Background: an optimization exercise with open tools, aiming at small area. Do not read the settings as production practice.
Where RTL was checked, it was by simulation tests only, not by an equivalence proof against the original.
Some runs may be left out. An edit can pass the tests and still lose a function that they never use.
The RTL of run 2 was laid out without a check of its function.

File: design.v
`timescale 1ns / 1ps
module clk_divider
    (
        input clk,  
        input rst,
        output tick  
    );
    integer counter_value;  
    reg divided_clk;
    localparam division_value = 2; 
    always@ (posedge clk)
        begin 
            if(rst)
                counter_value <= 0;
            else if(counter_value == division_value) 
                counter_value <= 1; 
            else
                counter_value <= counter_value + 1 ;     
        end
    always@(posedge clk)
        begin 
            if(rst)
                divided_clk <= 0;
            else if (counter_value == division_value) 
                divided_clk <= ~divided_clk;  
            else 
                divided_clk <= divided_clk;     
        end           
    assign tick = (counter_value == division_value) && !divided_clk;
endmodule
`timescale 1ns / 1ps
module horizontal_counter
    (
        input clk, 
        input rst, 
        input en, 
        output reg enable_v_counter, 
        output reg [15:0] h_count_value
    );
    always@(posedge clk)
     begin 
        if(rst)
            begin
                h_count_value <= 0;
                enable_v_counter <= 0;
            end
        else if(en)
        begin
        if(h_count_value < 799) 
            begin
                h_count_value <=  h_count_value + 1; 
                enable_v_counter <= 0;  
            end
        else 
            begin
                h_count_value <= 0;  
                enable_v_counter <= 1; 
            end
        end
     end               
endmodule
`timescale 1ns / 1ps
module vertical_counter
    (
        input clk, 
        input rst, 
        input en, 
        input enable_v_counter, 
        output reg [15:0] v_count_value
    );
    always@(posedge clk)
     begin 
     if(rst)
        v_count_value <= 0;
     else if(en && enable_v_counter) 
     begin   
        if(v_count_value < 524) 
            begin
                v_count_value <=  v_count_value + 1; 
            end
        else 
            begin
                v_count_value <= 0; 
            end
     end       
     end               
endmodule
`timescale 1ns / 1ps
module Draw_FSM_Rectangle # 
    (
        parameter horizontal_start_limit = 1,
        parameter vertical_start_limit = 1,
        parameter horizontal_end_limit = 1,
        parameter vertical_end_limit = 1, 
        parameter color = 0 
    )
    (
        input clk,
        input rst,
        input en,
        input [15:0] horizontal_actual_position,
        input [15:0] vertical_actual_position,
        output [18:0] addr, 
        output reg [11:0] data_out
    );
        reg [11:0] data; 
    always @(posedge clk)
    begin
                if(rst)
                data <= 12'b000000000000;
            else if(en)
            case(color)
                    0: data <= 12'b000000000000;   
                    1: data <= 12'b111100000000;   
                    2: data <= 12'b000011110000;   
                    3: data <= 12'b000000001111;   
                    4: data <= 12'b111111111111;   
                endcase    
    end
   always@(posedge clk)
        begin
            if(rst)
                data_out <= 12'b000000000000;
            else if(en)
            if(horizontal_actual_position >= horizontal_start_limit && 
               horizontal_actual_position <= horizontal_end_limit && 
               vertical_actual_position >= vertical_start_limit && 
               vertical_actual_position <= vertical_end_limit) 
               begin 
                    data_out <= data; 
               end
            else 
                begin
                    data_out <= 12'b000000000000; 
                end    
        end      
   assign addr = (vertical_actual_position * 800) + horizontal_actual_position;     
endmodule
`timescale 1ns / 1ps
module Draw_FSM_Left_Diagonal # 
    (
        parameter horizontal_start_limit = 1,
        parameter vertical_start_limit = 1,
        parameter horizontal_end_limit = 1,
        parameter vertical_end_limit = 1, 
        parameter color = 0, 
        parameter width = 1
    )
    (
        input clk,
        input rst,
        input en,
        input [15:0] horizontal_actual_position,
        input [15:0] vertical_actual_position,
        output [18:0] addr, 
        output reg [11:0] data_out
    );
        reg [11:0] data; 
    always @(posedge clk)
        begin
            if(rst)
                data <= 12'b000000000000;
            else if(en)
            case(color)
                0: data <= 12'b000000000000;   
                1: data <= 12'b111100000000;   
                2: data <= 12'b000011110000;   
                3: data <= 12'b000000001111;   
                4: data <= 12'b111111111111;   
            endcase    
        end    
    always @(posedge clk) 
        begin
            if(rst)
                data_out <= 12'b000000000000;
            else if(en)
            if(((horizontal_actual_position - horizontal_start_limit) == (vertical_actual_position - vertical_start_limit)) &&
                horizontal_actual_position   >=  horizontal_start_limit && 
                horizontal_actual_position  <=  horizontal_end_limit && 
                vertical_actual_position  >= vertical_start_limit && 
                vertical_actual_position  <= vertical_end_limit  )
                data_out <= data;
            else 
                data_out <= 12'b000000000000;
        end      
      assign addr = (vertical_actual_position * 800) + horizontal_actual_position;     
endmodule
`timescale 1ns / 1ps
module Draw_FSM_Right_Diagonal # 
    (
        parameter horizontal_start_limit = 1,
        parameter vertical_start_limit = 1,
        parameter horizontal_end_limit = 1,
        parameter vertical_end_limit = 1, 
        parameter color = 0, 
        parameter width = 1
    )
    (
        input clk,
        input rst,
        input en,
        input [15:0] horizontal_actual_position,
        input [15:0] vertical_actual_position,
        output [18:0] addr, 
        output reg [11:0] data_out
    );
        reg [11:0] data; 
    always @(posedge clk)
        begin
            if(rst)
                data <= 12'b000000000000;
            else if(en)
            case(color)
                0: data <= 12'b000000000000;   
                1: data <= 12'b111100000000;   
                2: data <= 12'b000011110000;   
                3: data <= 12'b000000001111;   
                4: data <= 12'b111111111111;   
            endcase    
        end    
    always @(posedge clk) 
        begin
            if(rst)
                data_out <= 12'b000000000000;
            else if(en)
            if(( -(horizontal_actual_position - horizontal_end_limit) == (vertical_actual_position - vertical_start_limit)) &&
                horizontal_actual_position   >=  horizontal_start_limit && 
                horizontal_actual_position  <=  horizontal_end_limit && 
                vertical_actual_position  >= vertical_start_limit && 
                vertical_actual_position  <= vertical_end_limit  )
                data_out <= data;
            else 
                data_out <= 12'b000000000000;
        end      
      assign addr = (vertical_actual_position * 800) + horizontal_actual_position;     
endmodule
`timescale 1ns / 1ps
module Draw_Symbol #
    (     
        parameter horizontal_start_limit = 1,
        parameter vertical_start_limit = 1,
        parameter color = 4,
        parameter offset = 1, 
        parameter isactive = 1,
        parameter number_of_fsm = 16
    )
    (
        input clk,
        input rst,
        output [18:0] address_write,
        output [11:0] data_write
    );
    wire tick_25Mhz;
    wire enable_v_counter; 
    wire [15:0] h_count_value; 
    wire [15:0] v_count_value;
    wire[11:0] data_write_wire[number_of_fsm-1 : 0];
    wire[18:0] address_write_wire[number_of_fsm-1 : 0];
    reg [18:0] address_test [number_of_fsm - 1 : 0]; 
    reg [11:0] data_test [number_of_fsm - 1 : 0];
    integer j;
    clk_divider m0
    (
        .clk(clk), 
        .rst(rst),
        .tick(tick_25Mhz)      
    );
    horizontal_counter m1
    (
        .clk(clk),
        .rst(rst),
        .en(tick_25Mhz), 
        .enable_v_counter(enable_v_counter), 
        .h_count_value(h_count_value)
    );
    vertical_counter m2
    (
        .clk(clk),
        .rst(rst),
        .en(tick_25Mhz), 
        .enable_v_counter(enable_v_counter), 
        .v_count_value(v_count_value)
    );
    generate
    case(offset)
     1:    
     begin
        Draw_FSM_Rectangle # 
          (.horizontal_start_limit(horizontal_start_limit), .vertical_start_limit(vertical_start_limit), .horizontal_end_limit(horizontal_start_limit), .vertical_end_limit(vertical_start_limit + 60), .color(color))
          m77
          ( .clk(clk), .rst(rst), .en(tick_25Mhz), .horizontal_actual_position(h_count_value), .vertical_actual_position(v_count_value), .addr(address_write_wire[0]), .data_out(data_write_wire[0]));   
        Draw_FSM_Left_Diagonal # 
          (.horizontal_start_limit(horizontal_start_limit), .vertical_start_limit(vertical_start_limit), .horizontal_end_limit(horizontal_start_limit + 60), .vertical_end_limit(vertical_start_limit + 60), .color(color), .width(2))
          m78
         (.clk(clk), .rst(rst), .en(tick_25Mhz), .horizontal_actual_position(h_count_value), .vertical_actual_position(v_count_value), .addr(address_write_wire[1]), .data_out(data_write_wire[1]));
        Draw_FSM_Right_Diagonal # 
          (.horizontal_start_limit(horizontal_start_limit + 60), .vertical_start_limit(vertical_start_limit), .horizontal_end_limit(horizontal_start_limit + 120), .vertical_end_limit(vertical_start_limit + 60), .color(color), .width(2))
          m79
         (.clk(clk), .rst(rst), .en(tick_25Mhz), .horizontal_actual_position(h_count_value), .vertical_actual_position(v_count_value), .addr(address_write_wire[2]), .data_out(data_write_wire[2]));
        Draw_FSM_Rectangle # 
          (.horizontal_start_limit(horizontal_start_limit + 120), .vertical_start_limit(vertical_start_limit), .horizontal_end_limit(horizontal_start_limit + 120), .vertical_end_limit(vertical_start_limit + 60), .color(color))
          m775
          ( .clk(clk), .rst(rst), .en(tick_25Mhz), .horizontal_actual_position(h_count_value), .vertical_actual_position(v_count_value), .addr(address_write_wire[3]), .data_out(data_write_wire[3]));   
     end                
     2:  
     begin
        Draw_FSM_Rectangle # 
          (.horizontal_start_limit(horizontal_start_limit), .vertical_start_limit(vertical_start_limit), .horizontal_end_limit(horizontal_start_limit), .vertical_end_limit(vertical_start_limit + 60), .color(color))
          m77
          ( .clk(clk), .rst(rst), .en(tick_25Mhz), .horizontal_actual_position(h_count_value), .vertical_actual_position(v_count_value), .addr(address_write_wire[0]), .data_out(data_write_wire[0]));   
        Draw_FSM_Rectangle # 
          (.horizontal_start_limit(horizontal_start_limit), .vertical_start_limit(vertical_start_limit), .horizontal_end_limit(horizontal_start_limit + 60), .vertical_end_limit(vertical_start_limit), .color(color))
          m78
          ( .clk(clk), .rst(rst), .en(tick_25Mhz), .horizontal_actual_position(h_count_value), .vertical_actual_position(v_count_value), .addr(address_write_wire[1]), .data_out(data_write_wire[1]));   
        Draw_FSM_Rectangle # 
          (.horizontal_start_limit(horizontal_start_limit), .vertical_start_limit(vertical_start_limit + 30), .horizontal_end_limit(horizontal_start_limit + 60), .vertical_end_limit(vertical_start_limit + 30), .color(color))
          m772
          ( .clk(clk), .rst(rst), .en(tick_25Mhz), .horizontal_actual_position(h_count_value), .vertical_actual_position(v_count_value), .addr(address_write_wire[2]), .data_out(data_write_wire[2]));   
        Draw_FSM_Rectangle # 
          (.horizontal_start_limit(horizontal_start_limit), .vertical_start_limit(vertical_start_limit + 60), .horizontal_end_limit(horizontal_start_limit + 60), .vertical_end_limit(vertical_start_limit + 60), .color(color))
          m771
          ( .clk(clk), .rst(rst), .en(tick_25Mhz), .horizontal_actual_position(h_count_value), .vertical_actual_position(v_count_value), .addr(address_write_wire[3]), .data_out(data_write_wire[3]));   
     end 
     3:  
     begin
        Draw_FSM_Rectangle # 
          (.horizontal_start_limit(horizontal_start_limit), .vertical_start_limit(vertical_start_limit), .horizontal_end_limit(horizontal_start_limit), .vertical_end_limit(vertical_start_limit + 60), .color(color))
          m77
          ( .clk(clk), .rst(rst), .en(tick_25Mhz), .horizontal_actual_position(h_count_value), .vertical_actual_position(v_count_value), .addr(address_write_wire[0]), .data_out(data_write_wire[0]));   
         Draw_FSM_Left_Diagonal # 
          (.horizontal_start_limit(horizontal_start_limit), .vertical_start_limit(vertical_start_limit), .horizontal_end_limit(horizontal_start_limit + 60), .vertical_end_limit(vertical_start_limit + 60), .color(color), .width(2))
          m78
         (.clk(clk), .rst(rst), .en(tick_25Mhz), .horizontal_actual_position(h_count_value), .vertical_actual_position(v_count_value), .addr(address_write_wire[1]), .data_out(data_write_wire[1]));
        Draw_FSM_Rectangle # 
          (.horizontal_start_limit(horizontal_start_limit + 60), .vertical_start_limit(vertical_start_limit), .horizontal_end_limit(horizontal_start_limit + 60), .vertical_end_limit(vertical_start_limit + 60), .color(color))
          m772
          ( .clk(clk), .rst(rst), .en(tick_25Mhz), .horizontal_actual_position(h_count_value), .vertical_actual_position(v_count_value), .addr(address_write_wire[2]), .data_out(data_write_wire[2]));   
     end
     4:  
     begin
        Draw_FSM_Rectangle # 
          (.horizontal_start_limit(horizontal_start_limit), .vertical_start_limit(vertical_start_limit), .horizontal_end_limit(horizontal_start_limit), .vertical_end_limit(vertical_start_limit + 60), .color(color))
          m771
          ( .clk(clk), .rst(rst), .en(tick_25Mhz), .horizontal_actual_position(h_count_value), .vertical_actual_position(v_count_value), .addr(address_write_wire[0]), .data_out(data_write_wire[0]));   
        Draw_FSM_Rectangle # 
          (.horizontal_start_limit(horizontal_start_limit), .vertical_start_limit(vertical_start_limit + 60), .horizontal_end_limit(horizontal_start_limit + 60), .vertical_end_limit(vertical_start_limit + 60), .color(color))
          m772
          ( .clk(clk), .rst(rst), .en(tick_25Mhz), .horizontal_actual_position(h_count_value), .vertical_actual_position(v_count_value), .addr(address_write_wire[1]), .data_out(data_write_wire[1]));   
        Draw_FSM_Rectangle # 
          (.horizontal_start_limit(horizontal_start_limit + 60), .vertical_start_limit(vertical_start_limit), .horizontal_end_limit(horizontal_start_limit + 60), .vertical_end_limit(vertical_start_limit + 60), .color(color))
          m773
          ( .clk(clk), .rst(rst), .en(tick_25Mhz), .horizontal_actual_position(h_count_value), .vertical_actual_position(v_count_value), .addr(address_write_wire[2]), .data_out(data_write_wire[2]));   
     end
     5:  
     begin
        Draw_FSM_Rectangle # 
          (.horizontal_start_limit(horizontal_start_limit), .vertical_start_limit(vertical_start_limit), .horizontal_end_limit(horizontal_start_limit), .vertical_end_limit(vertical_start_limit + 40), .color(color))
          m771
          ( .clk(clk), .rst(rst), .en(tick_25Mhz), .horizontal_actual_position(h_count_value), .vertical_actual_position(v_count_value), .addr(address_write_wire[0]), .data_out(data_write_wire[0]));   
        Draw_FSM_Rectangle # 
          (.horizontal_start_limit(horizontal_start_limit), .vertical_start_limit(vertical_start_limit), .horizontal_end_limit(horizontal_start_limit + 20), .vertical_end_limit(vertical_start_limit), .color(color))
          m772
          ( .clk(clk), .rst(rst), .en(tick_25Mhz), .horizontal_actual_position(h_count_value), .vertical_actual_position(v_count_value), .addr(address_write_wire[1]), .data_out(data_write_wire[1]));   
        Draw_FSM_Rectangle # 
          (.horizontal_start_limit(horizontal_start_limit + 20), .vertical_start_limit(vertical_start_limit), .horizontal_end_limit(horizontal_start_limit + 20), .vertical_end_limit(vertical_start_limit + 20), .color(color))
          m773
          ( .clk(clk), .rst(rst), .en(tick_25Mhz), .horizontal_actual_position(h_count_value), .vertical_actual_position(v_count_value), .addr(address_write_wire[2]), .data_out(data_write_wire[2]));   
        Draw_FSM_Rectangle # 
          (.horizontal_start_limit(horizontal_start_limit), .vertical_start_limit(vertical_start_limit + 20), .horizontal_end_limit(horizontal_start_limit + 20), .vertical_end_limit(vertical_start_limit + 20), .color(color))
          m774
          ( .clk(clk), .rst(rst), .en(tick_25Mhz), .horizontal_actual_position(h_count_value), .vertical_actual_position(v_count_value), .addr(address_write_wire[3]), .data_out(data_write_wire[3]));   
     end 
     6:  
     begin
        Draw_FSM_Rectangle # 
          (.horizontal_start_limit(horizontal_start_limit), .vertical_start_limit(vertical_start_limit), .horizontal_end_limit(horizontal_start_limit), .vertical_end_limit(vertical_start_limit + 40), .color(color))
          m771
          ( .clk(clk), .rst(rst), .en(tick_25Mhz), .horizontal_actual_position(h_count_value), .vertical_actual_position(v_count_value), .addr(address_write_wire[0]), .data_out(data_write_wire[0]));   
        Draw_FSM_Rectangle # 
          (.horizontal_start_limit(horizontal_start_limit), .vertical_start_limit(vertical_start_limit), .horizontal_end_limit(horizontal_start_limit + 40), .vertical_end_limit(vertical_start_limit), .color(color))
          m772
          ( .clk(clk), .rst(rst), .en(tick_25Mhz), .horizontal_actual_position(h_count_value), .vertical_actual_position(v_count_value), .addr(address_write_wire[1]), .data_out(data_write_wire[1]));   
        Draw_FSM_Rectangle # 
          (.horizontal_start_limit(horizontal_start_limit + 40), .vertical_start_limit(vertical_start_limit), .horizontal_end_limit(horizontal_start_limit + 40), .vertical_end_limit(vertical_start_limit + 40), .color(color))
          m773
          ( .clk(clk), .rst(rst), .en(tick_25Mhz), .horizontal_actual_position(h_count_value), .vertical_actual_position(v_count_value), .addr(address_write_wire[2]), .data_out(data_write_wire[2]));   
        Draw_FSM_Rectangle # 
          (.horizontal_start_limit(horizontal_start_limit), .vertical_start_limit(vertical_start_limit + 40), .horizontal_end_limit(horizontal_start_limit + 40), .vertical_end_limit(vertical_start_limit + 40), .color(color))
          m774
          ( .clk(clk), .rst(rst), .en(tick_25Mhz), .horizontal_actual_position(h_count_value), .vertical_actual_position(v_count_value), .addr(address_write_wire[3]), .data_out(data_write_wire[3]));   
     end
     7:  
     begin
        Draw_FSM_Rectangle # 
          (.horizontal_start_limit(horizontal_start_limit), .vertical_start_limit(vertical_start_limit), .horizontal_end_limit(horizontal_start_limit), .vertical_end_limit(vertical_start_limit + 40), .color(color))
          m77
          ( .clk(clk), .rst(rst), .en(tick_25Mhz), .horizontal_actual_position(h_count_value), .vertical_actual_position(v_count_value), .addr(address_write_wire[0]), .data_out(data_write_wire[0]));   
         Draw_FSM_Left_Diagonal # 
          (.horizontal_start_limit(horizontal_start_limit), .vertical_start_limit(vertical_start_limit), .horizontal_end_limit(horizontal_start_limit + 40), .vertical_end_limit(vertical_start_limit + 40), .color(color), .width(2))
          m78
         (.clk(clk), .rst(rst), .en(tick_25Mhz), .horizontal_actual_position(h_count_value), .vertical_actual_position(v_count_value), .addr(address_write_wire[1]), .data_out(data_write_wire[1]));
        Draw_FSM_Rectangle # 
          (.horizontal_start_limit(horizontal_start_limit + 40), .vertical_start_limit(vertical_start_limit), .horizontal_end_limit(horizontal_start_limit + 40), .vertical_end_limit(vertical_start_limit + 40), .color(color))
          m772
          ( .clk(clk), .rst(rst), .en(tick_25Mhz), .horizontal_actual_position(h_count_value), .vertical_actual_position(v_count_value), .addr(address_write_wire[2]), .data_out(data_write_wire[2]));   
     end
     8:  
     begin
        Draw_FSM_Rectangle # 
          (.horizontal_start_limit(horizontal_start_limit), .vertical_start_limit(vertical_start_limit), .horizontal_end_limit(horizontal_start_limit + 40), .vertical_end_limit(vertical_start_limit), .color(color))
          m771
          ( .clk(clk), .rst(rst), .en(tick_25Mhz), .horizontal_actual_position(h_count_value), .vertical_actual_position(v_count_value), .addr(address_write_wire[0]), .data_out(data_write_wire[0]));   
        Draw_FSM_Rectangle # 
          (.horizontal_start_limit(horizontal_start_limit), .vertical_start_limit(vertical_start_limit), .horizontal_end_limit(horizontal_start_limit), .vertical_end_limit(vertical_start_limit + 40), .color(color))
          m772
          ( .clk(clk), .rst(rst), .en(tick_25Mhz), .horizontal_actual_position(h_count_value), .vertical_actual_position(v_count_value), .addr(address_write_wire[1]), .data_out(data_write_wire[1]));   
        Draw_FSM_Rectangle # 
          (.horizontal_start_limit(horizontal_start_limit), .vertical_start_limit(vertical_start_limit + 40), .horizontal_end_limit(horizontal_start_limit + 40), .vertical_end_limit(vertical_start_limit + 40), .color(color))
          m773
          ( .clk(clk), .rst(rst), .en(tick_25Mhz), .horizontal_actual_position(h_count_value), .vertical_actual_position(v_count_value), .addr(address_write_wire[2]), .data_out(data_write_wire[2]));   
        Draw_FSM_Rectangle # 
          (.horizontal_start_limit(horizontal_start_limit + 40), .vertical_start_limit(vertical_start_limit + 20), .horizontal_end_limit(horizontal_start_limit + 40), .vertical_end_limit(vertical_start_limit + 40), .color(color))
          m774
          ( .clk(clk), .rst(rst), .en(tick_25Mhz), .horizontal_actual_position(h_count_value), .vertical_actual_position(v_count_value), .addr(address_write_wire[3]), .data_out(data_write_wire[3]));   
        Draw_FSM_Rectangle # 
          (.horizontal_start_limit(horizontal_start_limit + 35), .vertical_start_limit(vertical_start_limit + 20), .horizontal_end_limit(horizontal_start_limit + 45), .vertical_end_limit(vertical_start_limit + 20), .color(color))
          m777
          ( .clk(clk), .rst(rst), .en(tick_25Mhz), .horizontal_actual_position(h_count_value), .vertical_actual_position(v_count_value), .addr(address_write_wire[4]), .data_out(data_write_wire[4]));   
     end
     9:  
     begin
        Draw_FSM_Rectangle # 
          (.horizontal_start_limit(horizontal_start_limit), .vertical_start_limit(vertical_start_limit), .horizontal_end_limit(horizontal_start_limit + 40), .vertical_end_limit(vertical_start_limit), .color(color))
          m771
          ( .clk(clk), .rst(rst), .en(tick_25Mhz), .horizontal_actual_position(h_count_value), .vertical_actual_position(v_count_value), .addr(address_write_wire[0]), .data_out(data_write_wire[0]));   
        Draw_FSM_Rectangle # 
          (.horizontal_start_limit(horizontal_start_limit), .vertical_start_limit(vertical_start_limit), .horizontal_end_limit(horizontal_start_limit), .vertical_end_limit(vertical_start_limit + 20), .color(color))
          m772
          ( .clk(clk), .rst(rst), .en(tick_25Mhz), .horizontal_actual_position(h_count_value), .vertical_actual_position(v_count_value), .addr(address_write_wire[1]), .data_out(data_write_wire[1]));   
        Draw_FSM_Rectangle # 
          (.horizontal_start_limit(horizontal_start_limit), .vertical_start_limit(vertical_start_limit + 20), .horizontal_end_limit(horizontal_start_limit + 40), .vertical_end_limit(vertical_start_limit + 20), .color(color))
          m773
          ( .clk(clk), .rst(rst), .en(tick_25Mhz), .horizontal_actual_position(h_count_value), .vertical_actual_position(v_count_value), .addr(address_write_wire[2]), .data_out(data_write_wire[2]));   
        Draw_FSM_Rectangle # 
          (.horizontal_start_limit(horizontal_start_limit + 40), .vertical_start_limit(vertical_start_limit + 20), .horizontal_end_limit(horizontal_start_limit + 40), .vertical_end_limit(vertical_start_limit + 40), .color(color))
          m774
          ( .clk(clk), .rst(rst), .en(tick_25Mhz), .horizontal_actual_position(h_count_value), .vertical_actual_position(v_count_value), .addr(address_write_wire[3]), .data_out(data_write_wire[3]));   
        Draw_FSM_Rectangle # 
          (.horizontal_start_limit(horizontal_start_limit), .vertical_start_limit(vertical_start_limit + 40), .horizontal_end_limit(horizontal_start_limit + 40), .vertical_end_limit(vertical_start_limit + 40), .color(color))
          m777
          ( .clk(clk), .rst(rst), .en(tick_25Mhz), .horizontal_actual_position(h_count_value), .vertical_actual_position(v_count_value), .addr(address_write_wire[4]), .data_out(data_write_wire[4]));   
     end 
     10:  
     begin
         Draw_FSM_Right_Diagonal # 
          (.horizontal_start_limit(horizontal_start_limit), .vertical_start_limit(vertical_start_limit), .horizontal_end_limit(horizontal_start_limit + 40), .vertical_end_limit(vertical_start_limit + 40), .color(color), .width(2))
          m79
         (.clk(clk), .rst(rst), .en(tick_25Mhz), .horizontal_actual_position(h_count_value), .vertical_actual_position(v_count_value), .addr(address_write_wire[0]), .data_out(data_write_wire[0]));
        Draw_FSM_Left_Diagonal # 
          (.horizontal_start_limit(horizontal_start_limit+40), .vertical_start_limit(vertical_start_limit), .horizontal_end_limit(horizontal_start_limit + 80), .vertical_end_limit(vertical_start_limit + 40), .color(color), .width(2))
          m78
         (.clk(clk), .rst(rst), .en(tick_25Mhz), .horizontal_actual_position(h_count_value), .vertical_actual_position(v_count_value), .addr(address_write_wire[1]), .data_out(data_write_wire[1]));
         Draw_FSM_Rectangle # 
          (.horizontal_start_limit(horizontal_start_limit + 20), .vertical_start_limit(vertical_start_limit + 20), .horizontal_end_limit(horizontal_start_limit + 60), .vertical_end_limit(vertical_start_limit + 20), .color(color))
          m77
          ( .clk(clk), .rst(rst), .en(tick_25Mhz), .horizontal_actual_position(h_count_value), .vertical_actual_position(v_count_value), .addr(address_write_wire[2]), .data_out(data_write_wire[2]));   
     end
     11:  
     begin
        Draw_FSM_Rectangle # 
          (.horizontal_start_limit(horizontal_start_limit), .vertical_start_limit(vertical_start_limit), .horizontal_end_limit(horizontal_start_limit), .vertical_end_limit(vertical_start_limit + 40), .color(color))
          m771
          ( .clk(clk), .rst(rst), .en(tick_25Mhz), .horizontal_actual_position(h_count_value), .vertical_actual_position(v_count_value), .addr(address_write_wire[0]), .data_out(data_write_wire[0]));   
        Draw_FSM_Right_Diagonal # 
          (.horizontal_start_limit(horizontal_start_limit), .vertical_start_limit(vertical_start_limit), .horizontal_end_limit(horizontal_start_limit + 20), .vertical_end_limit(vertical_start_limit + 20), .color(color), .width(2))
          m79
         (.clk(clk), .rst(rst), .en(tick_25Mhz), .horizontal_actual_position(h_count_value), .vertical_actual_position(v_count_value), .addr(address_write_wire[1]), .data_out(data_write_wire[1]));
        Draw_FSM_Left_Diagonal # 
          (.horizontal_start_limit(horizontal_start_limit), .vertical_start_limit(vertical_start_limit + 20), .horizontal_end_limit(horizontal_start_limit + 20), .vertical_end_limit(vertical_start_limit + 40), .color(color), .width(2))
          m78
         (.clk(clk), .rst(rst), .en(tick_25Mhz), .horizontal_actual_position(h_count_value), .vertical_actual_position(v_count_value), .addr(address_write_wire[2]), .data_out(data_write_wire[2]));
     end
     12:  
     begin
        Draw_FSM_Rectangle # 
          (.horizontal_start_limit(horizontal_start_limit), .vertical_start_limit(vertical_start_limit), .horizontal_end_limit(horizontal_start_limit), .vertical_end_limit(vertical_start_limit + 40), .color(color))
          m77
          ( .clk(clk), .rst(rst), .en(tick_25Mhz), .horizontal_actual_position(h_count_value), .vertical_actual_position(v_count_value), .addr(address_write_wire[0]), .data_out(data_write_wire[0]));   
        Draw_FSM_Rectangle # 
          (.horizontal_start_limit(horizontal_start_limit), .vertical_start_limit(vertical_start_limit), .horizontal_end_limit(horizontal_start_limit + 40), .vertical_end_limit(vertical_start_limit), .color(color))
          m78
          ( .clk(clk), .rst(rst), .en(tick_25Mhz), .horizontal_actual_position(h_count_value), .vertical_actual_position(v_count_value), .addr(address_write_wire[1]), .data_out(data_write_wire[1]));   
        Draw_FSM_Rectangle # 
          (.horizontal_start_limit(horizontal_start_limit), .vertical_start_limit(vertical_start_limit + 20), .horizontal_end_limit(horizontal_start_limit + 40), .vertical_end_limit(vertical_start_limit + 20), .color(color))
          m772
          ( .clk(clk), .rst(rst), .en(tick_25Mhz), .horizontal_actual_position(h_count_value), .vertical_actual_position(v_count_value), .addr(address_write_wire[2]), .data_out(data_write_wire[2]));   
        Draw_FSM_Rectangle # 
          (.horizontal_start_limit(horizontal_start_limit), .vertical_start_limit(vertical_start_limit + 40), .horizontal_end_limit(horizontal_start_limit + 40), .vertical_end_limit(vertical_start_limit + 40), .color(color))
          m771
          ( .clk(clk), .rst(rst), .en(tick_25Mhz), .horizontal_actual_position(h_count_value), .vertical_actual_position(v_count_value), .addr(address_write_wire[3]), .data_out(data_write_wire[3]));   
     end
     13:  
     begin
        Draw_FSM_Rectangle # 
          (.horizontal_start_limit(horizontal_start_limit), .vertical_start_limit(vertical_start_limit), .horizontal_end_limit(horizontal_start_limit), .vertical_end_limit(vertical_start_limit + 40), .color(color))
          m77
          ( .clk(clk), .rst(rst), .en(tick_25Mhz), .horizontal_actual_position(h_count_value), .vertical_actual_position(v_count_value), .addr(address_write_wire[0]), .data_out(data_write_wire[0]));   
        Draw_FSM_Rectangle # 
          (.horizontal_start_limit(horizontal_start_limit), .vertical_start_limit(vertical_start_limit), .horizontal_end_limit(horizontal_start_limit + 40), .vertical_end_limit(vertical_start_limit), .color(color))
          m78
          ( .clk(clk), .rst(rst), .en(tick_25Mhz), .horizontal_actual_position(h_count_value), .vertical_actual_position(v_count_value), .addr(address_write_wire[1]), .data_out(data_write_wire[1]));   
        Draw_FSM_Rectangle # 
          (.horizontal_start_limit(horizontal_start_limit), .vertical_start_limit(vertical_start_limit + 40), .horizontal_end_limit(horizontal_start_limit + 40), .vertical_end_limit(vertical_start_limit + 40), .color(color))
          m771
          ( .clk(clk), .rst(rst), .en(tick_25Mhz), .horizontal_actual_position(h_count_value), .vertical_actual_position(v_count_value), .addr(address_write_wire[2]), .data_out(data_write_wire[2]));   
     end 
     14:  
     begin
        Draw_FSM_Rectangle # 
          (.horizontal_start_limit(horizontal_start_limit + 20), .vertical_start_limit(vertical_start_limit), .horizontal_end_limit(horizontal_start_limit + 20), .vertical_end_limit(vertical_start_limit), .color(color))
          m77
          ( .clk(clk), .rst(rst), .en(tick_25Mhz), .horizontal_actual_position(h_count_value), .vertical_actual_position(v_count_value), .addr(address_write_wire[0]), .data_out(data_write_wire[0]));   
        Draw_FSM_Rectangle # 
          (.horizontal_start_limit(horizontal_start_limit + 20), .vertical_start_limit(vertical_start_limit + 3), .horizontal_end_limit(horizontal_start_limit + 20), .vertical_end_limit(vertical_start_limit + 40), .color(color))
          m773
          ( .clk(clk), .rst(rst), .en(tick_25Mhz), .horizontal_actual_position(h_count_value), .vertical_actual_position(v_count_value), .addr(address_write_wire[1]), .data_out(data_write_wire[1]));   
     end
     15:  
     begin
        Draw_FSM_Left_Diagonal # 
          (.horizontal_start_limit(horizontal_start_limit), .vertical_start_limit(vertical_start_limit), .horizontal_end_limit(horizontal_start_limit + 40), .vertical_end_limit(vertical_start_limit + 40), .color(color), .width(2))
          m78
         (.clk(clk), .rst(rst), .en(tick_25Mhz), .horizontal_actual_position(h_count_value), .vertical_actual_position(v_count_value), .addr(address_write_wire[0]), .data_out(data_write_wire[0]));
        Draw_FSM_Right_Diagonal # 
          (.horizontal_start_limit(horizontal_start_limit + 40), .vertical_start_limit(vertical_start_limit), .horizontal_end_limit(horizontal_start_limit + 80), .vertical_end_limit(vertical_start_limit + 40), .color(color), .width(2))
          m79
         (.clk(clk), .rst(rst), .en(tick_25Mhz), .horizontal_actual_position(h_count_value), .vertical_actual_position(v_count_value), .addr(address_write_wire[1]), .data_out(data_write_wire[1]));
     end
     16:  
     begin
        Draw_FSM_Rectangle # 
          (.horizontal_start_limit(horizontal_start_limit + 40), .vertical_start_limit(vertical_start_limit), .horizontal_end_limit(horizontal_start_limit + 40), .vertical_end_limit(vertical_start_limit + 40), .color(color))
          m77
          ( .clk(clk), .rst(rst), .en(tick_25Mhz), .horizontal_actual_position(h_count_value), .vertical_actual_position(v_count_value), .addr(address_write_wire[0]), .data_out(data_write_wire[0]));   
        Draw_FSM_Rectangle # 
          (.horizontal_start_limit(horizontal_start_limit + 20), .vertical_start_limit(vertical_start_limit + 20), .horizontal_end_limit(horizontal_start_limit + 40), .vertical_end_limit(vertical_start_limit + 20), .color(color))
          m78
          ( .clk(clk), .rst(rst), .en(tick_25Mhz), .horizontal_actual_position(h_count_value), .vertical_actual_position(v_count_value), .addr(address_write_wire[1]), .data_out(data_write_wire[1]));   
        Draw_FSM_Rectangle # 
          (.horizontal_start_limit(horizontal_start_limit + 20), .vertical_start_limit(vertical_start_limit + 20), .horizontal_end_limit(horizontal_start_limit + 20), .vertical_end_limit(vertical_start_limit + 40), .color(color))
          m772
          ( .clk(clk), .rst(rst), .en(tick_25Mhz), .horizontal_actual_position(h_count_value), .vertical_actual_position(v_count_value), .addr(address_write_wire[2]), .data_out(data_write_wire[2]));   
        Draw_FSM_Rectangle # 
          (.horizontal_start_limit(horizontal_start_limit + 20), .vertical_start_limit(vertical_start_limit + 40), .horizontal_end_limit(horizontal_start_limit + 40), .vertical_end_limit(vertical_start_limit + 40), .color(color))
          m771
          ( .clk(clk), .rst(rst), .en(tick_25Mhz), .horizontal_actual_position(h_count_value), .vertical_actual_position(v_count_value), .addr(address_write_wire[3]), .data_out(data_write_wire[3]));   
     end
     17:  
     begin
        Draw_FSM_Rectangle # 
          (.horizontal_start_limit(horizontal_start_limit), .vertical_start_limit(vertical_start_limit), .horizontal_end_limit(horizontal_start_limit), .vertical_end_limit(vertical_start_limit + 40), .color(color))
          m771
          ( .clk(clk), .rst(rst), .en(tick_25Mhz), .horizontal_actual_position(h_count_value), .vertical_actual_position(v_count_value), .addr(address_write_wire[0]), .data_out(data_write_wire[0]));   
        Draw_FSM_Rectangle # 
          (.horizontal_start_limit(horizontal_start_limit), .vertical_start_limit(vertical_start_limit), .horizontal_end_limit(horizontal_start_limit + 20), .vertical_end_limit(vertical_start_limit), .color(color))
          m772
          ( .clk(clk), .rst(rst), .en(tick_25Mhz), .horizontal_actual_position(h_count_value), .vertical_actual_position(v_count_value), .addr(address_write_wire[1]), .data_out(data_write_wire[1]));   
        Draw_FSM_Rectangle # 
          (.horizontal_start_limit(horizontal_start_limit + 20), .vertical_start_limit(vertical_start_limit), .horizontal_end_limit(horizontal_start_limit + 20), .vertical_end_limit(vertical_start_limit + 20), .color(color))
          m773
          ( .clk(clk), .rst(rst), .en(tick_25Mhz), .horizontal_actual_position(h_count_value), .vertical_actual_position(v_count_value), .addr(address_write_wire[2]), .data_out(data_write_wire[2]));   
        Draw_FSM_Rectangle # 
          (.horizontal_start_limit(horizontal_start_limit), .vertical_start_limit(vertical_start_limit + 20), .horizontal_end_limit(horizontal_start_limit + 20), .vertical_end_limit(vertical_start_limit + 20), .color(color))
          m774
          ( .clk(clk), .rst(rst), .en(tick_25Mhz), .horizontal_actual_position(h_count_value), .vertical_actual_position(v_count_value), .addr(address_write_wire[3]), .data_out(data_write_wire[3]));   
        Draw_FSM_Left_Diagonal # 
          (.horizontal_start_limit(horizontal_start_limit), .vertical_start_limit(vertical_start_limit + 20), .horizontal_end_limit(horizontal_start_limit + 20), .vertical_end_limit(vertical_start_limit + 40), .color(color), .width(2))
          m78
         (.clk(clk), .rst(rst), .en(tick_25Mhz), .horizontal_actual_position(h_count_value), .vertical_actual_position(v_count_value), .addr(address_write_wire[4]), .data_out(data_write_wire[4]));
     end
     18:  
     begin
        Draw_FSM_Rectangle # 
          (.horizontal_start_limit(horizontal_start_limit), .vertical_start_limit(vertical_start_limit + 20), .horizontal_end_limit(horizontal_start_limit + 40), .vertical_end_limit(vertical_start_limit + 20), .color(color))
          m774
          ( .clk(clk), .rst(rst), .en(tick_25Mhz), .horizontal_actual_position(h_count_value), .vertical_actual_position(v_count_value), .addr(address_write_wire[0]), .data_out(data_write_wire[0]));   
        Draw_FSM_Left_Diagonal # 
          (.horizontal_start_limit(horizontal_start_limit + 20), .vertical_start_limit(vertical_start_limit), .horizontal_end_limit(horizontal_start_limit + 40), .vertical_end_limit(vertical_start_limit + 20), .color(color), .width(2))
          m78
         (.clk(clk), .rst(rst), .en(tick_25Mhz), .horizontal_actual_position(h_count_value), .vertical_actual_position(v_count_value), .addr(address_write_wire[1]), .data_out(data_write_wire[1]));
        Draw_FSM_Right_Diagonal # 
          (.horizontal_start_limit(horizontal_start_limit + 20), .vertical_start_limit(vertical_start_limit + 20), .horizontal_end_limit(horizontal_start_limit + 40), .vertical_end_limit(vertical_start_limit + 40), .color(color), .width(2))
          m79
         (.clk(clk), .rst(rst), .en(tick_25Mhz), .horizontal_actual_position(h_count_value), .vertical_actual_position(v_count_value), .addr(address_write_wire[2]), .data_out(data_write_wire[2]));
     end
     19:  
     begin
        Draw_FSM_Rectangle # 
          (.horizontal_start_limit(horizontal_start_limit + 20), .vertical_start_limit(vertical_start_limit), .horizontal_end_limit(horizontal_start_limit + 20), .vertical_end_limit(vertical_start_limit + 32), .color(color))
          m77
          ( .clk(clk), .rst(rst), .en(tick_25Mhz), .horizontal_actual_position(h_count_value), .vertical_actual_position(v_count_value), .addr(address_write_wire[0]), .data_out(data_write_wire[0]));   
        Draw_FSM_Rectangle # 
          (.horizontal_start_limit(horizontal_start_limit + 21), .vertical_start_limit(vertical_start_limit + 40), .horizontal_end_limit(horizontal_start_limit + 21), .vertical_end_limit(vertical_start_limit + 40), .color(color))
          m773
          ( .clk(clk), .rst(rst), .en(tick_25Mhz), .horizontal_actual_position(h_count_value), .vertical_actual_position(v_count_value), .addr(address_write_wire[1]), .data_out(data_write_wire[1]));   
     end
     20:  
     begin 
        Draw_FSM_Rectangle # 
          (.horizontal_start_limit(horizontal_start_limit + 20), .vertical_start_limit(vertical_start_limit + 10), .horizontal_end_limit(horizontal_start_limit + 20), .vertical_end_limit(vertical_start_limit + 10), .color(color))
          m77
          ( .clk(clk), .rst(rst), .en(tick_25Mhz), .horizontal_actual_position(h_count_value), .vertical_actual_position(v_count_value), .addr(address_write_wire[0]), .data_out(data_write_wire[0]));   
        Draw_FSM_Rectangle # 
          (.horizontal_start_limit(horizontal_start_limit + 20), .vertical_start_limit(vertical_start_limit + 30), .horizontal_end_limit(horizontal_start_limit + 20), .vertical_end_limit(vertical_start_limit + 30), .color(color))
          m773
          ( .clk(clk), .rst(rst), .en(tick_25Mhz), .horizontal_actual_position(h_count_value), .vertical_actual_position(v_count_value), .addr(address_write_wire[1]), .data_out(data_write_wire[1]));   
     end 
     21:  
     begin 
        Draw_FSM_Left_Diagonal # 
          (.horizontal_start_limit(horizontal_start_limit), .vertical_start_limit(vertical_start_limit), .horizontal_end_limit(horizontal_start_limit + 20), .vertical_end_limit(vertical_start_limit + 20), .color(color), .width(2))
          m78
         (.clk(clk), .rst(rst), .en(tick_25Mhz), .horizontal_actual_position(h_count_value), .vertical_actual_position(v_count_value), .addr(address_write_wire[0]), .data_out(data_write_wire[0]));
        Draw_FSM_Right_Diagonal # 
          (.horizontal_start_limit(horizontal_start_limit + 20), .vertical_start_limit(vertical_start_limit), .horizontal_end_limit(horizontal_start_limit + 40), .vertical_end_limit(vertical_start_limit + 20), .color(color), .width(2))
          m79
         (.clk(clk), .rst(rst), .en(tick_25Mhz), .horizontal_actual_position(h_count_value), .vertical_actual_position(v_count_value), .addr(address_write_wire[1]), .data_out(data_write_wire[1]));
        Draw_FSM_Rectangle # 
          (.horizontal_start_limit(horizontal_start_limit + 20), .vertical_start_limit(vertical_start_limit + 20), .horizontal_end_limit(horizontal_start_limit + 20), .vertical_end_limit(vertical_start_limit + 40), .color(color))
          m77
          ( .clk(clk), .rst(rst), .en(tick_25Mhz), .horizontal_actual_position(h_count_value), .vertical_actual_position(v_count_value), .addr(address_write_wire[2]), .data_out(data_write_wire[2]));   
     end
     22:  
     begin
        Draw_FSM_Rectangle # 
          (.horizontal_start_limit(horizontal_start_limit), .vertical_start_limit(vertical_start_limit), .horizontal_end_limit(horizontal_start_limit), .vertical_end_limit(vertical_start_limit + 40), .color(color))
          m771
          ( .clk(clk), .rst(rst), .en(tick_25Mhz), .horizontal_actual_position(h_count_value), .vertical_actual_position(v_count_value), .addr(address_write_wire[0]), .data_out(data_write_wire[0]));   
        Draw_FSM_Rectangle # 
          (.horizontal_start_limit(horizontal_start_limit), .vertical_start_limit(vertical_start_limit + 40), .horizontal_end_limit(horizontal_start_limit + 20), .vertical_end_limit(vertical_start_limit + 40), .color(color))
          m772
          ( .clk(clk), .rst(rst), .en(tick_25Mhz), .horizontal_actual_position(h_count_value), .vertical_actual_position(v_count_value), .addr(address_write_wire[1]), .data_out(data_write_wire[1]));   
        Draw_FSM_Rectangle # 
          (.horizontal_start_limit(horizontal_start_limit + 20), .vertical_start_limit(vertical_start_limit), .horizontal_end_limit(horizontal_start_limit + 20), .vertical_end_limit(vertical_start_limit + 40), .color(color))
          m773
          ( .clk(clk), .rst(rst), .en(tick_25Mhz), .horizontal_actual_position(h_count_value), .vertical_actual_position(v_count_value), .addr(address_write_wire[2]), .data_out(data_write_wire[2]));   
     end
     23:  
     begin
        Draw_FSM_Left_Diagonal # 
          (.horizontal_start_limit(horizontal_start_limit), .vertical_start_limit(vertical_start_limit), .horizontal_end_limit(horizontal_start_limit + 40), .vertical_end_limit(vertical_start_limit + 40), .color(color), .width(2))
          m78
         (.clk(clk), .rst(rst), .en(tick_25Mhz), .horizontal_actual_position(h_count_value), .vertical_actual_position(v_count_value), .addr(address_write_wire[0]), .data_out(data_write_wire[0]));
        Draw_FSM_Right_Diagonal # 
          (.horizontal_start_limit(horizontal_start_limit + 40), .vertical_start_limit(vertical_start_limit), .horizontal_end_limit(horizontal_start_limit + 80), .vertical_end_limit(vertical_start_limit + 40), .color(color), .width(2))
          m79
         (.clk(clk), .rst(rst), .en(tick_25Mhz), .horizontal_actual_position(h_count_value), .vertical_actual_position(v_count_value), .addr(address_write_wire[1]), .data_out(data_write_wire[1]));
        Draw_FSM_Left_Diagonal # 
          (.horizontal_start_limit(horizontal_start_limit + 20), .vertical_start_limit(vertical_start_limit), .horizontal_end_limit(horizontal_start_limit + 60), .vertical_end_limit(vertical_start_limit + 40), .color(color), .width(2))
          m782
         (.clk(clk), .rst(rst), .en(tick_25Mhz), .horizontal_actual_position(h_count_value), .vertical_actual_position(v_count_value), .addr(address_write_wire[2]), .data_out(data_write_wire[2]));
        Draw_FSM_Right_Diagonal # 
          (.horizontal_start_limit(horizontal_start_limit + 60), .vertical_start_limit(vertical_start_limit), .horizontal_end_limit(horizontal_start_limit + 100), .vertical_end_limit(vertical_start_limit + 40), .color(color), .width(2))
          m794
         (.clk(clk), .rst(rst), .en(tick_25Mhz), .horizontal_actual_position(h_count_value), .vertical_actual_position(v_count_value), .addr(address_write_wire[3]), .data_out(data_write_wire[3]));
     end
     24:  
     begin
        Draw_FSM_Rectangle # 
          (.horizontal_start_limit(horizontal_start_limit), .vertical_start_limit(vertical_start_limit), .horizontal_end_limit(horizontal_start_limit + 20), .vertical_end_limit(vertical_start_limit), .color(color))
          m771
          ( .clk(clk), .rst(rst), .en(tick_25Mhz), .horizontal_actual_position(h_count_value), .vertical_actual_position(v_count_value), .addr(address_write_wire[0]), .data_out(data_write_wire[0]));   
        Draw_FSM_Rectangle # 
          (.horizontal_start_limit(horizontal_start_limit), .vertical_start_limit(vertical_start_limit), .horizontal_end_limit(horizontal_start_limit), .vertical_end_limit(vertical_start_limit + 40), .color(color))
          m7712
          ( .clk(clk), .rst(rst), .en(tick_25Mhz), .horizontal_actual_position(h_count_value), .vertical_actual_position(v_count_value), .addr(address_write_wire[1]), .data_out(data_write_wire[1]));   
        Draw_FSM_Rectangle # 
          (.horizontal_start_limit(horizontal_start_limit + 20), .vertical_start_limit(vertical_start_limit), .horizontal_end_limit(horizontal_start_limit + 20), .vertical_end_limit(vertical_start_limit + 40), .color(color))
          m7713
          ( .clk(clk), .rst(rst), .en(tick_25Mhz), .horizontal_actual_position(h_count_value), .vertical_actual_position(v_count_value), .addr(address_write_wire[2]), .data_out(data_write_wire[2]));   
        Draw_FSM_Rectangle # 
          (.horizontal_start_limit(horizontal_start_limit), .vertical_start_limit(vertical_start_limit + 40 ), .horizontal_end_limit(horizontal_start_limit + 20), .vertical_end_limit(vertical_start_limit + 40), .color(color))
          m7715
          ( .clk(clk), .rst(rst), .en(tick_25Mhz), .horizontal_actual_position(h_count_value), .vertical_actual_position(v_count_value), .addr(address_write_wire[3]), .data_out(data_write_wire[3]));   
     end
     25:  
     begin 
        Draw_FSM_Rectangle # 
          (.horizontal_start_limit(horizontal_start_limit + 20), .vertical_start_limit(vertical_start_limit), .horizontal_end_limit(horizontal_start_limit + 20), .vertical_end_limit(vertical_start_limit + 40), .color(color))
          m771
          ( .clk(clk), .rst(rst), .en(tick_25Mhz), .horizontal_actual_position(h_count_value), .vertical_actual_position(v_count_value), .addr(address_write_wire[0]), .data_out(data_write_wire[0]));        
     end
     26:  
     begin 
        Draw_FSM_Rectangle # 
          (.horizontal_start_limit(horizontal_start_limit), .vertical_start_limit(vertical_start_limit), .horizontal_end_limit(horizontal_start_limit + 20), .vertical_end_limit(vertical_start_limit), .color(color))
          m771
          ( .clk(clk), .rst(rst), .en(tick_25Mhz), .horizontal_actual_position(h_count_value), .vertical_actual_position(v_count_value), .addr(address_write_wire[0]), .data_out(data_write_wire[0]));   
        Draw_FSM_Rectangle # 
          (.horizontal_start_limit(horizontal_start_limit + 20), .vertical_start_limit(vertical_start_limit), .horizontal_end_limit(horizontal_start_limit + 20), .vertical_end_limit(vertical_start_limit + 20), .color(color))
          m7712
          ( .clk(clk), .rst(rst), .en(tick_25Mhz), .horizontal_actual_position(h_count_value), .vertical_actual_position(v_count_value), .addr(address_write_wire[1]), .data_out(data_write_wire[1]));   
        Draw_FSM_Rectangle # 
          (.horizontal_start_limit(horizontal_start_limit), .vertical_start_limit(vertical_start_limit + 20), .horizontal_end_limit(horizontal_start_limit + 20), .vertical_end_limit(vertical_start_limit + 20), .color(color))
          m7713
          ( .clk(clk), .rst(rst), .en(tick_25Mhz), .horizontal_actual_position(h_count_value), .vertical_actual_position(v_count_value), .addr(address_write_wire[2]), .data_out(data_write_wire[2]));   
        Draw_FSM_Rectangle # 
          (.horizontal_start_limit(horizontal_start_limit), .vertical_start_limit(vertical_start_limit + 20), .horizontal_end_limit(horizontal_start_limit), .vertical_end_limit(vertical_start_limit + 40), .color(color))
          m7715
          ( .clk(clk), .rst(rst), .en(tick_25Mhz), .horizontal_actual_position(h_count_value), .vertical_actual_position(v_count_value), .addr(address_write_wire[3]), .data_out(data_write_wire[3]));   
        Draw_FSM_Rectangle # 
          (.horizontal_start_limit(horizontal_start_limit), .vertical_start_limit(vertical_start_limit + 40), .horizontal_end_limit(horizontal_start_limit + 20), .vertical_end_limit(vertical_start_limit + 40), .color(color))
          m7714
          ( .clk(clk), .rst(rst), .en(tick_25Mhz), .horizontal_actual_position(h_count_value), .vertical_actual_position(v_count_value), .addr(address_write_wire[4]), .data_out(data_write_wire[4]));   
     end 
     27:  
     begin 
        Draw_FSM_Rectangle # 
          (.horizontal_start_limit(horizontal_start_limit), .vertical_start_limit(vertical_start_limit), .horizontal_end_limit(horizontal_start_limit + 20), .vertical_end_limit(vertical_start_limit), .color(color))
          m771
          ( .clk(clk), .rst(rst), .en(tick_25Mhz), .horizontal_actual_position(h_count_value), .vertical_actual_position(v_count_value), .addr(address_write_wire[0]), .data_out(data_write_wire[0]));   
        Draw_FSM_Rectangle # 
          (.horizontal_start_limit(horizontal_start_limit), .vertical_start_limit(vertical_start_limit + 20), .horizontal_end_limit(horizontal_start_limit + 20), .vertical_end_limit(vertical_start_limit + 20), .color(color))
          m7713
          ( .clk(clk), .rst(rst), .en(tick_25Mhz), .horizontal_actual_position(h_count_value), .vertical_actual_position(v_count_value), .addr(address_write_wire[1]), .data_out(data_write_wire[1]));   
        Draw_FSM_Rectangle # 
          (.horizontal_start_limit(horizontal_start_limit), .vertical_start_limit(vertical_start_limit + 40), .horizontal_end_limit(horizontal_start_limit + 20), .vertical_end_limit(vertical_start_limit + 40), .color(color))
          m7714
          ( .clk(clk), .rst(rst), .en(tick_25Mhz), .horizontal_actual_position(h_count_value), .vertical_actual_position(v_count_value), .addr(address_write_wire[2]), .data_out(data_write_wire[2]));   
        Draw_FSM_Rectangle # 
          (.horizontal_start_limit(horizontal_start_limit + 20), .vertical_start_limit(vertical_start_limit), .horizontal_end_limit(horizontal_start_limit + 20), .vertical_end_limit(vertical_start_limit + 40), .color(color))
          m7715
          ( .clk(clk), .rst(rst), .en(tick_25Mhz), .horizontal_actual_position(h_count_value), .vertical_actual_position(v_count_value), .addr(address_write_wire[3]), .data_out(data_write_wire[3]));   
     end 
     28:  
     begin
        Draw_FSM_Rectangle # 
          (.horizontal_start_limit(horizontal_start_limit), .vertical_start_limit(vertical_start_limit), .horizontal_end_limit(horizontal_start_limit), .vertical_end_limit(vertical_start_limit + 20), .color(color))
          m771
          ( .clk(clk), .rst(rst), .en(tick_25Mhz), .horizontal_actual_position(h_count_value), .vertical_actual_position(v_count_value), .addr(address_write_wire[0]), .data_out(data_write_wire[0]));   
        Draw_FSM_Rectangle # 
          (.horizontal_start_limit(horizontal_start_limit + 20), .vertical_start_limit(vertical_start_limit), .horizontal_end_limit(horizontal_start_limit + 20), .vertical_end_limit(vertical_start_limit + 40), .color(color))
          m7714
          ( .clk(clk), .rst(rst), .en(tick_25Mhz), .horizontal_actual_position(h_count_value), .vertical_actual_position(v_count_value), .addr(address_write_wire[1]), .data_out(data_write_wire[1]));   
        Draw_FSM_Rectangle # 
          (.horizontal_start_limit(horizontal_start_limit), .vertical_start_limit(vertical_start_limit + 20), .horizontal_end_limit(horizontal_start_limit + 20), .vertical_end_limit(vertical_start_limit + 20), .color(color))
          m7715
          ( .clk(clk), .rst(rst), .en(tick_25Mhz), .horizontal_actual_position(h_count_value), .vertical_actual_position(v_count_value), .addr(address_write_wire[2]), .data_out(data_write_wire[2]));   
     end
     29:  
     begin 
        Draw_FSM_Rectangle # 
          (.horizontal_start_limit(horizontal_start_limit), .vertical_start_limit(vertical_start_limit), .horizontal_end_limit(horizontal_start_limit + 20), .vertical_end_limit(vertical_start_limit), .color(color))
          m771
          ( .clk(clk), .rst(rst), .en(tick_25Mhz), .horizontal_actual_position(h_count_value), .vertical_actual_position(v_count_value), .addr(address_write_wire[0]), .data_out(data_write_wire[0]));   
        Draw_FSM_Rectangle # 
          (.horizontal_start_limit(horizontal_start_limit), .vertical_start_limit(vertical_start_limit), .horizontal_end_limit(horizontal_start_limit), .vertical_end_limit(vertical_start_limit + 20), .color(color))
          m7712
          ( .clk(clk), .rst(rst), .en(tick_25Mhz), .horizontal_actual_position(h_count_value), .vertical_actual_position(v_count_value), .addr(address_write_wire[1]), .data_out(data_write_wire[1]));   
        Draw_FSM_Rectangle # 
          (.horizontal_start_limit(horizontal_start_limit), .vertical_start_limit(vertical_start_limit + 20), .horizontal_end_limit(horizontal_start_limit + 20), .vertical_end_limit(vertical_start_limit + 20), .color(color))
          m7713
          ( .clk(clk), .rst(rst), .en(tick_25Mhz), .horizontal_actual_position(h_count_value), .vertical_actual_position(v_count_value), .addr(address_write_wire[2]), .data_out(data_write_wire[2]));   
        Draw_FSM_Rectangle # 
          (.horizontal_start_limit(horizontal_start_limit + 20), .vertical_start_limit(vertical_start_limit + 20), .horizontal_end_limit(horizontal_start_limit + 20), .vertical_end_limit(vertical_start_limit + 40), .color(color))
          m7715
          ( .clk(clk), .rst(rst), .en(tick_25Mhz), .horizontal_actual_position(h_count_value), .vertical_actual_position(v_count_value), .addr(address_write_wire[3]), .data_out(data_write_wire[3]));   
        Draw_FSM_Rectangle # 
          (.horizontal_start_limit(horizontal_start_limit), .vertical_start_limit(vertical_start_limit + 40), .horizontal_end_limit(horizontal_start_limit + 20), .vertical_end_limit(vertical_start_limit + 40), .color(color))
          m7716
          ( .clk(clk), .rst(rst), .en(tick_25Mhz), .horizontal_actual_position(h_count_value), .vertical_actual_position(v_count_value), .addr(address_write_wire[4]), .data_out(data_write_wire[4]));   
     end
     30:  
     begin 
        Draw_FSM_Rectangle # 
          (.horizontal_start_limit(horizontal_start_limit), .vertical_start_limit(vertical_start_limit), .horizontal_end_limit(horizontal_start_limit + 20), .vertical_end_limit(vertical_start_limit), .color(color))
          m771
          ( .clk(clk), .rst(rst), .en(tick_25Mhz), .horizontal_actual_position(h_count_value), .vertical_actual_position(v_count_value), .addr(address_write_wire[0]), .data_out(data_write_wire[0]));   
        Draw_FSM_Rectangle # 
          (.horizontal_start_limit(horizontal_start_limit), .vertical_start_limit(vertical_start_limit), .horizontal_end_limit(horizontal_start_limit), .vertical_end_limit(vertical_start_limit + 40), .color(color))
          m7714
          ( .clk(clk), .rst(rst), .en(tick_25Mhz), .horizontal_actual_position(h_count_value), .vertical_actual_position(v_count_value), .addr(address_write_wire[1]), .data_out(data_write_wire[1]));   
        Draw_FSM_Rectangle # 
          (.horizontal_start_limit(horizontal_start_limit), .vertical_start_limit(vertical_start_limit + 20), .horizontal_end_limit(horizontal_start_limit + 20), .vertical_end_limit(vertical_start_limit + 20), .color(color))
          m7715
          ( .clk(clk), .rst(rst), .en(tick_25Mhz), .horizontal_actual_position(h_count_value), .vertical_actual_position(v_count_value), .addr(address_write_wire[2]), .data_out(data_write_wire[2]));   
        Draw_FSM_Rectangle # 
          (.horizontal_start_limit(horizontal_start_limit), .vertical_start_limit(vertical_start_limit + 40), .horizontal_end_limit(horizontal_start_limit + 20), .vertical_end_limit(vertical_start_limit + 40), .color(color))
          m7716
          ( .clk(clk), .rst(rst), .en(tick_25Mhz), .horizontal_actual_position(h_count_value), .vertical_actual_position(v_count_value), .addr(address_write_wire[3]), .data_out(data_write_wire[3]));   
        Draw_FSM_Rectangle # 
          (.horizontal_start_limit(horizontal_start_limit + 20), .vertical_start_limit(vertical_start_limit + 20), .horizontal_end_limit(horizontal_start_limit + 20), .vertical_end_limit(vertical_start_limit + 40), .color(color))
          m77161
          ( .clk(clk), .rst(rst), .en(tick_25Mhz), .horizontal_actual_position(h_count_value), .vertical_actual_position(v_count_value), .addr(address_write_wire[4]), .data_out(data_write_wire[4]));   
     end
     31:  
     begin
        Draw_FSM_Rectangle # 
          (.horizontal_start_limit(horizontal_start_limit), .vertical_start_limit(vertical_start_limit), .horizontal_end_limit(horizontal_start_limit + 20), .vertical_end_limit(vertical_start_limit), .color(color))
          m771
          ( .clk(clk), .rst(rst), .en(tick_25Mhz), .horizontal_actual_position(h_count_value), .vertical_actual_position(v_count_value), .addr(address_write_wire[0]), .data_out(data_write_wire[0]));   
        Draw_FSM_Rectangle # 
          (.horizontal_start_limit(horizontal_start_limit + 20), .vertical_start_limit(vertical_start_limit), .horizontal_end_limit(horizontal_start_limit + 20), .vertical_end_limit(vertical_start_limit + 40), .color(color))
          m7712
          ( .clk(clk), .rst(rst), .en(tick_25Mhz), .horizontal_actual_position(h_count_value), .vertical_actual_position(v_count_value), .addr(address_write_wire[1]), .data_out(data_write_wire[1]));   
     end 
     32:  
     begin
        Draw_FSM_Rectangle # 
          (.horizontal_start_limit(horizontal_start_limit), .vertical_start_limit(vertical_start_limit), .horizontal_end_limit(horizontal_start_limit + 20), .vertical_end_limit(vertical_start_limit), .color(color))
          m771
          ( .clk(clk), .rst(rst), .en(tick_25Mhz), .horizontal_actual_position(h_count_value), .vertical_actual_position(v_count_value), .addr(address_write_wire[0]), .data_out(data_write_wire[0]));   
        Draw_FSM_Rectangle # 
          (.horizontal_start_limit(horizontal_start_limit), .vertical_start_limit(vertical_start_limit + 20), .horizontal_end_limit(horizontal_start_limit + 20), .vertical_end_limit(vertical_start_limit + 20), .color(color))
          m7714
          ( .clk(clk), .rst(rst), .en(tick_25Mhz), .horizontal_actual_position(h_count_value), .vertical_actual_position(v_count_value), .addr(address_write_wire[1]), .data_out(data_write_wire[1]));   
        Draw_FSM_Rectangle # 
          (.horizontal_start_limit(horizontal_start_limit), .vertical_start_limit(vertical_start_limit + 40), .horizontal_end_limit(horizontal_start_limit + 20), .vertical_end_limit(vertical_start_limit + 40), .color(color))
          m7715
          ( .clk(clk), .rst(rst), .en(tick_25Mhz), .horizontal_actual_position(h_count_value), .vertical_actual_position(v_count_value), .addr(address_write_wire[2]), .data_out(data_write_wire[2]));   
        Draw_FSM_Rectangle # 
          (.horizontal_start_limit(horizontal_start_limit), .vertical_start_limit(vertical_start_limit), .horizontal_end_limit(horizontal_start_limit), .vertical_end_limit(vertical_start_limit + 40), .color(color))
          m7716
          ( .clk(clk), .rst(rst), .en(tick_25Mhz), .horizontal_actual_position(h_count_value), .vertical_actual_position(v_count_value), .addr(address_write_wire[3]), .data_out(data_write_wire[3]));   
        Draw_FSM_Rectangle # 
          (.horizontal_start_limit(horizontal_start_limit + 20), .vertical_start_limit(vertical_start_limit), .horizontal_end_limit(horizontal_start_limit + 20), .vertical_end_limit(vertical_start_limit + 40), .color(color))
          m7719
          ( .clk(clk), .rst(rst), .en(tick_25Mhz), .horizontal_actual_position(h_count_value), .vertical_actual_position(v_count_value), .addr(address_write_wire[4]), .data_out(data_write_wire[4]));   
     end
     33:  
     begin
        Draw_FSM_Rectangle # 
          (.horizontal_start_limit(horizontal_start_limit), .vertical_start_limit(vertical_start_limit), .horizontal_end_limit(horizontal_start_limit + 20), .vertical_end_limit(vertical_start_limit), .color(color))
          m771
          ( .clk(clk), .rst(rst), .en(tick_25Mhz), .horizontal_actual_position(h_count_value), .vertical_actual_position(v_count_value), .addr(address_write_wire[0]), .data_out(data_write_wire[0]));   
        Draw_FSM_Rectangle # 
          (.horizontal_start_limit(horizontal_start_limit), .vertical_start_limit(vertical_start_limit), .horizontal_end_limit(horizontal_start_limit), .vertical_end_limit(vertical_start_limit + 20), .color(color))
          m7715
          ( .clk(clk), .rst(rst), .en(tick_25Mhz), .horizontal_actual_position(h_count_value), .vertical_actual_position(v_count_value), .addr(address_write_wire[1]), .data_out(data_write_wire[1]));   
        Draw_FSM_Rectangle # 
          (.horizontal_start_limit(horizontal_start_limit), .vertical_start_limit(vertical_start_limit + 20), .horizontal_end_limit(horizontal_start_limit + 20), .vertical_end_limit(vertical_start_limit + 20), .color(color))
          m7716
          ( .clk(clk), .rst(rst), .en(tick_25Mhz), .horizontal_actual_position(h_count_value), .vertical_actual_position(v_count_value), .addr(address_write_wire[2]), .data_out(data_write_wire[2]));   
        Draw_FSM_Rectangle # 
          (.horizontal_start_limit(horizontal_start_limit + 20), .vertical_start_limit(vertical_start_limit), .horizontal_end_limit(horizontal_start_limit + 20), .vertical_end_limit(vertical_start_limit + 40), .color(color))
          m77111
          ( .clk(clk), .rst(rst), .en(tick_25Mhz), .horizontal_actual_position(h_count_value), .vertical_actual_position(v_count_value), .addr(address_write_wire[3]), .data_out(data_write_wire[3]));   
        Draw_FSM_Rectangle # 
          (.horizontal_start_limit(horizontal_start_limit), .vertical_start_limit(vertical_start_limit + 40), .horizontal_end_limit(horizontal_start_limit + 20), .vertical_end_limit(vertical_start_limit + 40), .color(color))
          m77142
          ( .clk(clk), .rst(rst), .en(tick_25Mhz), .horizontal_actual_position(h_count_value), .vertical_actual_position(v_count_value), .addr(address_write_wire[4]), .data_out(data_write_wire[4]));   
     end
     34:  
     begin
        Draw_FSM_Rectangle # 
          (.horizontal_start_limit(horizontal_start_limit), .vertical_start_limit(vertical_start_limit), .horizontal_end_limit(horizontal_start_limit), .vertical_end_limit(vertical_start_limit + 40), .color(color))
          m7716
          ( .clk(clk), .rst(rst), .en(tick_25Mhz), .horizontal_actual_position(h_count_value), .vertical_actual_position(v_count_value), .addr(address_write_wire[0]), .data_out(data_write_wire[0]));   
        Draw_FSM_Rectangle # 
          (.horizontal_start_limit(horizontal_start_limit), .vertical_start_limit(vertical_start_limit + 40), .horizontal_end_limit(horizontal_start_limit + 20), .vertical_end_limit(vertical_start_limit + 40), .color(color))
          m77164
          ( .clk(clk), .rst(rst), .en(tick_25Mhz), .horizontal_actual_position(h_count_value), .vertical_actual_position(v_count_value), .addr(address_write_wire[1]), .data_out(data_write_wire[1]));   
     end
    endcase    
    endgenerate
    reg [11:0] data_chain;
    always@(*)
        begin
            data_chain = data_test[0];
            for(j = 1; j < number_of_fsm; j = j + 1)
                data_chain = (data_chain != 0) ? ((data_write_wire[j] != 0) ? (data_chain & data_write_wire[j]) : data_chain) : data_write_wire[j];
        end
    always@(posedge clk)
        begin
            if(rst)
                begin
                    address_test[0] <= 0;
                    data_test[0] <= 0;
                    data_test[number_of_fsm - 1] <= 0;
                end
            else if(tick_25Mhz)
                begin
                    address_test[0] <= address_write_wire[0];
                    data_test[0] <= data_write_wire[0];
                    data_test[number_of_fsm - 1] <= data_chain;
                end
        end
  assign address_write = address_test[0]; 
  assign data_write = (isactive) ? data_test[number_of_fsm - 1] : 12'b000000000000 ;    
endmodule
`timescale 1ns / 1ps
module Draw_Frame # 
    (
        parameter select = 0,
        parameter number_of_fsm = 20 
    )
    (
        input clk,
        input rst,
        input isactive,
        output [18:0] address_write,
        output [11:0] data_write
    );
    wire tick_25Mhz;
    wire enable_v_counter; 
    wire [15:0] h_count_value; 
    wire [15:0] v_count_value; 
    wire[11:0] data_write_wire[number_of_fsm-1 : 0];
    wire[18:0] address_write_wire[number_of_fsm-1 : 0];
    reg [18:0] address_test [number_of_fsm - 1 : 0]; 
    reg [11:0] data_test [number_of_fsm - 1 : 0];
    integer j;
    clk_divider m0
    (
        .clk(clk), 
        .rst(rst),
        .tick(tick_25Mhz)      
    );
    horizontal_counter m1
    (
        .clk(clk),
        .rst(rst),
        .en(tick_25Mhz), 
        .enable_v_counter(enable_v_counter), 
        .h_count_value(h_count_value)
    );
    vertical_counter m2
    (
        .clk(clk),
        .rst(rst),
        .en(tick_25Mhz), 
        .enable_v_counter(enable_v_counter), 
        .v_count_value(v_count_value)
    );
    generate 
        case(select)
        1:   
            begin 
                Draw_FSM_Rectangle # 
                  (.horizontal_start_limit(144), .vertical_start_limit(35), .horizontal_end_limit(783), .vertical_end_limit(50), .color(2))
                  Up_Border
                  ( .clk(clk), .rst(rst), .en(tick_25Mhz), .horizontal_actual_position(h_count_value), .vertical_actual_position(v_count_value), .addr(address_write_wire[0]), .data_out(data_write_wire[0]));   
                Draw_FSM_Rectangle # 
                  (.horizontal_start_limit(144), .vertical_start_limit(499), .horizontal_end_limit(783), .vertical_end_limit(514), .color(2))
                  Down_Border
                  ( .clk(clk), .rst(rst), .en(tick_25Mhz), .horizontal_actual_position(h_count_value), .vertical_actual_position(v_count_value), .addr(address_write_wire[1]), .data_out(data_write_wire[1]));   
                Draw_FSM_Rectangle # 
                  (.horizontal_start_limit(144), .vertical_start_limit(35), .horizontal_end_limit(164), .vertical_end_limit(514), .color(2))
                  Left_Border
                  ( .clk(clk), .rst(rst), .en(tick_25Mhz), .horizontal_actual_position(h_count_value), .vertical_actual_position(v_count_value), .addr(address_write_wire[2]), .data_out(data_write_wire[2]));   
                Draw_FSM_Rectangle # 
                  (.horizontal_start_limit(763), .vertical_start_limit(35), .horizontal_end_limit(783), .vertical_end_limit(514), .color(2))
                  Right_Border
                  ( .clk(clk), .rst(rst), .en(tick_25Mhz), .horizontal_actual_position(h_count_value), .vertical_actual_position(v_count_value), .addr(address_write_wire[3]), .data_out(data_write_wire[3]));   
                Draw_Symbol #
                ( .horizontal_start_limit(284), .vertical_start_limit(70), .color(2), .offset(1), .isactive(1), .number_of_fsm(4))
                M_high
                ( .clk(clk), .rst(rst), .address_write(address_write_wire[4]), .data_write(data_write_wire[4]));
                Draw_Symbol #
                ( .horizontal_start_limit(424), .vertical_start_limit(70), .color(2), .offset(2), .isactive(1), .number_of_fsm(4))
                E_high
                ( .clk(clk), .rst(rst), .address_write(address_write_wire[5]), .data_write(data_write_wire[5]));   
                Draw_Symbol #
                ( .horizontal_start_limit(504), .vertical_start_limit(70), .color(2), .offset(3), .isactive(1), .number_of_fsm(3))
                N_high
                ( .clk(clk), .rst(rst), .address_write(address_write_wire[6]), .data_write(data_write_wire[6]));   
                Draw_Symbol #
                ( .horizontal_start_limit(580), .vertical_start_limit(70), .color(2), .offset(4), .isactive(1), .number_of_fsm(3))
                U_high
                ( .clk(clk), .rst(rst), .address_write(address_write_wire[7]), .data_write(data_write_wire[7]));
                Draw_Symbol #
                ( .horizontal_start_limit(354), .vertical_start_limit(200), .color(2), .offset(5), .isactive(1), .number_of_fsm(4))
                P
                ( .clk(clk), .rst(rst), .address_write(address_write_wire[8]), .data_write(data_write_wire[8]));   
                Draw_Symbol #
                ( .horizontal_start_limit(404), .vertical_start_limit(200), .color(2), .offset(6), .isactive(1), .number_of_fsm(4))
                O
                ( .clk(clk), .rst(rst), .address_write(address_write_wire[9]), .data_write(data_write_wire[9])); 
                Draw_Symbol #
                ( .horizontal_start_limit(474), .vertical_start_limit(200), .color(2), .offset(7), .isactive(1), .number_of_fsm(3))
                N
                ( .clk(clk), .rst(rst), .address_write(address_write_wire[10]), .data_write(data_write_wire[10]));
                Draw_Symbol #
                ( .horizontal_start_limit(534), .vertical_start_limit(200), .color(2), .offset(8), .isactive(1), .number_of_fsm(5))
                G
                ( .clk(clk), .rst(rst), .address_write(address_write_wire[11]), .data_write(data_write_wire[11]));   
                Draw_Symbol #
                ( .horizontal_start_limit(324), .vertical_start_limit(300), .color(2), .offset(9), .isactive(1), .number_of_fsm(5))
                S
                ( .clk(clk), .rst(rst), .address_write(address_write_wire[12]), .data_write(data_write_wire[12])); 
                Draw_Symbol #
                ( .horizontal_start_limit(384), .vertical_start_limit(300), .color(2), .offset(7), .isactive(1), .number_of_fsm(3))
                N2
                ( .clk(clk), .rst(rst), .address_write(address_write_wire[13]), .data_write(data_write_wire[13]));
                Draw_Symbol #
                ( .horizontal_start_limit(430), .vertical_start_limit(300), .color(2), .offset(10), .isactive(1), .number_of_fsm(3))
                A
                ( .clk(clk), .rst(rst), .address_write(address_write_wire[14]), .data_write(data_write_wire[14]));
                Draw_Symbol #
                ( .horizontal_start_limit(520), .vertical_start_limit(300), .color(2), .offset(11), .isactive(1), .number_of_fsm(3))
                K
                ( .clk(clk), .rst(rst), .address_write(address_write_wire[15]), .data_write(data_write_wire[15]));   
                Draw_Symbol #
                ( .horizontal_start_limit(564), .vertical_start_limit(300), .color(2), .offset(12), .isactive(1), .number_of_fsm(4))
                E
                ( .clk(clk), .rst(rst), .address_write(address_write_wire[16]), .data_write(data_write_wire[16])); 
                Draw_Symbol #
                ( .horizontal_start_limit(344), .vertical_start_limit(400), .color(2), .offset(16), .isactive(1), .number_of_fsm(4))
                D
                ( .clk(clk), .rst(rst), .address_write(address_write_wire[17]), .data_write(data_write_wire[17]));   
                Draw_Symbol #
                ( .horizontal_start_limit(404), .vertical_start_limit(400), .color(2), .offset(14), .isactive(1), .number_of_fsm(2))
                I
                ( .clk(clk), .rst(rst), .address_write(address_write_wire[18]), .data_write(data_write_wire[18])); 
                Draw_Symbol #
                ( .horizontal_start_limit(474), .vertical_start_limit(400), .color(2), .offset(7), .isactive(1), .number_of_fsm(3))
                N_2
                ( .clk(clk), .rst(rst), .address_write(address_write_wire[19]), .data_write(data_write_wire[19]));
                Draw_Symbol #
                ( .horizontal_start_limit(534), .vertical_start_limit(400), .color(2), .offset(6), .isactive(1), .number_of_fsm(4))
                O_2
                ( .clk(clk), .rst(rst), .address_write(address_write_wire[20]), .data_write(data_write_wire[20])); 
                Draw_FSM_Rectangle # 
                  (.horizontal_start_limit(334), .vertical_start_limit(180), .horizontal_end_limit(594), .vertical_end_limit(190), .color(2))
                  Up_Border_2
                  ( .clk(clk), .rst(rst), .en(tick_25Mhz), .horizontal_actual_position(h_count_value), .vertical_actual_position(v_count_value), .addr(address_write_wire[21]), .data_out(data_write_wire[21]));   
                Draw_FSM_Rectangle # 
                  (.horizontal_start_limit(334), .vertical_start_limit(250), .horizontal_end_limit(594), .vertical_end_limit(260), .color(2))
                  Down_Border_2
                  ( .clk(clk), .rst(rst), .en(tick_25Mhz), .horizontal_actual_position(h_count_value), .vertical_actual_position(v_count_value), .addr(address_write_wire[22]), .data_out(data_write_wire[22]));   
                Draw_FSM_Rectangle # 
                  (.horizontal_start_limit(334), .vertical_start_limit(180), .horizontal_end_limit(344), .vertical_end_limit(260), .color(2))
                  Left_Border_2
                  ( .clk(clk), .rst(rst), .en(tick_25Mhz), .horizontal_actual_position(h_count_value), .vertical_actual_position(v_count_value), .addr(address_write_wire[23]), .data_out(data_write_wire[23]));   
                Draw_FSM_Rectangle # 
                  (.horizontal_start_limit(584), .vertical_start_limit(180), .horizontal_end_limit(594), .vertical_end_limit(260), .color(2))
                  Right_Border_2
                  ( .clk(clk), .rst(rst), .en(tick_25Mhz), .horizontal_actual_position(h_count_value), .vertical_actual_position(v_count_value), .addr(address_write_wire[24]), .data_out(data_write_wire[24]));   
                Draw_Symbol #
                ( .horizontal_start_limit(284), .vertical_start_limit(200), .color(2), .offset(18), .isactive(1), .number_of_fsm(3))
                Arrow
                ( .clk(clk), .rst(rst), .address_write(address_write_wire[25]), .data_write(data_write_wire[25])); 
            end
        2:  
            begin 
                Draw_FSM_Rectangle # 
                  (.horizontal_start_limit(144), .vertical_start_limit(35), .horizontal_end_limit(783), .vertical_end_limit(50), .color(2))
                  Up_Border
                  ( .clk(clk), .rst(rst), .en(tick_25Mhz), .horizontal_actual_position(h_count_value), .vertical_actual_position(v_count_value), .addr(address_write_wire[0]), .data_out(data_write_wire[0]));   
                Draw_FSM_Rectangle # 
                  (.horizontal_start_limit(144), .vertical_start_limit(499), .horizontal_end_limit(783), .vertical_end_limit(514), .color(2))
                  Down_Border
                  ( .clk(clk), .rst(rst), .en(tick_25Mhz), .horizontal_actual_position(h_count_value), .vertical_actual_position(v_count_value), .addr(address_write_wire[1]), .data_out(data_write_wire[1]));   
                Draw_FSM_Rectangle # 
                  (.horizontal_start_limit(144), .vertical_start_limit(35), .horizontal_end_limit(164), .vertical_end_limit(514), .color(2))
                  Left_Border
                  ( .clk(clk), .rst(rst), .en(tick_25Mhz), .horizontal_actual_position(h_count_value), .vertical_actual_position(v_count_value), .addr(address_write_wire[2]), .data_out(data_write_wire[2]));   
                Draw_FSM_Rectangle # 
                  (.horizontal_start_limit(763), .vertical_start_limit(35), .horizontal_end_limit(783), .vertical_end_limit(514), .color(2))
                  Right_Border
                  ( .clk(clk), .rst(rst), .en(tick_25Mhz), .horizontal_actual_position(h_count_value), .vertical_actual_position(v_count_value), .addr(address_write_wire[3]), .data_out(data_write_wire[3]));   
                Draw_Symbol #
                ( .horizontal_start_limit(284), .vertical_start_limit(70), .color(2), .offset(1), .isactive(1), .number_of_fsm(4))
                M_high
                ( .clk(clk), .rst(rst), .address_write(address_write_wire[4]), .data_write(data_write_wire[4]));
                Draw_Symbol #
                ( .horizontal_start_limit(424), .vertical_start_limit(70), .color(2), .offset(2), .isactive(1), .number_of_fsm(4))
                E_high
                ( .clk(clk), .rst(rst), .address_write(address_write_wire[5]), .data_write(data_write_wire[5]));   
                Draw_Symbol #
                ( .horizontal_start_limit(504), .vertical_start_limit(70), .color(2), .offset(3), .isactive(1), .number_of_fsm(3))
                N_high
                ( .clk(clk), .rst(rst), .address_write(address_write_wire[6]), .data_write(data_write_wire[6]));   
                Draw_Symbol #
                ( .horizontal_start_limit(580), .vertical_start_limit(70), .color(2), .offset(4), .isactive(1), .number_of_fsm(3))
                U_high
                ( .clk(clk), .rst(rst), .address_write(address_write_wire[7]), .data_write(data_write_wire[7]));
                Draw_Symbol #
                ( .horizontal_start_limit(354), .vertical_start_limit(200), .color(2), .offset(5), .isactive(1), .number_of_fsm(4))
                P
                ( .clk(clk), .rst(rst), .address_write(address_write_wire[8]), .data_write(data_write_wire[8]));   
                Draw_Symbol #
                ( .horizontal_start_limit(404), .vertical_start_limit(200), .color(2), .offset(6), .isactive(1), .number_of_fsm(4))
                O
                ( .clk(clk), .rst(rst), .address_write(address_write_wire[9]), .data_write(data_write_wire[9])); 
                Draw_Symbol #
                ( .horizontal_start_limit(474), .vertical_start_limit(200), .color(2), .offset(7), .isactive(1), .number_of_fsm(3))
                N
                ( .clk(clk), .rst(rst), .address_write(address_write_wire[10]), .data_write(data_write_wire[10]));
                Draw_Symbol #
                ( .horizontal_start_limit(534), .vertical_start_limit(200), .color(2), .offset(8), .isactive(1), .number_of_fsm(5))
                G
                ( .clk(clk), .rst(rst), .address_write(address_write_wire[11]), .data_write(data_write_wire[11]));   
                Draw_Symbol #
                ( .horizontal_start_limit(324), .vertical_start_limit(300), .color(2), .offset(9), .isactive(1), .number_of_fsm(5))
                S
                ( .clk(clk), .rst(rst), .address_write(address_write_wire[12]), .data_write(data_write_wire[12])); 
                Draw_Symbol #
                ( .horizontal_start_limit(384), .vertical_start_limit(300), .color(2), .offset(7), .isactive(1), .number_of_fsm(3))
                N2
                ( .clk(clk), .rst(rst), .address_write(address_write_wire[13]), .data_write(data_write_wire[13]));
                Draw_Symbol #
                ( .horizontal_start_limit(430), .vertical_start_limit(300), .color(2), .offset(10), .isactive(1), .number_of_fsm(3))
                A
                ( .clk(clk), .rst(rst), .address_write(address_write_wire[14]), .data_write(data_write_wire[14]));
                Draw_Symbol #
                ( .horizontal_start_limit(520), .vertical_start_limit(300), .color(2), .offset(11), .isactive(1), .number_of_fsm(3))
                K
                ( .clk(clk), .rst(rst), .address_write(address_write_wire[15]), .data_write(data_write_wire[15]));   
                Draw_Symbol #
                ( .horizontal_start_limit(564), .vertical_start_limit(300), .color(2), .offset(12), .isactive(1), .number_of_fsm(4))
                E
                ( .clk(clk), .rst(rst), .address_write(address_write_wire[16]), .data_write(data_write_wire[16])); 
                Draw_Symbol #
                ( .horizontal_start_limit(344), .vertical_start_limit(400), .color(2), .offset(16), .isactive(1), .number_of_fsm(4))
                D
                ( .clk(clk), .rst(rst), .address_write(address_write_wire[17]), .data_write(data_write_wire[17]));   
                Draw_Symbol #
                ( .horizontal_start_limit(404), .vertical_start_limit(400), .color(2), .offset(14), .isactive(1), .number_of_fsm(2))
                I
                ( .clk(clk), .rst(rst), .address_write(address_write_wire[18]), .data_write(data_write_wire[18])); 
                Draw_Symbol #
                ( .horizontal_start_limit(474), .vertical_start_limit(400), .color(2), .offset(7), .isactive(1), .number_of_fsm(3))
                N_2
                ( .clk(clk), .rst(rst), .address_write(address_write_wire[19]), .data_write(data_write_wire[19]));
                Draw_Symbol #
                ( .horizontal_start_limit(534), .vertical_start_limit(400), .color(2), .offset(6), .isactive(1), .number_of_fsm(4))
                O_2
                ( .clk(clk), .rst(rst), .address_write(address_write_wire[20]), .data_write(data_write_wire[20]));
                Draw_FSM_Rectangle # 
                  (.horizontal_start_limit(314), .vertical_start_limit(280), .horizontal_end_limit(624), .vertical_end_limit(290), .color(2))
                  Up_Border_2
                  ( .clk(clk), .rst(rst), .en(tick_25Mhz), .horizontal_actual_position(h_count_value), .vertical_actual_position(v_count_value), .addr(address_write_wire[21]), .data_out(data_write_wire[21]));   
                Draw_FSM_Rectangle # 
                  (.horizontal_start_limit(314), .vertical_start_limit(350), .horizontal_end_limit(624), .vertical_end_limit(360), .color(2))
                  Down_Border_2
                  ( .clk(clk), .rst(rst), .en(tick_25Mhz), .horizontal_actual_position(h_count_value), .vertical_actual_position(v_count_value), .addr(address_write_wire[22]), .data_out(data_write_wire[22]));   
                Draw_FSM_Rectangle # 
                  (.horizontal_start_limit(314), .vertical_start_limit(280), .horizontal_end_limit(320), .vertical_end_limit(360), .color(2))
                  Left_Border_2
                  ( .clk(clk), .rst(rst), .en(tick_25Mhz), .horizontal_actual_position(h_count_value), .vertical_actual_position(v_count_value), .addr(address_write_wire[23]), .data_out(data_write_wire[23]));   
                Draw_FSM_Rectangle # 
                  (.horizontal_start_limit(618), .vertical_start_limit(280), .horizontal_end_limit(624), .vertical_end_limit(360), .color(2))
                  Right_Border_2
                  ( .clk(clk), .rst(rst), .en(tick_25Mhz), .horizontal_actual_position(h_count_value), .vertical_actual_position(v_count_value), .addr(address_write_wire[24]), .data_out(data_write_wire[24]));   
                Draw_Symbol #
                ( .horizontal_start_limit(264), .vertical_start_limit(300), .color(2), .offset(18), .isactive(1), .number_of_fsm(3))
                Arrow
                ( .clk(clk), .rst(rst), .address_write(address_write_wire[25]), .data_write(data_write_wire[25])); 
           end
        3:  
            begin
                Draw_FSM_Rectangle # 
                  (.horizontal_start_limit(144), .vertical_start_limit(35), .horizontal_end_limit(783), .vertical_end_limit(50), .color(2))
                  Up_Border
                  ( .clk(clk), .rst(rst), .en(tick_25Mhz), .horizontal_actual_position(h_count_value), .vertical_actual_position(v_count_value), .addr(address_write_wire[0]), .data_out(data_write_wire[0]));   
                Draw_FSM_Rectangle # 
                  (.horizontal_start_limit(144), .vertical_start_limit(499), .horizontal_end_limit(783), .vertical_end_limit(514), .color(2))
                  Down_Border
                  ( .clk(clk), .rst(rst), .en(tick_25Mhz), .horizontal_actual_position(h_count_value), .vertical_actual_position(v_count_value), .addr(address_write_wire[1]), .data_out(data_write_wire[1]));   
                Draw_FSM_Rectangle # 
                  (.horizontal_start_limit(144), .vertical_start_limit(35), .horizontal_end_limit(164), .vertical_end_limit(514), .color(2))
                  Left_Border
                  ( .clk(clk), .rst(rst), .en(tick_25Mhz), .horizontal_actual_position(h_count_value), .vertical_actual_position(v_count_value), .addr(address_write_wire[2]), .data_out(data_write_wire[2]));   
                Draw_FSM_Rectangle # 
                  (.horizontal_start_limit(763), .vertical_start_limit(35), .horizontal_end_limit(783), .vertical_end_limit(514), .color(2))
                  Right_Border
                  ( .clk(clk), .rst(rst), .en(tick_25Mhz), .horizontal_actual_position(h_count_value), .vertical_actual_position(v_count_value), .addr(address_write_wire[3]), .data_out(data_write_wire[3]));   
                Draw_Symbol #
                ( .horizontal_start_limit(284), .vertical_start_limit(70), .color(2), .offset(1), .isactive(1), .number_of_fsm(4))
                M_high
                ( .clk(clk), .rst(rst), .address_write(address_write_wire[4]), .data_write(data_write_wire[4]));
                Draw_Symbol #
                ( .horizontal_start_limit(424), .vertical_start_limit(70), .color(2), .offset(2), .isactive(1), .number_of_fsm(4))
                E_high
                ( .clk(clk), .rst(rst), .address_write(address_write_wire[5]), .data_write(data_write_wire[5]));   
                Draw_Symbol #
                ( .horizontal_start_limit(504), .vertical_start_limit(70), .color(2), .offset(3), .isactive(1), .number_of_fsm(3))
                N_high
                ( .clk(clk), .rst(rst), .address_write(address_write_wire[6]), .data_write(data_write_wire[6]));   
                Draw_Symbol #
                ( .horizontal_start_limit(580), .vertical_start_limit(70), .color(2), .offset(4), .isactive(1), .number_of_fsm(3))
                U_high
                ( .clk(clk), .rst(rst), .address_write(address_write_wire[7]), .data_write(data_write_wire[7]));
                Draw_Symbol #
                ( .horizontal_start_limit(354), .vertical_start_limit(200), .color(2), .offset(5), .isactive(1), .number_of_fsm(4))
                P
                ( .clk(clk), .rst(rst), .address_write(address_write_wire[8]), .data_write(data_write_wire[8]));   
                Draw_Symbol #
                ( .horizontal_start_limit(404), .vertical_start_limit(200), .color(2), .offset(6), .isactive(1), .number_of_fsm(4))
                O
                ( .clk(clk), .rst(rst), .address_write(address_write_wire[9]), .data_write(data_write_wire[9])); 
                Draw_Symbol #
                ( .horizontal_start_limit(474), .vertical_start_limit(200), .color(2), .offset(7), .isactive(1), .number_of_fsm(3))
                N
                ( .clk(clk), .rst(rst), .address_write(address_write_wire[10]), .data_write(data_write_wire[10]));
                Draw_Symbol #
                ( .horizontal_start_limit(534), .vertical_start_limit(200), .color(2), .offset(8), .isactive(1), .number_of_fsm(5))
                G
                ( .clk(clk), .rst(rst), .address_write(address_write_wire[11]), .data_write(data_write_wire[11]));   
                Draw_Symbol #
                ( .horizontal_start_limit(324), .vertical_start_limit(300), .color(2), .offset(9), .isactive(1), .number_of_fsm(5))
                S
                ( .clk(clk), .rst(rst), .address_write(address_write_wire[12]), .data_write(data_write_wire[12])); 
                Draw_Symbol #
                ( .horizontal_start_limit(384), .vertical_start_limit(300), .color(2), .offset(7), .isactive(1), .number_of_fsm(3))
                N2
                ( .clk(clk), .rst(rst), .address_write(address_write_wire[13]), .data_write(data_write_wire[13]));
                Draw_Symbol #
                ( .horizontal_start_limit(430), .vertical_start_limit(300), .color(2), .offset(10), .isactive(1), .number_of_fsm(3))
                A
                ( .clk(clk), .rst(rst), .address_write(address_write_wire[14]), .data_write(data_write_wire[14]));
                Draw_Symbol #
                ( .horizontal_start_limit(520), .vertical_start_limit(300), .color(2), .offset(11), .isactive(1), .number_of_fsm(3))
                K
                ( .clk(clk), .rst(rst), .address_write(address_write_wire[15]), .data_write(data_write_wire[15]));   
                Draw_Symbol #
                ( .horizontal_start_limit(564), .vertical_start_limit(300), .color(2), .offset(12), .isactive(1), .number_of_fsm(4))
                E
                ( .clk(clk), .rst(rst), .address_write(address_write_wire[16]), .data_write(data_write_wire[16])); 
                Draw_Symbol #
                ( .horizontal_start_limit(344), .vertical_start_limit(400), .color(2), .offset(16), .isactive(1), .number_of_fsm(4))
                D
                ( .clk(clk), .rst(rst), .address_write(address_write_wire[17]), .data_write(data_write_wire[17]));   
                Draw_Symbol #
                ( .horizontal_start_limit(404), .vertical_start_limit(400), .color(2), .offset(14), .isactive(1), .number_of_fsm(2))
                I
                ( .clk(clk), .rst(rst), .address_write(address_write_wire[18]), .data_write(data_write_wire[18])); 
                Draw_Symbol #
                ( .horizontal_start_limit(474), .vertical_start_limit(400), .color(2), .offset(7), .isactive(1), .number_of_fsm(3))
                N_2
                ( .clk(clk), .rst(rst), .address_write(address_write_wire[19]), .data_write(data_write_wire[19]));
                Draw_Symbol #
                ( .horizontal_start_limit(534), .vertical_start_limit(400), .color(2), .offset(6), .isactive(1), .number_of_fsm(4))
                O_2
                ( .clk(clk), .rst(rst), .address_write(address_write_wire[20]), .data_write(data_write_wire[20])); 
                Draw_FSM_Rectangle # 
                  (.horizontal_start_limit(334), .vertical_start_limit(380), .horizontal_end_limit(594), .vertical_end_limit(390), .color(2))
                  Up_Border_2
                  ( .clk(clk), .rst(rst), .en(tick_25Mhz), .horizontal_actual_position(h_count_value), .vertical_actual_position(v_count_value), .addr(address_write_wire[21]), .data_out(data_write_wire[21]));   
                Draw_FSM_Rectangle # 
                  (.horizontal_start_limit(334), .vertical_start_limit(450), .horizontal_end_limit(594), .vertical_end_limit(460), .color(2))
                  Down_Border_2
                  ( .clk(clk), .rst(rst), .en(tick_25Mhz), .horizontal_actual_position(h_count_value), .vertical_actual_position(v_count_value), .addr(address_write_wire[22]), .data_out(data_write_wire[22]));   
                Draw_FSM_Rectangle # 
                  (.horizontal_start_limit(334), .vertical_start_limit(380), .horizontal_end_limit(344), .vertical_end_limit(460), .color(2))
                  Left_Border_2
                  ( .clk(clk), .rst(rst), .en(tick_25Mhz), .horizontal_actual_position(h_count_value), .vertical_actual_position(v_count_value), .addr(address_write_wire[23]), .data_out(data_write_wire[23]));   
                Draw_FSM_Rectangle # 
                  (.horizontal_start_limit(584), .vertical_start_limit(380), .horizontal_end_limit(594), .vertical_end_limit(460), .color(2))
                  Right_Border_2
                  ( .clk(clk), .rst(rst), .en(tick_25Mhz), .horizontal_actual_position(h_count_value), .vertical_actual_position(v_count_value), .addr(address_write_wire[24]), .data_out(data_write_wire[24]));   
                Draw_Symbol #
                ( .horizontal_start_limit(284), .vertical_start_limit(400), .color(2), .offset(18), .isactive(1), .number_of_fsm(3))
                Arrow
                ( .clk(clk), .rst(rst), .address_write(address_write_wire[25]), .data_write(data_write_wire[25])); 
           end       
           4:   Draw_FSM_Rectangle # 
                  (.horizontal_start_limit(144), .vertical_start_limit(35), .horizontal_end_limit(783), .vertical_end_limit(50), .color(1))
                  Up_Border
                  ( .clk(clk), .rst(rst), .en(tick_25Mhz), .horizontal_actual_position(h_count_value), .vertical_actual_position(v_count_value), .addr(address_write_wire[0]), .data_out(data_write_wire[0]));   
           5: Draw_FSM_Rectangle # 
                  (.horizontal_start_limit(144), .vertical_start_limit(35), .horizontal_end_limit(783), .vertical_end_limit(50), .color(2))
                  Up_Border
                  ( .clk(clk), .rst(rst), .en(tick_25Mhz), .horizontal_actual_position(h_count_value), .vertical_actual_position(v_count_value), .addr(address_write_wire[0]), .data_out(data_write_wire[0]));   
           6: Draw_FSM_Rectangle # 
                  (.horizontal_start_limit(144), .vertical_start_limit(35), .horizontal_end_limit(783), .vertical_end_limit(50), .color(3))
                  Up_Border
                  ( .clk(clk), .rst(rst), .en(tick_25Mhz), .horizontal_actual_position(h_count_value), .vertical_actual_position(v_count_value), .addr(address_write_wire[0]), .data_out(data_write_wire[0]));   
        endcase
    endgenerate
    reg [11:0] data_chain;
    always@(*)
        begin
            data_chain = data_test[0];
            for(j = 1; j < number_of_fsm; j = j + 1)
                data_chain = (data_chain != 0) ? ((data_write_wire[j] != 0) ? (data_chain & data_write_wire[j]) : data_chain) : data_write_wire[j];
        end
    always@(posedge clk)
        begin
            if(rst)
                begin
                    address_test[0] <= 0;
                    data_test[0] <= 0;
                    data_test[number_of_fsm - 1] <= 0;
                end
            else if(tick_25Mhz)
                begin
                    address_test[0] <= address_write_wire[0];
                    data_test[0] <= data_write_wire[0];
                    data_test[number_of_fsm - 1] <= data_chain;
                end
        end
  assign address_write = address_test[0];
  assign data_write = (isactive) ? data_test[number_of_fsm - 1] : 12'b000000000000 ; 
endmodule
`timescale 1ns / 1ps
module menu_frames
    (
        input clk,
        input rst,
        input [1:0] frame_sel,
        output [18:0] address_write,
        output [11:0] data_write
    );
    wire [11:0] data_write_wire [2:0];
    wire [18:0] address_write_wire [2:0];
    wire sel_f1 = (frame_sel == 2'd0);
    wire sel_f2 = (frame_sel == 2'd1);
    wire sel_f3 = (frame_sel == 2'd2);
    Draw_Frame #
    (
        .select(1),
        .number_of_fsm(26)
    )
     Frame_1
    (
        .clk(clk),
        .rst(rst),
        .isactive(sel_f1),
        .address_write(address_write_wire[0]),
        .data_write(data_write_wire[0])
    );
    Draw_Frame #
    (
        .select(2),
        .number_of_fsm(26)
    )
     Frame_2
    (
        .clk(clk),
        .rst(rst),
        .isactive(sel_f2),
        .address_write(address_write_wire[1]),
        .data_write(data_write_wire[1])
    );
    Draw_Frame #
    (
        .select(3),
        .number_of_fsm(26)
    )
     Frame_3
    (
        .clk(clk),
        .rst(rst),
        .isactive(sel_f3),
        .address_write(address_write_wire[2]),
        .data_write(data_write_wire[2])
    );
    assign address_write = address_write_wire[0];
    assign data_write = (sel_f1) ? data_write_wire[0] : (sel_f2) ? data_write_wire[1] : (sel_f3) ? data_write_wire[2] : 12'b000000000000;
endmodule
File: run.sh
#!/bin/bash
# synth_recipe.tcl (not shown) runs the flow's synth.tcl, then flattens the netlist and writes it again
# the make line also repeats each setting of config.mk as NAME=value (left out here)
make -C /OpenROAD-flow-scripts/flow DESIGN_CONFIG=/design/flow/config.mk WORK_HOME=/design/flow/orfs CLKGATE_MAP_FILE= SYNTH_SCRIPT=/design/flow/synth_recipe.tcl finish
File: config.mk
export PLATFORM = sky130hd
export DESIGN_NAME = menu_frames
export DESIGN_NICKNAME = menu_frames
export VERILOG_FILES = /design/flow/design.v
export SDC_FILE = /design/flow/constraint.sdc
export NUM_CORES = 4
export LEC_CHECK = 0
export CAP_MARGIN = 20
export CORE_MARGIN = 2
export CORE_UTILIZATION = 40
export PLACE_DENSITY = 0.6
export SLEW_MARGIN = 20
File: constraint.sdc
create_clock -name core_clock -period 10.0 [get_ports {clk}]
set_input_delay 2.0000 -clock core_clock [delete_from_list [all_inputs] [get_ports {clk}]]
set_output_delay 2.0000 -clock core_clock [all_outputs]
set_load 0.01 [all_outputs]
==> results.txt, run 1 <==
* Number of global-route vias before repair at 151300
* Max Clock Freq at between 150 and 200 MHz
* Clock insertion delay at the later pin of the skew report at 1010 ps
* Hold Violations, Final at 0
* Synth area leaders: dfxtp_1 (42%), nor2_1 (8.9%), xor2_1 (7.2%)
* Buffer count from post-CTS setup fixing at 0
* Placed cell count at just over 30000
* Average cell area after synthesis at 8.113 um2
* Root Driver: clkbuf_16
* Result of the run: no timing/DRC/antenna violations
* Number of flops mapped to enable cells by yosys at 0
* Worst Hold Launch: Frame_2.genblk1.E.genblk1.m77.data_out[6]
* Worst R2R End: Frame_1.address_test[0][17]
* Initial Util at about 40%
* Gpl congestion at around 0.84
* Arrival time at the worst endpoint at ~3600 ps
* Area of the mapped netlist at 0.2007 mm2
* Number of flip-flops and latches in the synthesized netlist at 4168
* Count of mapped cells out of synthesis at roughly 25000
* Hold slack final at 445.5 ps
* Vias per Instance at around 5.2
* Category of the worst setup path launch point: input port
* Crit end category: output pin
* Depth of the most critical reg-to-reg path at 18
* Number of pins with negative max-slew slack in the final report at 0
* Clock tree from TritonCTS: yes
* Final non-filler cell total at 31380
* Hold Buf Count CTS at 0
* Count of H-tree levels built during CTS at 5
* Synth top area share at about two fifths
* Worst setup timing slack at the placement stage at 4407 ps
* DR WL/cell at ~13 um
* Total of cells resized after clock tree synthesis at 0
* Worst Path Max Fanout at 4
* Crit path from: frame_sel[0]
* Maximum count of clock buffers along a single path at 4
* Tot GR Track Use at 15.61%
* GRT Residual Overflow at 0
* Detailed Place HPWL at roughly 280 mm
* Length of the first detailed-routing pass in iterations at 5
* Total wirelength of the detailed-routed design at 415.0 mm
* Net count reported at finish at 24910
* Post-Route Skew at 64.62 ps
run 1: cells by family (layout without fill, tap and decap cells):
group	Yosys count	count (layout)	share of synthesized area (%)
other	1	9	0.001868
buffers and inverters	1727	1683	3.278
AOI/OAI and AO/OA	2888	2888	8.574
adders and majority gates	582	582	3.662
and+or+nand+nor	12250	12250	29.22
muxes	50	50	0.2531
DFF	4168	4168	41.58
xor gates and xnor gates	3074	3074	13.43
run 1: layout make-up:
class                   count  area [um2]
diodes                      1       2.502
clock buffers             650       13070
clock inverters           189        2510
fillers                 49450      278400
inverters                 719        2706
multi-input cells       18850      111000
flip-flops and latches   4168       83440
well taps                6681        8359
repair buffers            125        1151
run 1: critical path: stages:
cell and delay [ps]:
clkdlybuf4s50_1 520, mux2i_1 110, o22ai_1 320, clkdlybuf4s50_1 600
run 1: routing by layer:
| metal | vias up | GRT usage, % | share of wire, % |
|---|---|---|---|
| li1 | 84230 | - | - |
| met1 | 75030 | 21.53 | 50 |
| met2 | 1847 | 25.75 | 44 |
| met3 | 601 | 2.193 | 3.5 |
| met4 | 4 | 3.660 | 2.1 |
| met5 | - | 0 | 0.0058 |
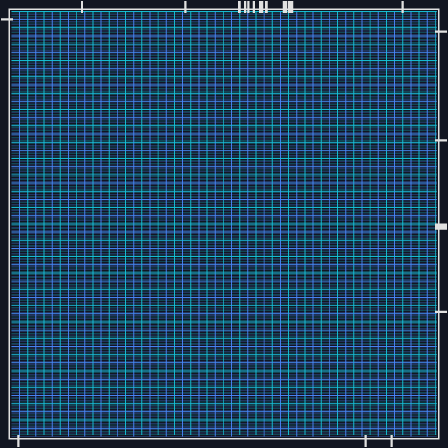
*Floorplan with the power grid, run 1*
Pins as bars on the die edge.
| color | net |
|---|---|
| cyan | VDD |
| blue | VSS |
signal pins: 35
met4 straps: 52
met1 rails: 261
met5 straps: 52
rows: 260
Chip Height: 712.3 um
core area: 0.5007 mm2

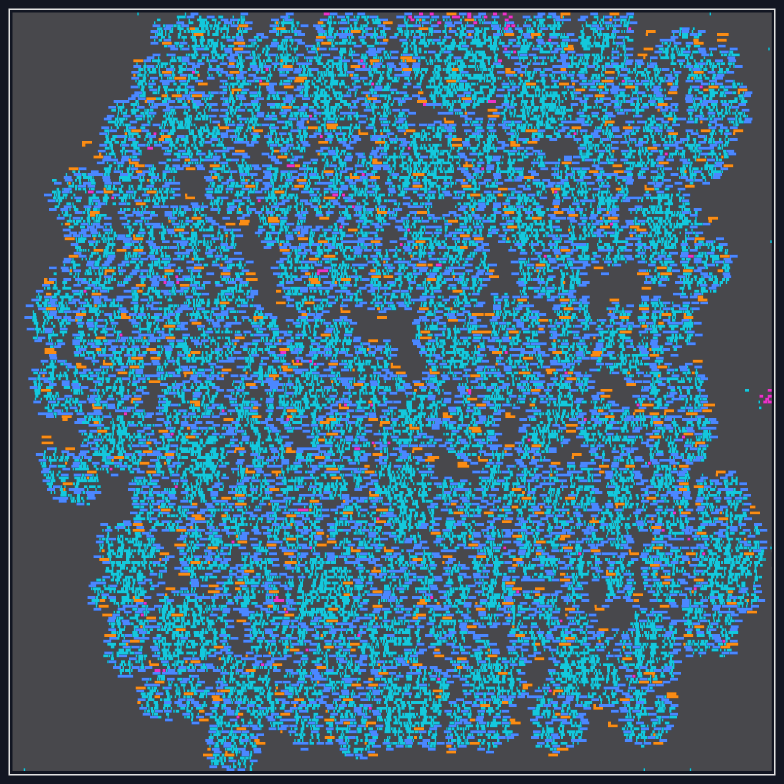
*Cell classes on the final placement, run 1*
Fill, decap, tap and diode cells in gray.
| color | class | cells | share of their area |
|---|---|---|---|
| cyan | combinational and other logic | 19569 | 53% |
| blue | sequential cells | 4168 | 39% |
| orange | clock drivers and dummy loads | 839 | 7.3% |
| magenta | remaining buffers and delay cells | 125 | 0.54% |
placement row count: 260
post-route cell area: 0.2222 mm2
register fraction of the total cell area: 37.55%
final cell utilization of the core: 44.39%

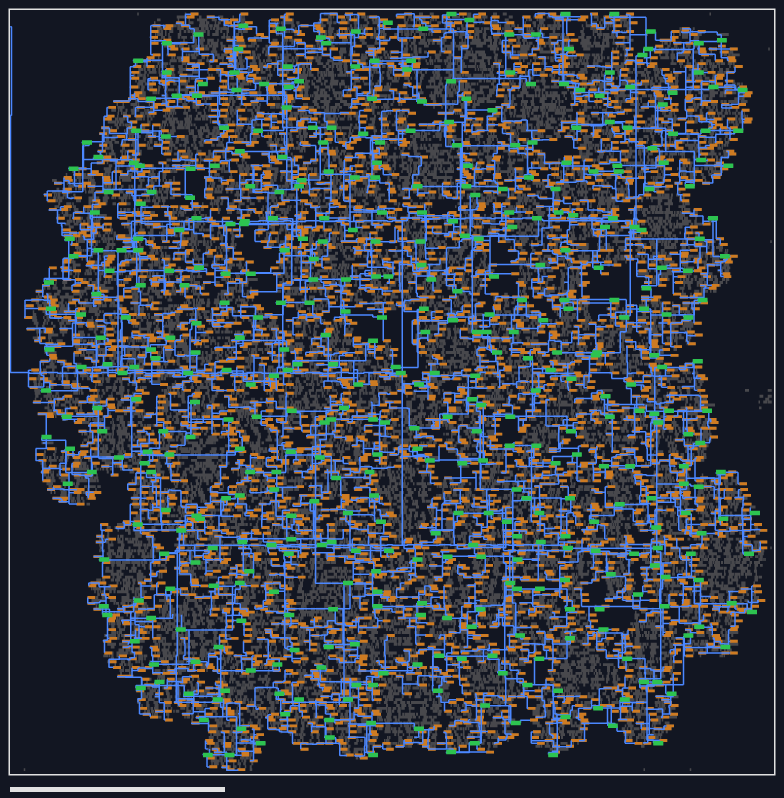
*Clock distribution, run 1*
Bar = 200 um.
[green] clock drivers | count: 456
[blue] clock wires | length: 56.0 mm
[orange] flip-flops | count: 4168
routed clock nets: 457
flops lie: widely spread

--- run 2 (changed files replaced; the others as in run 1) ---
==> design.v <==
module menu_frames(clk, rst, frame_sel, address_write, data_write);
  input clk;
  wire clk;
  input rst;
  wire rst;
  input [1:0] frame_sel;
  wire [1:0] frame_sel;
  output [18:0] address_write;
  wire [18:0] address_write;
  output [11:0] data_write;
  wire [11:0] data_write;
  wire _0000_;
  wire _0001_;
  wire _0002_;
  wire _0003_;
  wire _0004_;
  wire _0005_;
  wire _0006_;
  wire _0007_;
  wire _0008_;
  wire _0009_;
  wire _0010_;
  wire _0011_;
  wire _0012_;
  wire _0013_;
  wire _0014_;
  wire _0015_;
  wire _0016_;
  wire _0017_;
  wire _0018_;
  wire _0019_;
  wire _0020_;
  wire _0021_;
  wire _0022_;
  wire _0023_;
  wire _0024_;
  wire _0025_;
  wire _0026_;
  wire _0027_;
  wire _0028_;
  wire _0029_;
  wire _0030_;
  wire _0031_;
  wire _0032_;
  wire _0033_;
  wire _0034_;
  wire _0035_;
  wire _0036_;
  wire _0037_;
  wire _0038_;
  wire _0039_;
  wire _0040_;
  wire _0041_;
  wire _0042_;
  wire _0043_;
  wire _0044_;
  wire _0045_;
  wire _0046_;
  wire _0047_;
  wire _0048_;
  wire _0049_;
  wire _0050_;
  wire _0051_;
  wire _0052_;
  wire _0053_;
  wire _0054_;
  wire _0055_;
  wire _0056_;
  wire _0057_;
  wire _0058_;
  wire _0059_;
  wire _0060_;
  wire _0061_;
  wire _0062_;
  wire _0063_;
  wire _0064_;
  wire _0065_;
  wire _0066_;
  wire _0067_;
  wire _0068_;
  wire _0069_;
  wire _0070_;
  wire _0071_;
  wire _0072_;
  wire _0073_;
  wire _0074_;
  wire _0075_;
  wire _0076_;
  wire _0077_;
  wire _0078_;
  wire _0079_;
  wire _0080_;
  wire _0081_;
  wire _0082_;
  wire _0083_;
  wire _0084_;
  wire _0085_;
  wire _0086_;
  wire _0087_;
  wire _0088_;
  wire _0089_;
  wire _0090_;
  wire _0091_;
  wire _0092_;
  wire _0093_;
  wire _0094_;
  wire _0095_;
  wire _0096_;
  wire _0097_;
  wire _0098_;
  wire _0099_;
  wire _0100_;
  wire _0101_;
  wire _0102_;
  wire _0103_;
  wire _0104_;
  wire _0105_;
  wire _0106_;
  wire _0107_;
  wire _0108_;
  wire _0109_;
  wire _0110_;
  wire _0111_;
  wire _0112_;
  wire _0113_;
  wire _0114_;
  wire _0115_;
  wire _0116_;
  wire _0117_;
  wire _0118_;
  wire _0119_;
  wire _0120_;
  wire _0121_;
  wire _0122_;
  wire _0123_;
  wire _0124_;
  wire _0125_;
  wire _0126_;
  wire _0127_;
  wire _0128_;
  wire _0129_;
  wire _0130_;
  wire _0131_;
  wire _0132_;
  wire _0133_;
  wire _0134_;
  wire _0135_;
  wire _0136_;
  wire _0137_;
  wire _0138_;
  wire _0139_;
  wire _0140_;
  wire _0141_;
  wire _0142_;
  wire _0143_;
  wire _0144_;
  wire _0145_;
  wire _0146_;
  wire _0147_;
  wire _0148_;
  wire _0149_;
  wire _0150_;
  wire _0151_;
  wire _0152_;
  wire _0153_;
  wire _0154_;
  wire _0155_;
  wire _0156_;
  wire _0157_;
  wire _0158_;
  wire _0159_;
  wire _0160_;
  wire _0161_;
  wire _0162_;
  wire _0163_;
  wire _0164_;
  wire _0165_;
  wire _0166_;
  wire _0167_;
  wire _0168_;
  wire _0169_;
  wire _0170_;
  wire _0171_;
  wire _0172_;
  wire _0173_;
  wire _0174_;
  wire _0175_;
  wire _0176_;
  wire _0177_;
  wire _0178_;
  wire _0179_;
  wire _0180_;
  wire _0181_;
  wire _0182_;
  wire _0183_;
  wire _0184_;
  wire _0185_;
  wire _0186_;
  wire _0187_;
  wire _0188_;
  wire _0189_;
  wire _0190_;
  wire _0191_;
  wire _0192_;
  wire _0193_;
  wire _0194_;
  wire _0195_;
  wire _0196_;
  wire _0197_;
  wire _0198_;
  wire _0199_;
  wire _0200_;
  wire _0201_;
  wire _0202_;
  wire _0203_;
  wire _0204_;
  wire _0205_;
  wire _0206_;
  wire _0207_;
  wire _0208_;
  wire _0209_;
  wire _0210_;
  wire _0211_;
  wire _0212_;
  wire _0213_;
  wire _0214_;
  wire _0215_;
  wire _0216_;
  wire _0217_;
  wire _0218_;
  wire _0219_;
  wire _0220_;
  wire _0221_;
  wire _0222_;
  wire _0223_;
  wire _0224_;
  wire _0225_;
  wire _0226_;
  wire _0227_;
  wire _0228_;
  wire _0229_;
  wire _0230_;
  wire _0231_;
  wire _0232_;
  wire _0233_;
  wire _0234_;
  wire _0235_;
  wire _0236_;
  wire _0237_;
  wire _0238_;
  wire _0239_;
  wire _0240_;
  wire _0241_;
  wire _0242_;
  wire _0243_;
  wire _0244_;
  wire _0245_;
  wire _0246_;
  wire _0247_;
  wire _0248_;
  wire _0249_;
  wire _0250_;
  wire _0251_;
  wire _0252_;
  wire _0253_;
  wire _0254_;
  wire _0255_;
  wire _0256_;
  wire _0257_;
  wire _0258_;
  wire _0259_;
  wire _0260_;
  wire _0261_;
  wire _0262_;
  wire _0263_;
  wire _0264_;
  wire _0265_;
  wire _0266_;
  wire _0267_;
  wire _0268_;
  wire _0269_;
  wire _0270_;
  wire _0271_;
  wire _0272_;
  wire _0273_;
  wire _0274_;
  wire _0275_;
  wire _0276_;
  wire _0277_;
  wire _0278_;
  wire _0279_;
  wire _0280_;
  wire _0281_;
  wire _0282_;
  wire _0283_;
  wire _0284_;
  wire _0285_;
  wire _0286_;
  wire _0287_;
  wire _0288_;
  wire _0289_;
  wire _0290_;
  wire _0291_;
  wire _0292_;
  wire _0293_;
  wire _0294_;
  wire _0295_;
  wire _0296_;
  wire _0297_;
  wire _0298_;
  wire _0299_;
  wire _0300_;
  wire _0301_;
  wire _0302_;
  wire _0303_;
  wire _0304_;
  wire _0305_;
  wire _0306_;
  wire _0307_;
  wire _0308_;
  wire _0309_;
  wire _0310_;
  wire _0311_;
  wire _0312_;
  wire _0313_;
  wire _0314_;
  wire _0315_;
  wire _0316_;
  wire _0317_;
  wire _0318_;
  wire _0319_;
  wire _0320_;
  wire _0321_;
  wire _0322_;
  wire _0323_;
  wire _0324_;
  wire _0325_;
  wire _0326_;
  wire _0327_;
  wire _0328_;
  wire _0329_;
  wire _0330_;
  wire _0331_;
  wire _0332_;
  wire _0333_;
  wire _0334_;
  wire _0335_;
  wire _0336_;
  wire _0337_;
  wire _0338_;
  wire _0339_;
  wire _0340_;
  wire _0341_;
  wire _0342_;
  wire _0343_;
  wire _0344_;
  wire _0345_;
  wire _0346_;
  wire _0347_;
  wire _0348_;
  wire _0349_;
  wire _0350_;
  wire _0351_;
  wire _0352_;
  wire _0353_;
  wire _0354_;
  wire _0355_;
  wire _0356_;
  wire _0357_;
  wire _0358_;
  wire _0359_;
  wire _0360_;
  wire _0361_;
  wire _0362_;
  wire _0363_;
  wire _0364_;
  wire _0365_;
  wire _0366_;
  wire _0367_;
  wire _0368_;
  wire _0369_;
  wire _0370_;
  wire _0371_;
  wire _0372_;
  wire _0373_;
  wire _0374_;
  wire _0375_;
  wire _0376_;
  wire _0377_;
  wire _0378_;
  wire _0379_;
  wire _0380_;
  wire _0381_;
  wire _0382_;
  wire _0383_;
  wire _0384_;
  wire _0385_;
  wire _0386_;
  wire _0387_;
  wire _0388_;
  wire _0389_;
  wire _0390_;
  wire _0391_;
  wire _0392_;
  wire _0393_;
  wire _0394_;
  wire _0395_;
  wire _0396_;
  wire _0397_;
  wire _0398_;
  wire _0399_;
  wire _0400_;
  wire _0401_;
  wire _0402_;
  wire _0403_;
  wire _0404_;
  wire _0405_;
  wire _0406_;
  wire _0407_;
  wire _0408_;
  wire _0409_;
  wire _0410_;
  wire _0411_;
  wire _0412_;
  wire _0413_;
  wire _0414_;
  wire _0415_;
  wire _0416_;
  wire _0417_;
  wire _0418_;
  wire _0419_;
  wire _0420_;
  wire _0421_;
  wire _0422_;
  wire _0423_;
  wire _0424_;
  wire _0425_;
  wire _0426_;
  wire _0427_;
  wire _0428_;
  wire _0429_;
  wire _0430_;
  wire _0431_;
  wire _0432_;
  wire _0433_;
  wire _0434_;
  wire _0435_;
  wire _0436_;
  wire _0437_;
  wire _0438_;
  wire _0439_;
  wire _0440_;
  wire _0441_;
  wire _0442_;
  wire _0443_;
  wire _0444_;
  wire _0445_;
  wire _0446_;
  wire _0447_;
  wire _0448_;
  wire _0449_;
  wire _0450_;
  wire _0451_;
  wire _0452_;
  wire _0453_;
  wire _0454_;
  wire _0455_;
  wire _0456_;
  wire _0457_;
  wire _0458_;
  wire _0459_;
  wire _0460_;
  wire _0461_;
  wire _0462_;
  wire _0463_;
  wire _0464_;
  wire _0465_;
  wire _0466_;
  wire _0467_;
  wire _0468_;
  wire _0469_;
  wire _0470_;
  wire _0471_;
  wire _0472_;
  wire _0473_;
  wire _0474_;
  wire _0475_;
  wire _0476_;
  wire _0477_;
  wire _0478_;
  wire _0479_;
  wire _0480_;
  wire _0481_;
  wire _0482_;
  wire _0483_;
  wire _0484_;
  wire _0485_;
  wire _0486_;
  wire _0487_;
  wire _0488_;
  wire _0489_;
  wire _0490_;
  wire _0491_;
  wire _0492_;
  wire _0493_;
  wire _0494_;
  wire _0495_;
  wire _0496_;
  wire _0497_;
  wire _0498_;
  wire _0499_;
  wire _0500_;
  wire _0501_;
  wire _0502_;
  wire _0503_;
  wire _0504_;
  wire _0505_;
  wire _0506_;
  wire _0507_;
  wire _0508_;
  wire _0509_;
  wire _0510_;
  wire _0511_;
  wire _0512_;
  wire _0513_;
  wire _0514_;
  wire _0515_;
  wire _0516_;
  wire _0517_;
  wire _0518_;
  wire _0519_;
  wire _0520_;
  wire _0521_;
  wire _0522_;
  wire _0523_;
  wire _0524_;
  wire _0525_;
  wire _0526_;
  wire _0527_;
  wire _0528_;
  wire _0529_;
  wire _0530_;
  wire _0531_;
  wire _0532_;
  wire _0533_;
  wire _0534_;
  wire _0535_;
  wire _0536_;
  wire _0537_;
  wire _0538_;
  wire _0539_;
  wire _0540_;
  wire _0541_;
  wire _0542_;
  wire _0543_;
  wire _0544_;
  wire _0545_;
  wire _0546_;
  wire _0547_;
  wire _0548_;
  wire _0549_;
  wire _0550_;
  wire _0551_;
  wire _0552_;
  wire _0553_;
  wire _0554_;
  wire _0555_;
  wire _0556_;
  wire _0557_;
  wire _0558_;
  wire _0559_;
  wire _0560_;
  wire _0561_;
  wire _0562_;
  wire _0563_;
  wire _0564_;
  wire _0565_;
  wire _0566_;
  wire _0567_;
  wire _0568_;
  wire _0569_;
  wire _0570_;
  wire _0571_;
  wire _0572_;
  wire _0573_;
  wire _0574_;
  wire _0575_;
  wire _0576_;
  wire _0577_;
  wire _0578_;
  wire _0579_;
  wire _0580_;
  wire _0581_;
  wire _0582_;
  wire _0583_;
  wire _0584_;
  wire _0585_;
  wire _0586_;
  wire _0587_;
  wire _0588_;
  wire _0589_;
  wire _0590_;
  wire _0591_;
  wire _0592_;
  wire _0593_;
  wire _0594_;
  wire _0595_;
  wire _0596_;
  wire _0597_;
  wire _0598_;
  wire _0599_;
  wire _0600_;
  wire _0601_;
  wire _0602_;
  wire _0603_;
  wire _0604_;
  wire _0605_;
  wire _0606_;
  wire _0607_;
  wire _0608_;
  wire _0609_;
  wire _0610_;
  wire _0611_;
  wire _0612_;
  wire _0613_;
  wire _0614_;
  wire _0615_;
  wire _0616_;
  wire _0617_;
  wire _0618_;
  wire _0619_;
  wire _0620_;
  wire _0621_;
  wire _0622_;
  wire _0623_;
  wire _0624_;
  wire _0625_;
  wire _0626_;
  wire _0627_;
  wire _0628_;
  wire _0629_;
  wire _0630_;
  wire _0631_;
  wire [1:0] _0632_;
  wire [1:0] _0633_;
  reg [1:0] c;
  wire [9:0] hp;
  reg k0;
  reg k1;
  wire pix;
  reg [9:0] vp;
  assign _0558_ = vp[6] & ~(vp[5]);
  assign _0569_ = ~_0558_;
  assign _0580_ = vp[6] | ~(vp[5]);
  assign _0591_ = vp[9] ? _0580_ : _0569_;
  assign _0599_ = _0591_ ^ vp[7];
  assign _0604_ = _0580_ & ~(_0558_);
  assign _0605_ = _0604_ ^ vp[9];
  assign _0606_ = ~_0605_;
  assign _0607_ = ~vp[2];
  assign _0608_ = ~vp[6];
  assign _0609_ = ~vp[3];
  assign _0610_ = ~((_0607_ & _0608_) | _0609_);
  assign _0611_ = ~vp[4];
  assign _0612_ = ~((_0610_ | _0611_) & vp[7]);
  assign _0613_ = ~((vp[2] & vp[6]) | vp[3]);
  assign _0614_ = _0611_ & ~(_0610_);
  assign _0615_ = ~vp[7];
  assign _0616_ = ~((_0613_ & _0615_) | _0611_);
  assign _0617_ = ~((_0612_ | _0613_) & (_0614_ | _0616_));
  assign _0618_ = _0610_ | _0613_;
  assign _0619_ = ~(vp[2] & vp[5]);
  assign _0620_ = vp[3] ^ vp[6];
  assign _0621_ = ~(_0619_ | _0620_);
  assign _0622_ = _0618_ & ~(_0621_);
  assign _0623_ = vp[4] ^ vp[7];
  assign _0624_ = ~_0623_;
  assign _0625_ = _0622_ ^ _0624_;
  assign _0626_ = ~_0625_;
  assign _0627_ = vp[5] & ~(vp[2]);
  assign _0628_ = vp[2] & ~(vp[5]);
  assign _0629_ = ~(_0627_ | _0628_);
  assign _0630_ = hp[6] & vp[1];
  assign _0631_ = hp[5] & vp[0];
  assign _0023_ = hp[6] | vp[1];
  assign _0024_ = ~((_0630_ | _0631_) & _0023_);
  assign _0025_ = ~(hp[7] | vp[2]);
  assign _0026_ = ~(hp[7] & vp[2]);
  assign _0027_ = ~((_0024_ | _0025_) & _0026_);
  assign _0028_ = vp[0] & ~(_0027_);
  assign _0029_ = hp[8] | vp[3];
  assign _0030_ = _0028_ & ~(_0029_);
  assign _0031_ = ~(hp[9] ^ vp[1]);
  assign _0032_ = _0030_ | _0031_;
  assign _0033_ = ~(hp[8] & vp[3]);
  assign _0034_ = _0033_ | _0028_;
  assign _0035_ = _0027_ & ~(vp[0]);
  assign _0036_ = _0029_ ? _0035_ : _0028_;
  assign _0037_ = _0034_ & ~(_0036_);
  assign _0038_ = _0031_ ^ vp[4];
  assign _0039_ = _0037_ & ~(_0038_);
  assign _0040_ = ~vp[0];
  assign _0041_ = ~((_0032_ | _0039_) & (_0034_ | _0040_));
  assign _0042_ = _0031_ & ~(_0611_);
  assign _0043_ = ~hp[9];
  assign _0044_ = ~((_0043_ & vp[1]) | _0040_);
  assign _0045_ = _0037_ ? _0044_ : _0042_;
  assign _0046_ = ~_0031_;
  assign _0047_ = ~(vp[0] | vp[1]);
  assign _0048_ = vp[0] & vp[1];
  assign _0049_ = _0047_ | _0048_;
  assign _0050_ = _0046_ & ~(_0049_);
  assign _0051_ = ~(_0045_ | _0050_);
  assign _0052_ = ~(_0041_ ^ _0051_);
  assign _0053_ = _0051_ & ~(_0041_);
  assign _0054_ = ~((_0629_ & _0052_) | _0053_);
  assign _0055_ = vp[1] & ~(_0050_);
  assign _0056_ = _0628_ ^ _0620_;
  assign _0057_ = _0055_ & _0056_;
  assign _0058_ = ~(_0055_ | _0056_);
  assign _0059_ = ~_0058_;
  assign _0060_ = ~((_0054_ | _0057_) & _0059_);
  assign _0061_ = ~_0621_;
  assign _0062_ = ~((_0626_ | _0060_) & (_0061_ | _0624_));
  assign _0063_ = ~(_0617_ | _0062_);
  assign _0064_ = ~(vp[5] | vp[8]);
  assign _0065_ = vp[5] & vp[8];
  assign _0066_ = ~_0065_;
  assign _0067_ = ~((_0063_ | _0064_) & _0066_);
  assign _0068_ = _0617_ & _0062_;
  assign _0069_ = _0068_ ? _0066_ : _0067_;
  assign _0070_ = _0069_ ^ _0616_;
  assign _0071_ = _0616_ | ~(_0069_);
  assign _0072_ = ~((_0606_ & _0070_) | (_0071_ & _0067_));
  assign _0073_ = ~vp[8];
  assign _0074_ = ~((vp[6] & _0073_) | vp[5]);
  assign _0075_ = ~((_0599_ | _0072_) & _0074_);
  assign _0076_ = vp[8] & ~(vp[6]);
  assign _0077_ = ~_0076_;
  assign _0078_ = ~(_0075_ & _0077_);
  assign _0079_ = _0078_ | _0615_;
  assign _0080_ = ~((_0075_ & _0077_) | vp[7]);
  assign _0081_ = ~(_0080_ & vp[9]);
  assign _0082_ = ~((_0079_ | vp[4]) & _0081_);
  assign _0083_ = ~(vp[6] ^ vp[7]);
  assign _0084_ = _0591_ & ~(_0083_);
  assign _0085_ = _0084_ ^ _0073_;
  assign _0086_ = ~(_0069_ ^ _0616_);
  assign _0087_ = _0069_ & ~(_0616_);
  assign _0088_ = ~_0067_;
  assign _0089_ = ~((_0605_ | _0086_) & (_0087_ | _0088_));
  assign _0090_ = _0599_ | ~(_0089_);
  assign address_write[16] = _0085_ ^ _0090_;
  assign _0091_ = ~((address_write[16] & _0080_) | (_0079_ & vp[9]));
  assign _0092_ = _0079_ | vp[9];
  assign address_write[17] = ~((_0082_ & address_write[16]) | (_0091_ & _0092_));
  assign _0633_[1] = c[1] ^ c[0];
  assign _0093_ = vp[8] & ~(_0080_);
  assign _0094_ = _0079_ & vp[9];
  assign address_write[18] = _0094_ ? _0073_ : _0093_;
  assign _0095_ = _0605_ | _0086_;
  assign _0096_ = _0066_ | ~(_0068_);
  assign _0097_ = _0599_ ^ _0089_;
  assign address_write[15] = ~((_0095_ | _0096_) & _0097_);
  assign address_write[12] = _0626_ ^ _0060_;
  assign address_write[9] = _0038_ ^ _0037_;
  assign _0632_[0] = ~c[0];
  assign address_write[10] = ~(_0629_ ^ _0052_);
  assign _0098_ = hp[6] ^ vp[1];
  assign address_write[6] = _0098_ ^ _0631_;
  assign _0099_ = _0026_ & ~(_0025_);
  assign address_write[7] = ~(_0024_ ^ _0099_);
  assign address_write[5] = hp[5] ^ vp[0];
  assign _0100_ = _0048_ & ~(_0607_);
  assign _0101_ = vp[4] & vp[5];
  assign _0102_ = ~(_0101_ & vp[3]);
  assign _0103_ = _0100_ & ~(_0102_);
  assign _0104_ = _0103_ & ~(_0608_);
  assign _0105_ = _0104_ & ~(_0615_);
  assign _0021_ = _0105_ ^ vp[8];
  assign _0020_ = _0104_ ^ vp[7];
  assign _0019_ = _0103_ ^ vp[6];
  assign _0106_ = vp[3] & vp[4];
  assign _0107_ = ~(_0106_ & _0100_);
  assign _0108_ = ~vp[5];
  assign _0018_ = ~((_0107_ & _0108_) | _0103_);
  assign _0109_ = ~(_0100_ & vp[3]);
  assign _0017_ = ~((_0109_ & _0611_) | (_0106_ & _0100_));
  assign _0110_ = _0100_ ^ vp[3];
  assign _0111_ = _0047_ & ~(_0607_);
  assign _0112_ = ~(vp[4] | vp[5]);
  assign _0113_ = ~(_0112_ & vp[9]);
  assign _0114_ = vp[7] | vp[8];
  assign _0115_ = _0608_ & ~(_0114_);
  assign _0116_ = _0113_ | ~(_0115_);
  assign _0117_ = _0111_ & ~(_0116_);
  assign _0016_ = _0110_ & ~(_0117_);
  assign _0118_ = _0607_ & ~(_0048_);
  assign _0119_ = ~(_0118_ | _0100_);
  assign _0120_ = _0117_ & ~(_0609_);
  assign _0015_ = _0119_ & ~(_0120_);
  assign _0014_ = ~_0049_;
  assign _0013_ = _0040_ & ~(_0120_);
  assign _0121_ = address_write[4] & hp[5];
  assign _0122_ = ~address_write[3];
  assign _0123_ = _0121_ & ~(_0122_);
  assign _0124_ = address_write[1] & address_write[0];
  assign _0125_ = ~address_write[2];
  assign _0126_ = _0124_ & ~(_0125_);
  assign _0127_ = _0123_ & _0126_;
  assign _0128_ = ~hp[6];
  assign _0129_ = _0127_ & ~(_0128_);
  assign _0130_ = ~hp[7];
  assign _0131_ = _0129_ & ~(_0130_);
  assign _0132_ = ~hp[8];
  assign _0133_ = _0131_ ^ _0132_;
  assign _0134_ = address_write[3] & address_write[4];
  assign _0135_ = ~_0134_;
  assign _0136_ = _0126_ & ~(_0135_);
  assign _0137_ = _0125_ & ~(_0124_);
  assign _0138_ = _0137_ | ~(_0123_);
  assign _0139_ = ~(hp[6] | hp[7]);
  assign _0140_ = ~(_0138_ & _0139_);
  assign _0141_ = _0136_ & ~(_0140_);
  assign _0142_ = ~(hp[8] & hp[9]);
  assign _0143_ = _0141_ & ~(_0142_);
  assign _0011_ = ~(_0133_ | _0143_);
  assign _0010_ = _0129_ ^ hp[7];
  assign _0144_ = _0127_ | hp[6];
  assign _0009_ = _0144_ & ~(_0129_);
  assign _0145_ = ~_0136_;
  assign _0146_ = ~hp[5];
  assign _0147_ = ~((_0145_ & _0146_) | _0127_);
  assign _0008_ = _0147_ & ~(_0143_);
  assign _0148_ = ~((_0126_ & address_write[3]) | address_write[4]);
  assign _0007_ = ~(_0148_ | _0136_);
  assign _0006_ = _0126_ ^ address_write[3];
  assign _0005_ = ~(_0137_ | _0126_);
  assign _0004_ = address_write[1] ^ address_write[0];
  assign _0003_ = ~address_write[0];
  assign _0002_ = c[1] | c[0];
  assign _0000_ = ~(_0002_ | k1);
  assign _0149_ = ~(_0057_ | _0058_);
  assign address_write[11] = _0149_ ^ _0054_;
  assign _0150_ = _0139_ & ~(k0);
  assign _0151_ = ~(address_write[1] | address_write[2]);
  assign _0152_ = ~(hp[8] | hp[9]);
  assign _0153_ = ~(_0151_ & _0152_);
  assign _0154_ = _0150_ & ~(_0153_);
  assign _0155_ = address_write[0] | address_write[3];
  assign _0156_ = ~(address_write[4] | hp[5]);
  assign _0157_ = _0155_ | ~(_0156_);
  assign _0158_ = _0157_ | ~(_0000_);
  assign _0001_ = _0154_ & ~(_0158_);
  assign _0159_ = ~(_0063_ | _0068_);
  assign _0160_ = ~(_0064_ | _0065_);
  assign address_write[13] = _0159_ ^ _0160_;
  assign _0161_ = hp[8] & ~(hp[9]);
  assign _0162_ = _0161_ & ~(_0130_);
  assign _0163_ = ~(_0162_ & _0128_);
  assign _0164_ = address_write[1] & ~(_0163_);
  assign _0165_ = address_write[3] & hp[5];
  assign _0166_ = ~_0165_;
  assign _0167_ = _0164_ & ~(_0166_);
  assign _0168_ = _0167_ & ~(address_write[4]);
  assign _0169_ = _0168_ & _0137_;
  assign _0170_ = hp[9] & ~(hp[8]);
  assign _0171_ = _0170_ & _0139_;
  assign _0172_ = hp[5] ? address_write[4] : _0125_;
  assign _0173_ = ~(address_write[3] | address_write[2]);
  assign _0174_ = ~_0173_;
  assign _0175_ = ~(_0172_ & _0174_);
  assign _0176_ = _0175_ | _0134_;
  assign _0177_ = _0171_ & ~(_0176_);
  assign _0178_ = ~(_0173_ & _0156_);
  assign _0179_ = _0178_ | _0163_;
  assign _0180_ = _0124_ & ~(_0179_);
  assign _0181_ = ~((_0177_ & _0124_) | _0180_);
  assign _0182_ = _0169_ | ~(_0181_);
  assign _0183_ = ~(hp[5] & hp[6]);
  assign _0184_ = ~(hp[5] | hp[6]);
  assign _0185_ = _0183_ & ~(_0184_);
  assign _0186_ = ~_0151_;
  assign _0187_ = address_write[1] & address_write[2];
  assign _0188_ = _0607_ & ~(_0187_);
  assign _0189_ = _0186_ & ~(_0188_);
  assign _0190_ = ~(address_write[3] & vp[3]);
  assign _0191_ = ~(address_write[3] | vp[3]);
  assign _0192_ = _0190_ & ~(_0191_);
  assign _0193_ = ~(_0189_ ^ _0192_);
  assign _0194_ = ~(_0185_ & _0193_);
  assign _0195_ = _0189_ | ~(_0192_);
  assign _0196_ = _0195_ & ~(_0191_);
  assign _0197_ = ~(address_write[4] ^ vp[4]);
  assign _0198_ = ~_0197_;
  assign _0199_ = _0196_ ^ _0198_;
  assign _0200_ = ~(_0194_ | _0199_);
  assign _0201_ = ~(address_write[0] ^ vp[0]);
  assign _0202_ = hp[7] & ~(_0201_);
  assign _0203_ = ~(address_write[1] ^ vp[1]);
  assign _0204_ = ~(_0202_ & _0203_);
  assign _0205_ = vp[2] & ~(address_write[2]);
  assign _0206_ = address_write[2] & ~(vp[2]);
  assign _0207_ = ~(_0205_ | _0206_);
  assign _0208_ = _0207_ ^ address_write[1];
  assign _0209_ = _0204_ | _0208_;
  assign _0210_ = _0200_ & ~(_0209_);
  assign _0211_ = address_write[4] & vp[4];
  assign _0212_ = ~((_0196_ & _0198_) | _0211_);
  assign _0213_ = ~(hp[5] ^ vp[5]);
  assign _0214_ = ~_0213_;
  assign _0215_ = _0212_ ^ _0214_;
  assign _0216_ = hp[7] ^ vp[7];
  assign _0217_ = ~((hp[6] & _0608_) | hp[5]);
  assign _0218_ = _0151_ & ~(address_write[3]);
  assign _0219_ = address_write[3] & ~(vp[3]);
  assign _0220_ = _0197_ ? _0219_ : vp[3];
  assign _0221_ = _0192_ & ~(_0220_);
  assign _0222_ = ~address_write[4];
  assign _0223_ = ~((_0218_ | _0221_) & (_0222_ | vp[4]));
  assign _0224_ = ~((address_write[4] | _0611_) & _0223_);
  assign _0225_ = ~((_0217_ & _0224_) | (_0128_ & vp[6]));
  assign _0226_ = _0216_ ^ _0225_;
  assign _0227_ = _0198_ & ~(_0192_);
  assign _0228_ = ~_0227_;
  assign _0229_ = ~_0221_;
  assign _0230_ = ~((_0207_ & address_write[1]) | _0206_);
  assign _0231_ = _0230_ ? _0229_ : _0228_;
  assign _0232_ = _0231_ | _0203_;
  assign _0233_ = _0226_ & ~(_0232_);
  assign _0234_ = _0203_ | _0208_;
  assign _0235_ = ~(_0234_ & _0201_);
  assign _0236_ = _0224_ ^ _0214_;
  assign _0237_ = _0235_ | _0236_;
  assign _0238_ = _0213_ & ~(_0224_);
  assign _0239_ = ~((hp[5] & _0108_) | _0238_);
  assign _0240_ = ~(hp[6] ^ vp[6]);
  assign _0241_ = _0239_ ^ _0240_;
  assign _0242_ = ~(_0237_ | _0241_);
  assign _0243_ = ~((_0210_ & _0215_) | (_0233_ & _0242_));
  assign _0244_ = _0227_ | ~(_0220_);
  assign _0245_ = _0205_ ? _0228_ : _0244_;
  assign _0246_ = ~_0201_;
  assign _0247_ = _0246_ | _0207_;
  assign _0248_ = _0203_ & ~(_0247_);
  assign _0249_ = _0245_ | ~(_0248_);
  assign _0250_ = _0249_ | _0226_;
  assign _0251_ = ~_0236_;
  assign _0252_ = _0241_ & ~(_0251_);
  assign _0253_ = _0250_ | ~(_0252_);
  assign _0254_ = ~(hp[5] | hp[7]);
  assign _0255_ = ~(_0170_ & hp[6]);
  assign _0256_ = _0254_ & ~(_0255_);
  assign _0257_ = address_write[4] & ~(_0173_);
  assign _0258_ = _0256_ & ~(_0257_);
  assign _0259_ = _0171_ | _0258_;
  assign _0260_ = _0139_ | ~(_0161_);
  assign _0261_ = ~((_0254_ & _0148_) | _0260_);
  assign _0262_ = ~(_0259_ | _0261_);
  assign _0263_ = ~((_0243_ & _0253_) | _0262_);
  assign _0264_ = vp[9] | ~(vp[8]);
  assign _0265_ = _0264_ | vp[7];
  assign _0266_ = _0265_ | _0580_;
  assign _0267_ = ~(_0266_ | _0614_);
  assign _0268_ = vp[2] & ~(_0047_);
  assign _0269_ = ~((_0268_ | vp[3]) & vp[4]);
  assign _0270_ = _0265_ | _0569_;
  assign _0271_ = _0269_ & ~(_0270_);
  assign _0272_ = ~((_0182_ | _0263_) & (_0267_ | _0271_));
  assign _0273_ = _0112_ | vp[6];
  assign _0274_ = _0264_ | _0615_;
  assign _0275_ = ~(_0273_ | _0274_);
  assign _0276_ = ~(vp[2] | vp[3]);
  assign _0277_ = ~(_0276_ & _0108_);
  assign _0278_ = _0275_ & ~(_0277_);
  assign _0279_ = ~(address_write[3] | address_write[4]);
  assign _0280_ = ~((_0256_ & _0279_) | _0125_);
  assign _0281_ = ~_0280_;
  assign _0282_ = ~((_0281_ & _0124_) | (_0161_ & _0141_));
  assign _0283_ = _0282_ | ~(_0168_);
  assign _0284_ = ~(address_write[3] | hp[5]);
  assign _0285_ = _0284_ & ~(_0003_);
  assign _0286_ = _0128_ ? hp[5] : _0151_;
  assign _0287_ = _0279_ & ~(_0187_);
  assign _0288_ = ~((_0287_ & _0254_) | _0139_);
  assign _0289_ = _0170_ & ~(_0288_);
  assign _0290_ = ~((_0286_ | _0134_) & _0289_);
  assign _0291_ = _0285_ | _0290_;
  assign _0292_ = ~(_0283_ & _0291_);
  assign _0293_ = ~((_0166_ | _0125_) & _0178_);
  assign _0294_ = _0162_ & ~(_0128_);
  assign _0295_ = _0293_ | ~(_0294_);
  assign _0296_ = vp[3] | vp[4];
  assign _0297_ = _0607_ & ~(_0296_);
  assign _0298_ = _0121_ | ~(_0297_);
  assign _0299_ = _0298_ | _0270_;
  assign _0300_ = _0256_ & ~(_0136_);
  assign _0301_ = _0122_ & ~(_0187_);
  assign _0302_ = _0301_ | ~(_0121_);
  assign _0303_ = _0171_ & ~(_0302_);
  assign _0304_ = _0300_ | _0303_;
  assign _0305_ = _0161_ & ~(hp[7]);
  assign _0306_ = _0121_ | ~(_0305_);
  assign _0307_ = _0288_ & ~(_0306_);
  assign _0308_ = ~((_0118_ & _0609_) | _0611_);
  assign _0309_ = _0118_ & ~(_0296_);
  assign _0310_ = _0308_ | _0309_;
  assign _0311_ = _0310_ & _0271_;
  assign _0312_ = ~((_0165_ & _0187_) | _0121_);
  assign _0313_ = _0312_ | ~(_0305_);
  assign _0314_ = ~((_0313_ | _0128_) & _0179_);
  assign _0315_ = _0311_ & ~(_0314_);
  assign _0316_ = _0267_ & ~(vp[4]);
  assign _0317_ = ~((_0304_ | _0307_) & (_0315_ | _0316_));
  assign _0318_ = ~((_0295_ | _0299_) & _0317_);
  assign _0319_ = ~((_0278_ & _0292_) | _0318_);
  assign _0320_ = ~_0047_;
  assign _0321_ = ~(address_write[0] | address_write[4]);
  assign _0322_ = _0305_ & _0321_;
  assign _0323_ = _0297_ | _0108_;
  assign _0324_ = _0047_ & ~(vp[2]);
  assign _0325_ = ~((_0324_ | _0102_) & _0275_);
  assign _0326_ = ~(_0323_ | _0325_);
  assign _0327_ = ~((_0322_ | _0106_) & (_0326_ | _0271_));
  assign _0328_ = _0291_ & ~(_0314_);
  assign _0329_ = _0267_ & ~(_0157_);
  assign _0330_ = _0296_ | ~(_0275_);
  assign _0331_ = _0111_ & ~(_0330_);
  assign _0332_ = ~((_0329_ & _0307_) | (_0331_ & _0314_));
  assign _0333_ = ~((_0327_ | _0328_) & _0332_);
  assign _0334_ = ~(_0047_ & vp[4]);
  assign _0335_ = _0291_ | hp[5];
  assign _0336_ = _0289_ & _0140_;
  assign _0337_ = _0183_ | ~(_0305_);
  assign _0338_ = _0134_ & ~(_0151_);
  assign _0339_ = address_write[0] & address_write[4];
  assign _0340_ = _0339_ & ~(_0122_);
  assign _0341_ = ~((_0279_ & _0125_) | _0340_);
  assign _0342_ = _0338_ | ~(_0341_);
  assign _0343_ = ~(_0337_ | _0342_);
  assign _0344_ = _0106_ & ~(_0607_);
  assign _0345_ = _0344_ | vp[5];
  assign _0346_ = vp[8] | vp[9];
  assign _0347_ = _0346_ | _0615_;
  assign _0348_ = _0347_ | _0101_;
  assign _0349_ = _0112_ & ~(vp[3]);
  assign _0350_ = vp[6] & ~(_0349_);
  assign _0351_ = _0348_ | ~(_0350_);
  assign _0352_ = _0345_ & ~(_0351_);
  assign _0353_ = ~((_0336_ | _0343_) & _0352_);
  assign _0354_ = ~((_0334_ & _0335_) | _0353_);
  assign _0355_ = ~(_0333_ | _0354_);
  assign _0356_ = ~(_0287_ & address_write[0]);
  assign _0357_ = _0343_ & ~(_0356_);
  assign _0358_ = hp[5] | ~(address_write[2]);
  assign _0359_ = _0358_ | address_write[1];
  assign _0360_ = _0279_ & ~(address_write[0]);
  assign _0361_ = ~((_0294_ & _0340_) | (_0171_ & _0360_));
  assign _0362_ = ~(_0359_ | _0361_);
  assign _0363_ = _0357_ | _0362_;
  assign _0364_ = _0291_ & ~(_0363_);
  assign _0365_ = ~((_0301_ | _0222_) & _0146_);
  assign _0366_ = ~(_0365_ & _0162_);
  assign _0367_ = ~(_0366_ | _0144_);
  assign _0368_ = ~_0367_;
  assign _0369_ = vp[6] & ~(vp[3]);
  assign _0370_ = ~(_0324_ & _0369_);
  assign _0371_ = _0347_ | ~(_0101_);
  assign _0372_ = _0370_ | _0371_;
  assign _0373_ = ~((_0364_ & _0368_) | _0372_);
  assign _0374_ = _0355_ & ~(_0373_);
  assign _0375_ = ~((_0319_ | _0320_) & _0374_);
  assign _0376_ = _0343_ | ~(_0290_);
  assign _0377_ = ~(_0134_ & hp[6]);
  assign _0378_ = _0324_ & ~(vp[4]);
  assign _0379_ = _0377_ & ~(_0378_);
  assign _0380_ = ~(_0379_ | _0345_);
  assign _0381_ = ~((_0376_ | _0367_) & _0380_);
  assign _0382_ = _0003_ ? _0165_ : _0284_;
  assign _0383_ = address_write[2] & address_write[4];
  assign _0384_ = ~(_0382_ & _0383_);
  assign _0385_ = _0164_ & ~(_0384_);
  assign _0386_ = _0363_ | _0385_;
  assign _0387_ = _0381_ & ~(_0386_);
  assign _0388_ = _0342_ | _0335_;
  assign _0389_ = ~((_0387_ & _0388_) | _0351_);
  assign _0390_ = _0375_ | _0389_;
  assign _0391_ = _0218_ | _0222_;
  assign _0392_ = _0391_ & _0184_;
  assign _0393_ = ~_0339_;
  assign _0394_ = ~((_0392_ & _0393_) | _0130_);
  assign _0395_ = ~_0152_;
  assign _0396_ = _0392_ & ~(hp[7]);
  assign _0397_ = ~((_0394_ | _0395_) & (_0396_ | _0142_));
  assign _0398_ = ~(vp[4] & vp[7]);
  assign _0399_ = ~(vp[5] & vp[6]);
  assign _0400_ = ~(_0399_ | _0264_);
  assign _0401_ = _0398_ | ~(_0400_);
  assign _0402_ = _0339_ & ~(_0142_);
  assign _0403_ = ~((_0401_ & _0116_) | _0402_);
  assign _0404_ = ~(_0309_ | _0580_);
  assign _0405_ = ~_0404_;
  assign _0406_ = ~((_0405_ & _0115_) | vp[9]);
  assign _0407_ = _0132_ & ~(_0377_);
  assign _0408_ = ~((_0407_ & _0293_) | _0152_);
  assign _0409_ = _0408_ | _0130_;
  assign _0410_ = _0287_ | _0146_;
  assign _0411_ = ~((_0410_ & _0128_) | hp[9]);
  assign _0412_ = _0308_ | ~(_0115_);
  assign _0413_ = ~(_0142_ | _0339_);
  assign _0414_ = _0412_ & ~(_0413_);
  assign _0415_ = ~((_0409_ | _0411_) & _0414_);
  assign _0416_ = ~((_0403_ & _0310_) | (_0406_ & _0415_));
  assign _0417_ = _0193_ | ~(_0215_);
  assign _0418_ = ~(_0558_ & _0146_);
  assign _0419_ = hp[6] & ~(hp[7]);
  assign _0420_ = _0184_ & ~(_0130_);
  assign _0421_ = ~((_0418_ & _0419_) | (_0420_ & _0558_));
  assign _0422_ = ~_0161_;
  assign _0423_ = _0421_ | _0422_;
  assign _0424_ = ~vp[1];
  assign _0425_ = _0004_ | ~(_0201_);
  assign _0426_ = _0424_ & ~(_0425_);
  assign _0427_ = ~_0208_;
  assign _0428_ = ~(_0207_ & _0004_);
  assign _0429_ = ~(_0428_ | _0246_);
  assign _0430_ = ~((_0426_ & _0427_) | (_0429_ & vp[1]));
  assign _0431_ = _0423_ | _0430_;
  assign _0432_ = _0199_ & ~(_0431_);
  assign _0433_ = _0349_ & _0118_;
  assign _0434_ = _0615_ ? vp[6] : _0433_;
  assign _0435_ = vp[6] & ~(vp[1]);
  assign _0436_ = _0620_ & ~(_0628_);
  assign _0437_ = ~((_0435_ | _0436_) & _0349_);
  assign _0438_ = _0346_ | ~(_0437_);
  assign _0439_ = _0434_ & ~(_0438_);
  assign _0440_ = _0208_ & ~(_0425_);
  assign _0441_ = vp[1] ? _0440_ : _0429_;
  assign _0442_ = ~(_0267_ & _0171_);
  assign _0443_ = _0441_ & ~(_0442_);
  assign _0444_ = ~_0199_;
  assign _0445_ = ~((_0432_ & _0439_) | (_0443_ & _0444_));
  assign _0446_ = ~((_0397_ | _0416_) & (_0417_ | _0445_));
  assign _0447_ = ~((_0162_ & _0123_) | address_write[2]);
  assign _0448_ = ~(_0447_ ^ _0167_);
  assign _0449_ = ~_0282_;
  assign _0450_ = vp[5] | ~(vp[1]);
  assign _0451_ = ~((_0450_ | vp[0]) & (_0320_ | _0607_));
  assign _0452_ = _0296_ | ~(_0162_);
  assign _0453_ = _0451_ & ~(_0452_);
  assign _0454_ = ~(_0410_ | _0360_);
  assign _0455_ = _0128_ & ~(_0454_);
  assign _0456_ = _0453_ & ~(_0455_);
  assign _0457_ = ~((_0190_ | _0186_) & (_0197_ | vp[3]));
  assign _0458_ = ~((address_write[4] & vp[3]) | _0151_);
  assign _0459_ = _0458_ & ~(_0191_);
  assign _0460_ = ~(_0457_ | _0459_);
  assign _0461_ = ~((_0460_ | hp[6]) & _0454_);
  assign _0462_ = ~((_0448_ & _0449_) | (_0456_ & _0461_));
  assign _0463_ = ~(address_write[2] | address_write[4]);
  assign _0464_ = ~((_0383_ | _0170_) & (_0463_ | _0161_));
  assign _0465_ = _0420_ & ~(_0464_);
  assign _0466_ = address_write[1] & ~(_0155_);
  assign _0467_ = ~((_0465_ | _0303_) & _0466_);
  assign _0468_ = _0462_ & _0467_;
  assign _0469_ = ~_0439_;
  assign _0470_ = _0277_ | _0048_;
  assign _0471_ = _0362_ | _0180_;
  assign _0472_ = ~((_0470_ & _0169_) | _0471_);
  assign _0473_ = _0341_ | _0186_;
  assign _0474_ = _0473_ | _0335_;
  assign _0475_ = _0472_ & _0474_;
  assign _0476_ = ~((_0468_ | _0469_) & (_0475_ | _0325_));
  assign _0477_ = _0446_ | _0476_;
  assign _0478_ = _0390_ | _0477_;
  assign _0479_ = _0170_ & ~(hp[7]);
  assign _0480_ = ~((_0162_ | _0479_) & _0248_);
  assign _0481_ = ~(_0480_ | _0231_);
  assign _0482_ = _0481_ & ~(_0351_);
  assign _0483_ = ~_0226_;
  assign _0484_ = ~((_0482_ & _0241_) | _0483_);
  assign _0485_ = _0480_ | _0325_;
  assign _0486_ = _0245_ | _0241_;
  assign _0487_ = _0485_ | _0486_;
  assign _0488_ = ~_0170_;
  assign _0489_ = _0347_ | _0488_;
  assign _0490_ = _0288_ & ~(_0489_);
  assign _0491_ = ~((_0481_ & _0252_) | (_0490_ & vp[1]));
  assign _0492_ = ~((address_write[1] | _0424_) & _0161_);
  assign _0493_ = _0207_ & ~(_0492_);
  assign _0494_ = ~(_0493_ & _0221_);
  assign _0495_ = _0494_ | ~(_0242_);
  assign _0496_ = ~(_0491_ & _0495_);
  assign _0497_ = ~(_0271_ & hp[9]);
  assign _0498_ = ~(hp[8] ^ vp[8]);
  assign _0499_ = _0234_ | _0246_;
  assign _0500_ = _0498_ | _0499_;
  assign _0501_ = _0500_ | _0486_;
  assign _0502_ = ~((_0497_ | _0501_) & _0483_);
  assign _0503_ = ~((_0496_ & _0439_) | (_0502_ & _0251_));
  assign _0504_ = ~((_0484_ & _0487_) | _0503_);
  assign _0505_ = _0478_ | _0504_;
  assign _0506_ = _0272_ & ~(_0505_);
  assign _0507_ = ~(_0267_ & _0139_);
  assign _0508_ = _0499_ | _0422_;
  assign _0509_ = _0507_ | _0508_;
  assign _0510_ = _0509_ | _0251_;
  assign _0511_ = _0271_ & _0193_;
  assign _0512_ = _0511_ & _0199_;
  assign _0513_ = _0441_ & _0305_;
  assign _0514_ = hp[6] & vp[5];
  assign _0515_ = _0146_ & ~(_0211_);
  assign _0516_ = _0128_ & ~(_0515_);
  assign _0517_ = _0121_ | _0108_;
  assign _0518_ = ~((_0514_ & _0156_) | (_0516_ & _0517_));
  assign _0519_ = _0513_ & ~(_0518_);
  assign _0520_ = ~frame_sel[0];
  assign _0521_ = ~((_0512_ & _0519_) | _0520_);
  assign _0522_ = ~((_0510_ | _0231_) & _0521_);
  assign _0523_ = ~((_0174_ & _0121_) | (_0156_ & _0137_));
  assign _0524_ = ~(_0523_ & _0324_);
  assign _0525_ = _0524_ | _0422_;
  assign _0526_ = _0106_ | vp[5];
  assign _0527_ = _0399_ | ~(_0296_);
  assign _0528_ = ~((_0526_ | vp[6]) & (_0527_ | _0378_));
  assign _0529_ = _0391_ | _0183_;
  assign _0530_ = ~((_0529_ & _0479_) | (_0161_ & _0140_));
  assign _0531_ = ~((_0525_ | _0437_) & (_0528_ | _0530_));
  assign _0532_ = hp[5] & ~(_0161_);
  assign _0533_ = _0288_ ? _0532_ : _0161_;
  assign _0534_ = _0222_ & ~(_0161_);
  assign _0535_ = _0156_ & ~(_0151_);
  assign _0536_ = ~((_0534_ | _0535_) & (_0137_ | _0122_));
  assign _0537_ = _0344_ & ~(_0424_);
  assign _0538_ = _0537_ | _0569_;
  assign _0539_ = ~((_0533_ & _0536_) | (_0538_ & _0405_));
  assign _0540_ = _0539_ | _0265_;
  assign _0541_ = _0531_ & ~(_0540_);
  assign _0542_ = ~(_0522_ | _0541_);
  assign _0543_ = _0274_ | _0350_;
  assign _0544_ = ~((_0627_ | vp[4]) & _0460_);
  assign _0545_ = _0544_ | _0508_;
  assign _0546_ = _0262_ & ~(_0545_);
  assign _0547_ = ~((_0321_ & _0151_) | _0279_);
  assign _0548_ = ~(_0547_ & _0258_);
  assign _0549_ = _0254_ & ~(_0338_);
  assign _0550_ = ~(_0549_ & _0261_);
  assign _0551_ = _0548_ & _0550_;
  assign _0552_ = ~_0551_;
  assign _0553_ = ~((_0546_ & _0252_) | _0552_);
  assign _0554_ = _0193_ | ~(_0326_);
  assign _0555_ = ~(_0554_ | _0199_);
  assign _0556_ = _0305_ & _0111_;
  assign _0557_ = ~((_0284_ | _0128_) & _0556_);
  assign _0559_ = ~((_0184_ & _0145_) | _0557_);
  assign _0560_ = _0330_ | ~(_0559_);
  assign _0561_ = ~(_0560_ & frame_sel[1]);
  assign _0562_ = ~((_0555_ & _0519_) | _0561_);
  assign _0563_ = ~((_0543_ | _0553_) & _0562_);
  assign _0564_ = _0542_ & ~(_0563_);
  assign _0565_ = ~((_0268_ & vp[3]) | _0274_);
  assign _0566_ = ~(_0565_ & _0112_);
  assign _0567_ = ~((_0435_ & _0276_) | _0566_);
  assign _0568_ = ~(_0016_ & _0608_);
  assign _0570_ = ~((_0567_ & _0568_) | (_0400_ & _0344_));
  assign _0571_ = ~(_0570_ | _0262_);
  assign _0572_ = ~((_0571_ | _0563_) & (_0522_ | _0541_));
  assign _0573_ = _0019_ & ~(_0347_);
  assign _0574_ = ~(_0559_ & _0054_);
  assign _0575_ = ~(_0574_ & _0551_);
  assign _0576_ = _0345_ | hp[9];
  assign _0577_ = ~(_0576_ | _0351_);
  assign _0578_ = _0577_ & _0236_;
  assign _0579_ = ~(_0578_ & _0226_);
  assign _0581_ = ~(frame_sel[0] | frame_sel[1]);
  assign _0582_ = _0372_ & ~(_0352_);
  assign _0583_ = _0582_ | _0215_;
  assign _0584_ = ~(_0513_ & _0200_);
  assign _0585_ = ~(_0276_ | _0371_);
  assign _0586_ = _0607_ ? _0424_ : _0620_;
  assign _0587_ = ~(_0586_ & _0019_);
  assign _0588_ = ~(_0268_ | _0265_);
  assign _0589_ = _0349_ & ~(vp[6]);
  assign _0590_ = ~((_0585_ & _0587_) | (_0588_ & _0589_));
  assign _0592_ = ~((_0583_ | _0584_) & (_0590_ | _0262_));
  assign _0593_ = _0581_ & ~(_0592_);
  assign _0594_ = ~((_0579_ | _0501_) & _0593_);
  assign _0595_ = ~((_0573_ & _0575_) | _0594_);
  assign pix = ~((_0506_ | _0564_) & (_0572_ | _0595_));
  assign _0596_ = ~(_0028_ | _0035_);
  assign _0597_ = ~(_0033_ & _0029_);
  assign address_write[8] = _0596_ ^ _0597_;
  assign address_write[14] = _0605_ ^ _0086_;
  assign _0598_ = _0105_ & ~(_0073_);
  assign _0600_ = _0598_ ^ vp[9];
  assign _0022_ = _0600_ & ~(_0120_);
  assign _0601_ = ~(_0162_ & _0129_);
  assign _0602_ = ~(_0601_ & _0488_);
  assign _0603_ = _0011_ & ~(_0043_);
  assign _0012_ = _0602_ | _0603_;
  always @(posedge clk)
    if (rst) vp[0] <= 1'h0;
    else if (_0001_) vp[0] <= _0013_;
  always @(posedge clk)
    if (rst) vp[1] <= 1'h0;
    else if (_0001_) vp[1] <= _0014_;
  always @(posedge clk)
    if (rst) vp[2] <= 1'h0;
    else if (_0001_) vp[2] <= _0015_;
  always @(posedge clk)
    if (rst) vp[3] <= 1'h0;
    else if (_0001_) vp[3] <= _0016_;
  always @(posedge clk)
    if (rst) vp[4] <= 1'h0;
    else if (_0001_) vp[4] <= _0017_;
  always @(posedge clk)
    if (rst) vp[5] <= 1'h0;
    else if (_0001_) vp[5] <= _0018_;
  always @(posedge clk)
    if (rst) vp[6] <= 1'h0;
    else if (_0001_) vp[6] <= _0019_;
  always @(posedge clk)
    if (rst) vp[7] <= 1'h0;
    else if (_0001_) vp[7] <= _0020_;
  always @(posedge clk)
    if (rst) vp[8] <= 1'h0;
    else if (_0001_) vp[8] <= _0021_;
  always @(posedge clk)
    if (rst) vp[9] <= 1'h0;
    else if (_0001_) vp[9] <= _0022_;
  reg \address_write_reg[0] ;
  always @(posedge clk)
    if (rst) \address_write_reg[0]  <= 1'h0;
    else if (_0000_) \address_write_reg[0]  <= _0003_;
  assign address_write[0] = \address_write_reg[0] ;
  reg \address_write_reg[1] ;
  always @(posedge clk)
    if (rst) \address_write_reg[1]  <= 1'h0;
    else if (_0000_) \address_write_reg[1]  <= _0004_;
  assign address_write[1] = \address_write_reg[1] ;
  reg \address_write_reg[2] ;
  always @(posedge clk)
    if (rst) \address_write_reg[2]  <= 1'h0;
    else if (_0000_) \address_write_reg[2]  <= _0005_;
  assign address_write[2] = \address_write_reg[2] ;
  reg \address_write_reg[3] ;
  always @(posedge clk)
    if (rst) \address_write_reg[3]  <= 1'h0;
    else if (_0000_) \address_write_reg[3]  <= _0006_;
  assign address_write[3] = \address_write_reg[3] ;
  reg \address_write_reg[4] ;
  always @(posedge clk)
    if (rst) \address_write_reg[4]  <= 1'h0;
    else if (_0000_) \address_write_reg[4]  <= _0007_;
  assign address_write[4] = \address_write_reg[4] ;
  reg \hp_reg[5] ;
  always @(posedge clk)
    if (rst) \hp_reg[5]  <= 1'h0;
    else if (_0000_) \hp_reg[5]  <= _0008_;
  assign hp[5] = \hp_reg[5] ;
  reg \hp_reg[6] ;
  always @(posedge clk)
    if (rst) \hp_reg[6]  <= 1'h0;
    else if (_0000_) \hp_reg[6]  <= _0009_;
  assign hp[6] = \hp_reg[6] ;
  reg \hp_reg[7] ;
  always @(posedge clk)
    if (rst) \hp_reg[7]  <= 1'h0;
    else if (_0000_) \hp_reg[7]  <= _0010_;
  assign hp[7] = \hp_reg[7] ;
  reg \hp_reg[8] ;
  always @(posedge clk)
    if (rst) \hp_reg[8]  <= 1'h0;
    else if (_0000_) \hp_reg[8]  <= _0011_;
  assign hp[8] = \hp_reg[8] ;
  reg \hp_reg[9] ;
  always @(posedge clk)
    if (rst) \hp_reg[9]  <= 1'h0;
    else if (_0000_) \hp_reg[9]  <= _0012_;
  assign hp[9] = \hp_reg[9] ;
  always @(posedge clk)
    if (rst) k0 <= 1'h1;
    else if (_0000_) k0 <= 1'h0;
  always @(posedge clk)
    if (rst) c[0] <= 1'h0;
    else c[0] <= _0632_[0];
  always @(posedge clk)
    if (rst) c[1] <= 1'h1;
    else c[1] <= _0633_[1];
  always @(posedge clk)
    if (rst) k1 <= 1'h1;
    else if (!_0002_) k1 <= 1'h0;
  assign _0633_[0] = _0632_[0];
  assign _0632_[1] = c[1];
  assign hp[4:0] = address_write[4:0];
  assign data_write = { 4'h0, pix, pix, pix, pix, 4'h0 };
endmodule
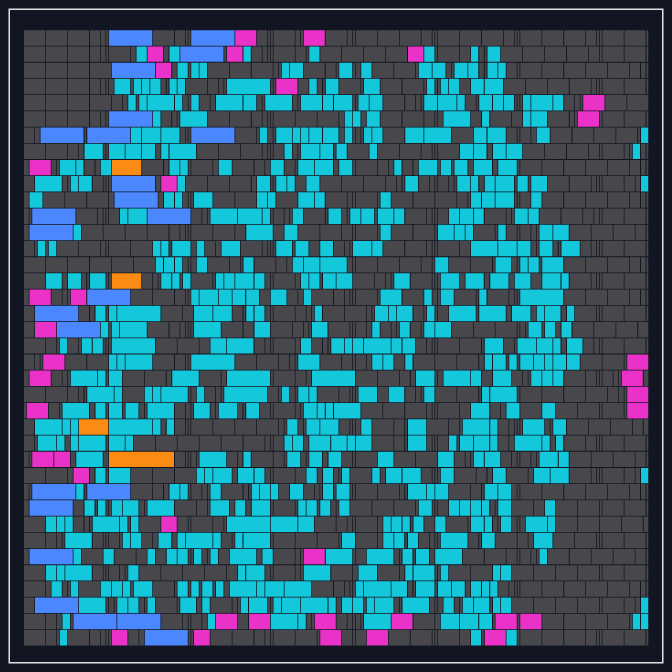
*Cell classes on the final placement, run 2*
Fill, decap, tap and diode cells in gray.
| color | class | cells | share of their area |
|---|---|---|---|
| magenta | remaining buffers and delay cells | 37 | 7.5% |
| orange | clock drivers and dummy loads | 4 | 1.6% |
| blue | sequential cells | 24 | 10% |
| cyan | combinational and other logic | 563 | 80% |

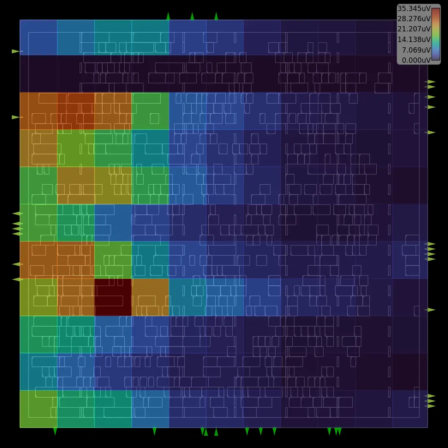
*IR drop over the die, run 2*

==> results.txt, run 2 <==
* Pin count of the biggest net entering global routing at 38
* Maximum count of clock buffers along a single path at 2
* Post-route cell area at ~0.0048 mm2
* Worst R2R End: hp_reg[9]
* Length of the first detailed-routing pass in iterations at 5
* Width of the die at 109.4 um
* Met2 Usage GRT at 44.71%
* Met1 usage at between 40% and 50%
* Result of the run: no timing/DRC/antenna violations
* Post-Route Skew at 4.147 ps
* Highest-utilization routing layer at the global route stage: met2
* Adder and majority cell fraction of the synthesized area at 19.54%
* DR WL met2 at 7.472 mm
* Setup ws final at 1081 ps
* Initial Util at 41.00%
* Count of H-tree levels built during CTS at 1
* Register area share after synthesis at 10.81%
* Hold slack final at 414.0 ps
* Register Area at between 400 and 500 um2
* Final-layout fill cell count at 1160
* Total of cells resized after clock tree synthesis at 0
* Tot GR Track Use at 29.44%
* Crit path from: vp[2]
* Count of mapped cells out of synthesis at 637
* Number of flops mapped to enable cells by yosys at 0
* Number of flip-flops and latches in the synthesized netlist at 24
* Met1 wire length at ~7.5 mm
* Initial antenna violation count at 0
* Net count reported at finish at between 600 and 700
* Root Driver: clkbuf_8
* Xor/xnor cell area share of the yosys netlist at 3.153%
* Largest family of logic cells by synthesized area: simple AND/OR/NAND/NOR gates
* Most instantiated library cell after synthesis: nand2_1
* Slowest-stage cell, CP: dfxtp_1
* Crit path capture: address_write[17]
* Final non-filler cell total at about 770
* Placed cell count at approximately 760
* Clock insertion delay at the later pin of the skew report at 280 ps
* Worst setup timing slack at the placement stage at 1471 ps
* Worst Hold Launch: c[0]
* Placement row count at 38
* Number of global-route vias before repair at roughly 4400
* Category of the worst setup path launch point: flop
* GRT Residual Overflow at 0
* Synth area leaders: ha_1 (15%), dfxtp_1 (11%), nand2_1 (4.9%)
* DR WL/cell at 22.38 um
* Number of port buffers at 26
* Endpoints failing setup at 0
* Chip Height at between 100 and 150 um
* Crit end category: output pin
* Synth top area share at 15.48%
* Depth of the most critical reg-to-reg path at 10
* Final critical path time including I/O delays and setup at roughly 8900 ps
* Total wirelength of the detailed-routed design at approximately 17 mm
* Final cell utilization of the core at a little over two fifths
* Core area at 0.01084 mm2
* Gpl congestion at 0.9849
* Worst Hold Depth at 1
* Area of the mapped netlist at 0.004444 mm2
* Hold Buf Count CTS at 0
* Number of diodes added for antenna fixing at 0
* Compound-Gate Fraction of Synth Area at around a quarter
* Synthesis-to-finish area growth at 6.982%
* Highest routed metal layer: met4
* Routed length on met3 at approximately 1.6 mm
* Multi-input combinational cell area at 0.003505 mm2
* Number of different library cells in the post-synthesis netlist at 70
* Number of pins with negative max-slew slack in the final report at 0
* Post-synthesis simple-gate area fraction at a little under a third
* Vias per Instance at about 6.4
* Worst Path Max Fanout at 18
* Buffer count from post-CTS setup fixing at 0
* GR Layer Usage met3 at under 10%
* Fraction of synthesized area in multiplexers at 0.9009%
* Fraction of registers with async set or reset after synthesis at 0%
* Detailed Place HPWL at 13.15 mm
* Delay contributed by the slowest stage of the critical path at between 700 and 800 ps
* Clock tree from TritonCTS: yes
* Average cell area after synthesis at 6.977 um2
* Most Frequent Cell on Critical Path: ha_1
* Arrival time at the worst endpoint at roughly 6900 ps
* Max Clock Freq at 112.1 MHz
* Hold Violations, Final at 0
* Antenna Nets Post-Route at 0
* Die area at approximately 0.012 mm2
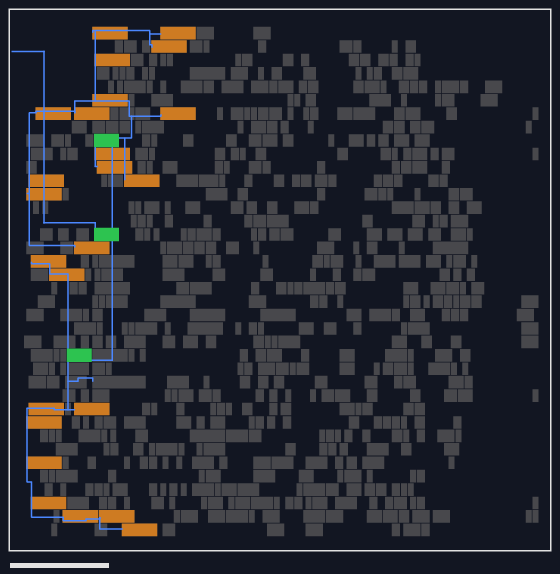
*Clock distribution, run 2*
Bar = 20 um.
[green] clock drivers | count: 3
[blue] clock wires | length: 344 um
[orange] flip-flops | count: 24
routed clock nets: 4

run 2: changes by cell type in the layout (fill, tap and decap cells not counted), moves of 620 or more:
cell | before | now
xnor2_1 | 1423 | 11
nor4_1 | 683 | 14
and3_1 | 626 | 6
nand4_1 | 774 | 13
nand3_1 | 1144 | 26
a21oi_1 | 1250 | 39
nor2_1 | 4744 | 53
xor2_1 | 1648 | 5
inv_1 | 717 | 45
nand2_1 | 2230 | 58
dfxtp_1 | 4168 | 24
run 2: critical path, delay by kind of cell (launching register included):
| family | cells | cell delay, ps |
|---|---|---|
| AOI/OAI and AO/OA | 7 | 1180 |
| xor gates and xnor gates | 2 | 370 |
| adders and majority gates | 10 | 2670 |
| buffers and inverters | 5 | 1140 |
| DFF | 1 | 750 |
| and+or+nand+nor | 4 | 510 |
run 2: area by class of cell:
| class | count | share of cell area (%) |
|---|---|---|
| multi-input cells | 515 | 73.71 |
| flip-flops and latches | 24 | 10.11 |
| repair buffers | 37 | 7.211 |
| inverters | 48 | 3.789 |
| well taps | 140 | 3.684 |
| clock buffers | 3 | 0.8684 |
| clock inverters | 1 | 0.6316 |
### Metal layers overlaid, run 2

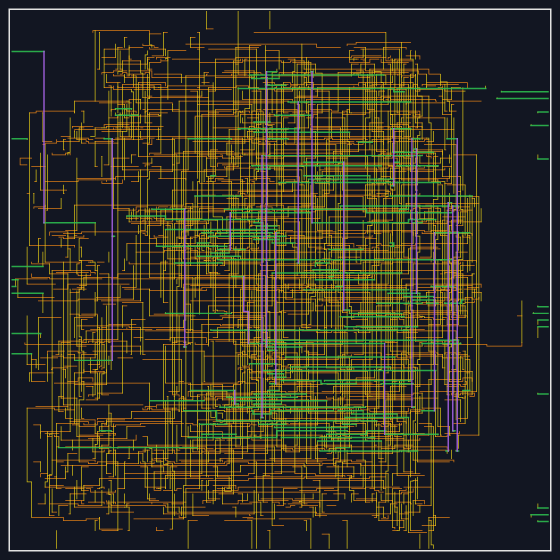

==> run 3: too many edits to list; what changed since run 2 <==
design.v: 1397 -> 99 lines; modules unchanged: 0
  menu_frames: edited, 1397 -> 98 lines
==> flow/run.sh (new file) <==
#!/bin/bash
# Layout flow: the standard synthesis, then the combinational logic between
# the registers is re-mapped for area with ABC's deepsyn (registers, their names
# and cell types untouched), then the standard flow from floorplan to finish.
set -euo pipefail
HERE=$PWD
R=$HERE/orfs/results/$FLOW_PLATFORM/menu_frames/base
LIB=$FLOW_HOME/platforms/sky130hd/lib/sky130_fd_sc_hd__tt_025C_1v80.lib
T=${REOPT_SECONDS:-90}

bash standard.sh synth > log_standard_synth.txt 2>&1
cp $R/1_2_yosys.v $HERE/standard_1_2_yosys.v

# cells marked don't-use on the platform
DU=$(grep -o 'cell *( *"\?sky130_fd_sc_hd__\(probe\|lpflow\)[a-z0-9_]*' $LIB | sed 's/.*(\s*"\?//' | sort -u | sed 's/^/-dont_use /' | tr '\n' ' ')

pids=()
for s in 1 2 3 4; do
  sed -e "s/@T@/$T/" -e "s/@S@/$s/" flow/deep.abc.in > deep_$s.abc
  cat > reopt_$s.ys <<EOY
read_liberty -ignore_miss_func $LIB
read_verilog $HERE/standard_1_2_yosys.v
hierarchy -top $FLOW_TOP
setattr -mod -set keep_hierarchy 1 sky130_fd_sc_hd__dfxtp_1
flatten
abc -liberty $LIB $DU -script $HERE/deep_$s.abc
opt_clean -purge
hilomap -singleton -hicell sky130_fd_sc_hd__conb_1 HI -locell sky130_fd_sc_hd__conb_1 LO
insbuf -buf sky130_fd_sc_hd__buf_4 A X
opt_clean -purge
blackbox sky130_fd_sc_hd__dfxtp_1
tee -o $HERE/reopt_$s.stat stat -liberty $LIB
check -assert
write_verilog -noattr -nohex -nodec $HERE/reopt_$s.v
EOY
  yosys -s reopt_$s.ys > log_reopt_$s.txt 2>&1 &
  pids+=($!)
done
for p in "${pids[@]}"; do wait $p || true; done

best=""; besta=""
for s in 1 2 3 4; do
  [[ -s reopt_$s.v && -s reopt_$s.stat ]] || continue
  a=$(grep -i "chip area for module" reopt_$s.stat | awk '{print $NF}')
  echo "seed $s area $a" >> log_reopt_choice.txt
  if [[ -z "$besta" ]] || awk "BEGIN{exit !($a < $besta)}"; then best=$s; besta=$a; fi
done
if [[ -n "$best" ]]; then
  echo "using seed $best" >> log_reopt_choice.txt
  cp reopt_$best.v $R/1_2_yosys.v
  rm -f $R/1_synth.odb $R/1_synth.sdc
else
  echo "no re-mapped netlist, keeping the standard one" >> log_reopt_choice.txt
fi

bash standard.sh finish > log_standard_finish.txt 2>&1
==> flow/deep.abc.in (new file) <==
strash
&get -n
&deepsyn -T @T@ -S @S@
&put
dch -f
map -a
topo
==> standard.sh (new file) <==
#!/bin/bash
# synth_recipe.tcl (not shown) runs the flow's synth.tcl, then flattens the netlist and writes it again
# the make line also repeats each setting of config.mk as NAME=value (left out here)
make -C /OpenROAD-flow-scripts/flow DESIGN_CONFIG=/design/flow/config.mk WORK_HOME=/design/flow/orfs CLKGATE_MAP_FILE= SYNTH_SCRIPT=/design/flow/synth_recipe.tcl "${@:-finish}"
removed: run.sh
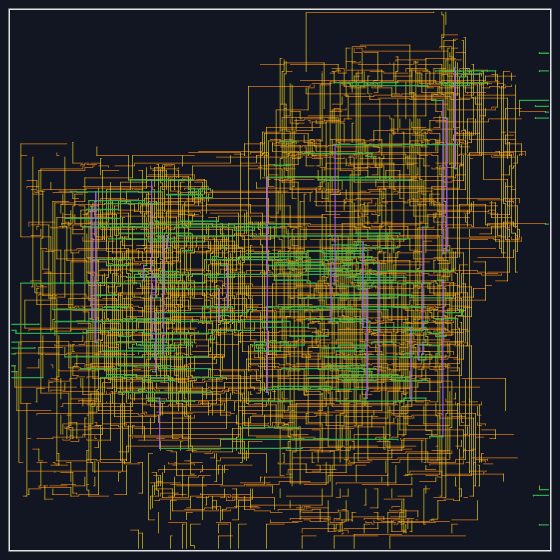
*Metal layers overlaid, run 3*
| color | layer | wire length |
|---|---|---|
| green | metal 3 | 1880 um |
| yellow | metal 2 | 8820 um |
| orange | metal 1 | 9140 um |
| purple | metal 4 | 517 um |
Tot GR Track Use: 25.59%
total number of vias: 6251
total wirelength of the detailed-routed design: 20.36 mm
DR WL/cell: 20.98 um

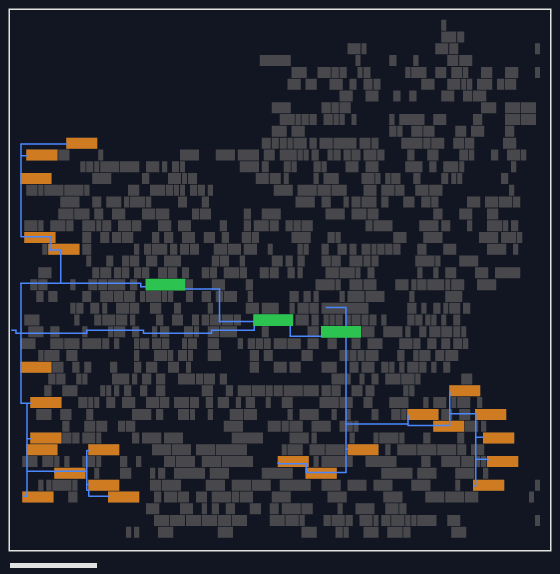
*Clock distribution, run 3*
Bar = 20 um.
[green] clock drivers | count: 3
[blue] clock wires | length: 416 um
[orange] flip-flops | count: 24
routed clock nets: 4
Post-Route Skew: 3.039 ps
clock insertion delay at the later pin of the skew report: 270 ps

==> results.txt, run 3 <==
* Post-route cell area at between 0.006 and 0.007 mm2
* Worst R2R End: vp[9]
* Hold slack final at ~410 ps
* Placed cell count at 966
* Crit end category: output pin
* Delay contributed by the slowest stage of the critical path at approximately 1000 ps
* Final critical path time including I/O delays and setup at 7197 ps
* Category of the worst setup path launch point: flop
* Average cell area after synthesis at 7.275 um2
* Inverter count of the layout excluding clock inverters at 37
* Count of H-tree levels built during CTS at 1
* Result of the run: no timing/DRC/antenna violations
* Number of clock-tree buffers in the layout at 3
* Gpl congestion at 0.9934
* Post-synthesis simple-gate area fraction at 32.67%
* Register area share after synthesis at roughly 8.3%
* Initial antenna violation count at 0
* Tap Count at 184
* Core area at 0.01437 mm2
* Worst Hold Depth at 1
* Number of different library cells in the post-synthesis netlist at 95
* Placement row count at 44
* Worst Path Max Fanout at 26
* Synthesis-to-finish area growth at 6.263%
* DR WL met2 at 8.817 mm
* Proportion of cell area occupied by multi-input gates at 79.36%
* Routed length on met3 at 1.884 mm
* Antenna Nets Post-Route at 0
* Count of mapped cells out of synthesis at between 700 and 800
* Non-clock buffer share at 5.185%
* Worst setup timing slack at the placement stage at 3274 ps
* Vias per Instance at 6.444
* Initial Util at 40.46%
* Clock tree from TritonCTS: yes
* Number of port buffers at 26
* Hold Buf Count CTS at 0
* Final non-filler cell total at 970
* Area of the mapped netlist at 0.005813 mm2
* Endpoints failing setup at 0
* Final-layout fill cell count at 1508
* Pin count of the biggest net entering global routing at 40
* Register fraction of the total cell area at roughly 7.8%
* Detailed Place HPWL at 15.67 mm
* Ordered cell list for the critical path: inv_1, ha_1, clkinv_1, a221o_1, a211oi_1, nand3_1, o41ai_1, nor3b_1, and4_1, a32oi_1, clkdlybuf4s50_1
* Clock-cell share of area at 1.701%
* Length of the first detailed-routing pass in iterations at 5
* Synth area leaders: ha_1 (15%), dfxtp_1 (8.3%), xnor2_1 (5.4%)
* Highest routed metal layer: met4
* Compound-Gate Fraction of Synth Area at 25.18%
* Multi-input combinational cell area at just under 0.005 mm2
* Final cell utilization of the core at 42.99%
* Area-dominant cell class after layout: multi-input gates
* Max Clock Freq at between 100 and 150 MHz
* Hold Violations, Final at 0
* Fraction of synthesized area in multiplexers at 0.9040%
* Width of the die at 124.6 um
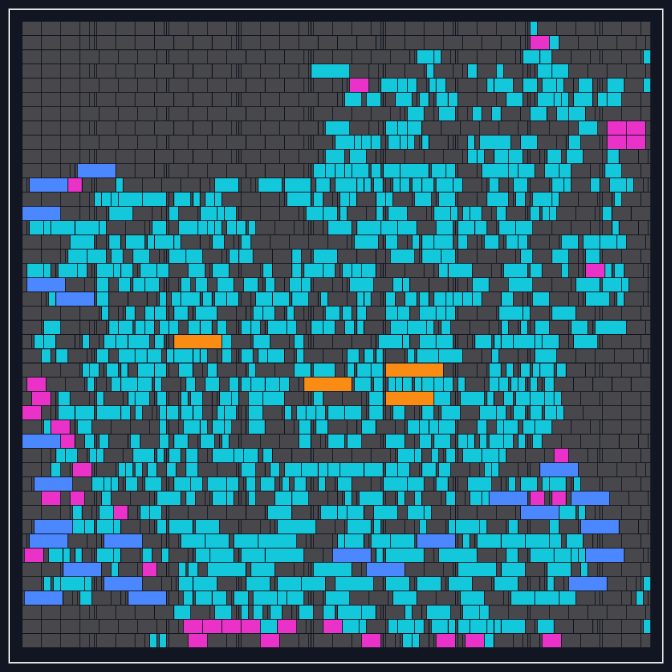
*Cell classes on the final placement, run 3*
Fill, decap, tap and diode cells in gray.
| color | class | cells | share of their area |
|---|---|---|---|
| magenta | remaining buffers and delay cells | 34 | 5.4% |
| cyan | combinational and other logic | 724 | 85% |
| orange | clock drivers and dummy loads | 4 | 1.8% |
| blue | sequential cells | 24 | 8.1% |

[run 3: cells by family after synthesis]
kind of cell | count (synthesis)
xor+xnor | 44
simple gates | 346
buf+inv | 95
flops | 24
other cells | 1
mux | 5
compound gates | 205
fa+ha+maj | 79
[run 3: worst max path at each step]
stage | end | depth (start not counted) | start
2_1_floorplan | data_write[4] | 14 | vp[4]
3_3_place_gp | data_write[6] | 11 | vp[6]
3_5_place_dp | data_write[6] | 11 | vp[6]
4_1_cts | data_write[6] | 11 | vp[6]
5_1_grt | data_write[6] | 11 | vp[6]
6_report | data_write[6] | 11 | vp[6]
[run 3: metal layers]
| metal | vias to the layer above | track usage, % |
|---|---|---|
| met5 | - | 0 |
| met4 | 0 | 4.627 |
| met3 | 53 | 3.909 |
| met2 | 376 | 38.83 |
| met1 | 2892 | 38.46 |
| li1 | 2930 | - |
## Run 4: what changed since run 3
==> run.sh (new file) <==
#!/bin/bash
# synth_recipe.tcl (not shown) runs the flow's synth.tcl, then flattens the netlist and writes it again
# the make line also repeats each setting of config.mk as NAME=value (left out here)
make -C /OpenROAD-flow-scripts/flow DESIGN_CONFIG=/design/flow/config.mk WORK_HOME=/design/flow/orfs CLKGATE_MAP_FILE= SYNTH_SCRIPT=/design/flow/synth_recipe.tcl finish
removed: flow/run.sh
removed: flow/deep.abc.in
removed: standard.sh
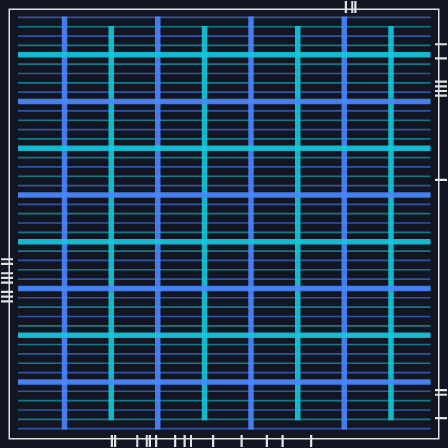
*Floorplan with the power grid, run 4*
Pins as bars on the die edge.
| color | net |
|---|---|
| blue | VSS |
| cyan | VDD |
met4 straps: 8
met5 straps: 8
signal pins: 35

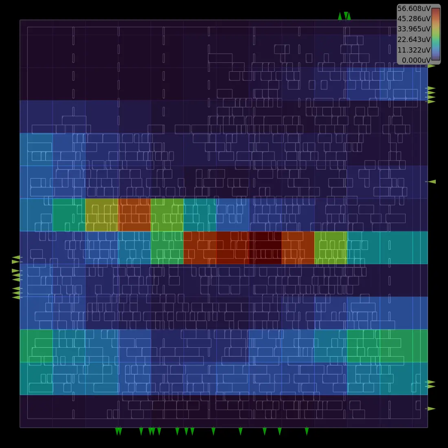
*IR drop over the die, run 4*

==> results.txt, run 4 <==
* Number of diodes added for antenna fixing at 0
* Total wirelength of the detailed-routed design at 20.36 mm
* Final-layout fill cell count at 1508
* Number of flip-flops and latches in the synthesized netlist at 24
* Placement row count at 44
* Clock tree from TritonCTS: yes
* Synth top area share at 14.85%
* Setup ws final at approximately 2800 ps
* Buffer count from post-CTS setup fixing at 0
* Average cell area after synthesis at 7.275 um2
* Register area share after synthesis at 8.265%
* Multi-input combinational cell area at 0.004902 mm2
* Worst R2R End: vp[9]
* Depth of the most critical reg-to-reg path at 6
* Hold Violations, Final at 0
* Post-Route Skew at 3.039 ps
* Width of the die at 124.6 um
* Total number of vias at approximately 6300
* Cell class contributing the biggest share of worst-path delay: compound AO/OA/AOI/OAI gates
* Fraction of registers with async set or reset after synthesis at 0%
* Endpoints failing setup at 0
* Result of the run: no timing/DRC/antenna violations
* Placed cell count at 966
* Length of the first detailed-routing pass in iterations at 5
* Crit path capture: data_write[6]
* Worst Hold Launch: c[0]
* Clock insertion delay at the later pin of the skew report at 270 ps
* Worst setup timing slack at the placement stage at ~3300 ps
* Hold Buf Count CTS at 0
* Max Clock Freq at 139.0 MHz
* Initial Util at around 40%
* Synthesis-to-finish area growth at 6.263%
* Net count reported at finish at 870
* Hold slack final at 413.3 ps
* Final critical path time including I/O delays and setup at about 7200 ps
* Synth area leaders: ha_1 (15%), dfxtp_1 (8.3%), xnor2_1 (5.4%)
* Die area at about 0.016 mm2
* DR WL/cell at 20.98 um
* Post-route cell area at between 0.006 and 0.007 mm2
* Number of flops mapped to enable cells by yosys at 0
* Most instantiated library cell after synthesis: nor2_1
* Arrival time at the worst endpoint at 5200 ps
* Antenna Nets Post-Route at 0
* Category of the worst setup path launch point: flop
* Pin count of the biggest net entering global routing at 40
* Root Driver: clkbuf_16
* Crit path from: vp[6]
* Initial antenna violation count at 0
* Worst Path Max Fanout at 26
* Count of H-tree levels built during CTS at 1
* Maximum count of clock buffers along a single path at 2
* Final non-filler cell total at slightly below 1000
* Number of global-route vias before repair at roughly 5800
* Vias per Instance at around 6.4
* Delay contributed by the slowest stage of the critical path at 1030 ps
* Gpl congestion at ~1
* Number of port buffers at 26
* Buffering stage count on the worst path with inverters included at 3
* GRT Residual Overflow at 0
* Detailed Place HPWL at 15.67 mm
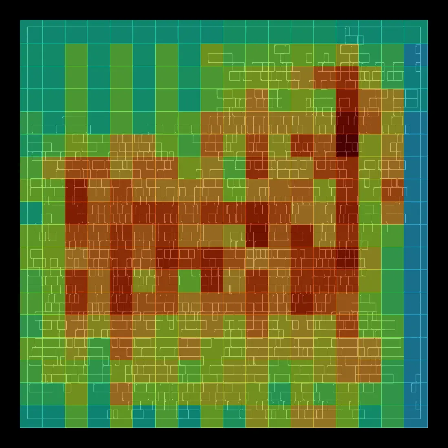
*Routing congestion map, run 4*
final cell utilization of the core: 42.99%
GR Layer Usage met3: 3.909%
highest-utilization routing layer at the global route stage: met2
met1 usage: 38.46%
met2 Usage GRT: 38.83%

## run 4: layer usage
| layer | share of wire [%] | up-vias | routed length, um | track usage (%) |
|---|---|---|---|---|
| li1 | - | 2930 | - | - |
| met1 | 45 | 2892 | 9137 | 38.46 |
| met2 | 43 | 376 | 8817 | 38.83 |
| met3 | 9.3 | 53 | 1884 | 3.909 |
| met4 | 2.5 | 0 | 516 | 4.627 |
| met5 | 0 | - | 0 | 0 |
## run 4: logic make-up after synthesis
group	after synthesis	share of synthesized area (%)
AND/OR/NAND/NOR	346	32.67
AO/OA/AOI/OAI	205	25.18
buffers and inverters	95	7.856
adder cells (fa/ha/maj)	79	18.30
XOR/XNOR	44	6.759
flip-flops	24	8.265
multiplexers	5	0.9040
other	1	0.06451
## run 4: layout make-up
type / instances / area share (%)
Multi-Input combinational cell: 687 / 79.36
Sequential cell: 24 / 7.778
Timing Repair Buffer: 34 / 5.185
Tap cell: 184 / 3.727
Inverter: 37 / 2.248
Clock buffer: 3 / 1.215
Clock inverter: 1 / 0.4861
==> run 5: too many edits to list; what changed since run 4 <==
design.v: 99 -> 101 lines; modules unchanged: 0
  menu_frames: edited, 98 -> 100 lines
==> flow/run.sh (new file) <==
#!/bin/bash
# Layout flow: the standard synthesis, then the combinational logic between
# the registers is re-mapped for area with ABC's deepsyn (registers, their names
# and cell types untouched), then the standard flow from floorplan to finish.
set -euo pipefail
HERE=$PWD
R=$HERE/orfs/results/$FLOW_PLATFORM/menu_frames/base
LIB=$FLOW_HOME/platforms/sky130hd/lib/sky130_fd_sc_hd__tt_025C_1v80.lib
T=${REOPT_SECONDS:-90}

bash standard.sh synth > log_standard_synth.txt 2>&1
cp $R/1_2_yosys.v $HERE/standard_1_2_yosys.v

# cells marked don't-use on the platform
DU=$(grep -o 'cell *( *"\?sky130_fd_sc_hd__\(probe\|lpflow\)[a-z0-9_]*' $LIB | sed 's/.*(\s*"\?//' | sort -u | sed 's/^/-dont_use /' | tr '\n' ' ')

pids=()
for s in 1 2 3 4; do
  sed -e "s/@T@/$T/" -e "s/@S@/$s/" flow/deep.abc.in > deep_$s.abc
  cat > reopt_$s.ys <<EOY
read_liberty -ignore_miss_func $LIB
read_verilog $HERE/standard_1_2_yosys.v
hierarchy -top $FLOW_TOP
setattr -mod -set keep_hierarchy 1 sky130_fd_sc_hd__dfxtp_1
flatten -noscopeinfo
opt_clean
abc -liberty $LIB $DU -script $HERE/deep_$s.abc
splitnets
opt_clean -purge
hilomap -hicell sky130_fd_sc_hd__conb_1 HI -locell sky130_fd_sc_hd__conb_1 LO
insbuf -buf sky130_fd_sc_hd__buf_1 A X
opt_clean -purge
blackbox sky130_fd_sc_hd__dfxtp_1
tee -o $HERE/reopt_$s.stat stat -liberty $LIB
check
write_verilog -noattr -nohex -nodec $HERE/reopt_$s.v
EOY
  yosys -s reopt_$s.ys > log_reopt_$s.txt 2>&1 &
  pids+=($!)
done
for p in "${pids[@]}"; do wait $p || true; done

best=""; besta=""
for s in 1 2 3 4; do
  [[ -s reopt_$s.v && -s reopt_$s.stat ]] || continue
  a=$(grep -i "chip area for module" reopt_$s.stat | awk '{print $NF}')
  echo "seed $s area $a" >> log_reopt_choice.txt
  if [[ -z "$besta" ]] || awk "BEGIN{exit !($a < $besta)}"; then best=$s; besta=$a; fi
done
if [[ -n "$best" ]]; then
  echo "using seed $best" >> log_reopt_choice.txt
  cp reopt_$best.v $R/1_2_yosys.v
  rm -f $R/1_synth.odb $R/1_synth.sdc
else
  echo "no re-mapped netlist, keeping the standard one" >> log_reopt_choice.txt
fi

bash standard.sh finish > log_standard_finish.txt 2>&1
==> flow/deep.abc.in (new file) <==
strash
&get -n
&deepsyn -T @T@ -S @S@
&put
dch -f
map -a
topo
==> standard.sh (new file) <==
#!/bin/bash
# synth_recipe.tcl (not shown) runs the flow's synth.tcl, then flattens the netlist and writes it again
# the make line also repeats each setting of config.mk as NAME=value (left out here)
make -C /OpenROAD-flow-scripts/flow DESIGN_CONFIG=/design/flow/config.mk WORK_HOME=/design/flow/orfs CLKGATE_MAP_FILE= SYNTH_SCRIPT=/design/flow/synth_recipe.tcl "${@:-finish}"
removed: run.sh
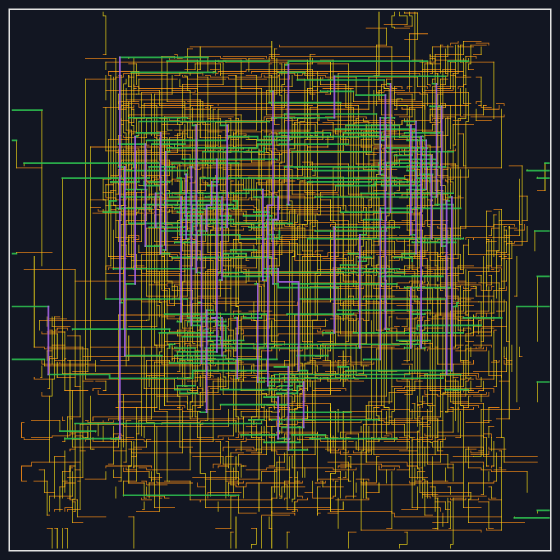
*Metal layers overlaid, run 5*
| color | layer | wire length |
|---|---|---|
| purple | metal 4 | 991 um |
| orange | metal 1 | 6030 um |
| yellow | metal 2 | 6880 um |
| green | metal 3 | 1890 um |

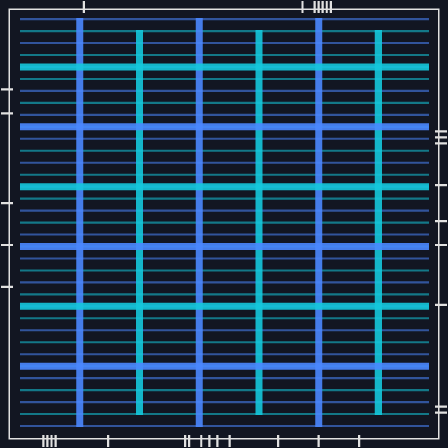
*Floorplan with the power grid, run 5*
Pins as bars on the die edge.
| color | net |
|---|---|
| cyan | VDD |
| blue | VSS |
met1 rails: 35
rows: 34
met4 straps: 6

==> results.txt, run 5 <==
* Total number of vias at 4978
* Root Driver: clkbuf_8
* Tot GR Track Use at roughly 33%
* Initial Util at 40.49%
* Non-clock buffer share at under 10%
* Buffering stage count on the worst path with inverters included at 3
* Arrival time at the worst endpoint at 5460 ps
* Gpl congestion at 1.102
* Result of the run: no timing/DRC/antenna violations
* Final critical path time including I/O delays and setup at 7459 ps
* Period Utilization, post-route at 74.59%
* Leading cell types in the layout, fill and taps excluded: nor2_1 (185), clkinv_1 (110), nand2_1 (67)
* Maximum count of clock buffers along a single path at 2
* Length of the first detailed-routing pass in iterations at 8
* Detailed Place HPWL at approximately 12 mm
* Post-placement cell area at 0.003837 mm2
* Register fraction of the total cell area at 12.29%
* Post-Route Skew at between 3 and 4 ps
* Vias per Instance at 6.293
* Path type of the worst setup path: flop to output pin
* First-pass GRT wire length at 24.98 mm
* Most common cell after layout, fill and taps aside: nor2_1
* Layout cells sized above 1 at approximately 2.2%
* Area-dominant cell class after layout: multi-input gates
* Proportion of cell area occupied by multi-input gates at 64.63%
* Required @ worst endpoint at 8000 ps
* Ys Warns at 1
* Crit end category: output pin
* Chip Height at 97.27 um
* Clock tree from TritonCTS: yes
* Number of pins with negative max-slew slack in the final report at 0
* Slowest-stage cell, CP: dfxtp_1
* Cts bufs inserted at 3
* Sinks on Clock Net at 24
* Average cell area after synthesis at between 5 and 6 um2
* Max-slew headroom at roughly two fifths
* Register Area at 480.5 um2
* Total of cells resized after clock tree synthesis at 0
* Clock-cell share of area at roughly 1.8%
* Hold Violations, Final at 0
* Cell class contributing the biggest share of worst-path delay: simple AND/OR/NAND/NOR gates
* Category of the worst setup path launch point: flop
* Net count reported at finish at between 600 and 700
* Hold Buf Count CTS at 0
* Tap Count at 108
* Final cell utilization of the core at between 40% and 50%
* Number of port buffers at 26
* Hold slack final at ~450 ps
* Number of non-clock buffers at 29
* Multi-In Gates at about 520
* Endpoints failing setup at 0
* Pin count of the biggest net entering global routing at 19
* Number of clock-tree buffers in the layout at 3
* Count of H-tree levels built during CTS at 1
* Inverter count of the layout excluding clock inverters at 110
* Synthesis-to-finish area growth at 12.33%
* Die area at 0.009461 mm2
* Final non-filler cell total at 791
* GRT Residual Overflow at 0
* Slew at the pin closest to its max-slew limit at 915.7 ps
* Most Frequent Cell on Critical Path: nor2_1
* Count of mapped cells out of synthesis at 666
* Number of global-route vias before repair at 4602
* Antenna Nets Post-Route at 0
* Buffer count from post-CTS setup fixing at 0
* Final-layout fill cell count at 957
* Clock insertion delay at the later pin of the skew report at between 200 and 300 ps
* Count of sequential standard cells at 24
* Worst Path Max Fanout at 11
* Placed cell count at 787
* Hold crit path type: flop to flop
* Clock Pin Slew Worst Setup and Hold Paths at about 90 ps
* Core area at 0.008593 mm2
* Area of the mapped netlist at 0.003480 mm2
* Violation count after the first detailed-routing iteration at 643
* Initial antenna violation count at 0
* Setup Total Neg Slack at 0 ps
* Max Clock Freq at 134.1 MHz
* DR WL/cell at 19.97 um
* Placement row count at 34
* Delay contributed by the slowest stage of the critical path at 660 ps
* I/O pin total at 35
* Setup repair after global routing missed its margin: false
* Number of remaining DRC errors at 0
* Width of the die at 97.27 um
* Max Cap Viol at 0
* Number of diodes added for antenna fixing at 0
* Total wirelength of the detailed-routed design at 15.80 mm
* Multi-input combinational cell area at 0.002526 mm2
* Post-route cell area at 0.003909 mm2
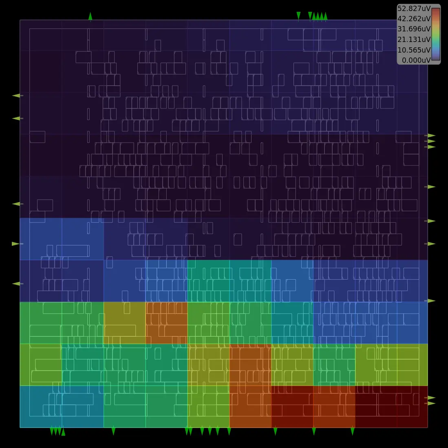
*IR drop over the die, run 5*

==> run 5: metrics by stage <==
step,worst slack (ps)
finish,2541
global route,2047
CTS,2592
detailed placement,2899
global placement,3038
floorplan,3827
==> run 5: worst paths after layout <==
| kind | from | slack (ps) | end | depth (start not counted) |
|---|---|---|---|---|
| worst max-delay path | vp[4] | 2540 | address_write[18] | 26 |
| worst min-delay path | c[0] | 450 | c[0] | 1 |
| worst max register to register | hp[2] | 6060 | vp[8] | 13 |
| worst min register to register | c[0] | 450 | c[0] | 1 |
==> run 5: metal layers <==
metal | vias to the layer above | track usage (%) | part of all wire [%]
met2 | 396 | 52.14 | 44
met5 | - | 0 | 0
met1 | 2213 | 42.57 | 38
li1 | 2267 | - | -
met3 | 102 | 6.331 | 12
met4 | 0 | 17.09 | 6.3
### Routing congestion map, run 5

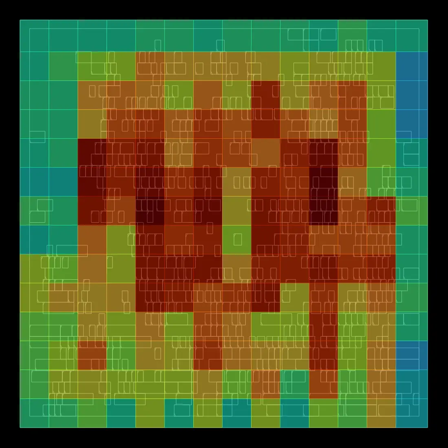

## Run 6: what changed since run 5
--- a/flow/run.sh
+++ b/flow/run.sh
@@ -16,7 +16,9 @@
 
 pids=()
 for s in 1 2 3 4; do
-  sed -e "s/@T@/$T/" -e "s/@S@/$s/" flow/deep.abc.in > deep_$s.abc
+  # seeds 1-3 map with amap, seed 4 with &nf
+  if [[ $s == 4 ]]; then tail=flow/map_nf.abc.in; else tail=flow/map_amap.abc.in; fi
+  sed -e "s/@T@/$T/" -e "s/@S@/$s/" flow/deep.abc.in $tail > deep_$s.abc
   cat > reopt_$s.ys <<EOY
 read_liberty -ignore_miss_func $LIB
 read_verilog $HERE/standard_1_2_yosys.v
@@ -55,4 +57,8 @@
   echo "no re-mapped netlist, keeping the standard one" >> log_reopt_choice.txt
 fi
 
+# every port still gets its own buffer, of the smallest buffer cell; the clock
+# net gets one level of clkbuf_8 (24 registers) and no dummy balancing load
+export BUFFER_PORTS_ARGS="-buffer_cell sky130_fd_sc_hd__buf_1"
+export CTS_ARGS="-sink_clustering_enable -repair_clock_nets -dont_use_dummy_load -buf_list sky130_fd_sc_hd__clkbuf_8 -sink_clustering_size 30 -sink_clustering_max_diameter 200"
 bash standard.sh finish > log_standard_finish.txt 2>&1
==> flow/deep.abc.in (replaced) <==
strash
&get -n
&deepsyn -T @T@ -S @S@
&put
==> flow/map_amap.abc.in (new file) <==
dch -f
amap
topo
==> flow/map_nf.abc.in (new file) <==
&get -n
&dch -f
&nf -R 1000
&put
topo
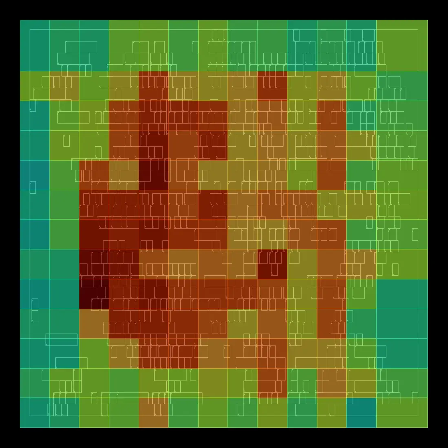
*Routing congestion map, run 6*
Tot GR Track Use: 32.61%
met1 usage: 46.69%
GR Layer Usage met3: 6.704%
final cell utilization of the core: 43.35%

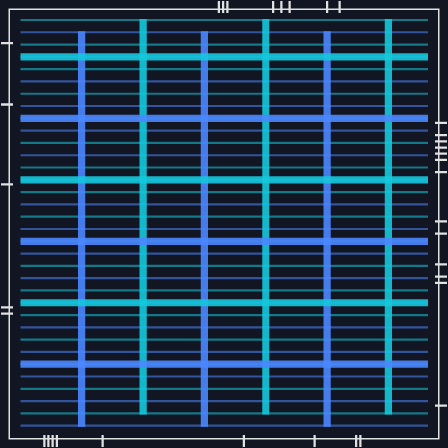
*Floorplan with the power grid, run 6*
Pins as bars on the die edge.
| color | net |
|---|---|
| cyan | VDD |
| blue | VSS |
met1 rails: 34
met5 straps: 6
signal pins: 35
met4 straps: 6
rows: 33
core area: 0.008093 mm2
Chip Height: 94.69 um
width of the die: 94.69 um

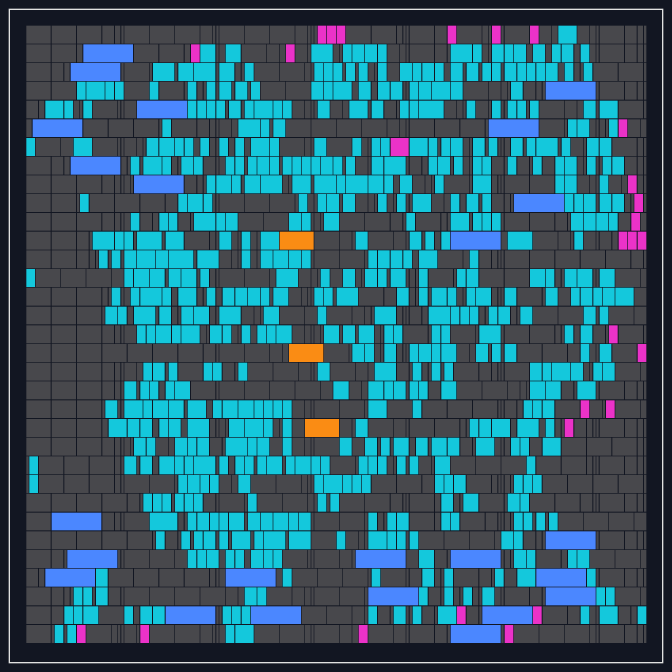
*Cell classes on the final placement, run 6*
Fill, decap, tap and diode cells in gray.
| color | class | cells | share of their area |
|---|---|---|---|
| magenta | remaining buffers and delay cells | 27 | 3.1% |
| blue | sequential cells | 24 | 14% |
| cyan | combinational and other logic | 567 | 81% |
| orange | clock drivers | 3 | 1.2% |

==> results.txt, run 6 <==
* Result of the run: no timing/DRC/antenna violations
* Worst Hold Depth at 2
* Clock tree from TritonCTS: yes
* Gpl congestion at approximately 1.1
* Most common cell after layout, fill and taps aside: nor2_1
* Length of the first detailed-routing pass in iterations at 6
* Final non-filler cell total at 726
* Setup ws final at 2028 ps
* Antenna Nets Post-Route at 0
* Pin count of the biggest net entering global routing at 17
* Number of global-route vias before repair at 4078
* Worst setup timing slack at the placement stage at 2533 ps
* Number of pins with negative max-slew slack in the final report at 0
* Met1 wire length at 6.320 mm
* Clock insertion delay at the later pin of the skew report at 280 ps
* Arrival time at the worst endpoint at 5970 ps
* Layout cells sized above 1 at 0.6441%
* Setup repair after global routing missed its margin: false
* Most Frequent Cell on Critical Path: nand2_1
* Synthesis-to-finish area growth at 6.656%
* Max Clock Freq at 125.4 MHz
* Worst Path Max Fanout at 16
* Path type of the worst setup path: flop to output pin
* Period Utilization, post-route at 79.72%
* Crit end category: output pin
* Final critical path time including I/O delays and setup at 7972 ps
* Highest routed metal layer: met4
* Buffering stage count on the worst path with inverters included at 5
* Hold Violations, Final at 0
* Cts bufs inserted at 3
* Maximum count of clock buffers along a single path at 2
* Delay contributed by the slowest stage of the critical path at between 700 and 800 ps
* Leading cell types in the layout, fill and taps excluded: nor2_1 (155), clkinv_1 (74), nand2_1 (68)
* Count of H-tree levels built during CTS at 1
* First-pass GRT wire length at between 20 and 25 mm
* Post-route cell area at roughly 0.0035 mm2
* Slowest-stage cell, CP: dfxtp_1
* Register Area at 480.5 um2
* Final-layout fill cell count at ~940
* Total of cells resized after clock tree synthesis at 0
* Number of diodes added for antenna fixing at 0
* Cell class contributing the biggest share of worst-path delay: compound AO/OA/AOI/OAI gates
* Total number of vias at 4697
* Buffer count from post-CTS setup fixing at 0
* Setup Total Neg Slack at 0 ps
* Placement row count at 33
[run 6: cell type report]
| cell class | count | share of cell area (%) |
|---|---|---|
| Inverter | 74 | 7.917 |
| Clock buffer | 3 | 1.177 |
| Tap cell | 105 | 3.745 |
| Sequential cell | 24 | 13.69 |
| Multi-Input combinational cell | 493 | 70.47 |
| Timing Repair Buffer | 27 | 2.996 |
[run 6: final timing paths]
kind              startpoint                end  slack, ps
setup / recovery       hp[5]  address_write[18]       2030
hold / removal            k0                 k0        480
setup reg to reg       hp[2]              vp[5]       6310
hold reg to reg           k0                 k0        480
[run 6: through the flow]
stage | util [%] | hold WS, ps
2_1_floorplan | - | 410.6
3_3_place_gp | 42.84 | 422.3
3_5_place_dp | 42.84 | 462.2
4_1_cts | 43.35 | 480.2
5_1_grt | 43.35 | 510.4
6_report | 43.35 | 480.0
## Run 7: what changed since run 6
--- a/flow/run.sh
+++ b/flow/run.sh
@@ -6,7 +6,7 @@
 HERE=$PWD
 R=$HERE/orfs/results/$FLOW_PLATFORM/menu_frames/base
 LIB=$FLOW_HOME/platforms/sky130hd/lib/sky130_fd_sc_hd__tt_025C_1v80.lib
-T=${REOPT_SECONDS:-90}
+T=${REOPT_SECONDS:-150}
 
 bash standard.sh synth > log_standard_synth.txt 2>&1
 cp $R/1_2_yosys.v $HERE/standard_1_2_yosys.v
@@ -14,10 +14,10 @@
 # cells marked don't-use on the platform
 DU=$(grep -o 'cell *( *"\?sky130_fd_sc_hd__\(probe\|lpflow\)[a-z0-9_]*' $LIB | sed 's/.*(\s*"\?//' | sort -u | sed 's/^/-dont_use /' | tr '\n' ' ')
 
+for wave in "1 2 3 4" "5 6 7 8"; do
 pids=()
-for s in 1 2 3 4; do
-  # seeds 1-3 map with amap, seed 4 with &nf
-  if [[ $s == 4 ]]; then tail=flow/map_nf.abc.in; else tail=flow/map_amap.abc.in; fi
+for s in $wave; do
+  tail=flow/map_amap.abc.in
   sed -e "s/@T@/$T/" -e "s/@S@/$s/" flow/deep.abc.in $tail > deep_$s.abc
   cat > reopt_$s.ys <<EOY
 read_liberty -ignore_miss_func $LIB
@@ -41,12 +41,20 @@
   pids+=($!)
 done
 for p in "${pids[@]}"; do wait $p || true; done
+done
 
+# sanity bounds: same register count as the standard netlist, and no implausible shrink
+std_ff=$(grep -c "sky130_fd_sc_hd__dfxtp_1 " $HERE/standard_1_2_yosys.v || true)
+std_area=$(grep -i "chip area for module" orfs/reports/$FLOW_PLATFORM/menu_frames/base/synth_stat.txt | awk '{print $NF}')
+echo "standard: $std_ff registers, area $std_area" >> log_reopt_choice.txt
 best=""; besta=""
-for s in 1 2 3 4; do
+for s in 1 2 3 4 5 6 7 8; do
   [[ -s reopt_$s.v && -s reopt_$s.stat ]] || continue
   a=$(grep -i "chip area for module" reopt_$s.stat | awk '{print $NF}')
-  echo "seed $s area $a" >> log_reopt_choice.txt
+  ff=$(grep -c "sky130_fd_sc_hd__dfxtp_1 " reopt_$s.v || true)
+  echo "seed $s area $a registers $ff" >> log_reopt_choice.txt
+  [[ "$ff" == "$std_ff" ]] || continue
+  awk "BEGIN{exit !($a > 0.4 * $std_area)}" || continue
   if [[ -z "$besta" ]] || awk "BEGIN{exit !($a < $besta)}"; then best=$s; besta=$a; fi
 done
 if [[ -n "$best" ]]; then
removed: flow/map_nf.abc.in
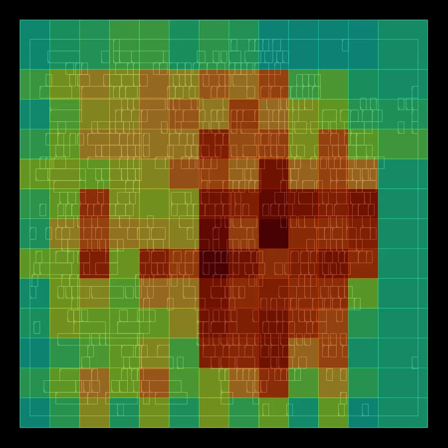
*Routing congestion map, run 7*
GR Layer Usage met3: 6.260%
Tot GR Track Use: 30.06%
DR WL/cell: 18.60 um
met2 Usage GRT: 42.92%

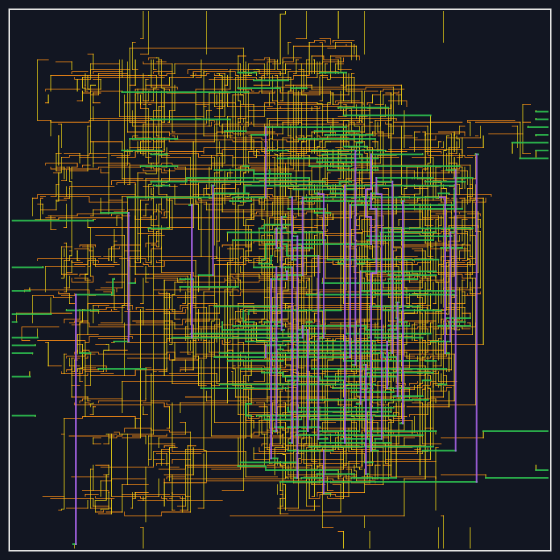
*Metal layers overlaid, run 7*
| color | layer | wire length |
|---|---|---|
| yellow | metal 2 | 5230 um |
| green | metal 3 | 1670 um |
| purple | metal 4 | 894 um |
| orange | metal 1 | 5430 um |

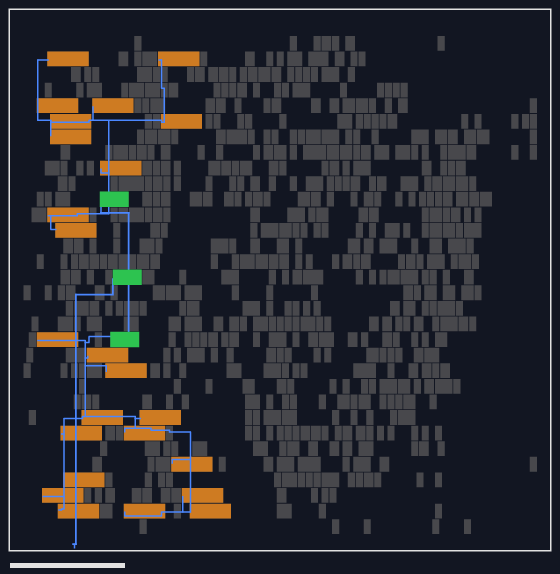
*Clock distribution, run 7*
Bar = 20 um.
[orange] flip-flops | count: 24
[green] clock drivers | count: 3
[blue] clock wires | length: 296 um
routed clock nets: 4
Post-Route Skew: 16.39 ps

==> results.txt, run 7 <==
* Setup repair after global routing missed its margin: false
* Number of pins with negative max-slew slack in the final report at 0
* Highest routed metal layer: met4
* Pin count of the biggest net entering global routing at 20
* Ys Warns at 1
* Result of the run: no timing/DRC/antenna violations
* Path type of the worst setup path: flop to output pin
* Clock Pin Slew Worst Setup and Hold Paths at 90 ps
* Met1 usage at roughly two fifths
* Width of the die at 94.22 um
* Met1 wire length at 5.429 mm
* Required @ worst endpoint at 8000 ps
* Die area at approximately 0.0089 mm2
* Most common cell after layout, fill and taps aside: nor2_1
* Hold Violations, Final at 0
* Worst Path Max Fanout at 16
* Max Cap Viol at 0
* Setup ws final at ~2600 ps
* Cts bufs inserted at 3
* Count of H-tree levels built during CTS at 1
* Highest-utilization routing layer at the global route stage: met2
* DR WL met2 at 5.226 mm
* Slowest-stage cell, CP: dfxtp_1
* Final critical path time including I/O delays and setup at 7404 ps
* Hold crit path type: flop to flop
* Clock tree from TritonCTS: yes
* Buffering stage count on the worst path with inverters included at 5
* Total wirelength of the detailed-routed design at 13.22 mm
* Placement row count at 32
* Synthesis-to-finish area growth at 6.495%
* Period Utilization, post-route at 74.04%
* I/O pin total at 35
* Core area at 0.007807 mm2
* Root Driver: clkbuf_8
* Vias per Instance at between 6 and 7
-- run 7: path summary, 6_finish.rpt --
kind / start / end / slack [ps] / depth (start not counted)
max: hp[5] / address_write[17] / 2600 / 32
min: c[0] / c[0] / 460 / 1
max reg2reg: hp[2] / vp[8] / 6640 / 13
min reg2reg: c[0] / c[0] / 460 / 1
-- run 7: per-stage QoR --
stage | hold WS, ps | std cells | cell area (um2) | util [%]
after global placement | 424.8 | 708 | 3421 | 43.81
after floorplan | 410.6 | 596 | 3256 | -
after detailed placement | 437.1 | 708 | 3426 | 43.88
final | 455.9 | 711 | 3467 | 44.41
after global routing | 482.8 | 711 | 3467 | 44.41
after CTS | 457.6 | 711 | 3467 | 44.41
-- run 7: cell type report --
type	count	area [um2]	area share, %
clock buffer	3	41.29	1.191
inverter	73	274.0	7.903
multi-input combinational	483	2446	70.55
sequential	24	480.5	13.86
tap	102	127.6	3.681
timing repair buffer	26	97.59	2.815
-- run 7: worst reg2reg max path, delay by kind of cell, from the launching register on --
family                 cells  cell delay, ps
AND/OR/NAND/NOR           11            2500
flip-flops                 1             480
buffers and inverters      2             240
## Run 8: what changed since run 7
--- a/flow/run.sh
+++ b/flow/run.sh
@@ -6,7 +6,7 @@
 HERE=$PWD
 R=$HERE/orfs/results/$FLOW_PLATFORM/menu_frames/base
 LIB=$FLOW_HOME/platforms/sky130hd/lib/sky130_fd_sc_hd__tt_025C_1v80.lib
-T=${REOPT_SECONDS:-150}
+T=${REOPT_SECONDS:-50}
 
 bash standard.sh synth > log_standard_synth.txt 2>&1
 cp $R/1_2_yosys.v $HERE/standard_1_2_yosys.v
@@ -18,7 +18,7 @@
 pids=()
 for s in $wave; do
   tail=flow/map_amap.abc.in
-  sed -e "s/@T@/$T/" -e "s/@S@/$s/" flow/deep.abc.in $tail > deep_$s.abc
+  sed -e "s/@T@/$T/" -e "s/@S@/$s/" -e "s/@S2@/$((s + 10))/" -e "s/@S3@/$((s + 20))/" flow/deep.abc.in $tail > deep_$s.abc
   cat > reopt_$s.ys <<EOY
 read_liberty -ignore_miss_func $LIB
 read_verilog $HERE/standard_1_2_yosys.v
==> flow/deep.abc.in (replaced) <==
strash
&get -n
&deepsyn -T @T@ -S @S@
&deepsyn -T @T@ -S @S2@
&deepsyn -T @T@ -S @S3@
&put
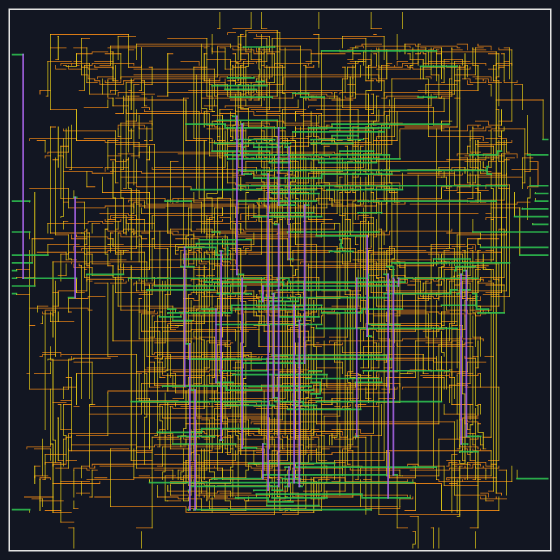
*Metal layers overlaid, run 8*
| color | layer | wire length |
|---|---|---|
| yellow | metal 2 | 6400 um |
| orange | metal 1 | 6110 um |
| purple | metal 4 | 679 um |
| green | metal 3 | 1610 um |
total number of vias: 4688
DR WL/cell: 20.42 um

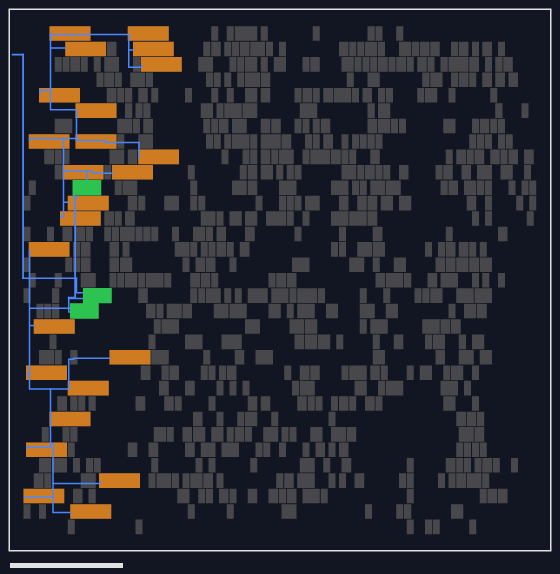
*Clock distribution, run 8*
Bar = 20 um.
[blue] clock wires | length: 289 um
[orange] flip-flops | count: 24
[green] clock drivers | count: 3
routed clock nets: 4
Post-Route Skew: 10.86 ps

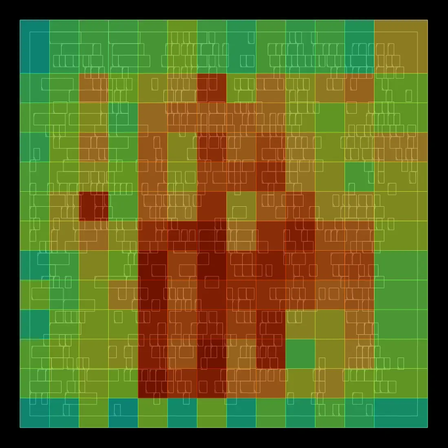
*Routing congestion map, run 8*
GR Layer Usage met3: 4.506%
met1 usage: 45.28%

==> results.txt, run 8 <==
* Clock insertion delay at the later pin of the skew report at 260 ps
* Max-slew headroom at 28.02%
* Number of diodes added for antenna fixing at 0
* Final critical path time including I/O delays and setup at 7631 ps
* Layout cells sized above 1 at 0.6452%
* Endpoints failing setup at 0
* Total wirelength of the detailed-routed design at 14.80 mm
* Core area at 0.008134 mm2
* Count of H-tree levels built during CTS at 1
* Total of cells resized after clock tree synthesis at 0
* Placed cell count at 722
* Antenna Nets Post-Route at 0
* Average cell area after synthesis at approximately 5.5 um2
* Hold Violations, Final at 0
* Max Cap Viol at 0
* Number of remaining DRC errors at 0
* Required @ worst endpoint at 8000 ps
* Clock Pin Slew Worst Setup and Hold Paths at 70 ps
* First-pass GRT wire length at around 23 mm
* Final non-filler cell total at 725
* Clock tree from TritonCTS: yes
* Post-placement cell area at 0.003508 mm2
* Slowest-stage cell, CP: clkinv_1
* Initial antenna violation count at 0
* Tot GR Track Use at 32.77%
* Synthesis-to-finish area growth at 6.534%
* Delay contributed by the slowest stage of the critical path at 550 ps
* Count of mapped cells out of synthesis at 606
* Worst setup timing slack at the placement stage at 2822 ps
* Number of port buffers at 26
* Ys Warns at 1
* Cts bufs inserted at 3
* Crit end category: output pin
* Most Frequent Cell on Critical Path: o21ai_0
* Net count reported at finish at 626
* Area of the mapped netlist at approximately 0.0033 mm2
* Vias per Instance at 6.466
* GRT Residual Overflow at 0
* Gpl congestion at ~1.1
* Hold Buf Count CTS at 0
* Chip Height at 95.27 um
* Detailed Place HPWL at between 10 and 15 mm
* Worst Path Max Fanout at 21
* Cell class contributing the biggest share of worst-path delay: simple AND/OR/NAND/NOR gates
* Category of the worst setup path launch point: flop
* Result of the run: no timing/DRC/antenna violations
* Placement row count at 33
* Hold slack final at roughly 440 ps
* Final cell utilization of the core at 43.64%
* Post-route cell area at 0.003550 mm2
* Width of the die at between 90 and 100 um
* Sinks on Clock Net at 24
* Pin count of the biggest net entering global routing at 22
* Number of global-route vias before repair at 4142
run 8: cell type report:
| cell class | count | area [um2] | share of cell area (%) |
|---|---|---|---|
| tap | 105 | 131.4 | 3.701 |
| multi-input combinational | 491 | 2510 | 70.71 |
| clock buffer | 3 | 41.29 | 1.163 |
| timing repair buffer | 27 | 105.1 | 2.961 |
| inverter | 75 | 281.5 | 7.931 |
| sequential | 24 | 480.5 | 13.54 |
run 8: per-layer routing:
metal / share of wire (%) / GRT usage [%]
met5: 0 / 0
met4: 4.6 / 12.32
met3: 11 / 4.506
met2: 43 / 51.58
met1: 41 / 45.28
run 8: path summary, 6_finish.rpt:
path | startpoint | endpoint | slack, ps | cells past startpoint
worst max-delay path | hp[5] | address_write[18] | 2370 | 30
worst min-delay path | c[0] | c[0] | 440 | 1
worst max register to register | hp[2] | vp[8] | 6470 | 10
worst min register to register | c[0] | c[0] | 440 | 1
### Cell classes on the final placement, run 8

Fill, decap, tap and diode cells in gray.
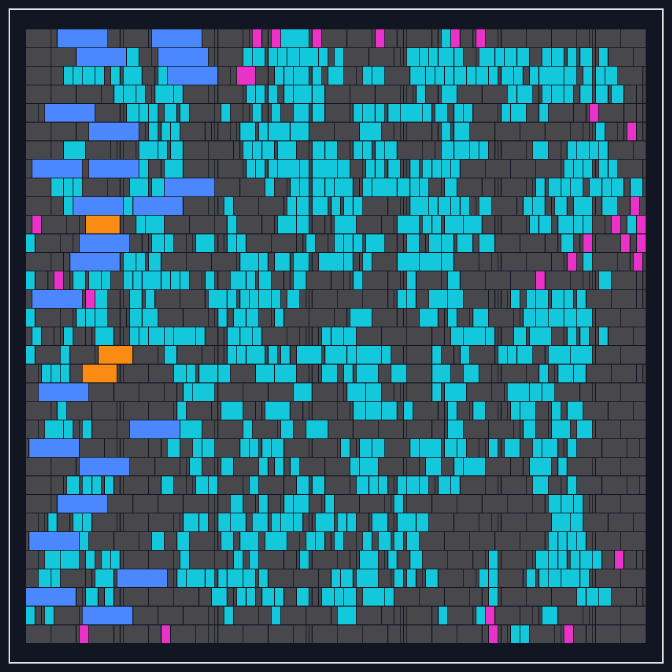

## Run 9: large edit since run 8, in outline
changed, not shown: flow/run.sh
new, not shown: flow/netlist.sha256
new, not shown: flow/netlist.v
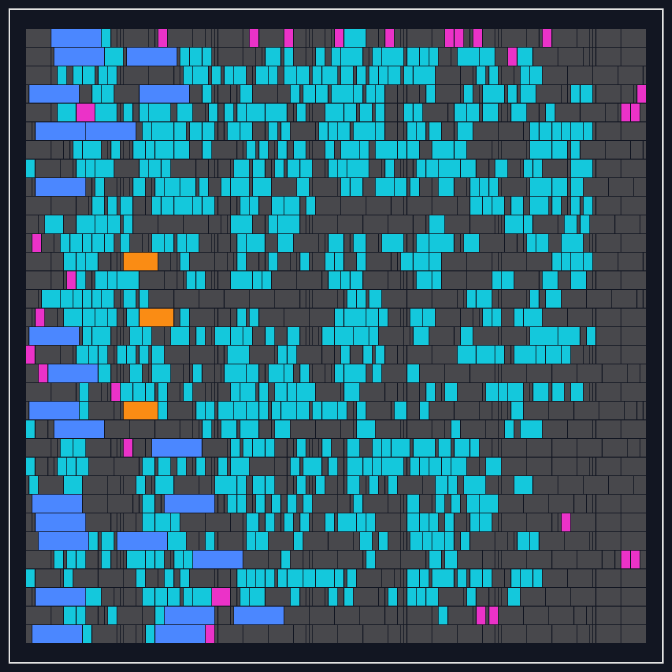
*Cell classes on the final placement, run 9*
Fill, decap, tap and diode cells in gray.
| color | class | cells | share of their area |
|---|---|---|---|
| blue | sequential cells | 24 | 14% |
| magenta | remaining buffers and delay cells | 28 | 3.3% |
| orange | clock drivers | 3 | 1.2% |
| cyan | combinational and other logic | 568 | 81% |
post-route cell area: 0.003553 mm2
core area: 0.008134 mm2
register fraction of the total cell area: 13.52%
final cell utilization of the core: 43.69%
placement row count: 33

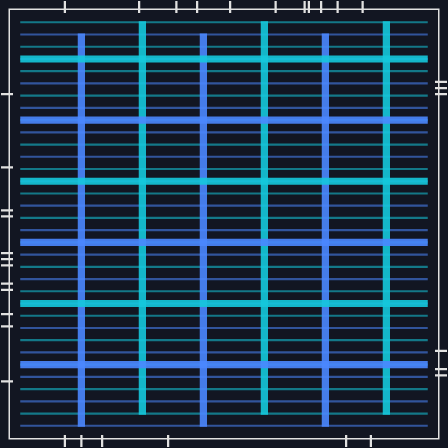
*Floorplan with the power grid, run 9*
Pins as bars on the die edge.
| color | net |
|---|---|
| cyan | VDD |
| blue | VSS |
met5 straps: 6
signal pins: 35
rows: 33
Chip Height: 95.22 um
width of the die: 95.22 um

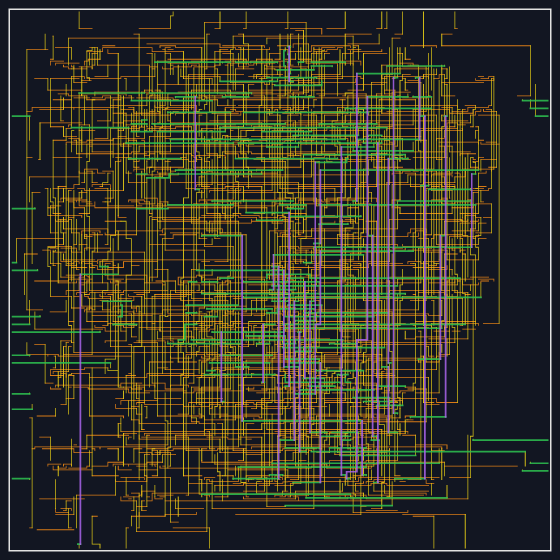
*Metal layers overlaid, run 9*
| color | layer | wire length |
|---|---|---|
| orange | metal 1 | 6190 um |
| yellow | metal 2 | 6460 um |
| purple | metal 4 | 915 um |
| green | metal 3 | 1660 um |

==> results.txt, run 9 <==
* Reg2reg start: hp[2]
* Worst Hold Depth at 1
* Cts bufs inserted at 3
* Number of global-route vias before repair at 4192
* First-pass GRT wire length at 23.38 mm
* Area of the mapped netlist at 0.003328 mm2
* Worst setup timing slack at the placement stage at around 2000 ps
* Worst R2R End: vp[9]
* Setup ws final at 1526 ps
* Max Cap Viol at 0
* Leading cell types in the layout, fill and taps excluded: nor2_1 (138), clkinv_1 (84), nand2_1 (67)
* Period Utilization, post-route at a little over four fifths
* Gpl congestion at approximately 1.1
* Register Area at between 400 and 500 um2
* Number of remaining DRC errors at 0
* Antenna Nets Post-Route at 0
* Crit end category: output pin
* Net count reported at finish at 629
* Setup repair after global routing missed its margin: false
* Arrival time at the worst endpoint at 6470 ps
* Most common cell after layout, fill and taps aside: nor2_1
* Post-Route Skew at 14.32 ps
* DR WL/cell at 20.91 um
* Average cell area after synthesis at 5.474 um2
* Layout cells sized above 1 at 0.8026%
* Multi-input combinational cell area at between 0.002 and 0.0025 mm2
* Number of diodes added for antenna fixing at 0
* Hold slack final at 433.2 ps
* Path type of the worst setup path: flop to output pin
* Max Clock Freq at 118.0 MHz
* Root Driver: clkbuf_8
* Sinks on Clock Net at 24
* Synthesis-to-finish area growth at 6.767%
* Setup Total Neg Slack at 0 ps
* Placed cell count at around 730
* Endpoint of the worst hold-timing path: c[0]
* Number of port buffers at 26
* Count of H-tree levels built during CTS at 1
* Buffering stage count on the worst path with inverters included at 4
* Final non-filler cell total at 728
* Most Frequent Cell on Critical Path: o21ai_0
* Total wirelength of the detailed-routed design at 15.22 mm
* Category of the worst setup path launch point: flop
* Depth of the most critical reg-to-reg path at 13
* Initial Util at 40.92%
* Clock insertion delay at the later pin of the skew report at 270 ps
* Ys Warns at 1
* Tot GR Track Use at between 30% and 40%
* Register-to-Register Setup Slack at 6400 ps
* Total of cells resized after clock tree synthesis at 0
* Number of pins with negative max-slew slack in the final report at 0
* Worst Path Max Fanout at 12
* Post-placement cell area at 0.003512 mm2
* Count of mapped cells out of synthesis at 608
* Detailed Place HPWL at 12.16 mm
* Max-slew headroom at roughly 25%
* Vias per Instance at ~6.5
* Required @ worst endpoint at 8000 ps
* Violation count after the first detailed-routing iteration at 831
* Clock tree from TritonCTS: yes
* Pin count of the biggest net entering global routing at 19
* Hold Buf Count CTS at 0
* Buffer count from post-CTS setup fixing at 0
* I/O pin total at 35
* Maximum count of clock buffers along a single path at 2
* Final critical path time including I/O delays and setup at 8474 ps
* Result of the run: no timing/DRC/antenna violations
* Initial antenna violation count at 0
* Total number of vias at 4727
* Final-layout fill cell count at 962
* Hold Violations, Final at 0
* Delay contributed by the slowest stage of the critical path at approximately 570 ps
* Endpoints failing setup at 0
* Worst Hold Launch: c[0]
* Length of the first detailed-routing pass in iterations at 6
* Slew at the pin closest to its max-slew limit at 1090 ps
* Cell class contributing the biggest share of worst-path delay: compound AO/OA/AOI/OAI gates
* Slowest-stage cell, CP: dfxtp_1
* Die area at ~0.0091 mm2
* Hold crit path type: flop to flop
* Clock Pin Slew Worst Setup and Hold Paths at around 90 ps
* GRT Residual Overflow at 0
run 9: how the worst max path moves through the flow:
stage,startpoint,endpoint,depth (start not counted)
global placement,hp[5],address_write[17],31
floorplan,hp[5],address_write[17],30
detailed placement,hp[5],address_write[17],31
CTS,hp[5],address_write[17],31
finish,hp[5],address_write[17],31
global route,hp[5],address_write[17],31
run 9: final cells by class:
class                      instances  share of cell area (%)
clock buffer                       3                   1.162
inverter                          84                   8.873
sequential                        24                   13.52
tap                              105                   3.697
timing repair buffer              28                   3.169
multi-input combinational        484                   69.58
run 9: metal layers:
| layer | wire length, um | vias to the layer above | track usage, % |
|---|---|---|---|
| li1 | - | 2188 | - |
| met1 | 6190 | 2138 | 45.78 |
| met2 | 6460 | 335 | 51.70 |
| met4 | 915 | 0 | 17.75 |
| met5 | 0 | - | 0 |
| met3 | 1656 | 66 | 6.482 |
## Run 10: large edit since run 9, in outline
changed, not shown: flow/netlist.v
==> results.txt, run 10 <==
* Layout cells sized above 1 at 1.019%
* Worst setup timing slack at the placement stage at 2570 ps
* Register-to-Register Setup Slack at 6560 ps
* Placed cell count at about 690
* Chip Height at 93.42 um
* Vias per Instance at 6.476
* Count of H-tree levels built during CTS at 1
* Result of the run: no timing/DRC/antenna violations
* Arrival time at the worst endpoint at 5840 ps
* Initial Util at 41.39%
* First-pass GRT wire length at 21.68 mm
* Met1 usage at 44.04%
* Worst Hold Depth at 1
* Period Utilization, post-route at between 70% and 80%
* Slowest-stage cell, CP: clkinv_1
* Depth of the most critical reg-to-reg path at 15
* Number of pins with negative max-slew slack in the final report at 0
* Post-placement cell area at about 0.0034 mm2
* Slew at the pin closest to its max-slew limit at 764.0 ps
* Area of the mapped netlist at 0.003198 mm2
* Length of the first detailed-routing pass in iterations at 5
* Antenna Nets Post-Route at 0
* Met2 Usage GRT at ~47%
* Max Clock Freq at 127.5 MHz
* Endpoint of the worst hold-timing path: c[0]
* Ys Warns at 1
* Post-Route Skew at 11.21 ps
* Clock insertion delay at the later pin of the skew report at 260 ps
* DR WL/cell at 19.61 um
* Final non-filler cell total at 691
* Count of mapped cells out of synthesis at 574
* Core area at 0.007727 mm2
* Total of cells resized after clock tree synthesis at 0
* Leading cell types in the layout, fill and taps excluded: nor2_1 (150), clkinv_1 (64), nand2_1 (60)
* Violation count after the first detailed-routing iteration at 729
* Gpl congestion at 1.088
* Number of remaining DRC errors at 0
* Final critical path time including I/O delays and setup at 7845 ps
* Buffer count from post-CTS setup fixing at 0
* Most common cell after layout, fill and taps aside: nor2_1
* Cts bufs inserted at 3
* Setup ws final at roughly 2200 ps
* Hold Violations, Final at 0
* Setup repair after global routing missed its margin: false
* Maximum count of clock buffers along a single path at 2
* Crit path from: hp[5]
* Initial antenna violation count at 0
* Number of port buffers at 26
* Synthesis-to-finish area growth at 7.081%
* Placement row count at 32
* Max Cap Viol at 0
* Most Frequent Cell on Critical Path: nand2_1
* GR Layer Usage met3 at 3.465%
* Post-route cell area at 0.003425 mm2
* Reg2reg start: hp[2]
* Average cell area after synthesis at 5.572 um2
* Highest-utilization routing layer at the global route stage: met2
* Net count reported at finish at 595
* Worst R2R End: vp[9]
* Worst Hold Launch: c[0]
* Pin count of the biggest net entering global routing at 22
* Number of diodes added for antenna fixing at 0
* Max-slew headroom at a little under half
* Root Driver: clkbuf_8
* I/O pin total at 35
* Number of global-route vias before repair at roughly 4000
* GRT Residual Overflow at 0
* Tot GR Track Use at between 30% and 40%
* Total wirelength of the detailed-routed design at between 10 and 15 mm
* Hold slack final at approximately 440 ps
* Setup Total Neg Slack at 0 ps
* Hold Buf Count CTS at 0
* Crit path capture: data_write[6]
* Delay contributed by the slowest stage of the critical path at ~630 ps
* Die area at 0.008726 mm2
* Total number of vias at ~4500
* Sinks on Clock Net at 24
* Width of the die at 93.42 um
* Category of the worst setup path launch point: flop
* Required @ worst endpoint at 8000 ps
* Crit end category: output pin
* Clock Pin Slew Worst Setup and Hold Paths at 80 ps
* Endpoints failing setup at 0
* Detailed Place HPWL at 10.67 mm
* Clock tree from TritonCTS: yes
* Worst Path Max Fanout at 21
* Final cell utilization of the core at ~44%
* Path type of the worst setup path: flop to output pin
* Hold crit path type: flop to flop
-- run 10: routing by layer --
| layer | vias up | wire length (um) |
|---|---|---|
| li1 | 2103 | - |
| met5 | - | 0 |
| met4 | 0 | 712 |
| met3 | 60 | 1329 |
| met1 | 2002 | 5790 |
| met2 | 310 | 5720 |
-- run 10: area by class of cell --
class                   count  area [um2]
clock buffers               3       41.29
fillers                   843        4303
inverters                  64       240.2
multi-input cells         470        2422
flip-flops and latches     24       480.5
well taps                 102       127.6
repair buffers             28       112.6
-- run 10: worst max-delay path, delay by kind of cell, from the launching register on --
family | cells | cell delay, ps
and+or+nand+nor | 16 | 2130
AOI/OAI and AO/OA | 12 | 1750
buffers and inverters | 5 | 1170
DFF | 1 | 510
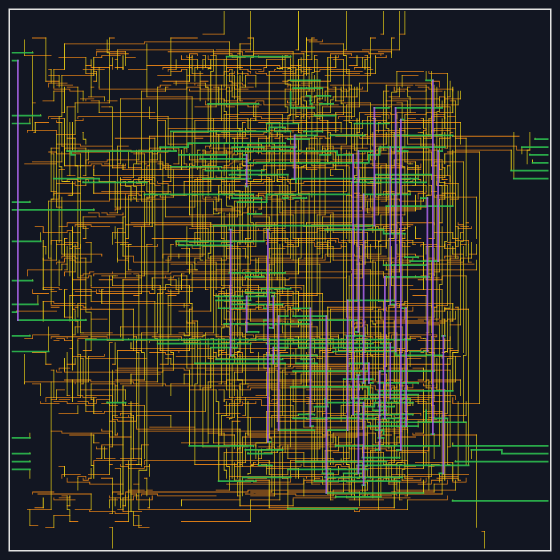
*Metal layers overlaid, run 10*
| color | layer | wire length |
|---|---|---|
| yellow | metal 2 | 5720 um |
| purple | metal 4 | 713 um |
| orange | metal 1 | 5790 um |
| green | metal 3 | 1330 um |

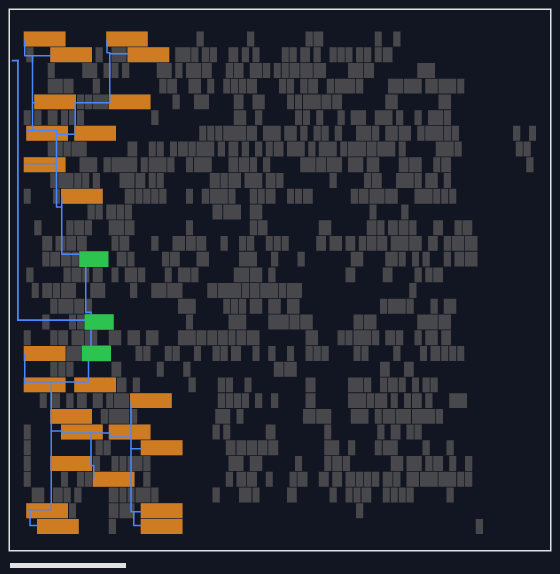
*Clock distribution, run 10*
Bar = 20 um.
[orange] flip-flops | count: 24
[blue] clock wires | length: 276 um
[green] clock drivers | count: 3
routed clock nets: 4

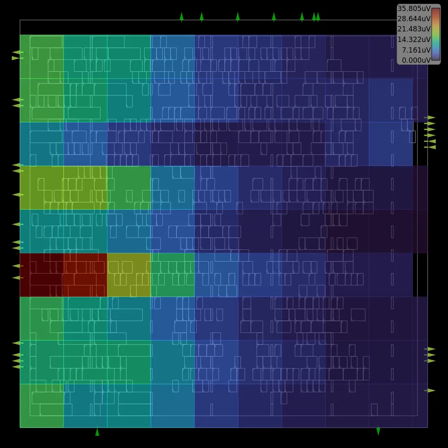
*IR drop over the die, run 10*

## Run 11: what changed since run 10
--- a/config.mk
+++ b/config.mk
@@ -5,8 +5,8 @@
 export SDC_FILE = /design/flow/constraint.sdc
 export NUM_CORES = 4
 export LEC_CHECK = 0
-export CAP_MARGIN = 20
+export CAP_MARGIN = 0
 export CORE_MARGIN = 2
 export CORE_UTILIZATION = 40
 export PLACE_DENSITY = 0.6
-export SLEW_MARGIN = 20
+export SLEW_MARGIN = 0
==> results.txt, run 11 <==
* Result of the run: no timing/DRC/antenna violations
* Placement row count at 32
* Arrival time at the worst endpoint at 5860 ps
* Chip Height at between 90 and 100 um
* Width of the die at just over 90 um
* Buffering stage count on the worst path with inverters included at 5
* Placed cell count at 688
* Worst setup timing slack at the placement stage at between 2000 and 3000 ps
* Net count reported at finish at 595
* Maximum count of clock buffers along a single path at 2
* Cell class contributing the biggest share of worst-path delay: simple AND/OR/NAND/NOR gates
* Number of diodes added for antenna fixing at 0
* Tap Count at ~100
* Number of global-route vias before repair at 3956
* Hold slack final at around 440 ps
* Antenna Nets Post-Route at 0
* Area-dominant cell class after layout: multi-input gates
* Number of port buffers at 26
* Buffer count from post-CTS setup fixing at 0
* Category of the worst setup path launch point: flop
* Clock insertion delay at the later pin of the skew report at 260 ps
* Total of cells resized after clock tree synthesis at 0
* Cts bufs inserted at 3
* Vias per Instance at 6.457
* Final cell utilization of the core at approximately 44%
* Layout cells sized above 1 at less than 1%
* Number of remaining DRC errors at 0
* Sinks on Clock Net at 24
* Hold Buf Count CTS at 0
* Required @ worst endpoint at 8000 ps
* Length of the first detailed-routing pass in iterations at 6
* Root Driver: clkbuf_8
* Count of H-tree levels built during CTS at 1
* Initial Util at 41.39%
* Period Utilization, post-route at 78.62%
* Slowest-stage cell, CP: clkinv_1
* Number of non-clock buffers at 28
* Tot GR Track Use at 31.45%
* Hold crit path type: flop to flop
* Setup ws final at 2138 ps
* Max-slew headroom at 26.10%
* Final-layout fill cell count at 843
* Endpoints failing setup at 0
* Initial antenna violation count at 0
* First-pass GRT wire length at between 20 and 25 mm
* Register fraction of the total cell area at 14.05%
* Max Clock Freq at roughly 130 MHz
* Proportion of cell area occupied by multi-input gates at a little over two thirds
* Hold Violations, Final at 0
* Multi-input combinational cell area at around 0.0024 mm2
* Inverter count of the layout excluding clock inverters at 64
* Worst Path Max Fanout at 21
* I/O pin total at 35
* Most common cell after layout, fill and taps aside: nor2_1
* Synthesis-to-finish area growth at 6.925%
* Path type of the worst setup path: flop to output pin
* Multi-In Gates at 470
* Clock Pin Slew Worst Setup and Hold Paths at roughly 80 ps
* Delay contributed by the slowest stage of the critical path at 630 ps
* Number of pins with negative max-slew slack in the final report at 0
* Core area at 0.007727 mm2
* Most Frequent Cell on Critical Path: nand2_1
* Ys Warns at 1
* Pin count of the biggest net entering global routing at 22
* Leading cell types in the layout, fill and taps excluded: nor2_1 (150), clkinv_1 (64), nand2_1 (60)
* Register Area at 480.5 um2
* Crit end category: output pin
* Count of sequential standard cells at 24
* Clock-cell share of area at 1.207%
* Max Cap Viol at 0
* Number of clock-tree buffers in the layout at 3
[run 11: changes by cell type in the layout (fill, tap and decap cells not counted)]
cell	before	now
o31ai_1	5	6
o31ai_2	1	0
[run 11: per-layer routing]
| layer | GRT usage [%] | vias to the layer above | routed length [um] |
|---|---|---|---|
| li1 | - | 2094 | - |
| met1 | 44.04 | 1993 | 5705 |
| met2 | 47.06 | 321 | 5682 |
| met3 | 3.465 | 54 | 1497 |
| met4 | 16.67 | 0 | 738 |
| met5 | 0 | - | 0 |
[run 11: worst paths after layout]
check / cells past startpoint / start / slack, ps / to
hold / removal: 1 / c[0] / 440 / c[0]
setup / recovery: 33 / hp[5] / 2140 / data_write[6]
setup reg to reg: 14 / hp[2] / 6570 / vp[8]
hold reg to reg: 1 / c[0] / 440 / c[0]
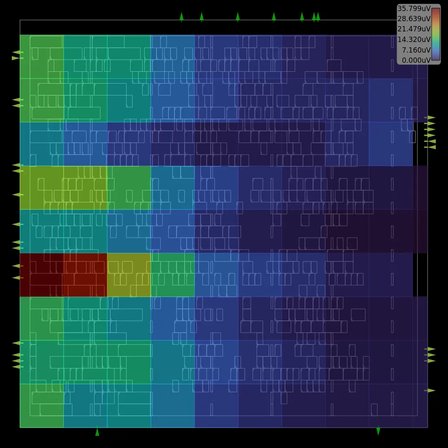
*IR drop over the die, run 11*

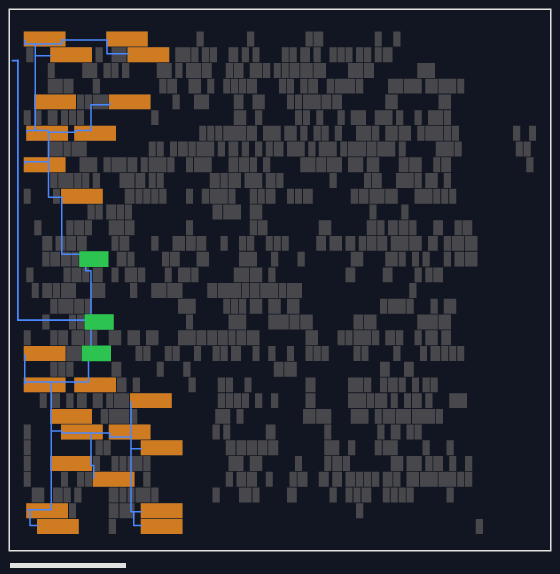
*Clock distribution, run 11*
Bar = 20 um.
[green] clock drivers | count: 3
[orange] flip-flops | count: 24
[blue] clock wires | length: 279 um
routed clock nets: 4
Post-Route Skew: 11.16 ps

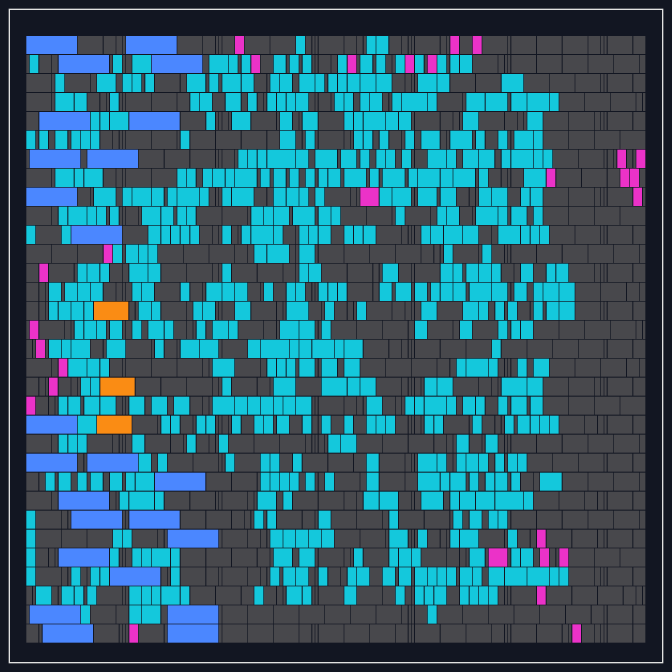
*Cell classes on the final placement, run 11*
Fill, decap, tap and diode cells in gray.
| color | class | cells | share of their area |
|---|---|---|---|
| orange | clock drivers | 3 | 1.3% |
| blue | sequential cells | 24 | 15% |
| cyan | combinational and other logic | 534 | 81% |
| magenta | remaining buffers and delay cells | 28 | 3.4% |

## Run 12: what changed since run 11
--- a/config.mk
+++ b/config.mk
@@ -7,6 +7,6 @@
 export LEC_CHECK = 0
 export CAP_MARGIN = 0
 export CORE_MARGIN = 2
-export CORE_UTILIZATION = 40
-export PLACE_DENSITY = 0.6
+export CORE_UTILIZATION = 60
+export PLACE_DENSITY = 0.8
 export SLEW_MARGIN = 0
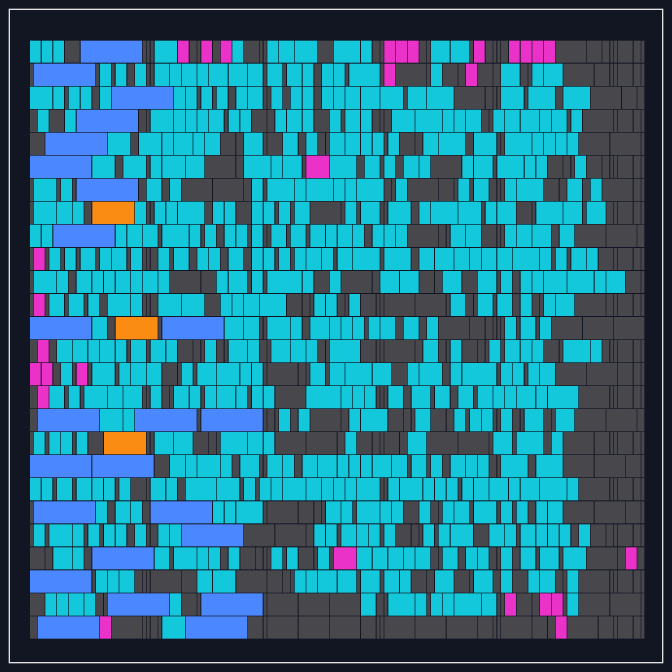
*Cell classes on the final placement, run 12*
Fill, decap, tap and diode cells in gray.
| color | class | cells | share of their area |
|---|---|---|---|
| blue | sequential cells | 24 | 15% |
| cyan | combinational and other logic | 534 | 81% |
| orange | clock drivers | 3 | 1.3% |
| magenta | remaining buffers and delay cells | 28 | 3.4% |

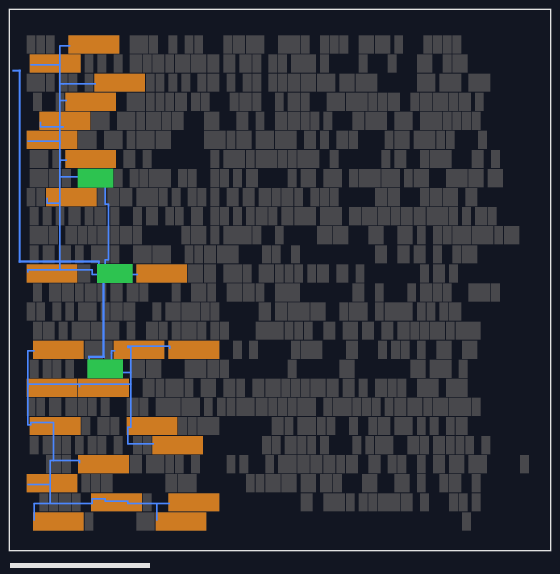
*Clock distribution, run 12*
Bar = 20 um.
[blue] clock wires | length: 264 um
[green] clock drivers | count: 3
[orange] flip-flops | count: 24
routed clock nets: 4
Post-Route Skew: 13.49 ps

==> results.txt, run 12 <==
* Result of the run: no timing/DRC/antenna violations
* DR WL met2 at around 5.4 mm
* Antenna Nets Post-Route at 0
* Required @ worst endpoint at 8000 ps
* Length of the first detailed-routing pass in iterations at 16
* Sinks on Clock Net at 24
* Pin count of the biggest net entering global routing at 22
* Worst setup timing slack at the placement stage at 2638 ps
* Worst Path Max Fanout at 21
* Placement row count at 26
* Worst Hold Depth at 1
* Average cell area after synthesis at approximately 5.6 um2
* Max Clock Freq at 126.3 MHz
* Core area at around 0.0051 mm2
* Crit end category: output pin
* Detailed Place HPWL at 9.547 mm
* Die area at 0.005930 mm2
* Depth of the most critical reg-to-reg path at 14
* GR Layer Usage met3 at under 10%
* Leading cell types in the layout, fill and taps excluded: nor2_1 (150), clkinv_1 (64), nand2_1 (60)
* Count of H-tree levels built during CTS at 1
* Setup repair after global routing missed its margin: false
* Final non-filler cell total at 659
* Slowest-stage cell, CP: clkinv_1
* Ys Warns at 1
* Final critical path time including I/O delays and setup at 7916 ps
* Number of diodes added for antenna fixing at 0
* Met1 usage at 52.80%
* Final cell utilization of the core at 65.75%
* Hold crit path type: flop to flop
* Hold Violations, Final at 0
* Synthesis-to-finish area growth at 5.673%
* Buffering stage count on the worst path with inverters included at 5
* First-pass GRT wire length at 20.37 mm
* Total of cells resized after clock tree synthesis at 0
* Endpoints failing setup at 0
* Vias per Instance at 7.131
* Initial Util at 62.22%
* Most Frequent Cell on Critical Path: nand2_1
* Number of remaining DRC errors at 0
* Gpl congestion at 1.213
* Hold slack final at 444.9 ps
* Buffer count from post-CTS setup fixing at 0
* Met2 Usage GRT at a little under 70%
* Period Utilization, post-route at 79.16%
* Clock insertion delay at the later pin of the skew report at 270 ps
* Number of port buffers at 26
* Layout cells sized above 1 at 0.8489%
* Clock tree from TritonCTS: yes
* Root Driver: clkbuf_8
* I/O pin total at 35
* Cell class contributing the biggest share of worst-path delay: simple AND/OR/NAND/NOR gates
* Net count reported at finish at ~600
* Hold Buf Count CTS at 0
* Count of mapped cells out of synthesis at 574
* Number of pins with negative max-slew slack in the final report at 0
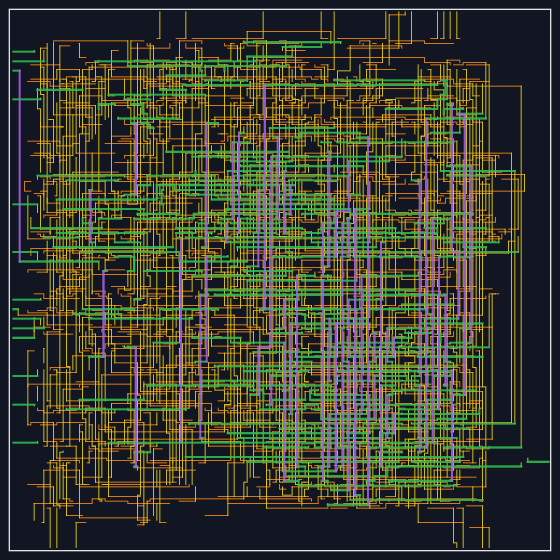
*Metal layers overlaid, run 12*
| color | layer | wire length |
|---|---|---|
| orange | metal 1 | 4490 um |
| yellow | metal 2 | 5440 um |
| green | metal 3 | 2010 um |
| purple | metal 4 | 962 um |
Tot GR Track Use: 42.11%
total wirelength of the detailed-routed design: 12.90 mm
DR WL/cell: 19.57 um
total number of vias: 4699

## run 12: cell counts in the layout (fill, tap and decap cells not counted)
Identical to the previous run, type by type.
## run 12: final cells by class
| type | instances | area [um2] |
|---|---|---|
| Clock buffer | 3 | 41.29 |
| Multi-Input combinational cell | 470 | 2417 |
| Sequential cell | 24 | 480.5 |
| Inverter | 64 | 240.2 |
| Tap cell | 70 | 87.58 |
| Timing Repair Buffer | 28 | 112.6 |
| Fill cell | 523 | 1760 |
## run 12: worst reg2reg max path, cell delays in order (launching register included)
cell and delay [ps]:
dfxtp_1 510, nor2_1 280, clkinv_1 330, nor3_1 420, nand4_1 260, nor2_1 250
clkinv_1 140, nor2_1 150, clkinv_1 100, nor2_1 260, nand2_1 120, nor2_1 270
nand2_1 120, nor2_1 170, a211oi_1 60
## run 12: how the worst max path moves through the flow
stage	startpoint	endpoint	cells after the start
after global routing	vp[4]	data_write[6]	30
after floorplan	hp[5]	data_write[5]	33
final	hp[5]	data_write[4]	33
after detailed placement	hp[5]	data_write[4]	33
after CTS	hp[5]	data_write[4]	33
after global placement	hp[5]	data_write[5]	33

==> layout pictures side by side <==
Metal layers overlaid.
picture 1
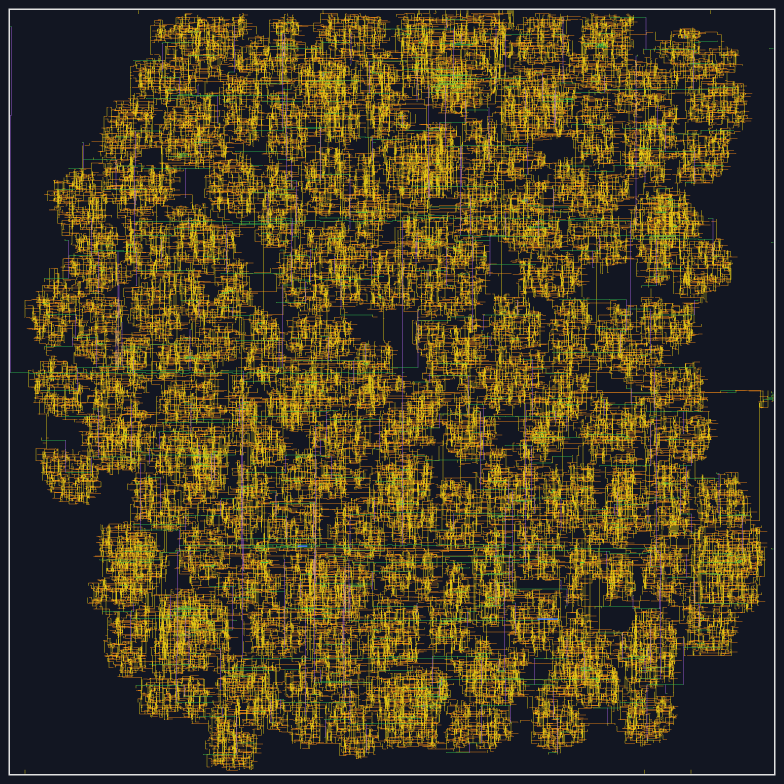
picture 2
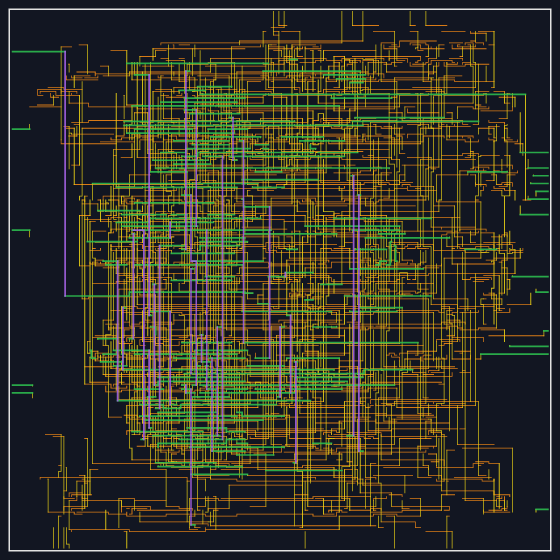
picture 3
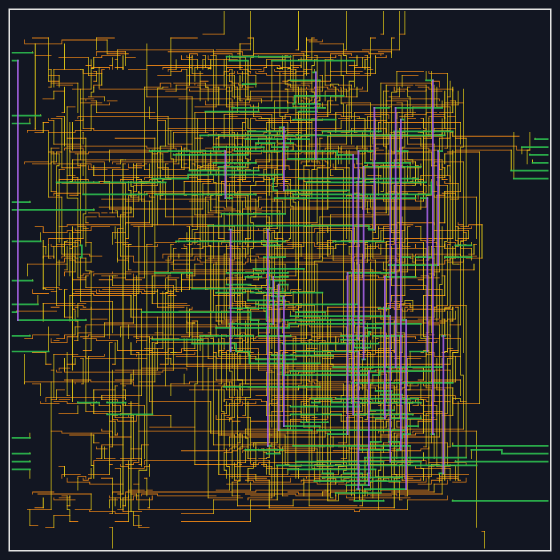
run 1: picture 1
run 11: picture 3
run 6: picture 2


## Gallery

Routing congestion map.
Plate I
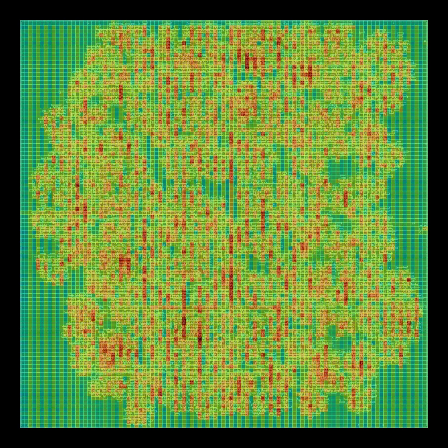
Plate II
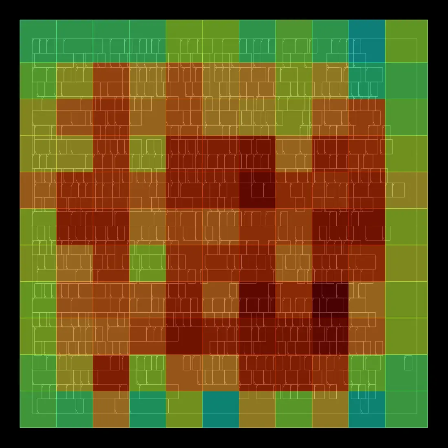
Plate III
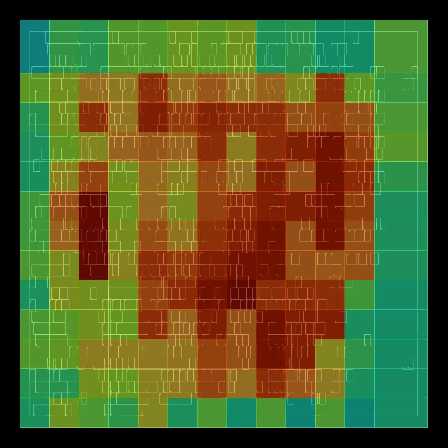
Plate IV
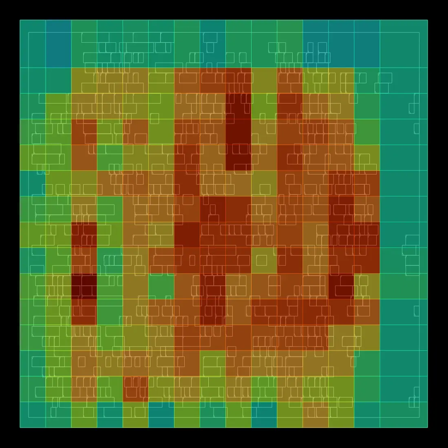
Plate V
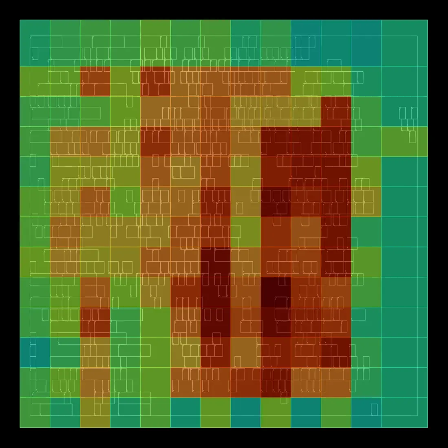
The one with the least wire per cell is Plate I.
The one with the lowest track usage is Plate I.
Plate I comes from run 1.
Plate V comes from run 11.
Plate III comes from run 9.
Plate IV comes from run 2.
Plate II comes from run 12.

-- what the ideal ports hide --
No port has a modelled driver above. Below, the same layouts with a new extraction and two added sets of constraints.
Step 1: set_driving_cell puts a clkbuf_16 on clk and a buf_2 on each other input, an assumption about the parent block.
Step 2 adds t to the input delays and takes it off the output delays; t is the mean of the earliest and latest rising clock arrival at the registers after step 1. Input paths then give back, and output paths get back, about the clock's delay inside the block.
Slacks: ideal / step 1 / step 2; pairs: ideal / step 1.
run	t (ns)	slack for setup (ns)	latest minus earliest clock arrival (ns)
run 1	1.091	4.453 / 4.424 / 4.424	0.065 / 0.064
run 2	0.299	1.081 / 1.056 / 1.355	0.004 / 0.004
run 3	0.299	2.803 / 2.770 / 3.070	0.003 / 0.003
run 4	0.299	2.803 / 2.770 / 3.070	0.003 / 0.003
run 5	0.303	2.541 / 2.512 / 2.815	0.003 / 0.004
run 6	0.309	2.028 / 1.996 / 2.305	0.009 / 0.010
run 7	0.288	2.596 / 2.571 / 2.859	0.016 / 0.016
run 8	0.281	2.369 / 2.344 / 2.626	0.010 / 0.011
run 9	0.285	1.526 / 1.500 / 1.785	0.014 / 0.014
run 10	0.277	2.155 / 2.132 / 2.409	0.012 / 0.011
run 11	0.278	2.138 / 2.115 / 2.393	0.011 / 0.012
run 12	0.283	2.084 / 2.061 / 2.344	0.013 / 0.014
After both steps every run listed still meets setup and hold. For run 1, which loses most, drivers alone change the setup slack by -0.029 ns; drivers and shift together by -0.029 ns.
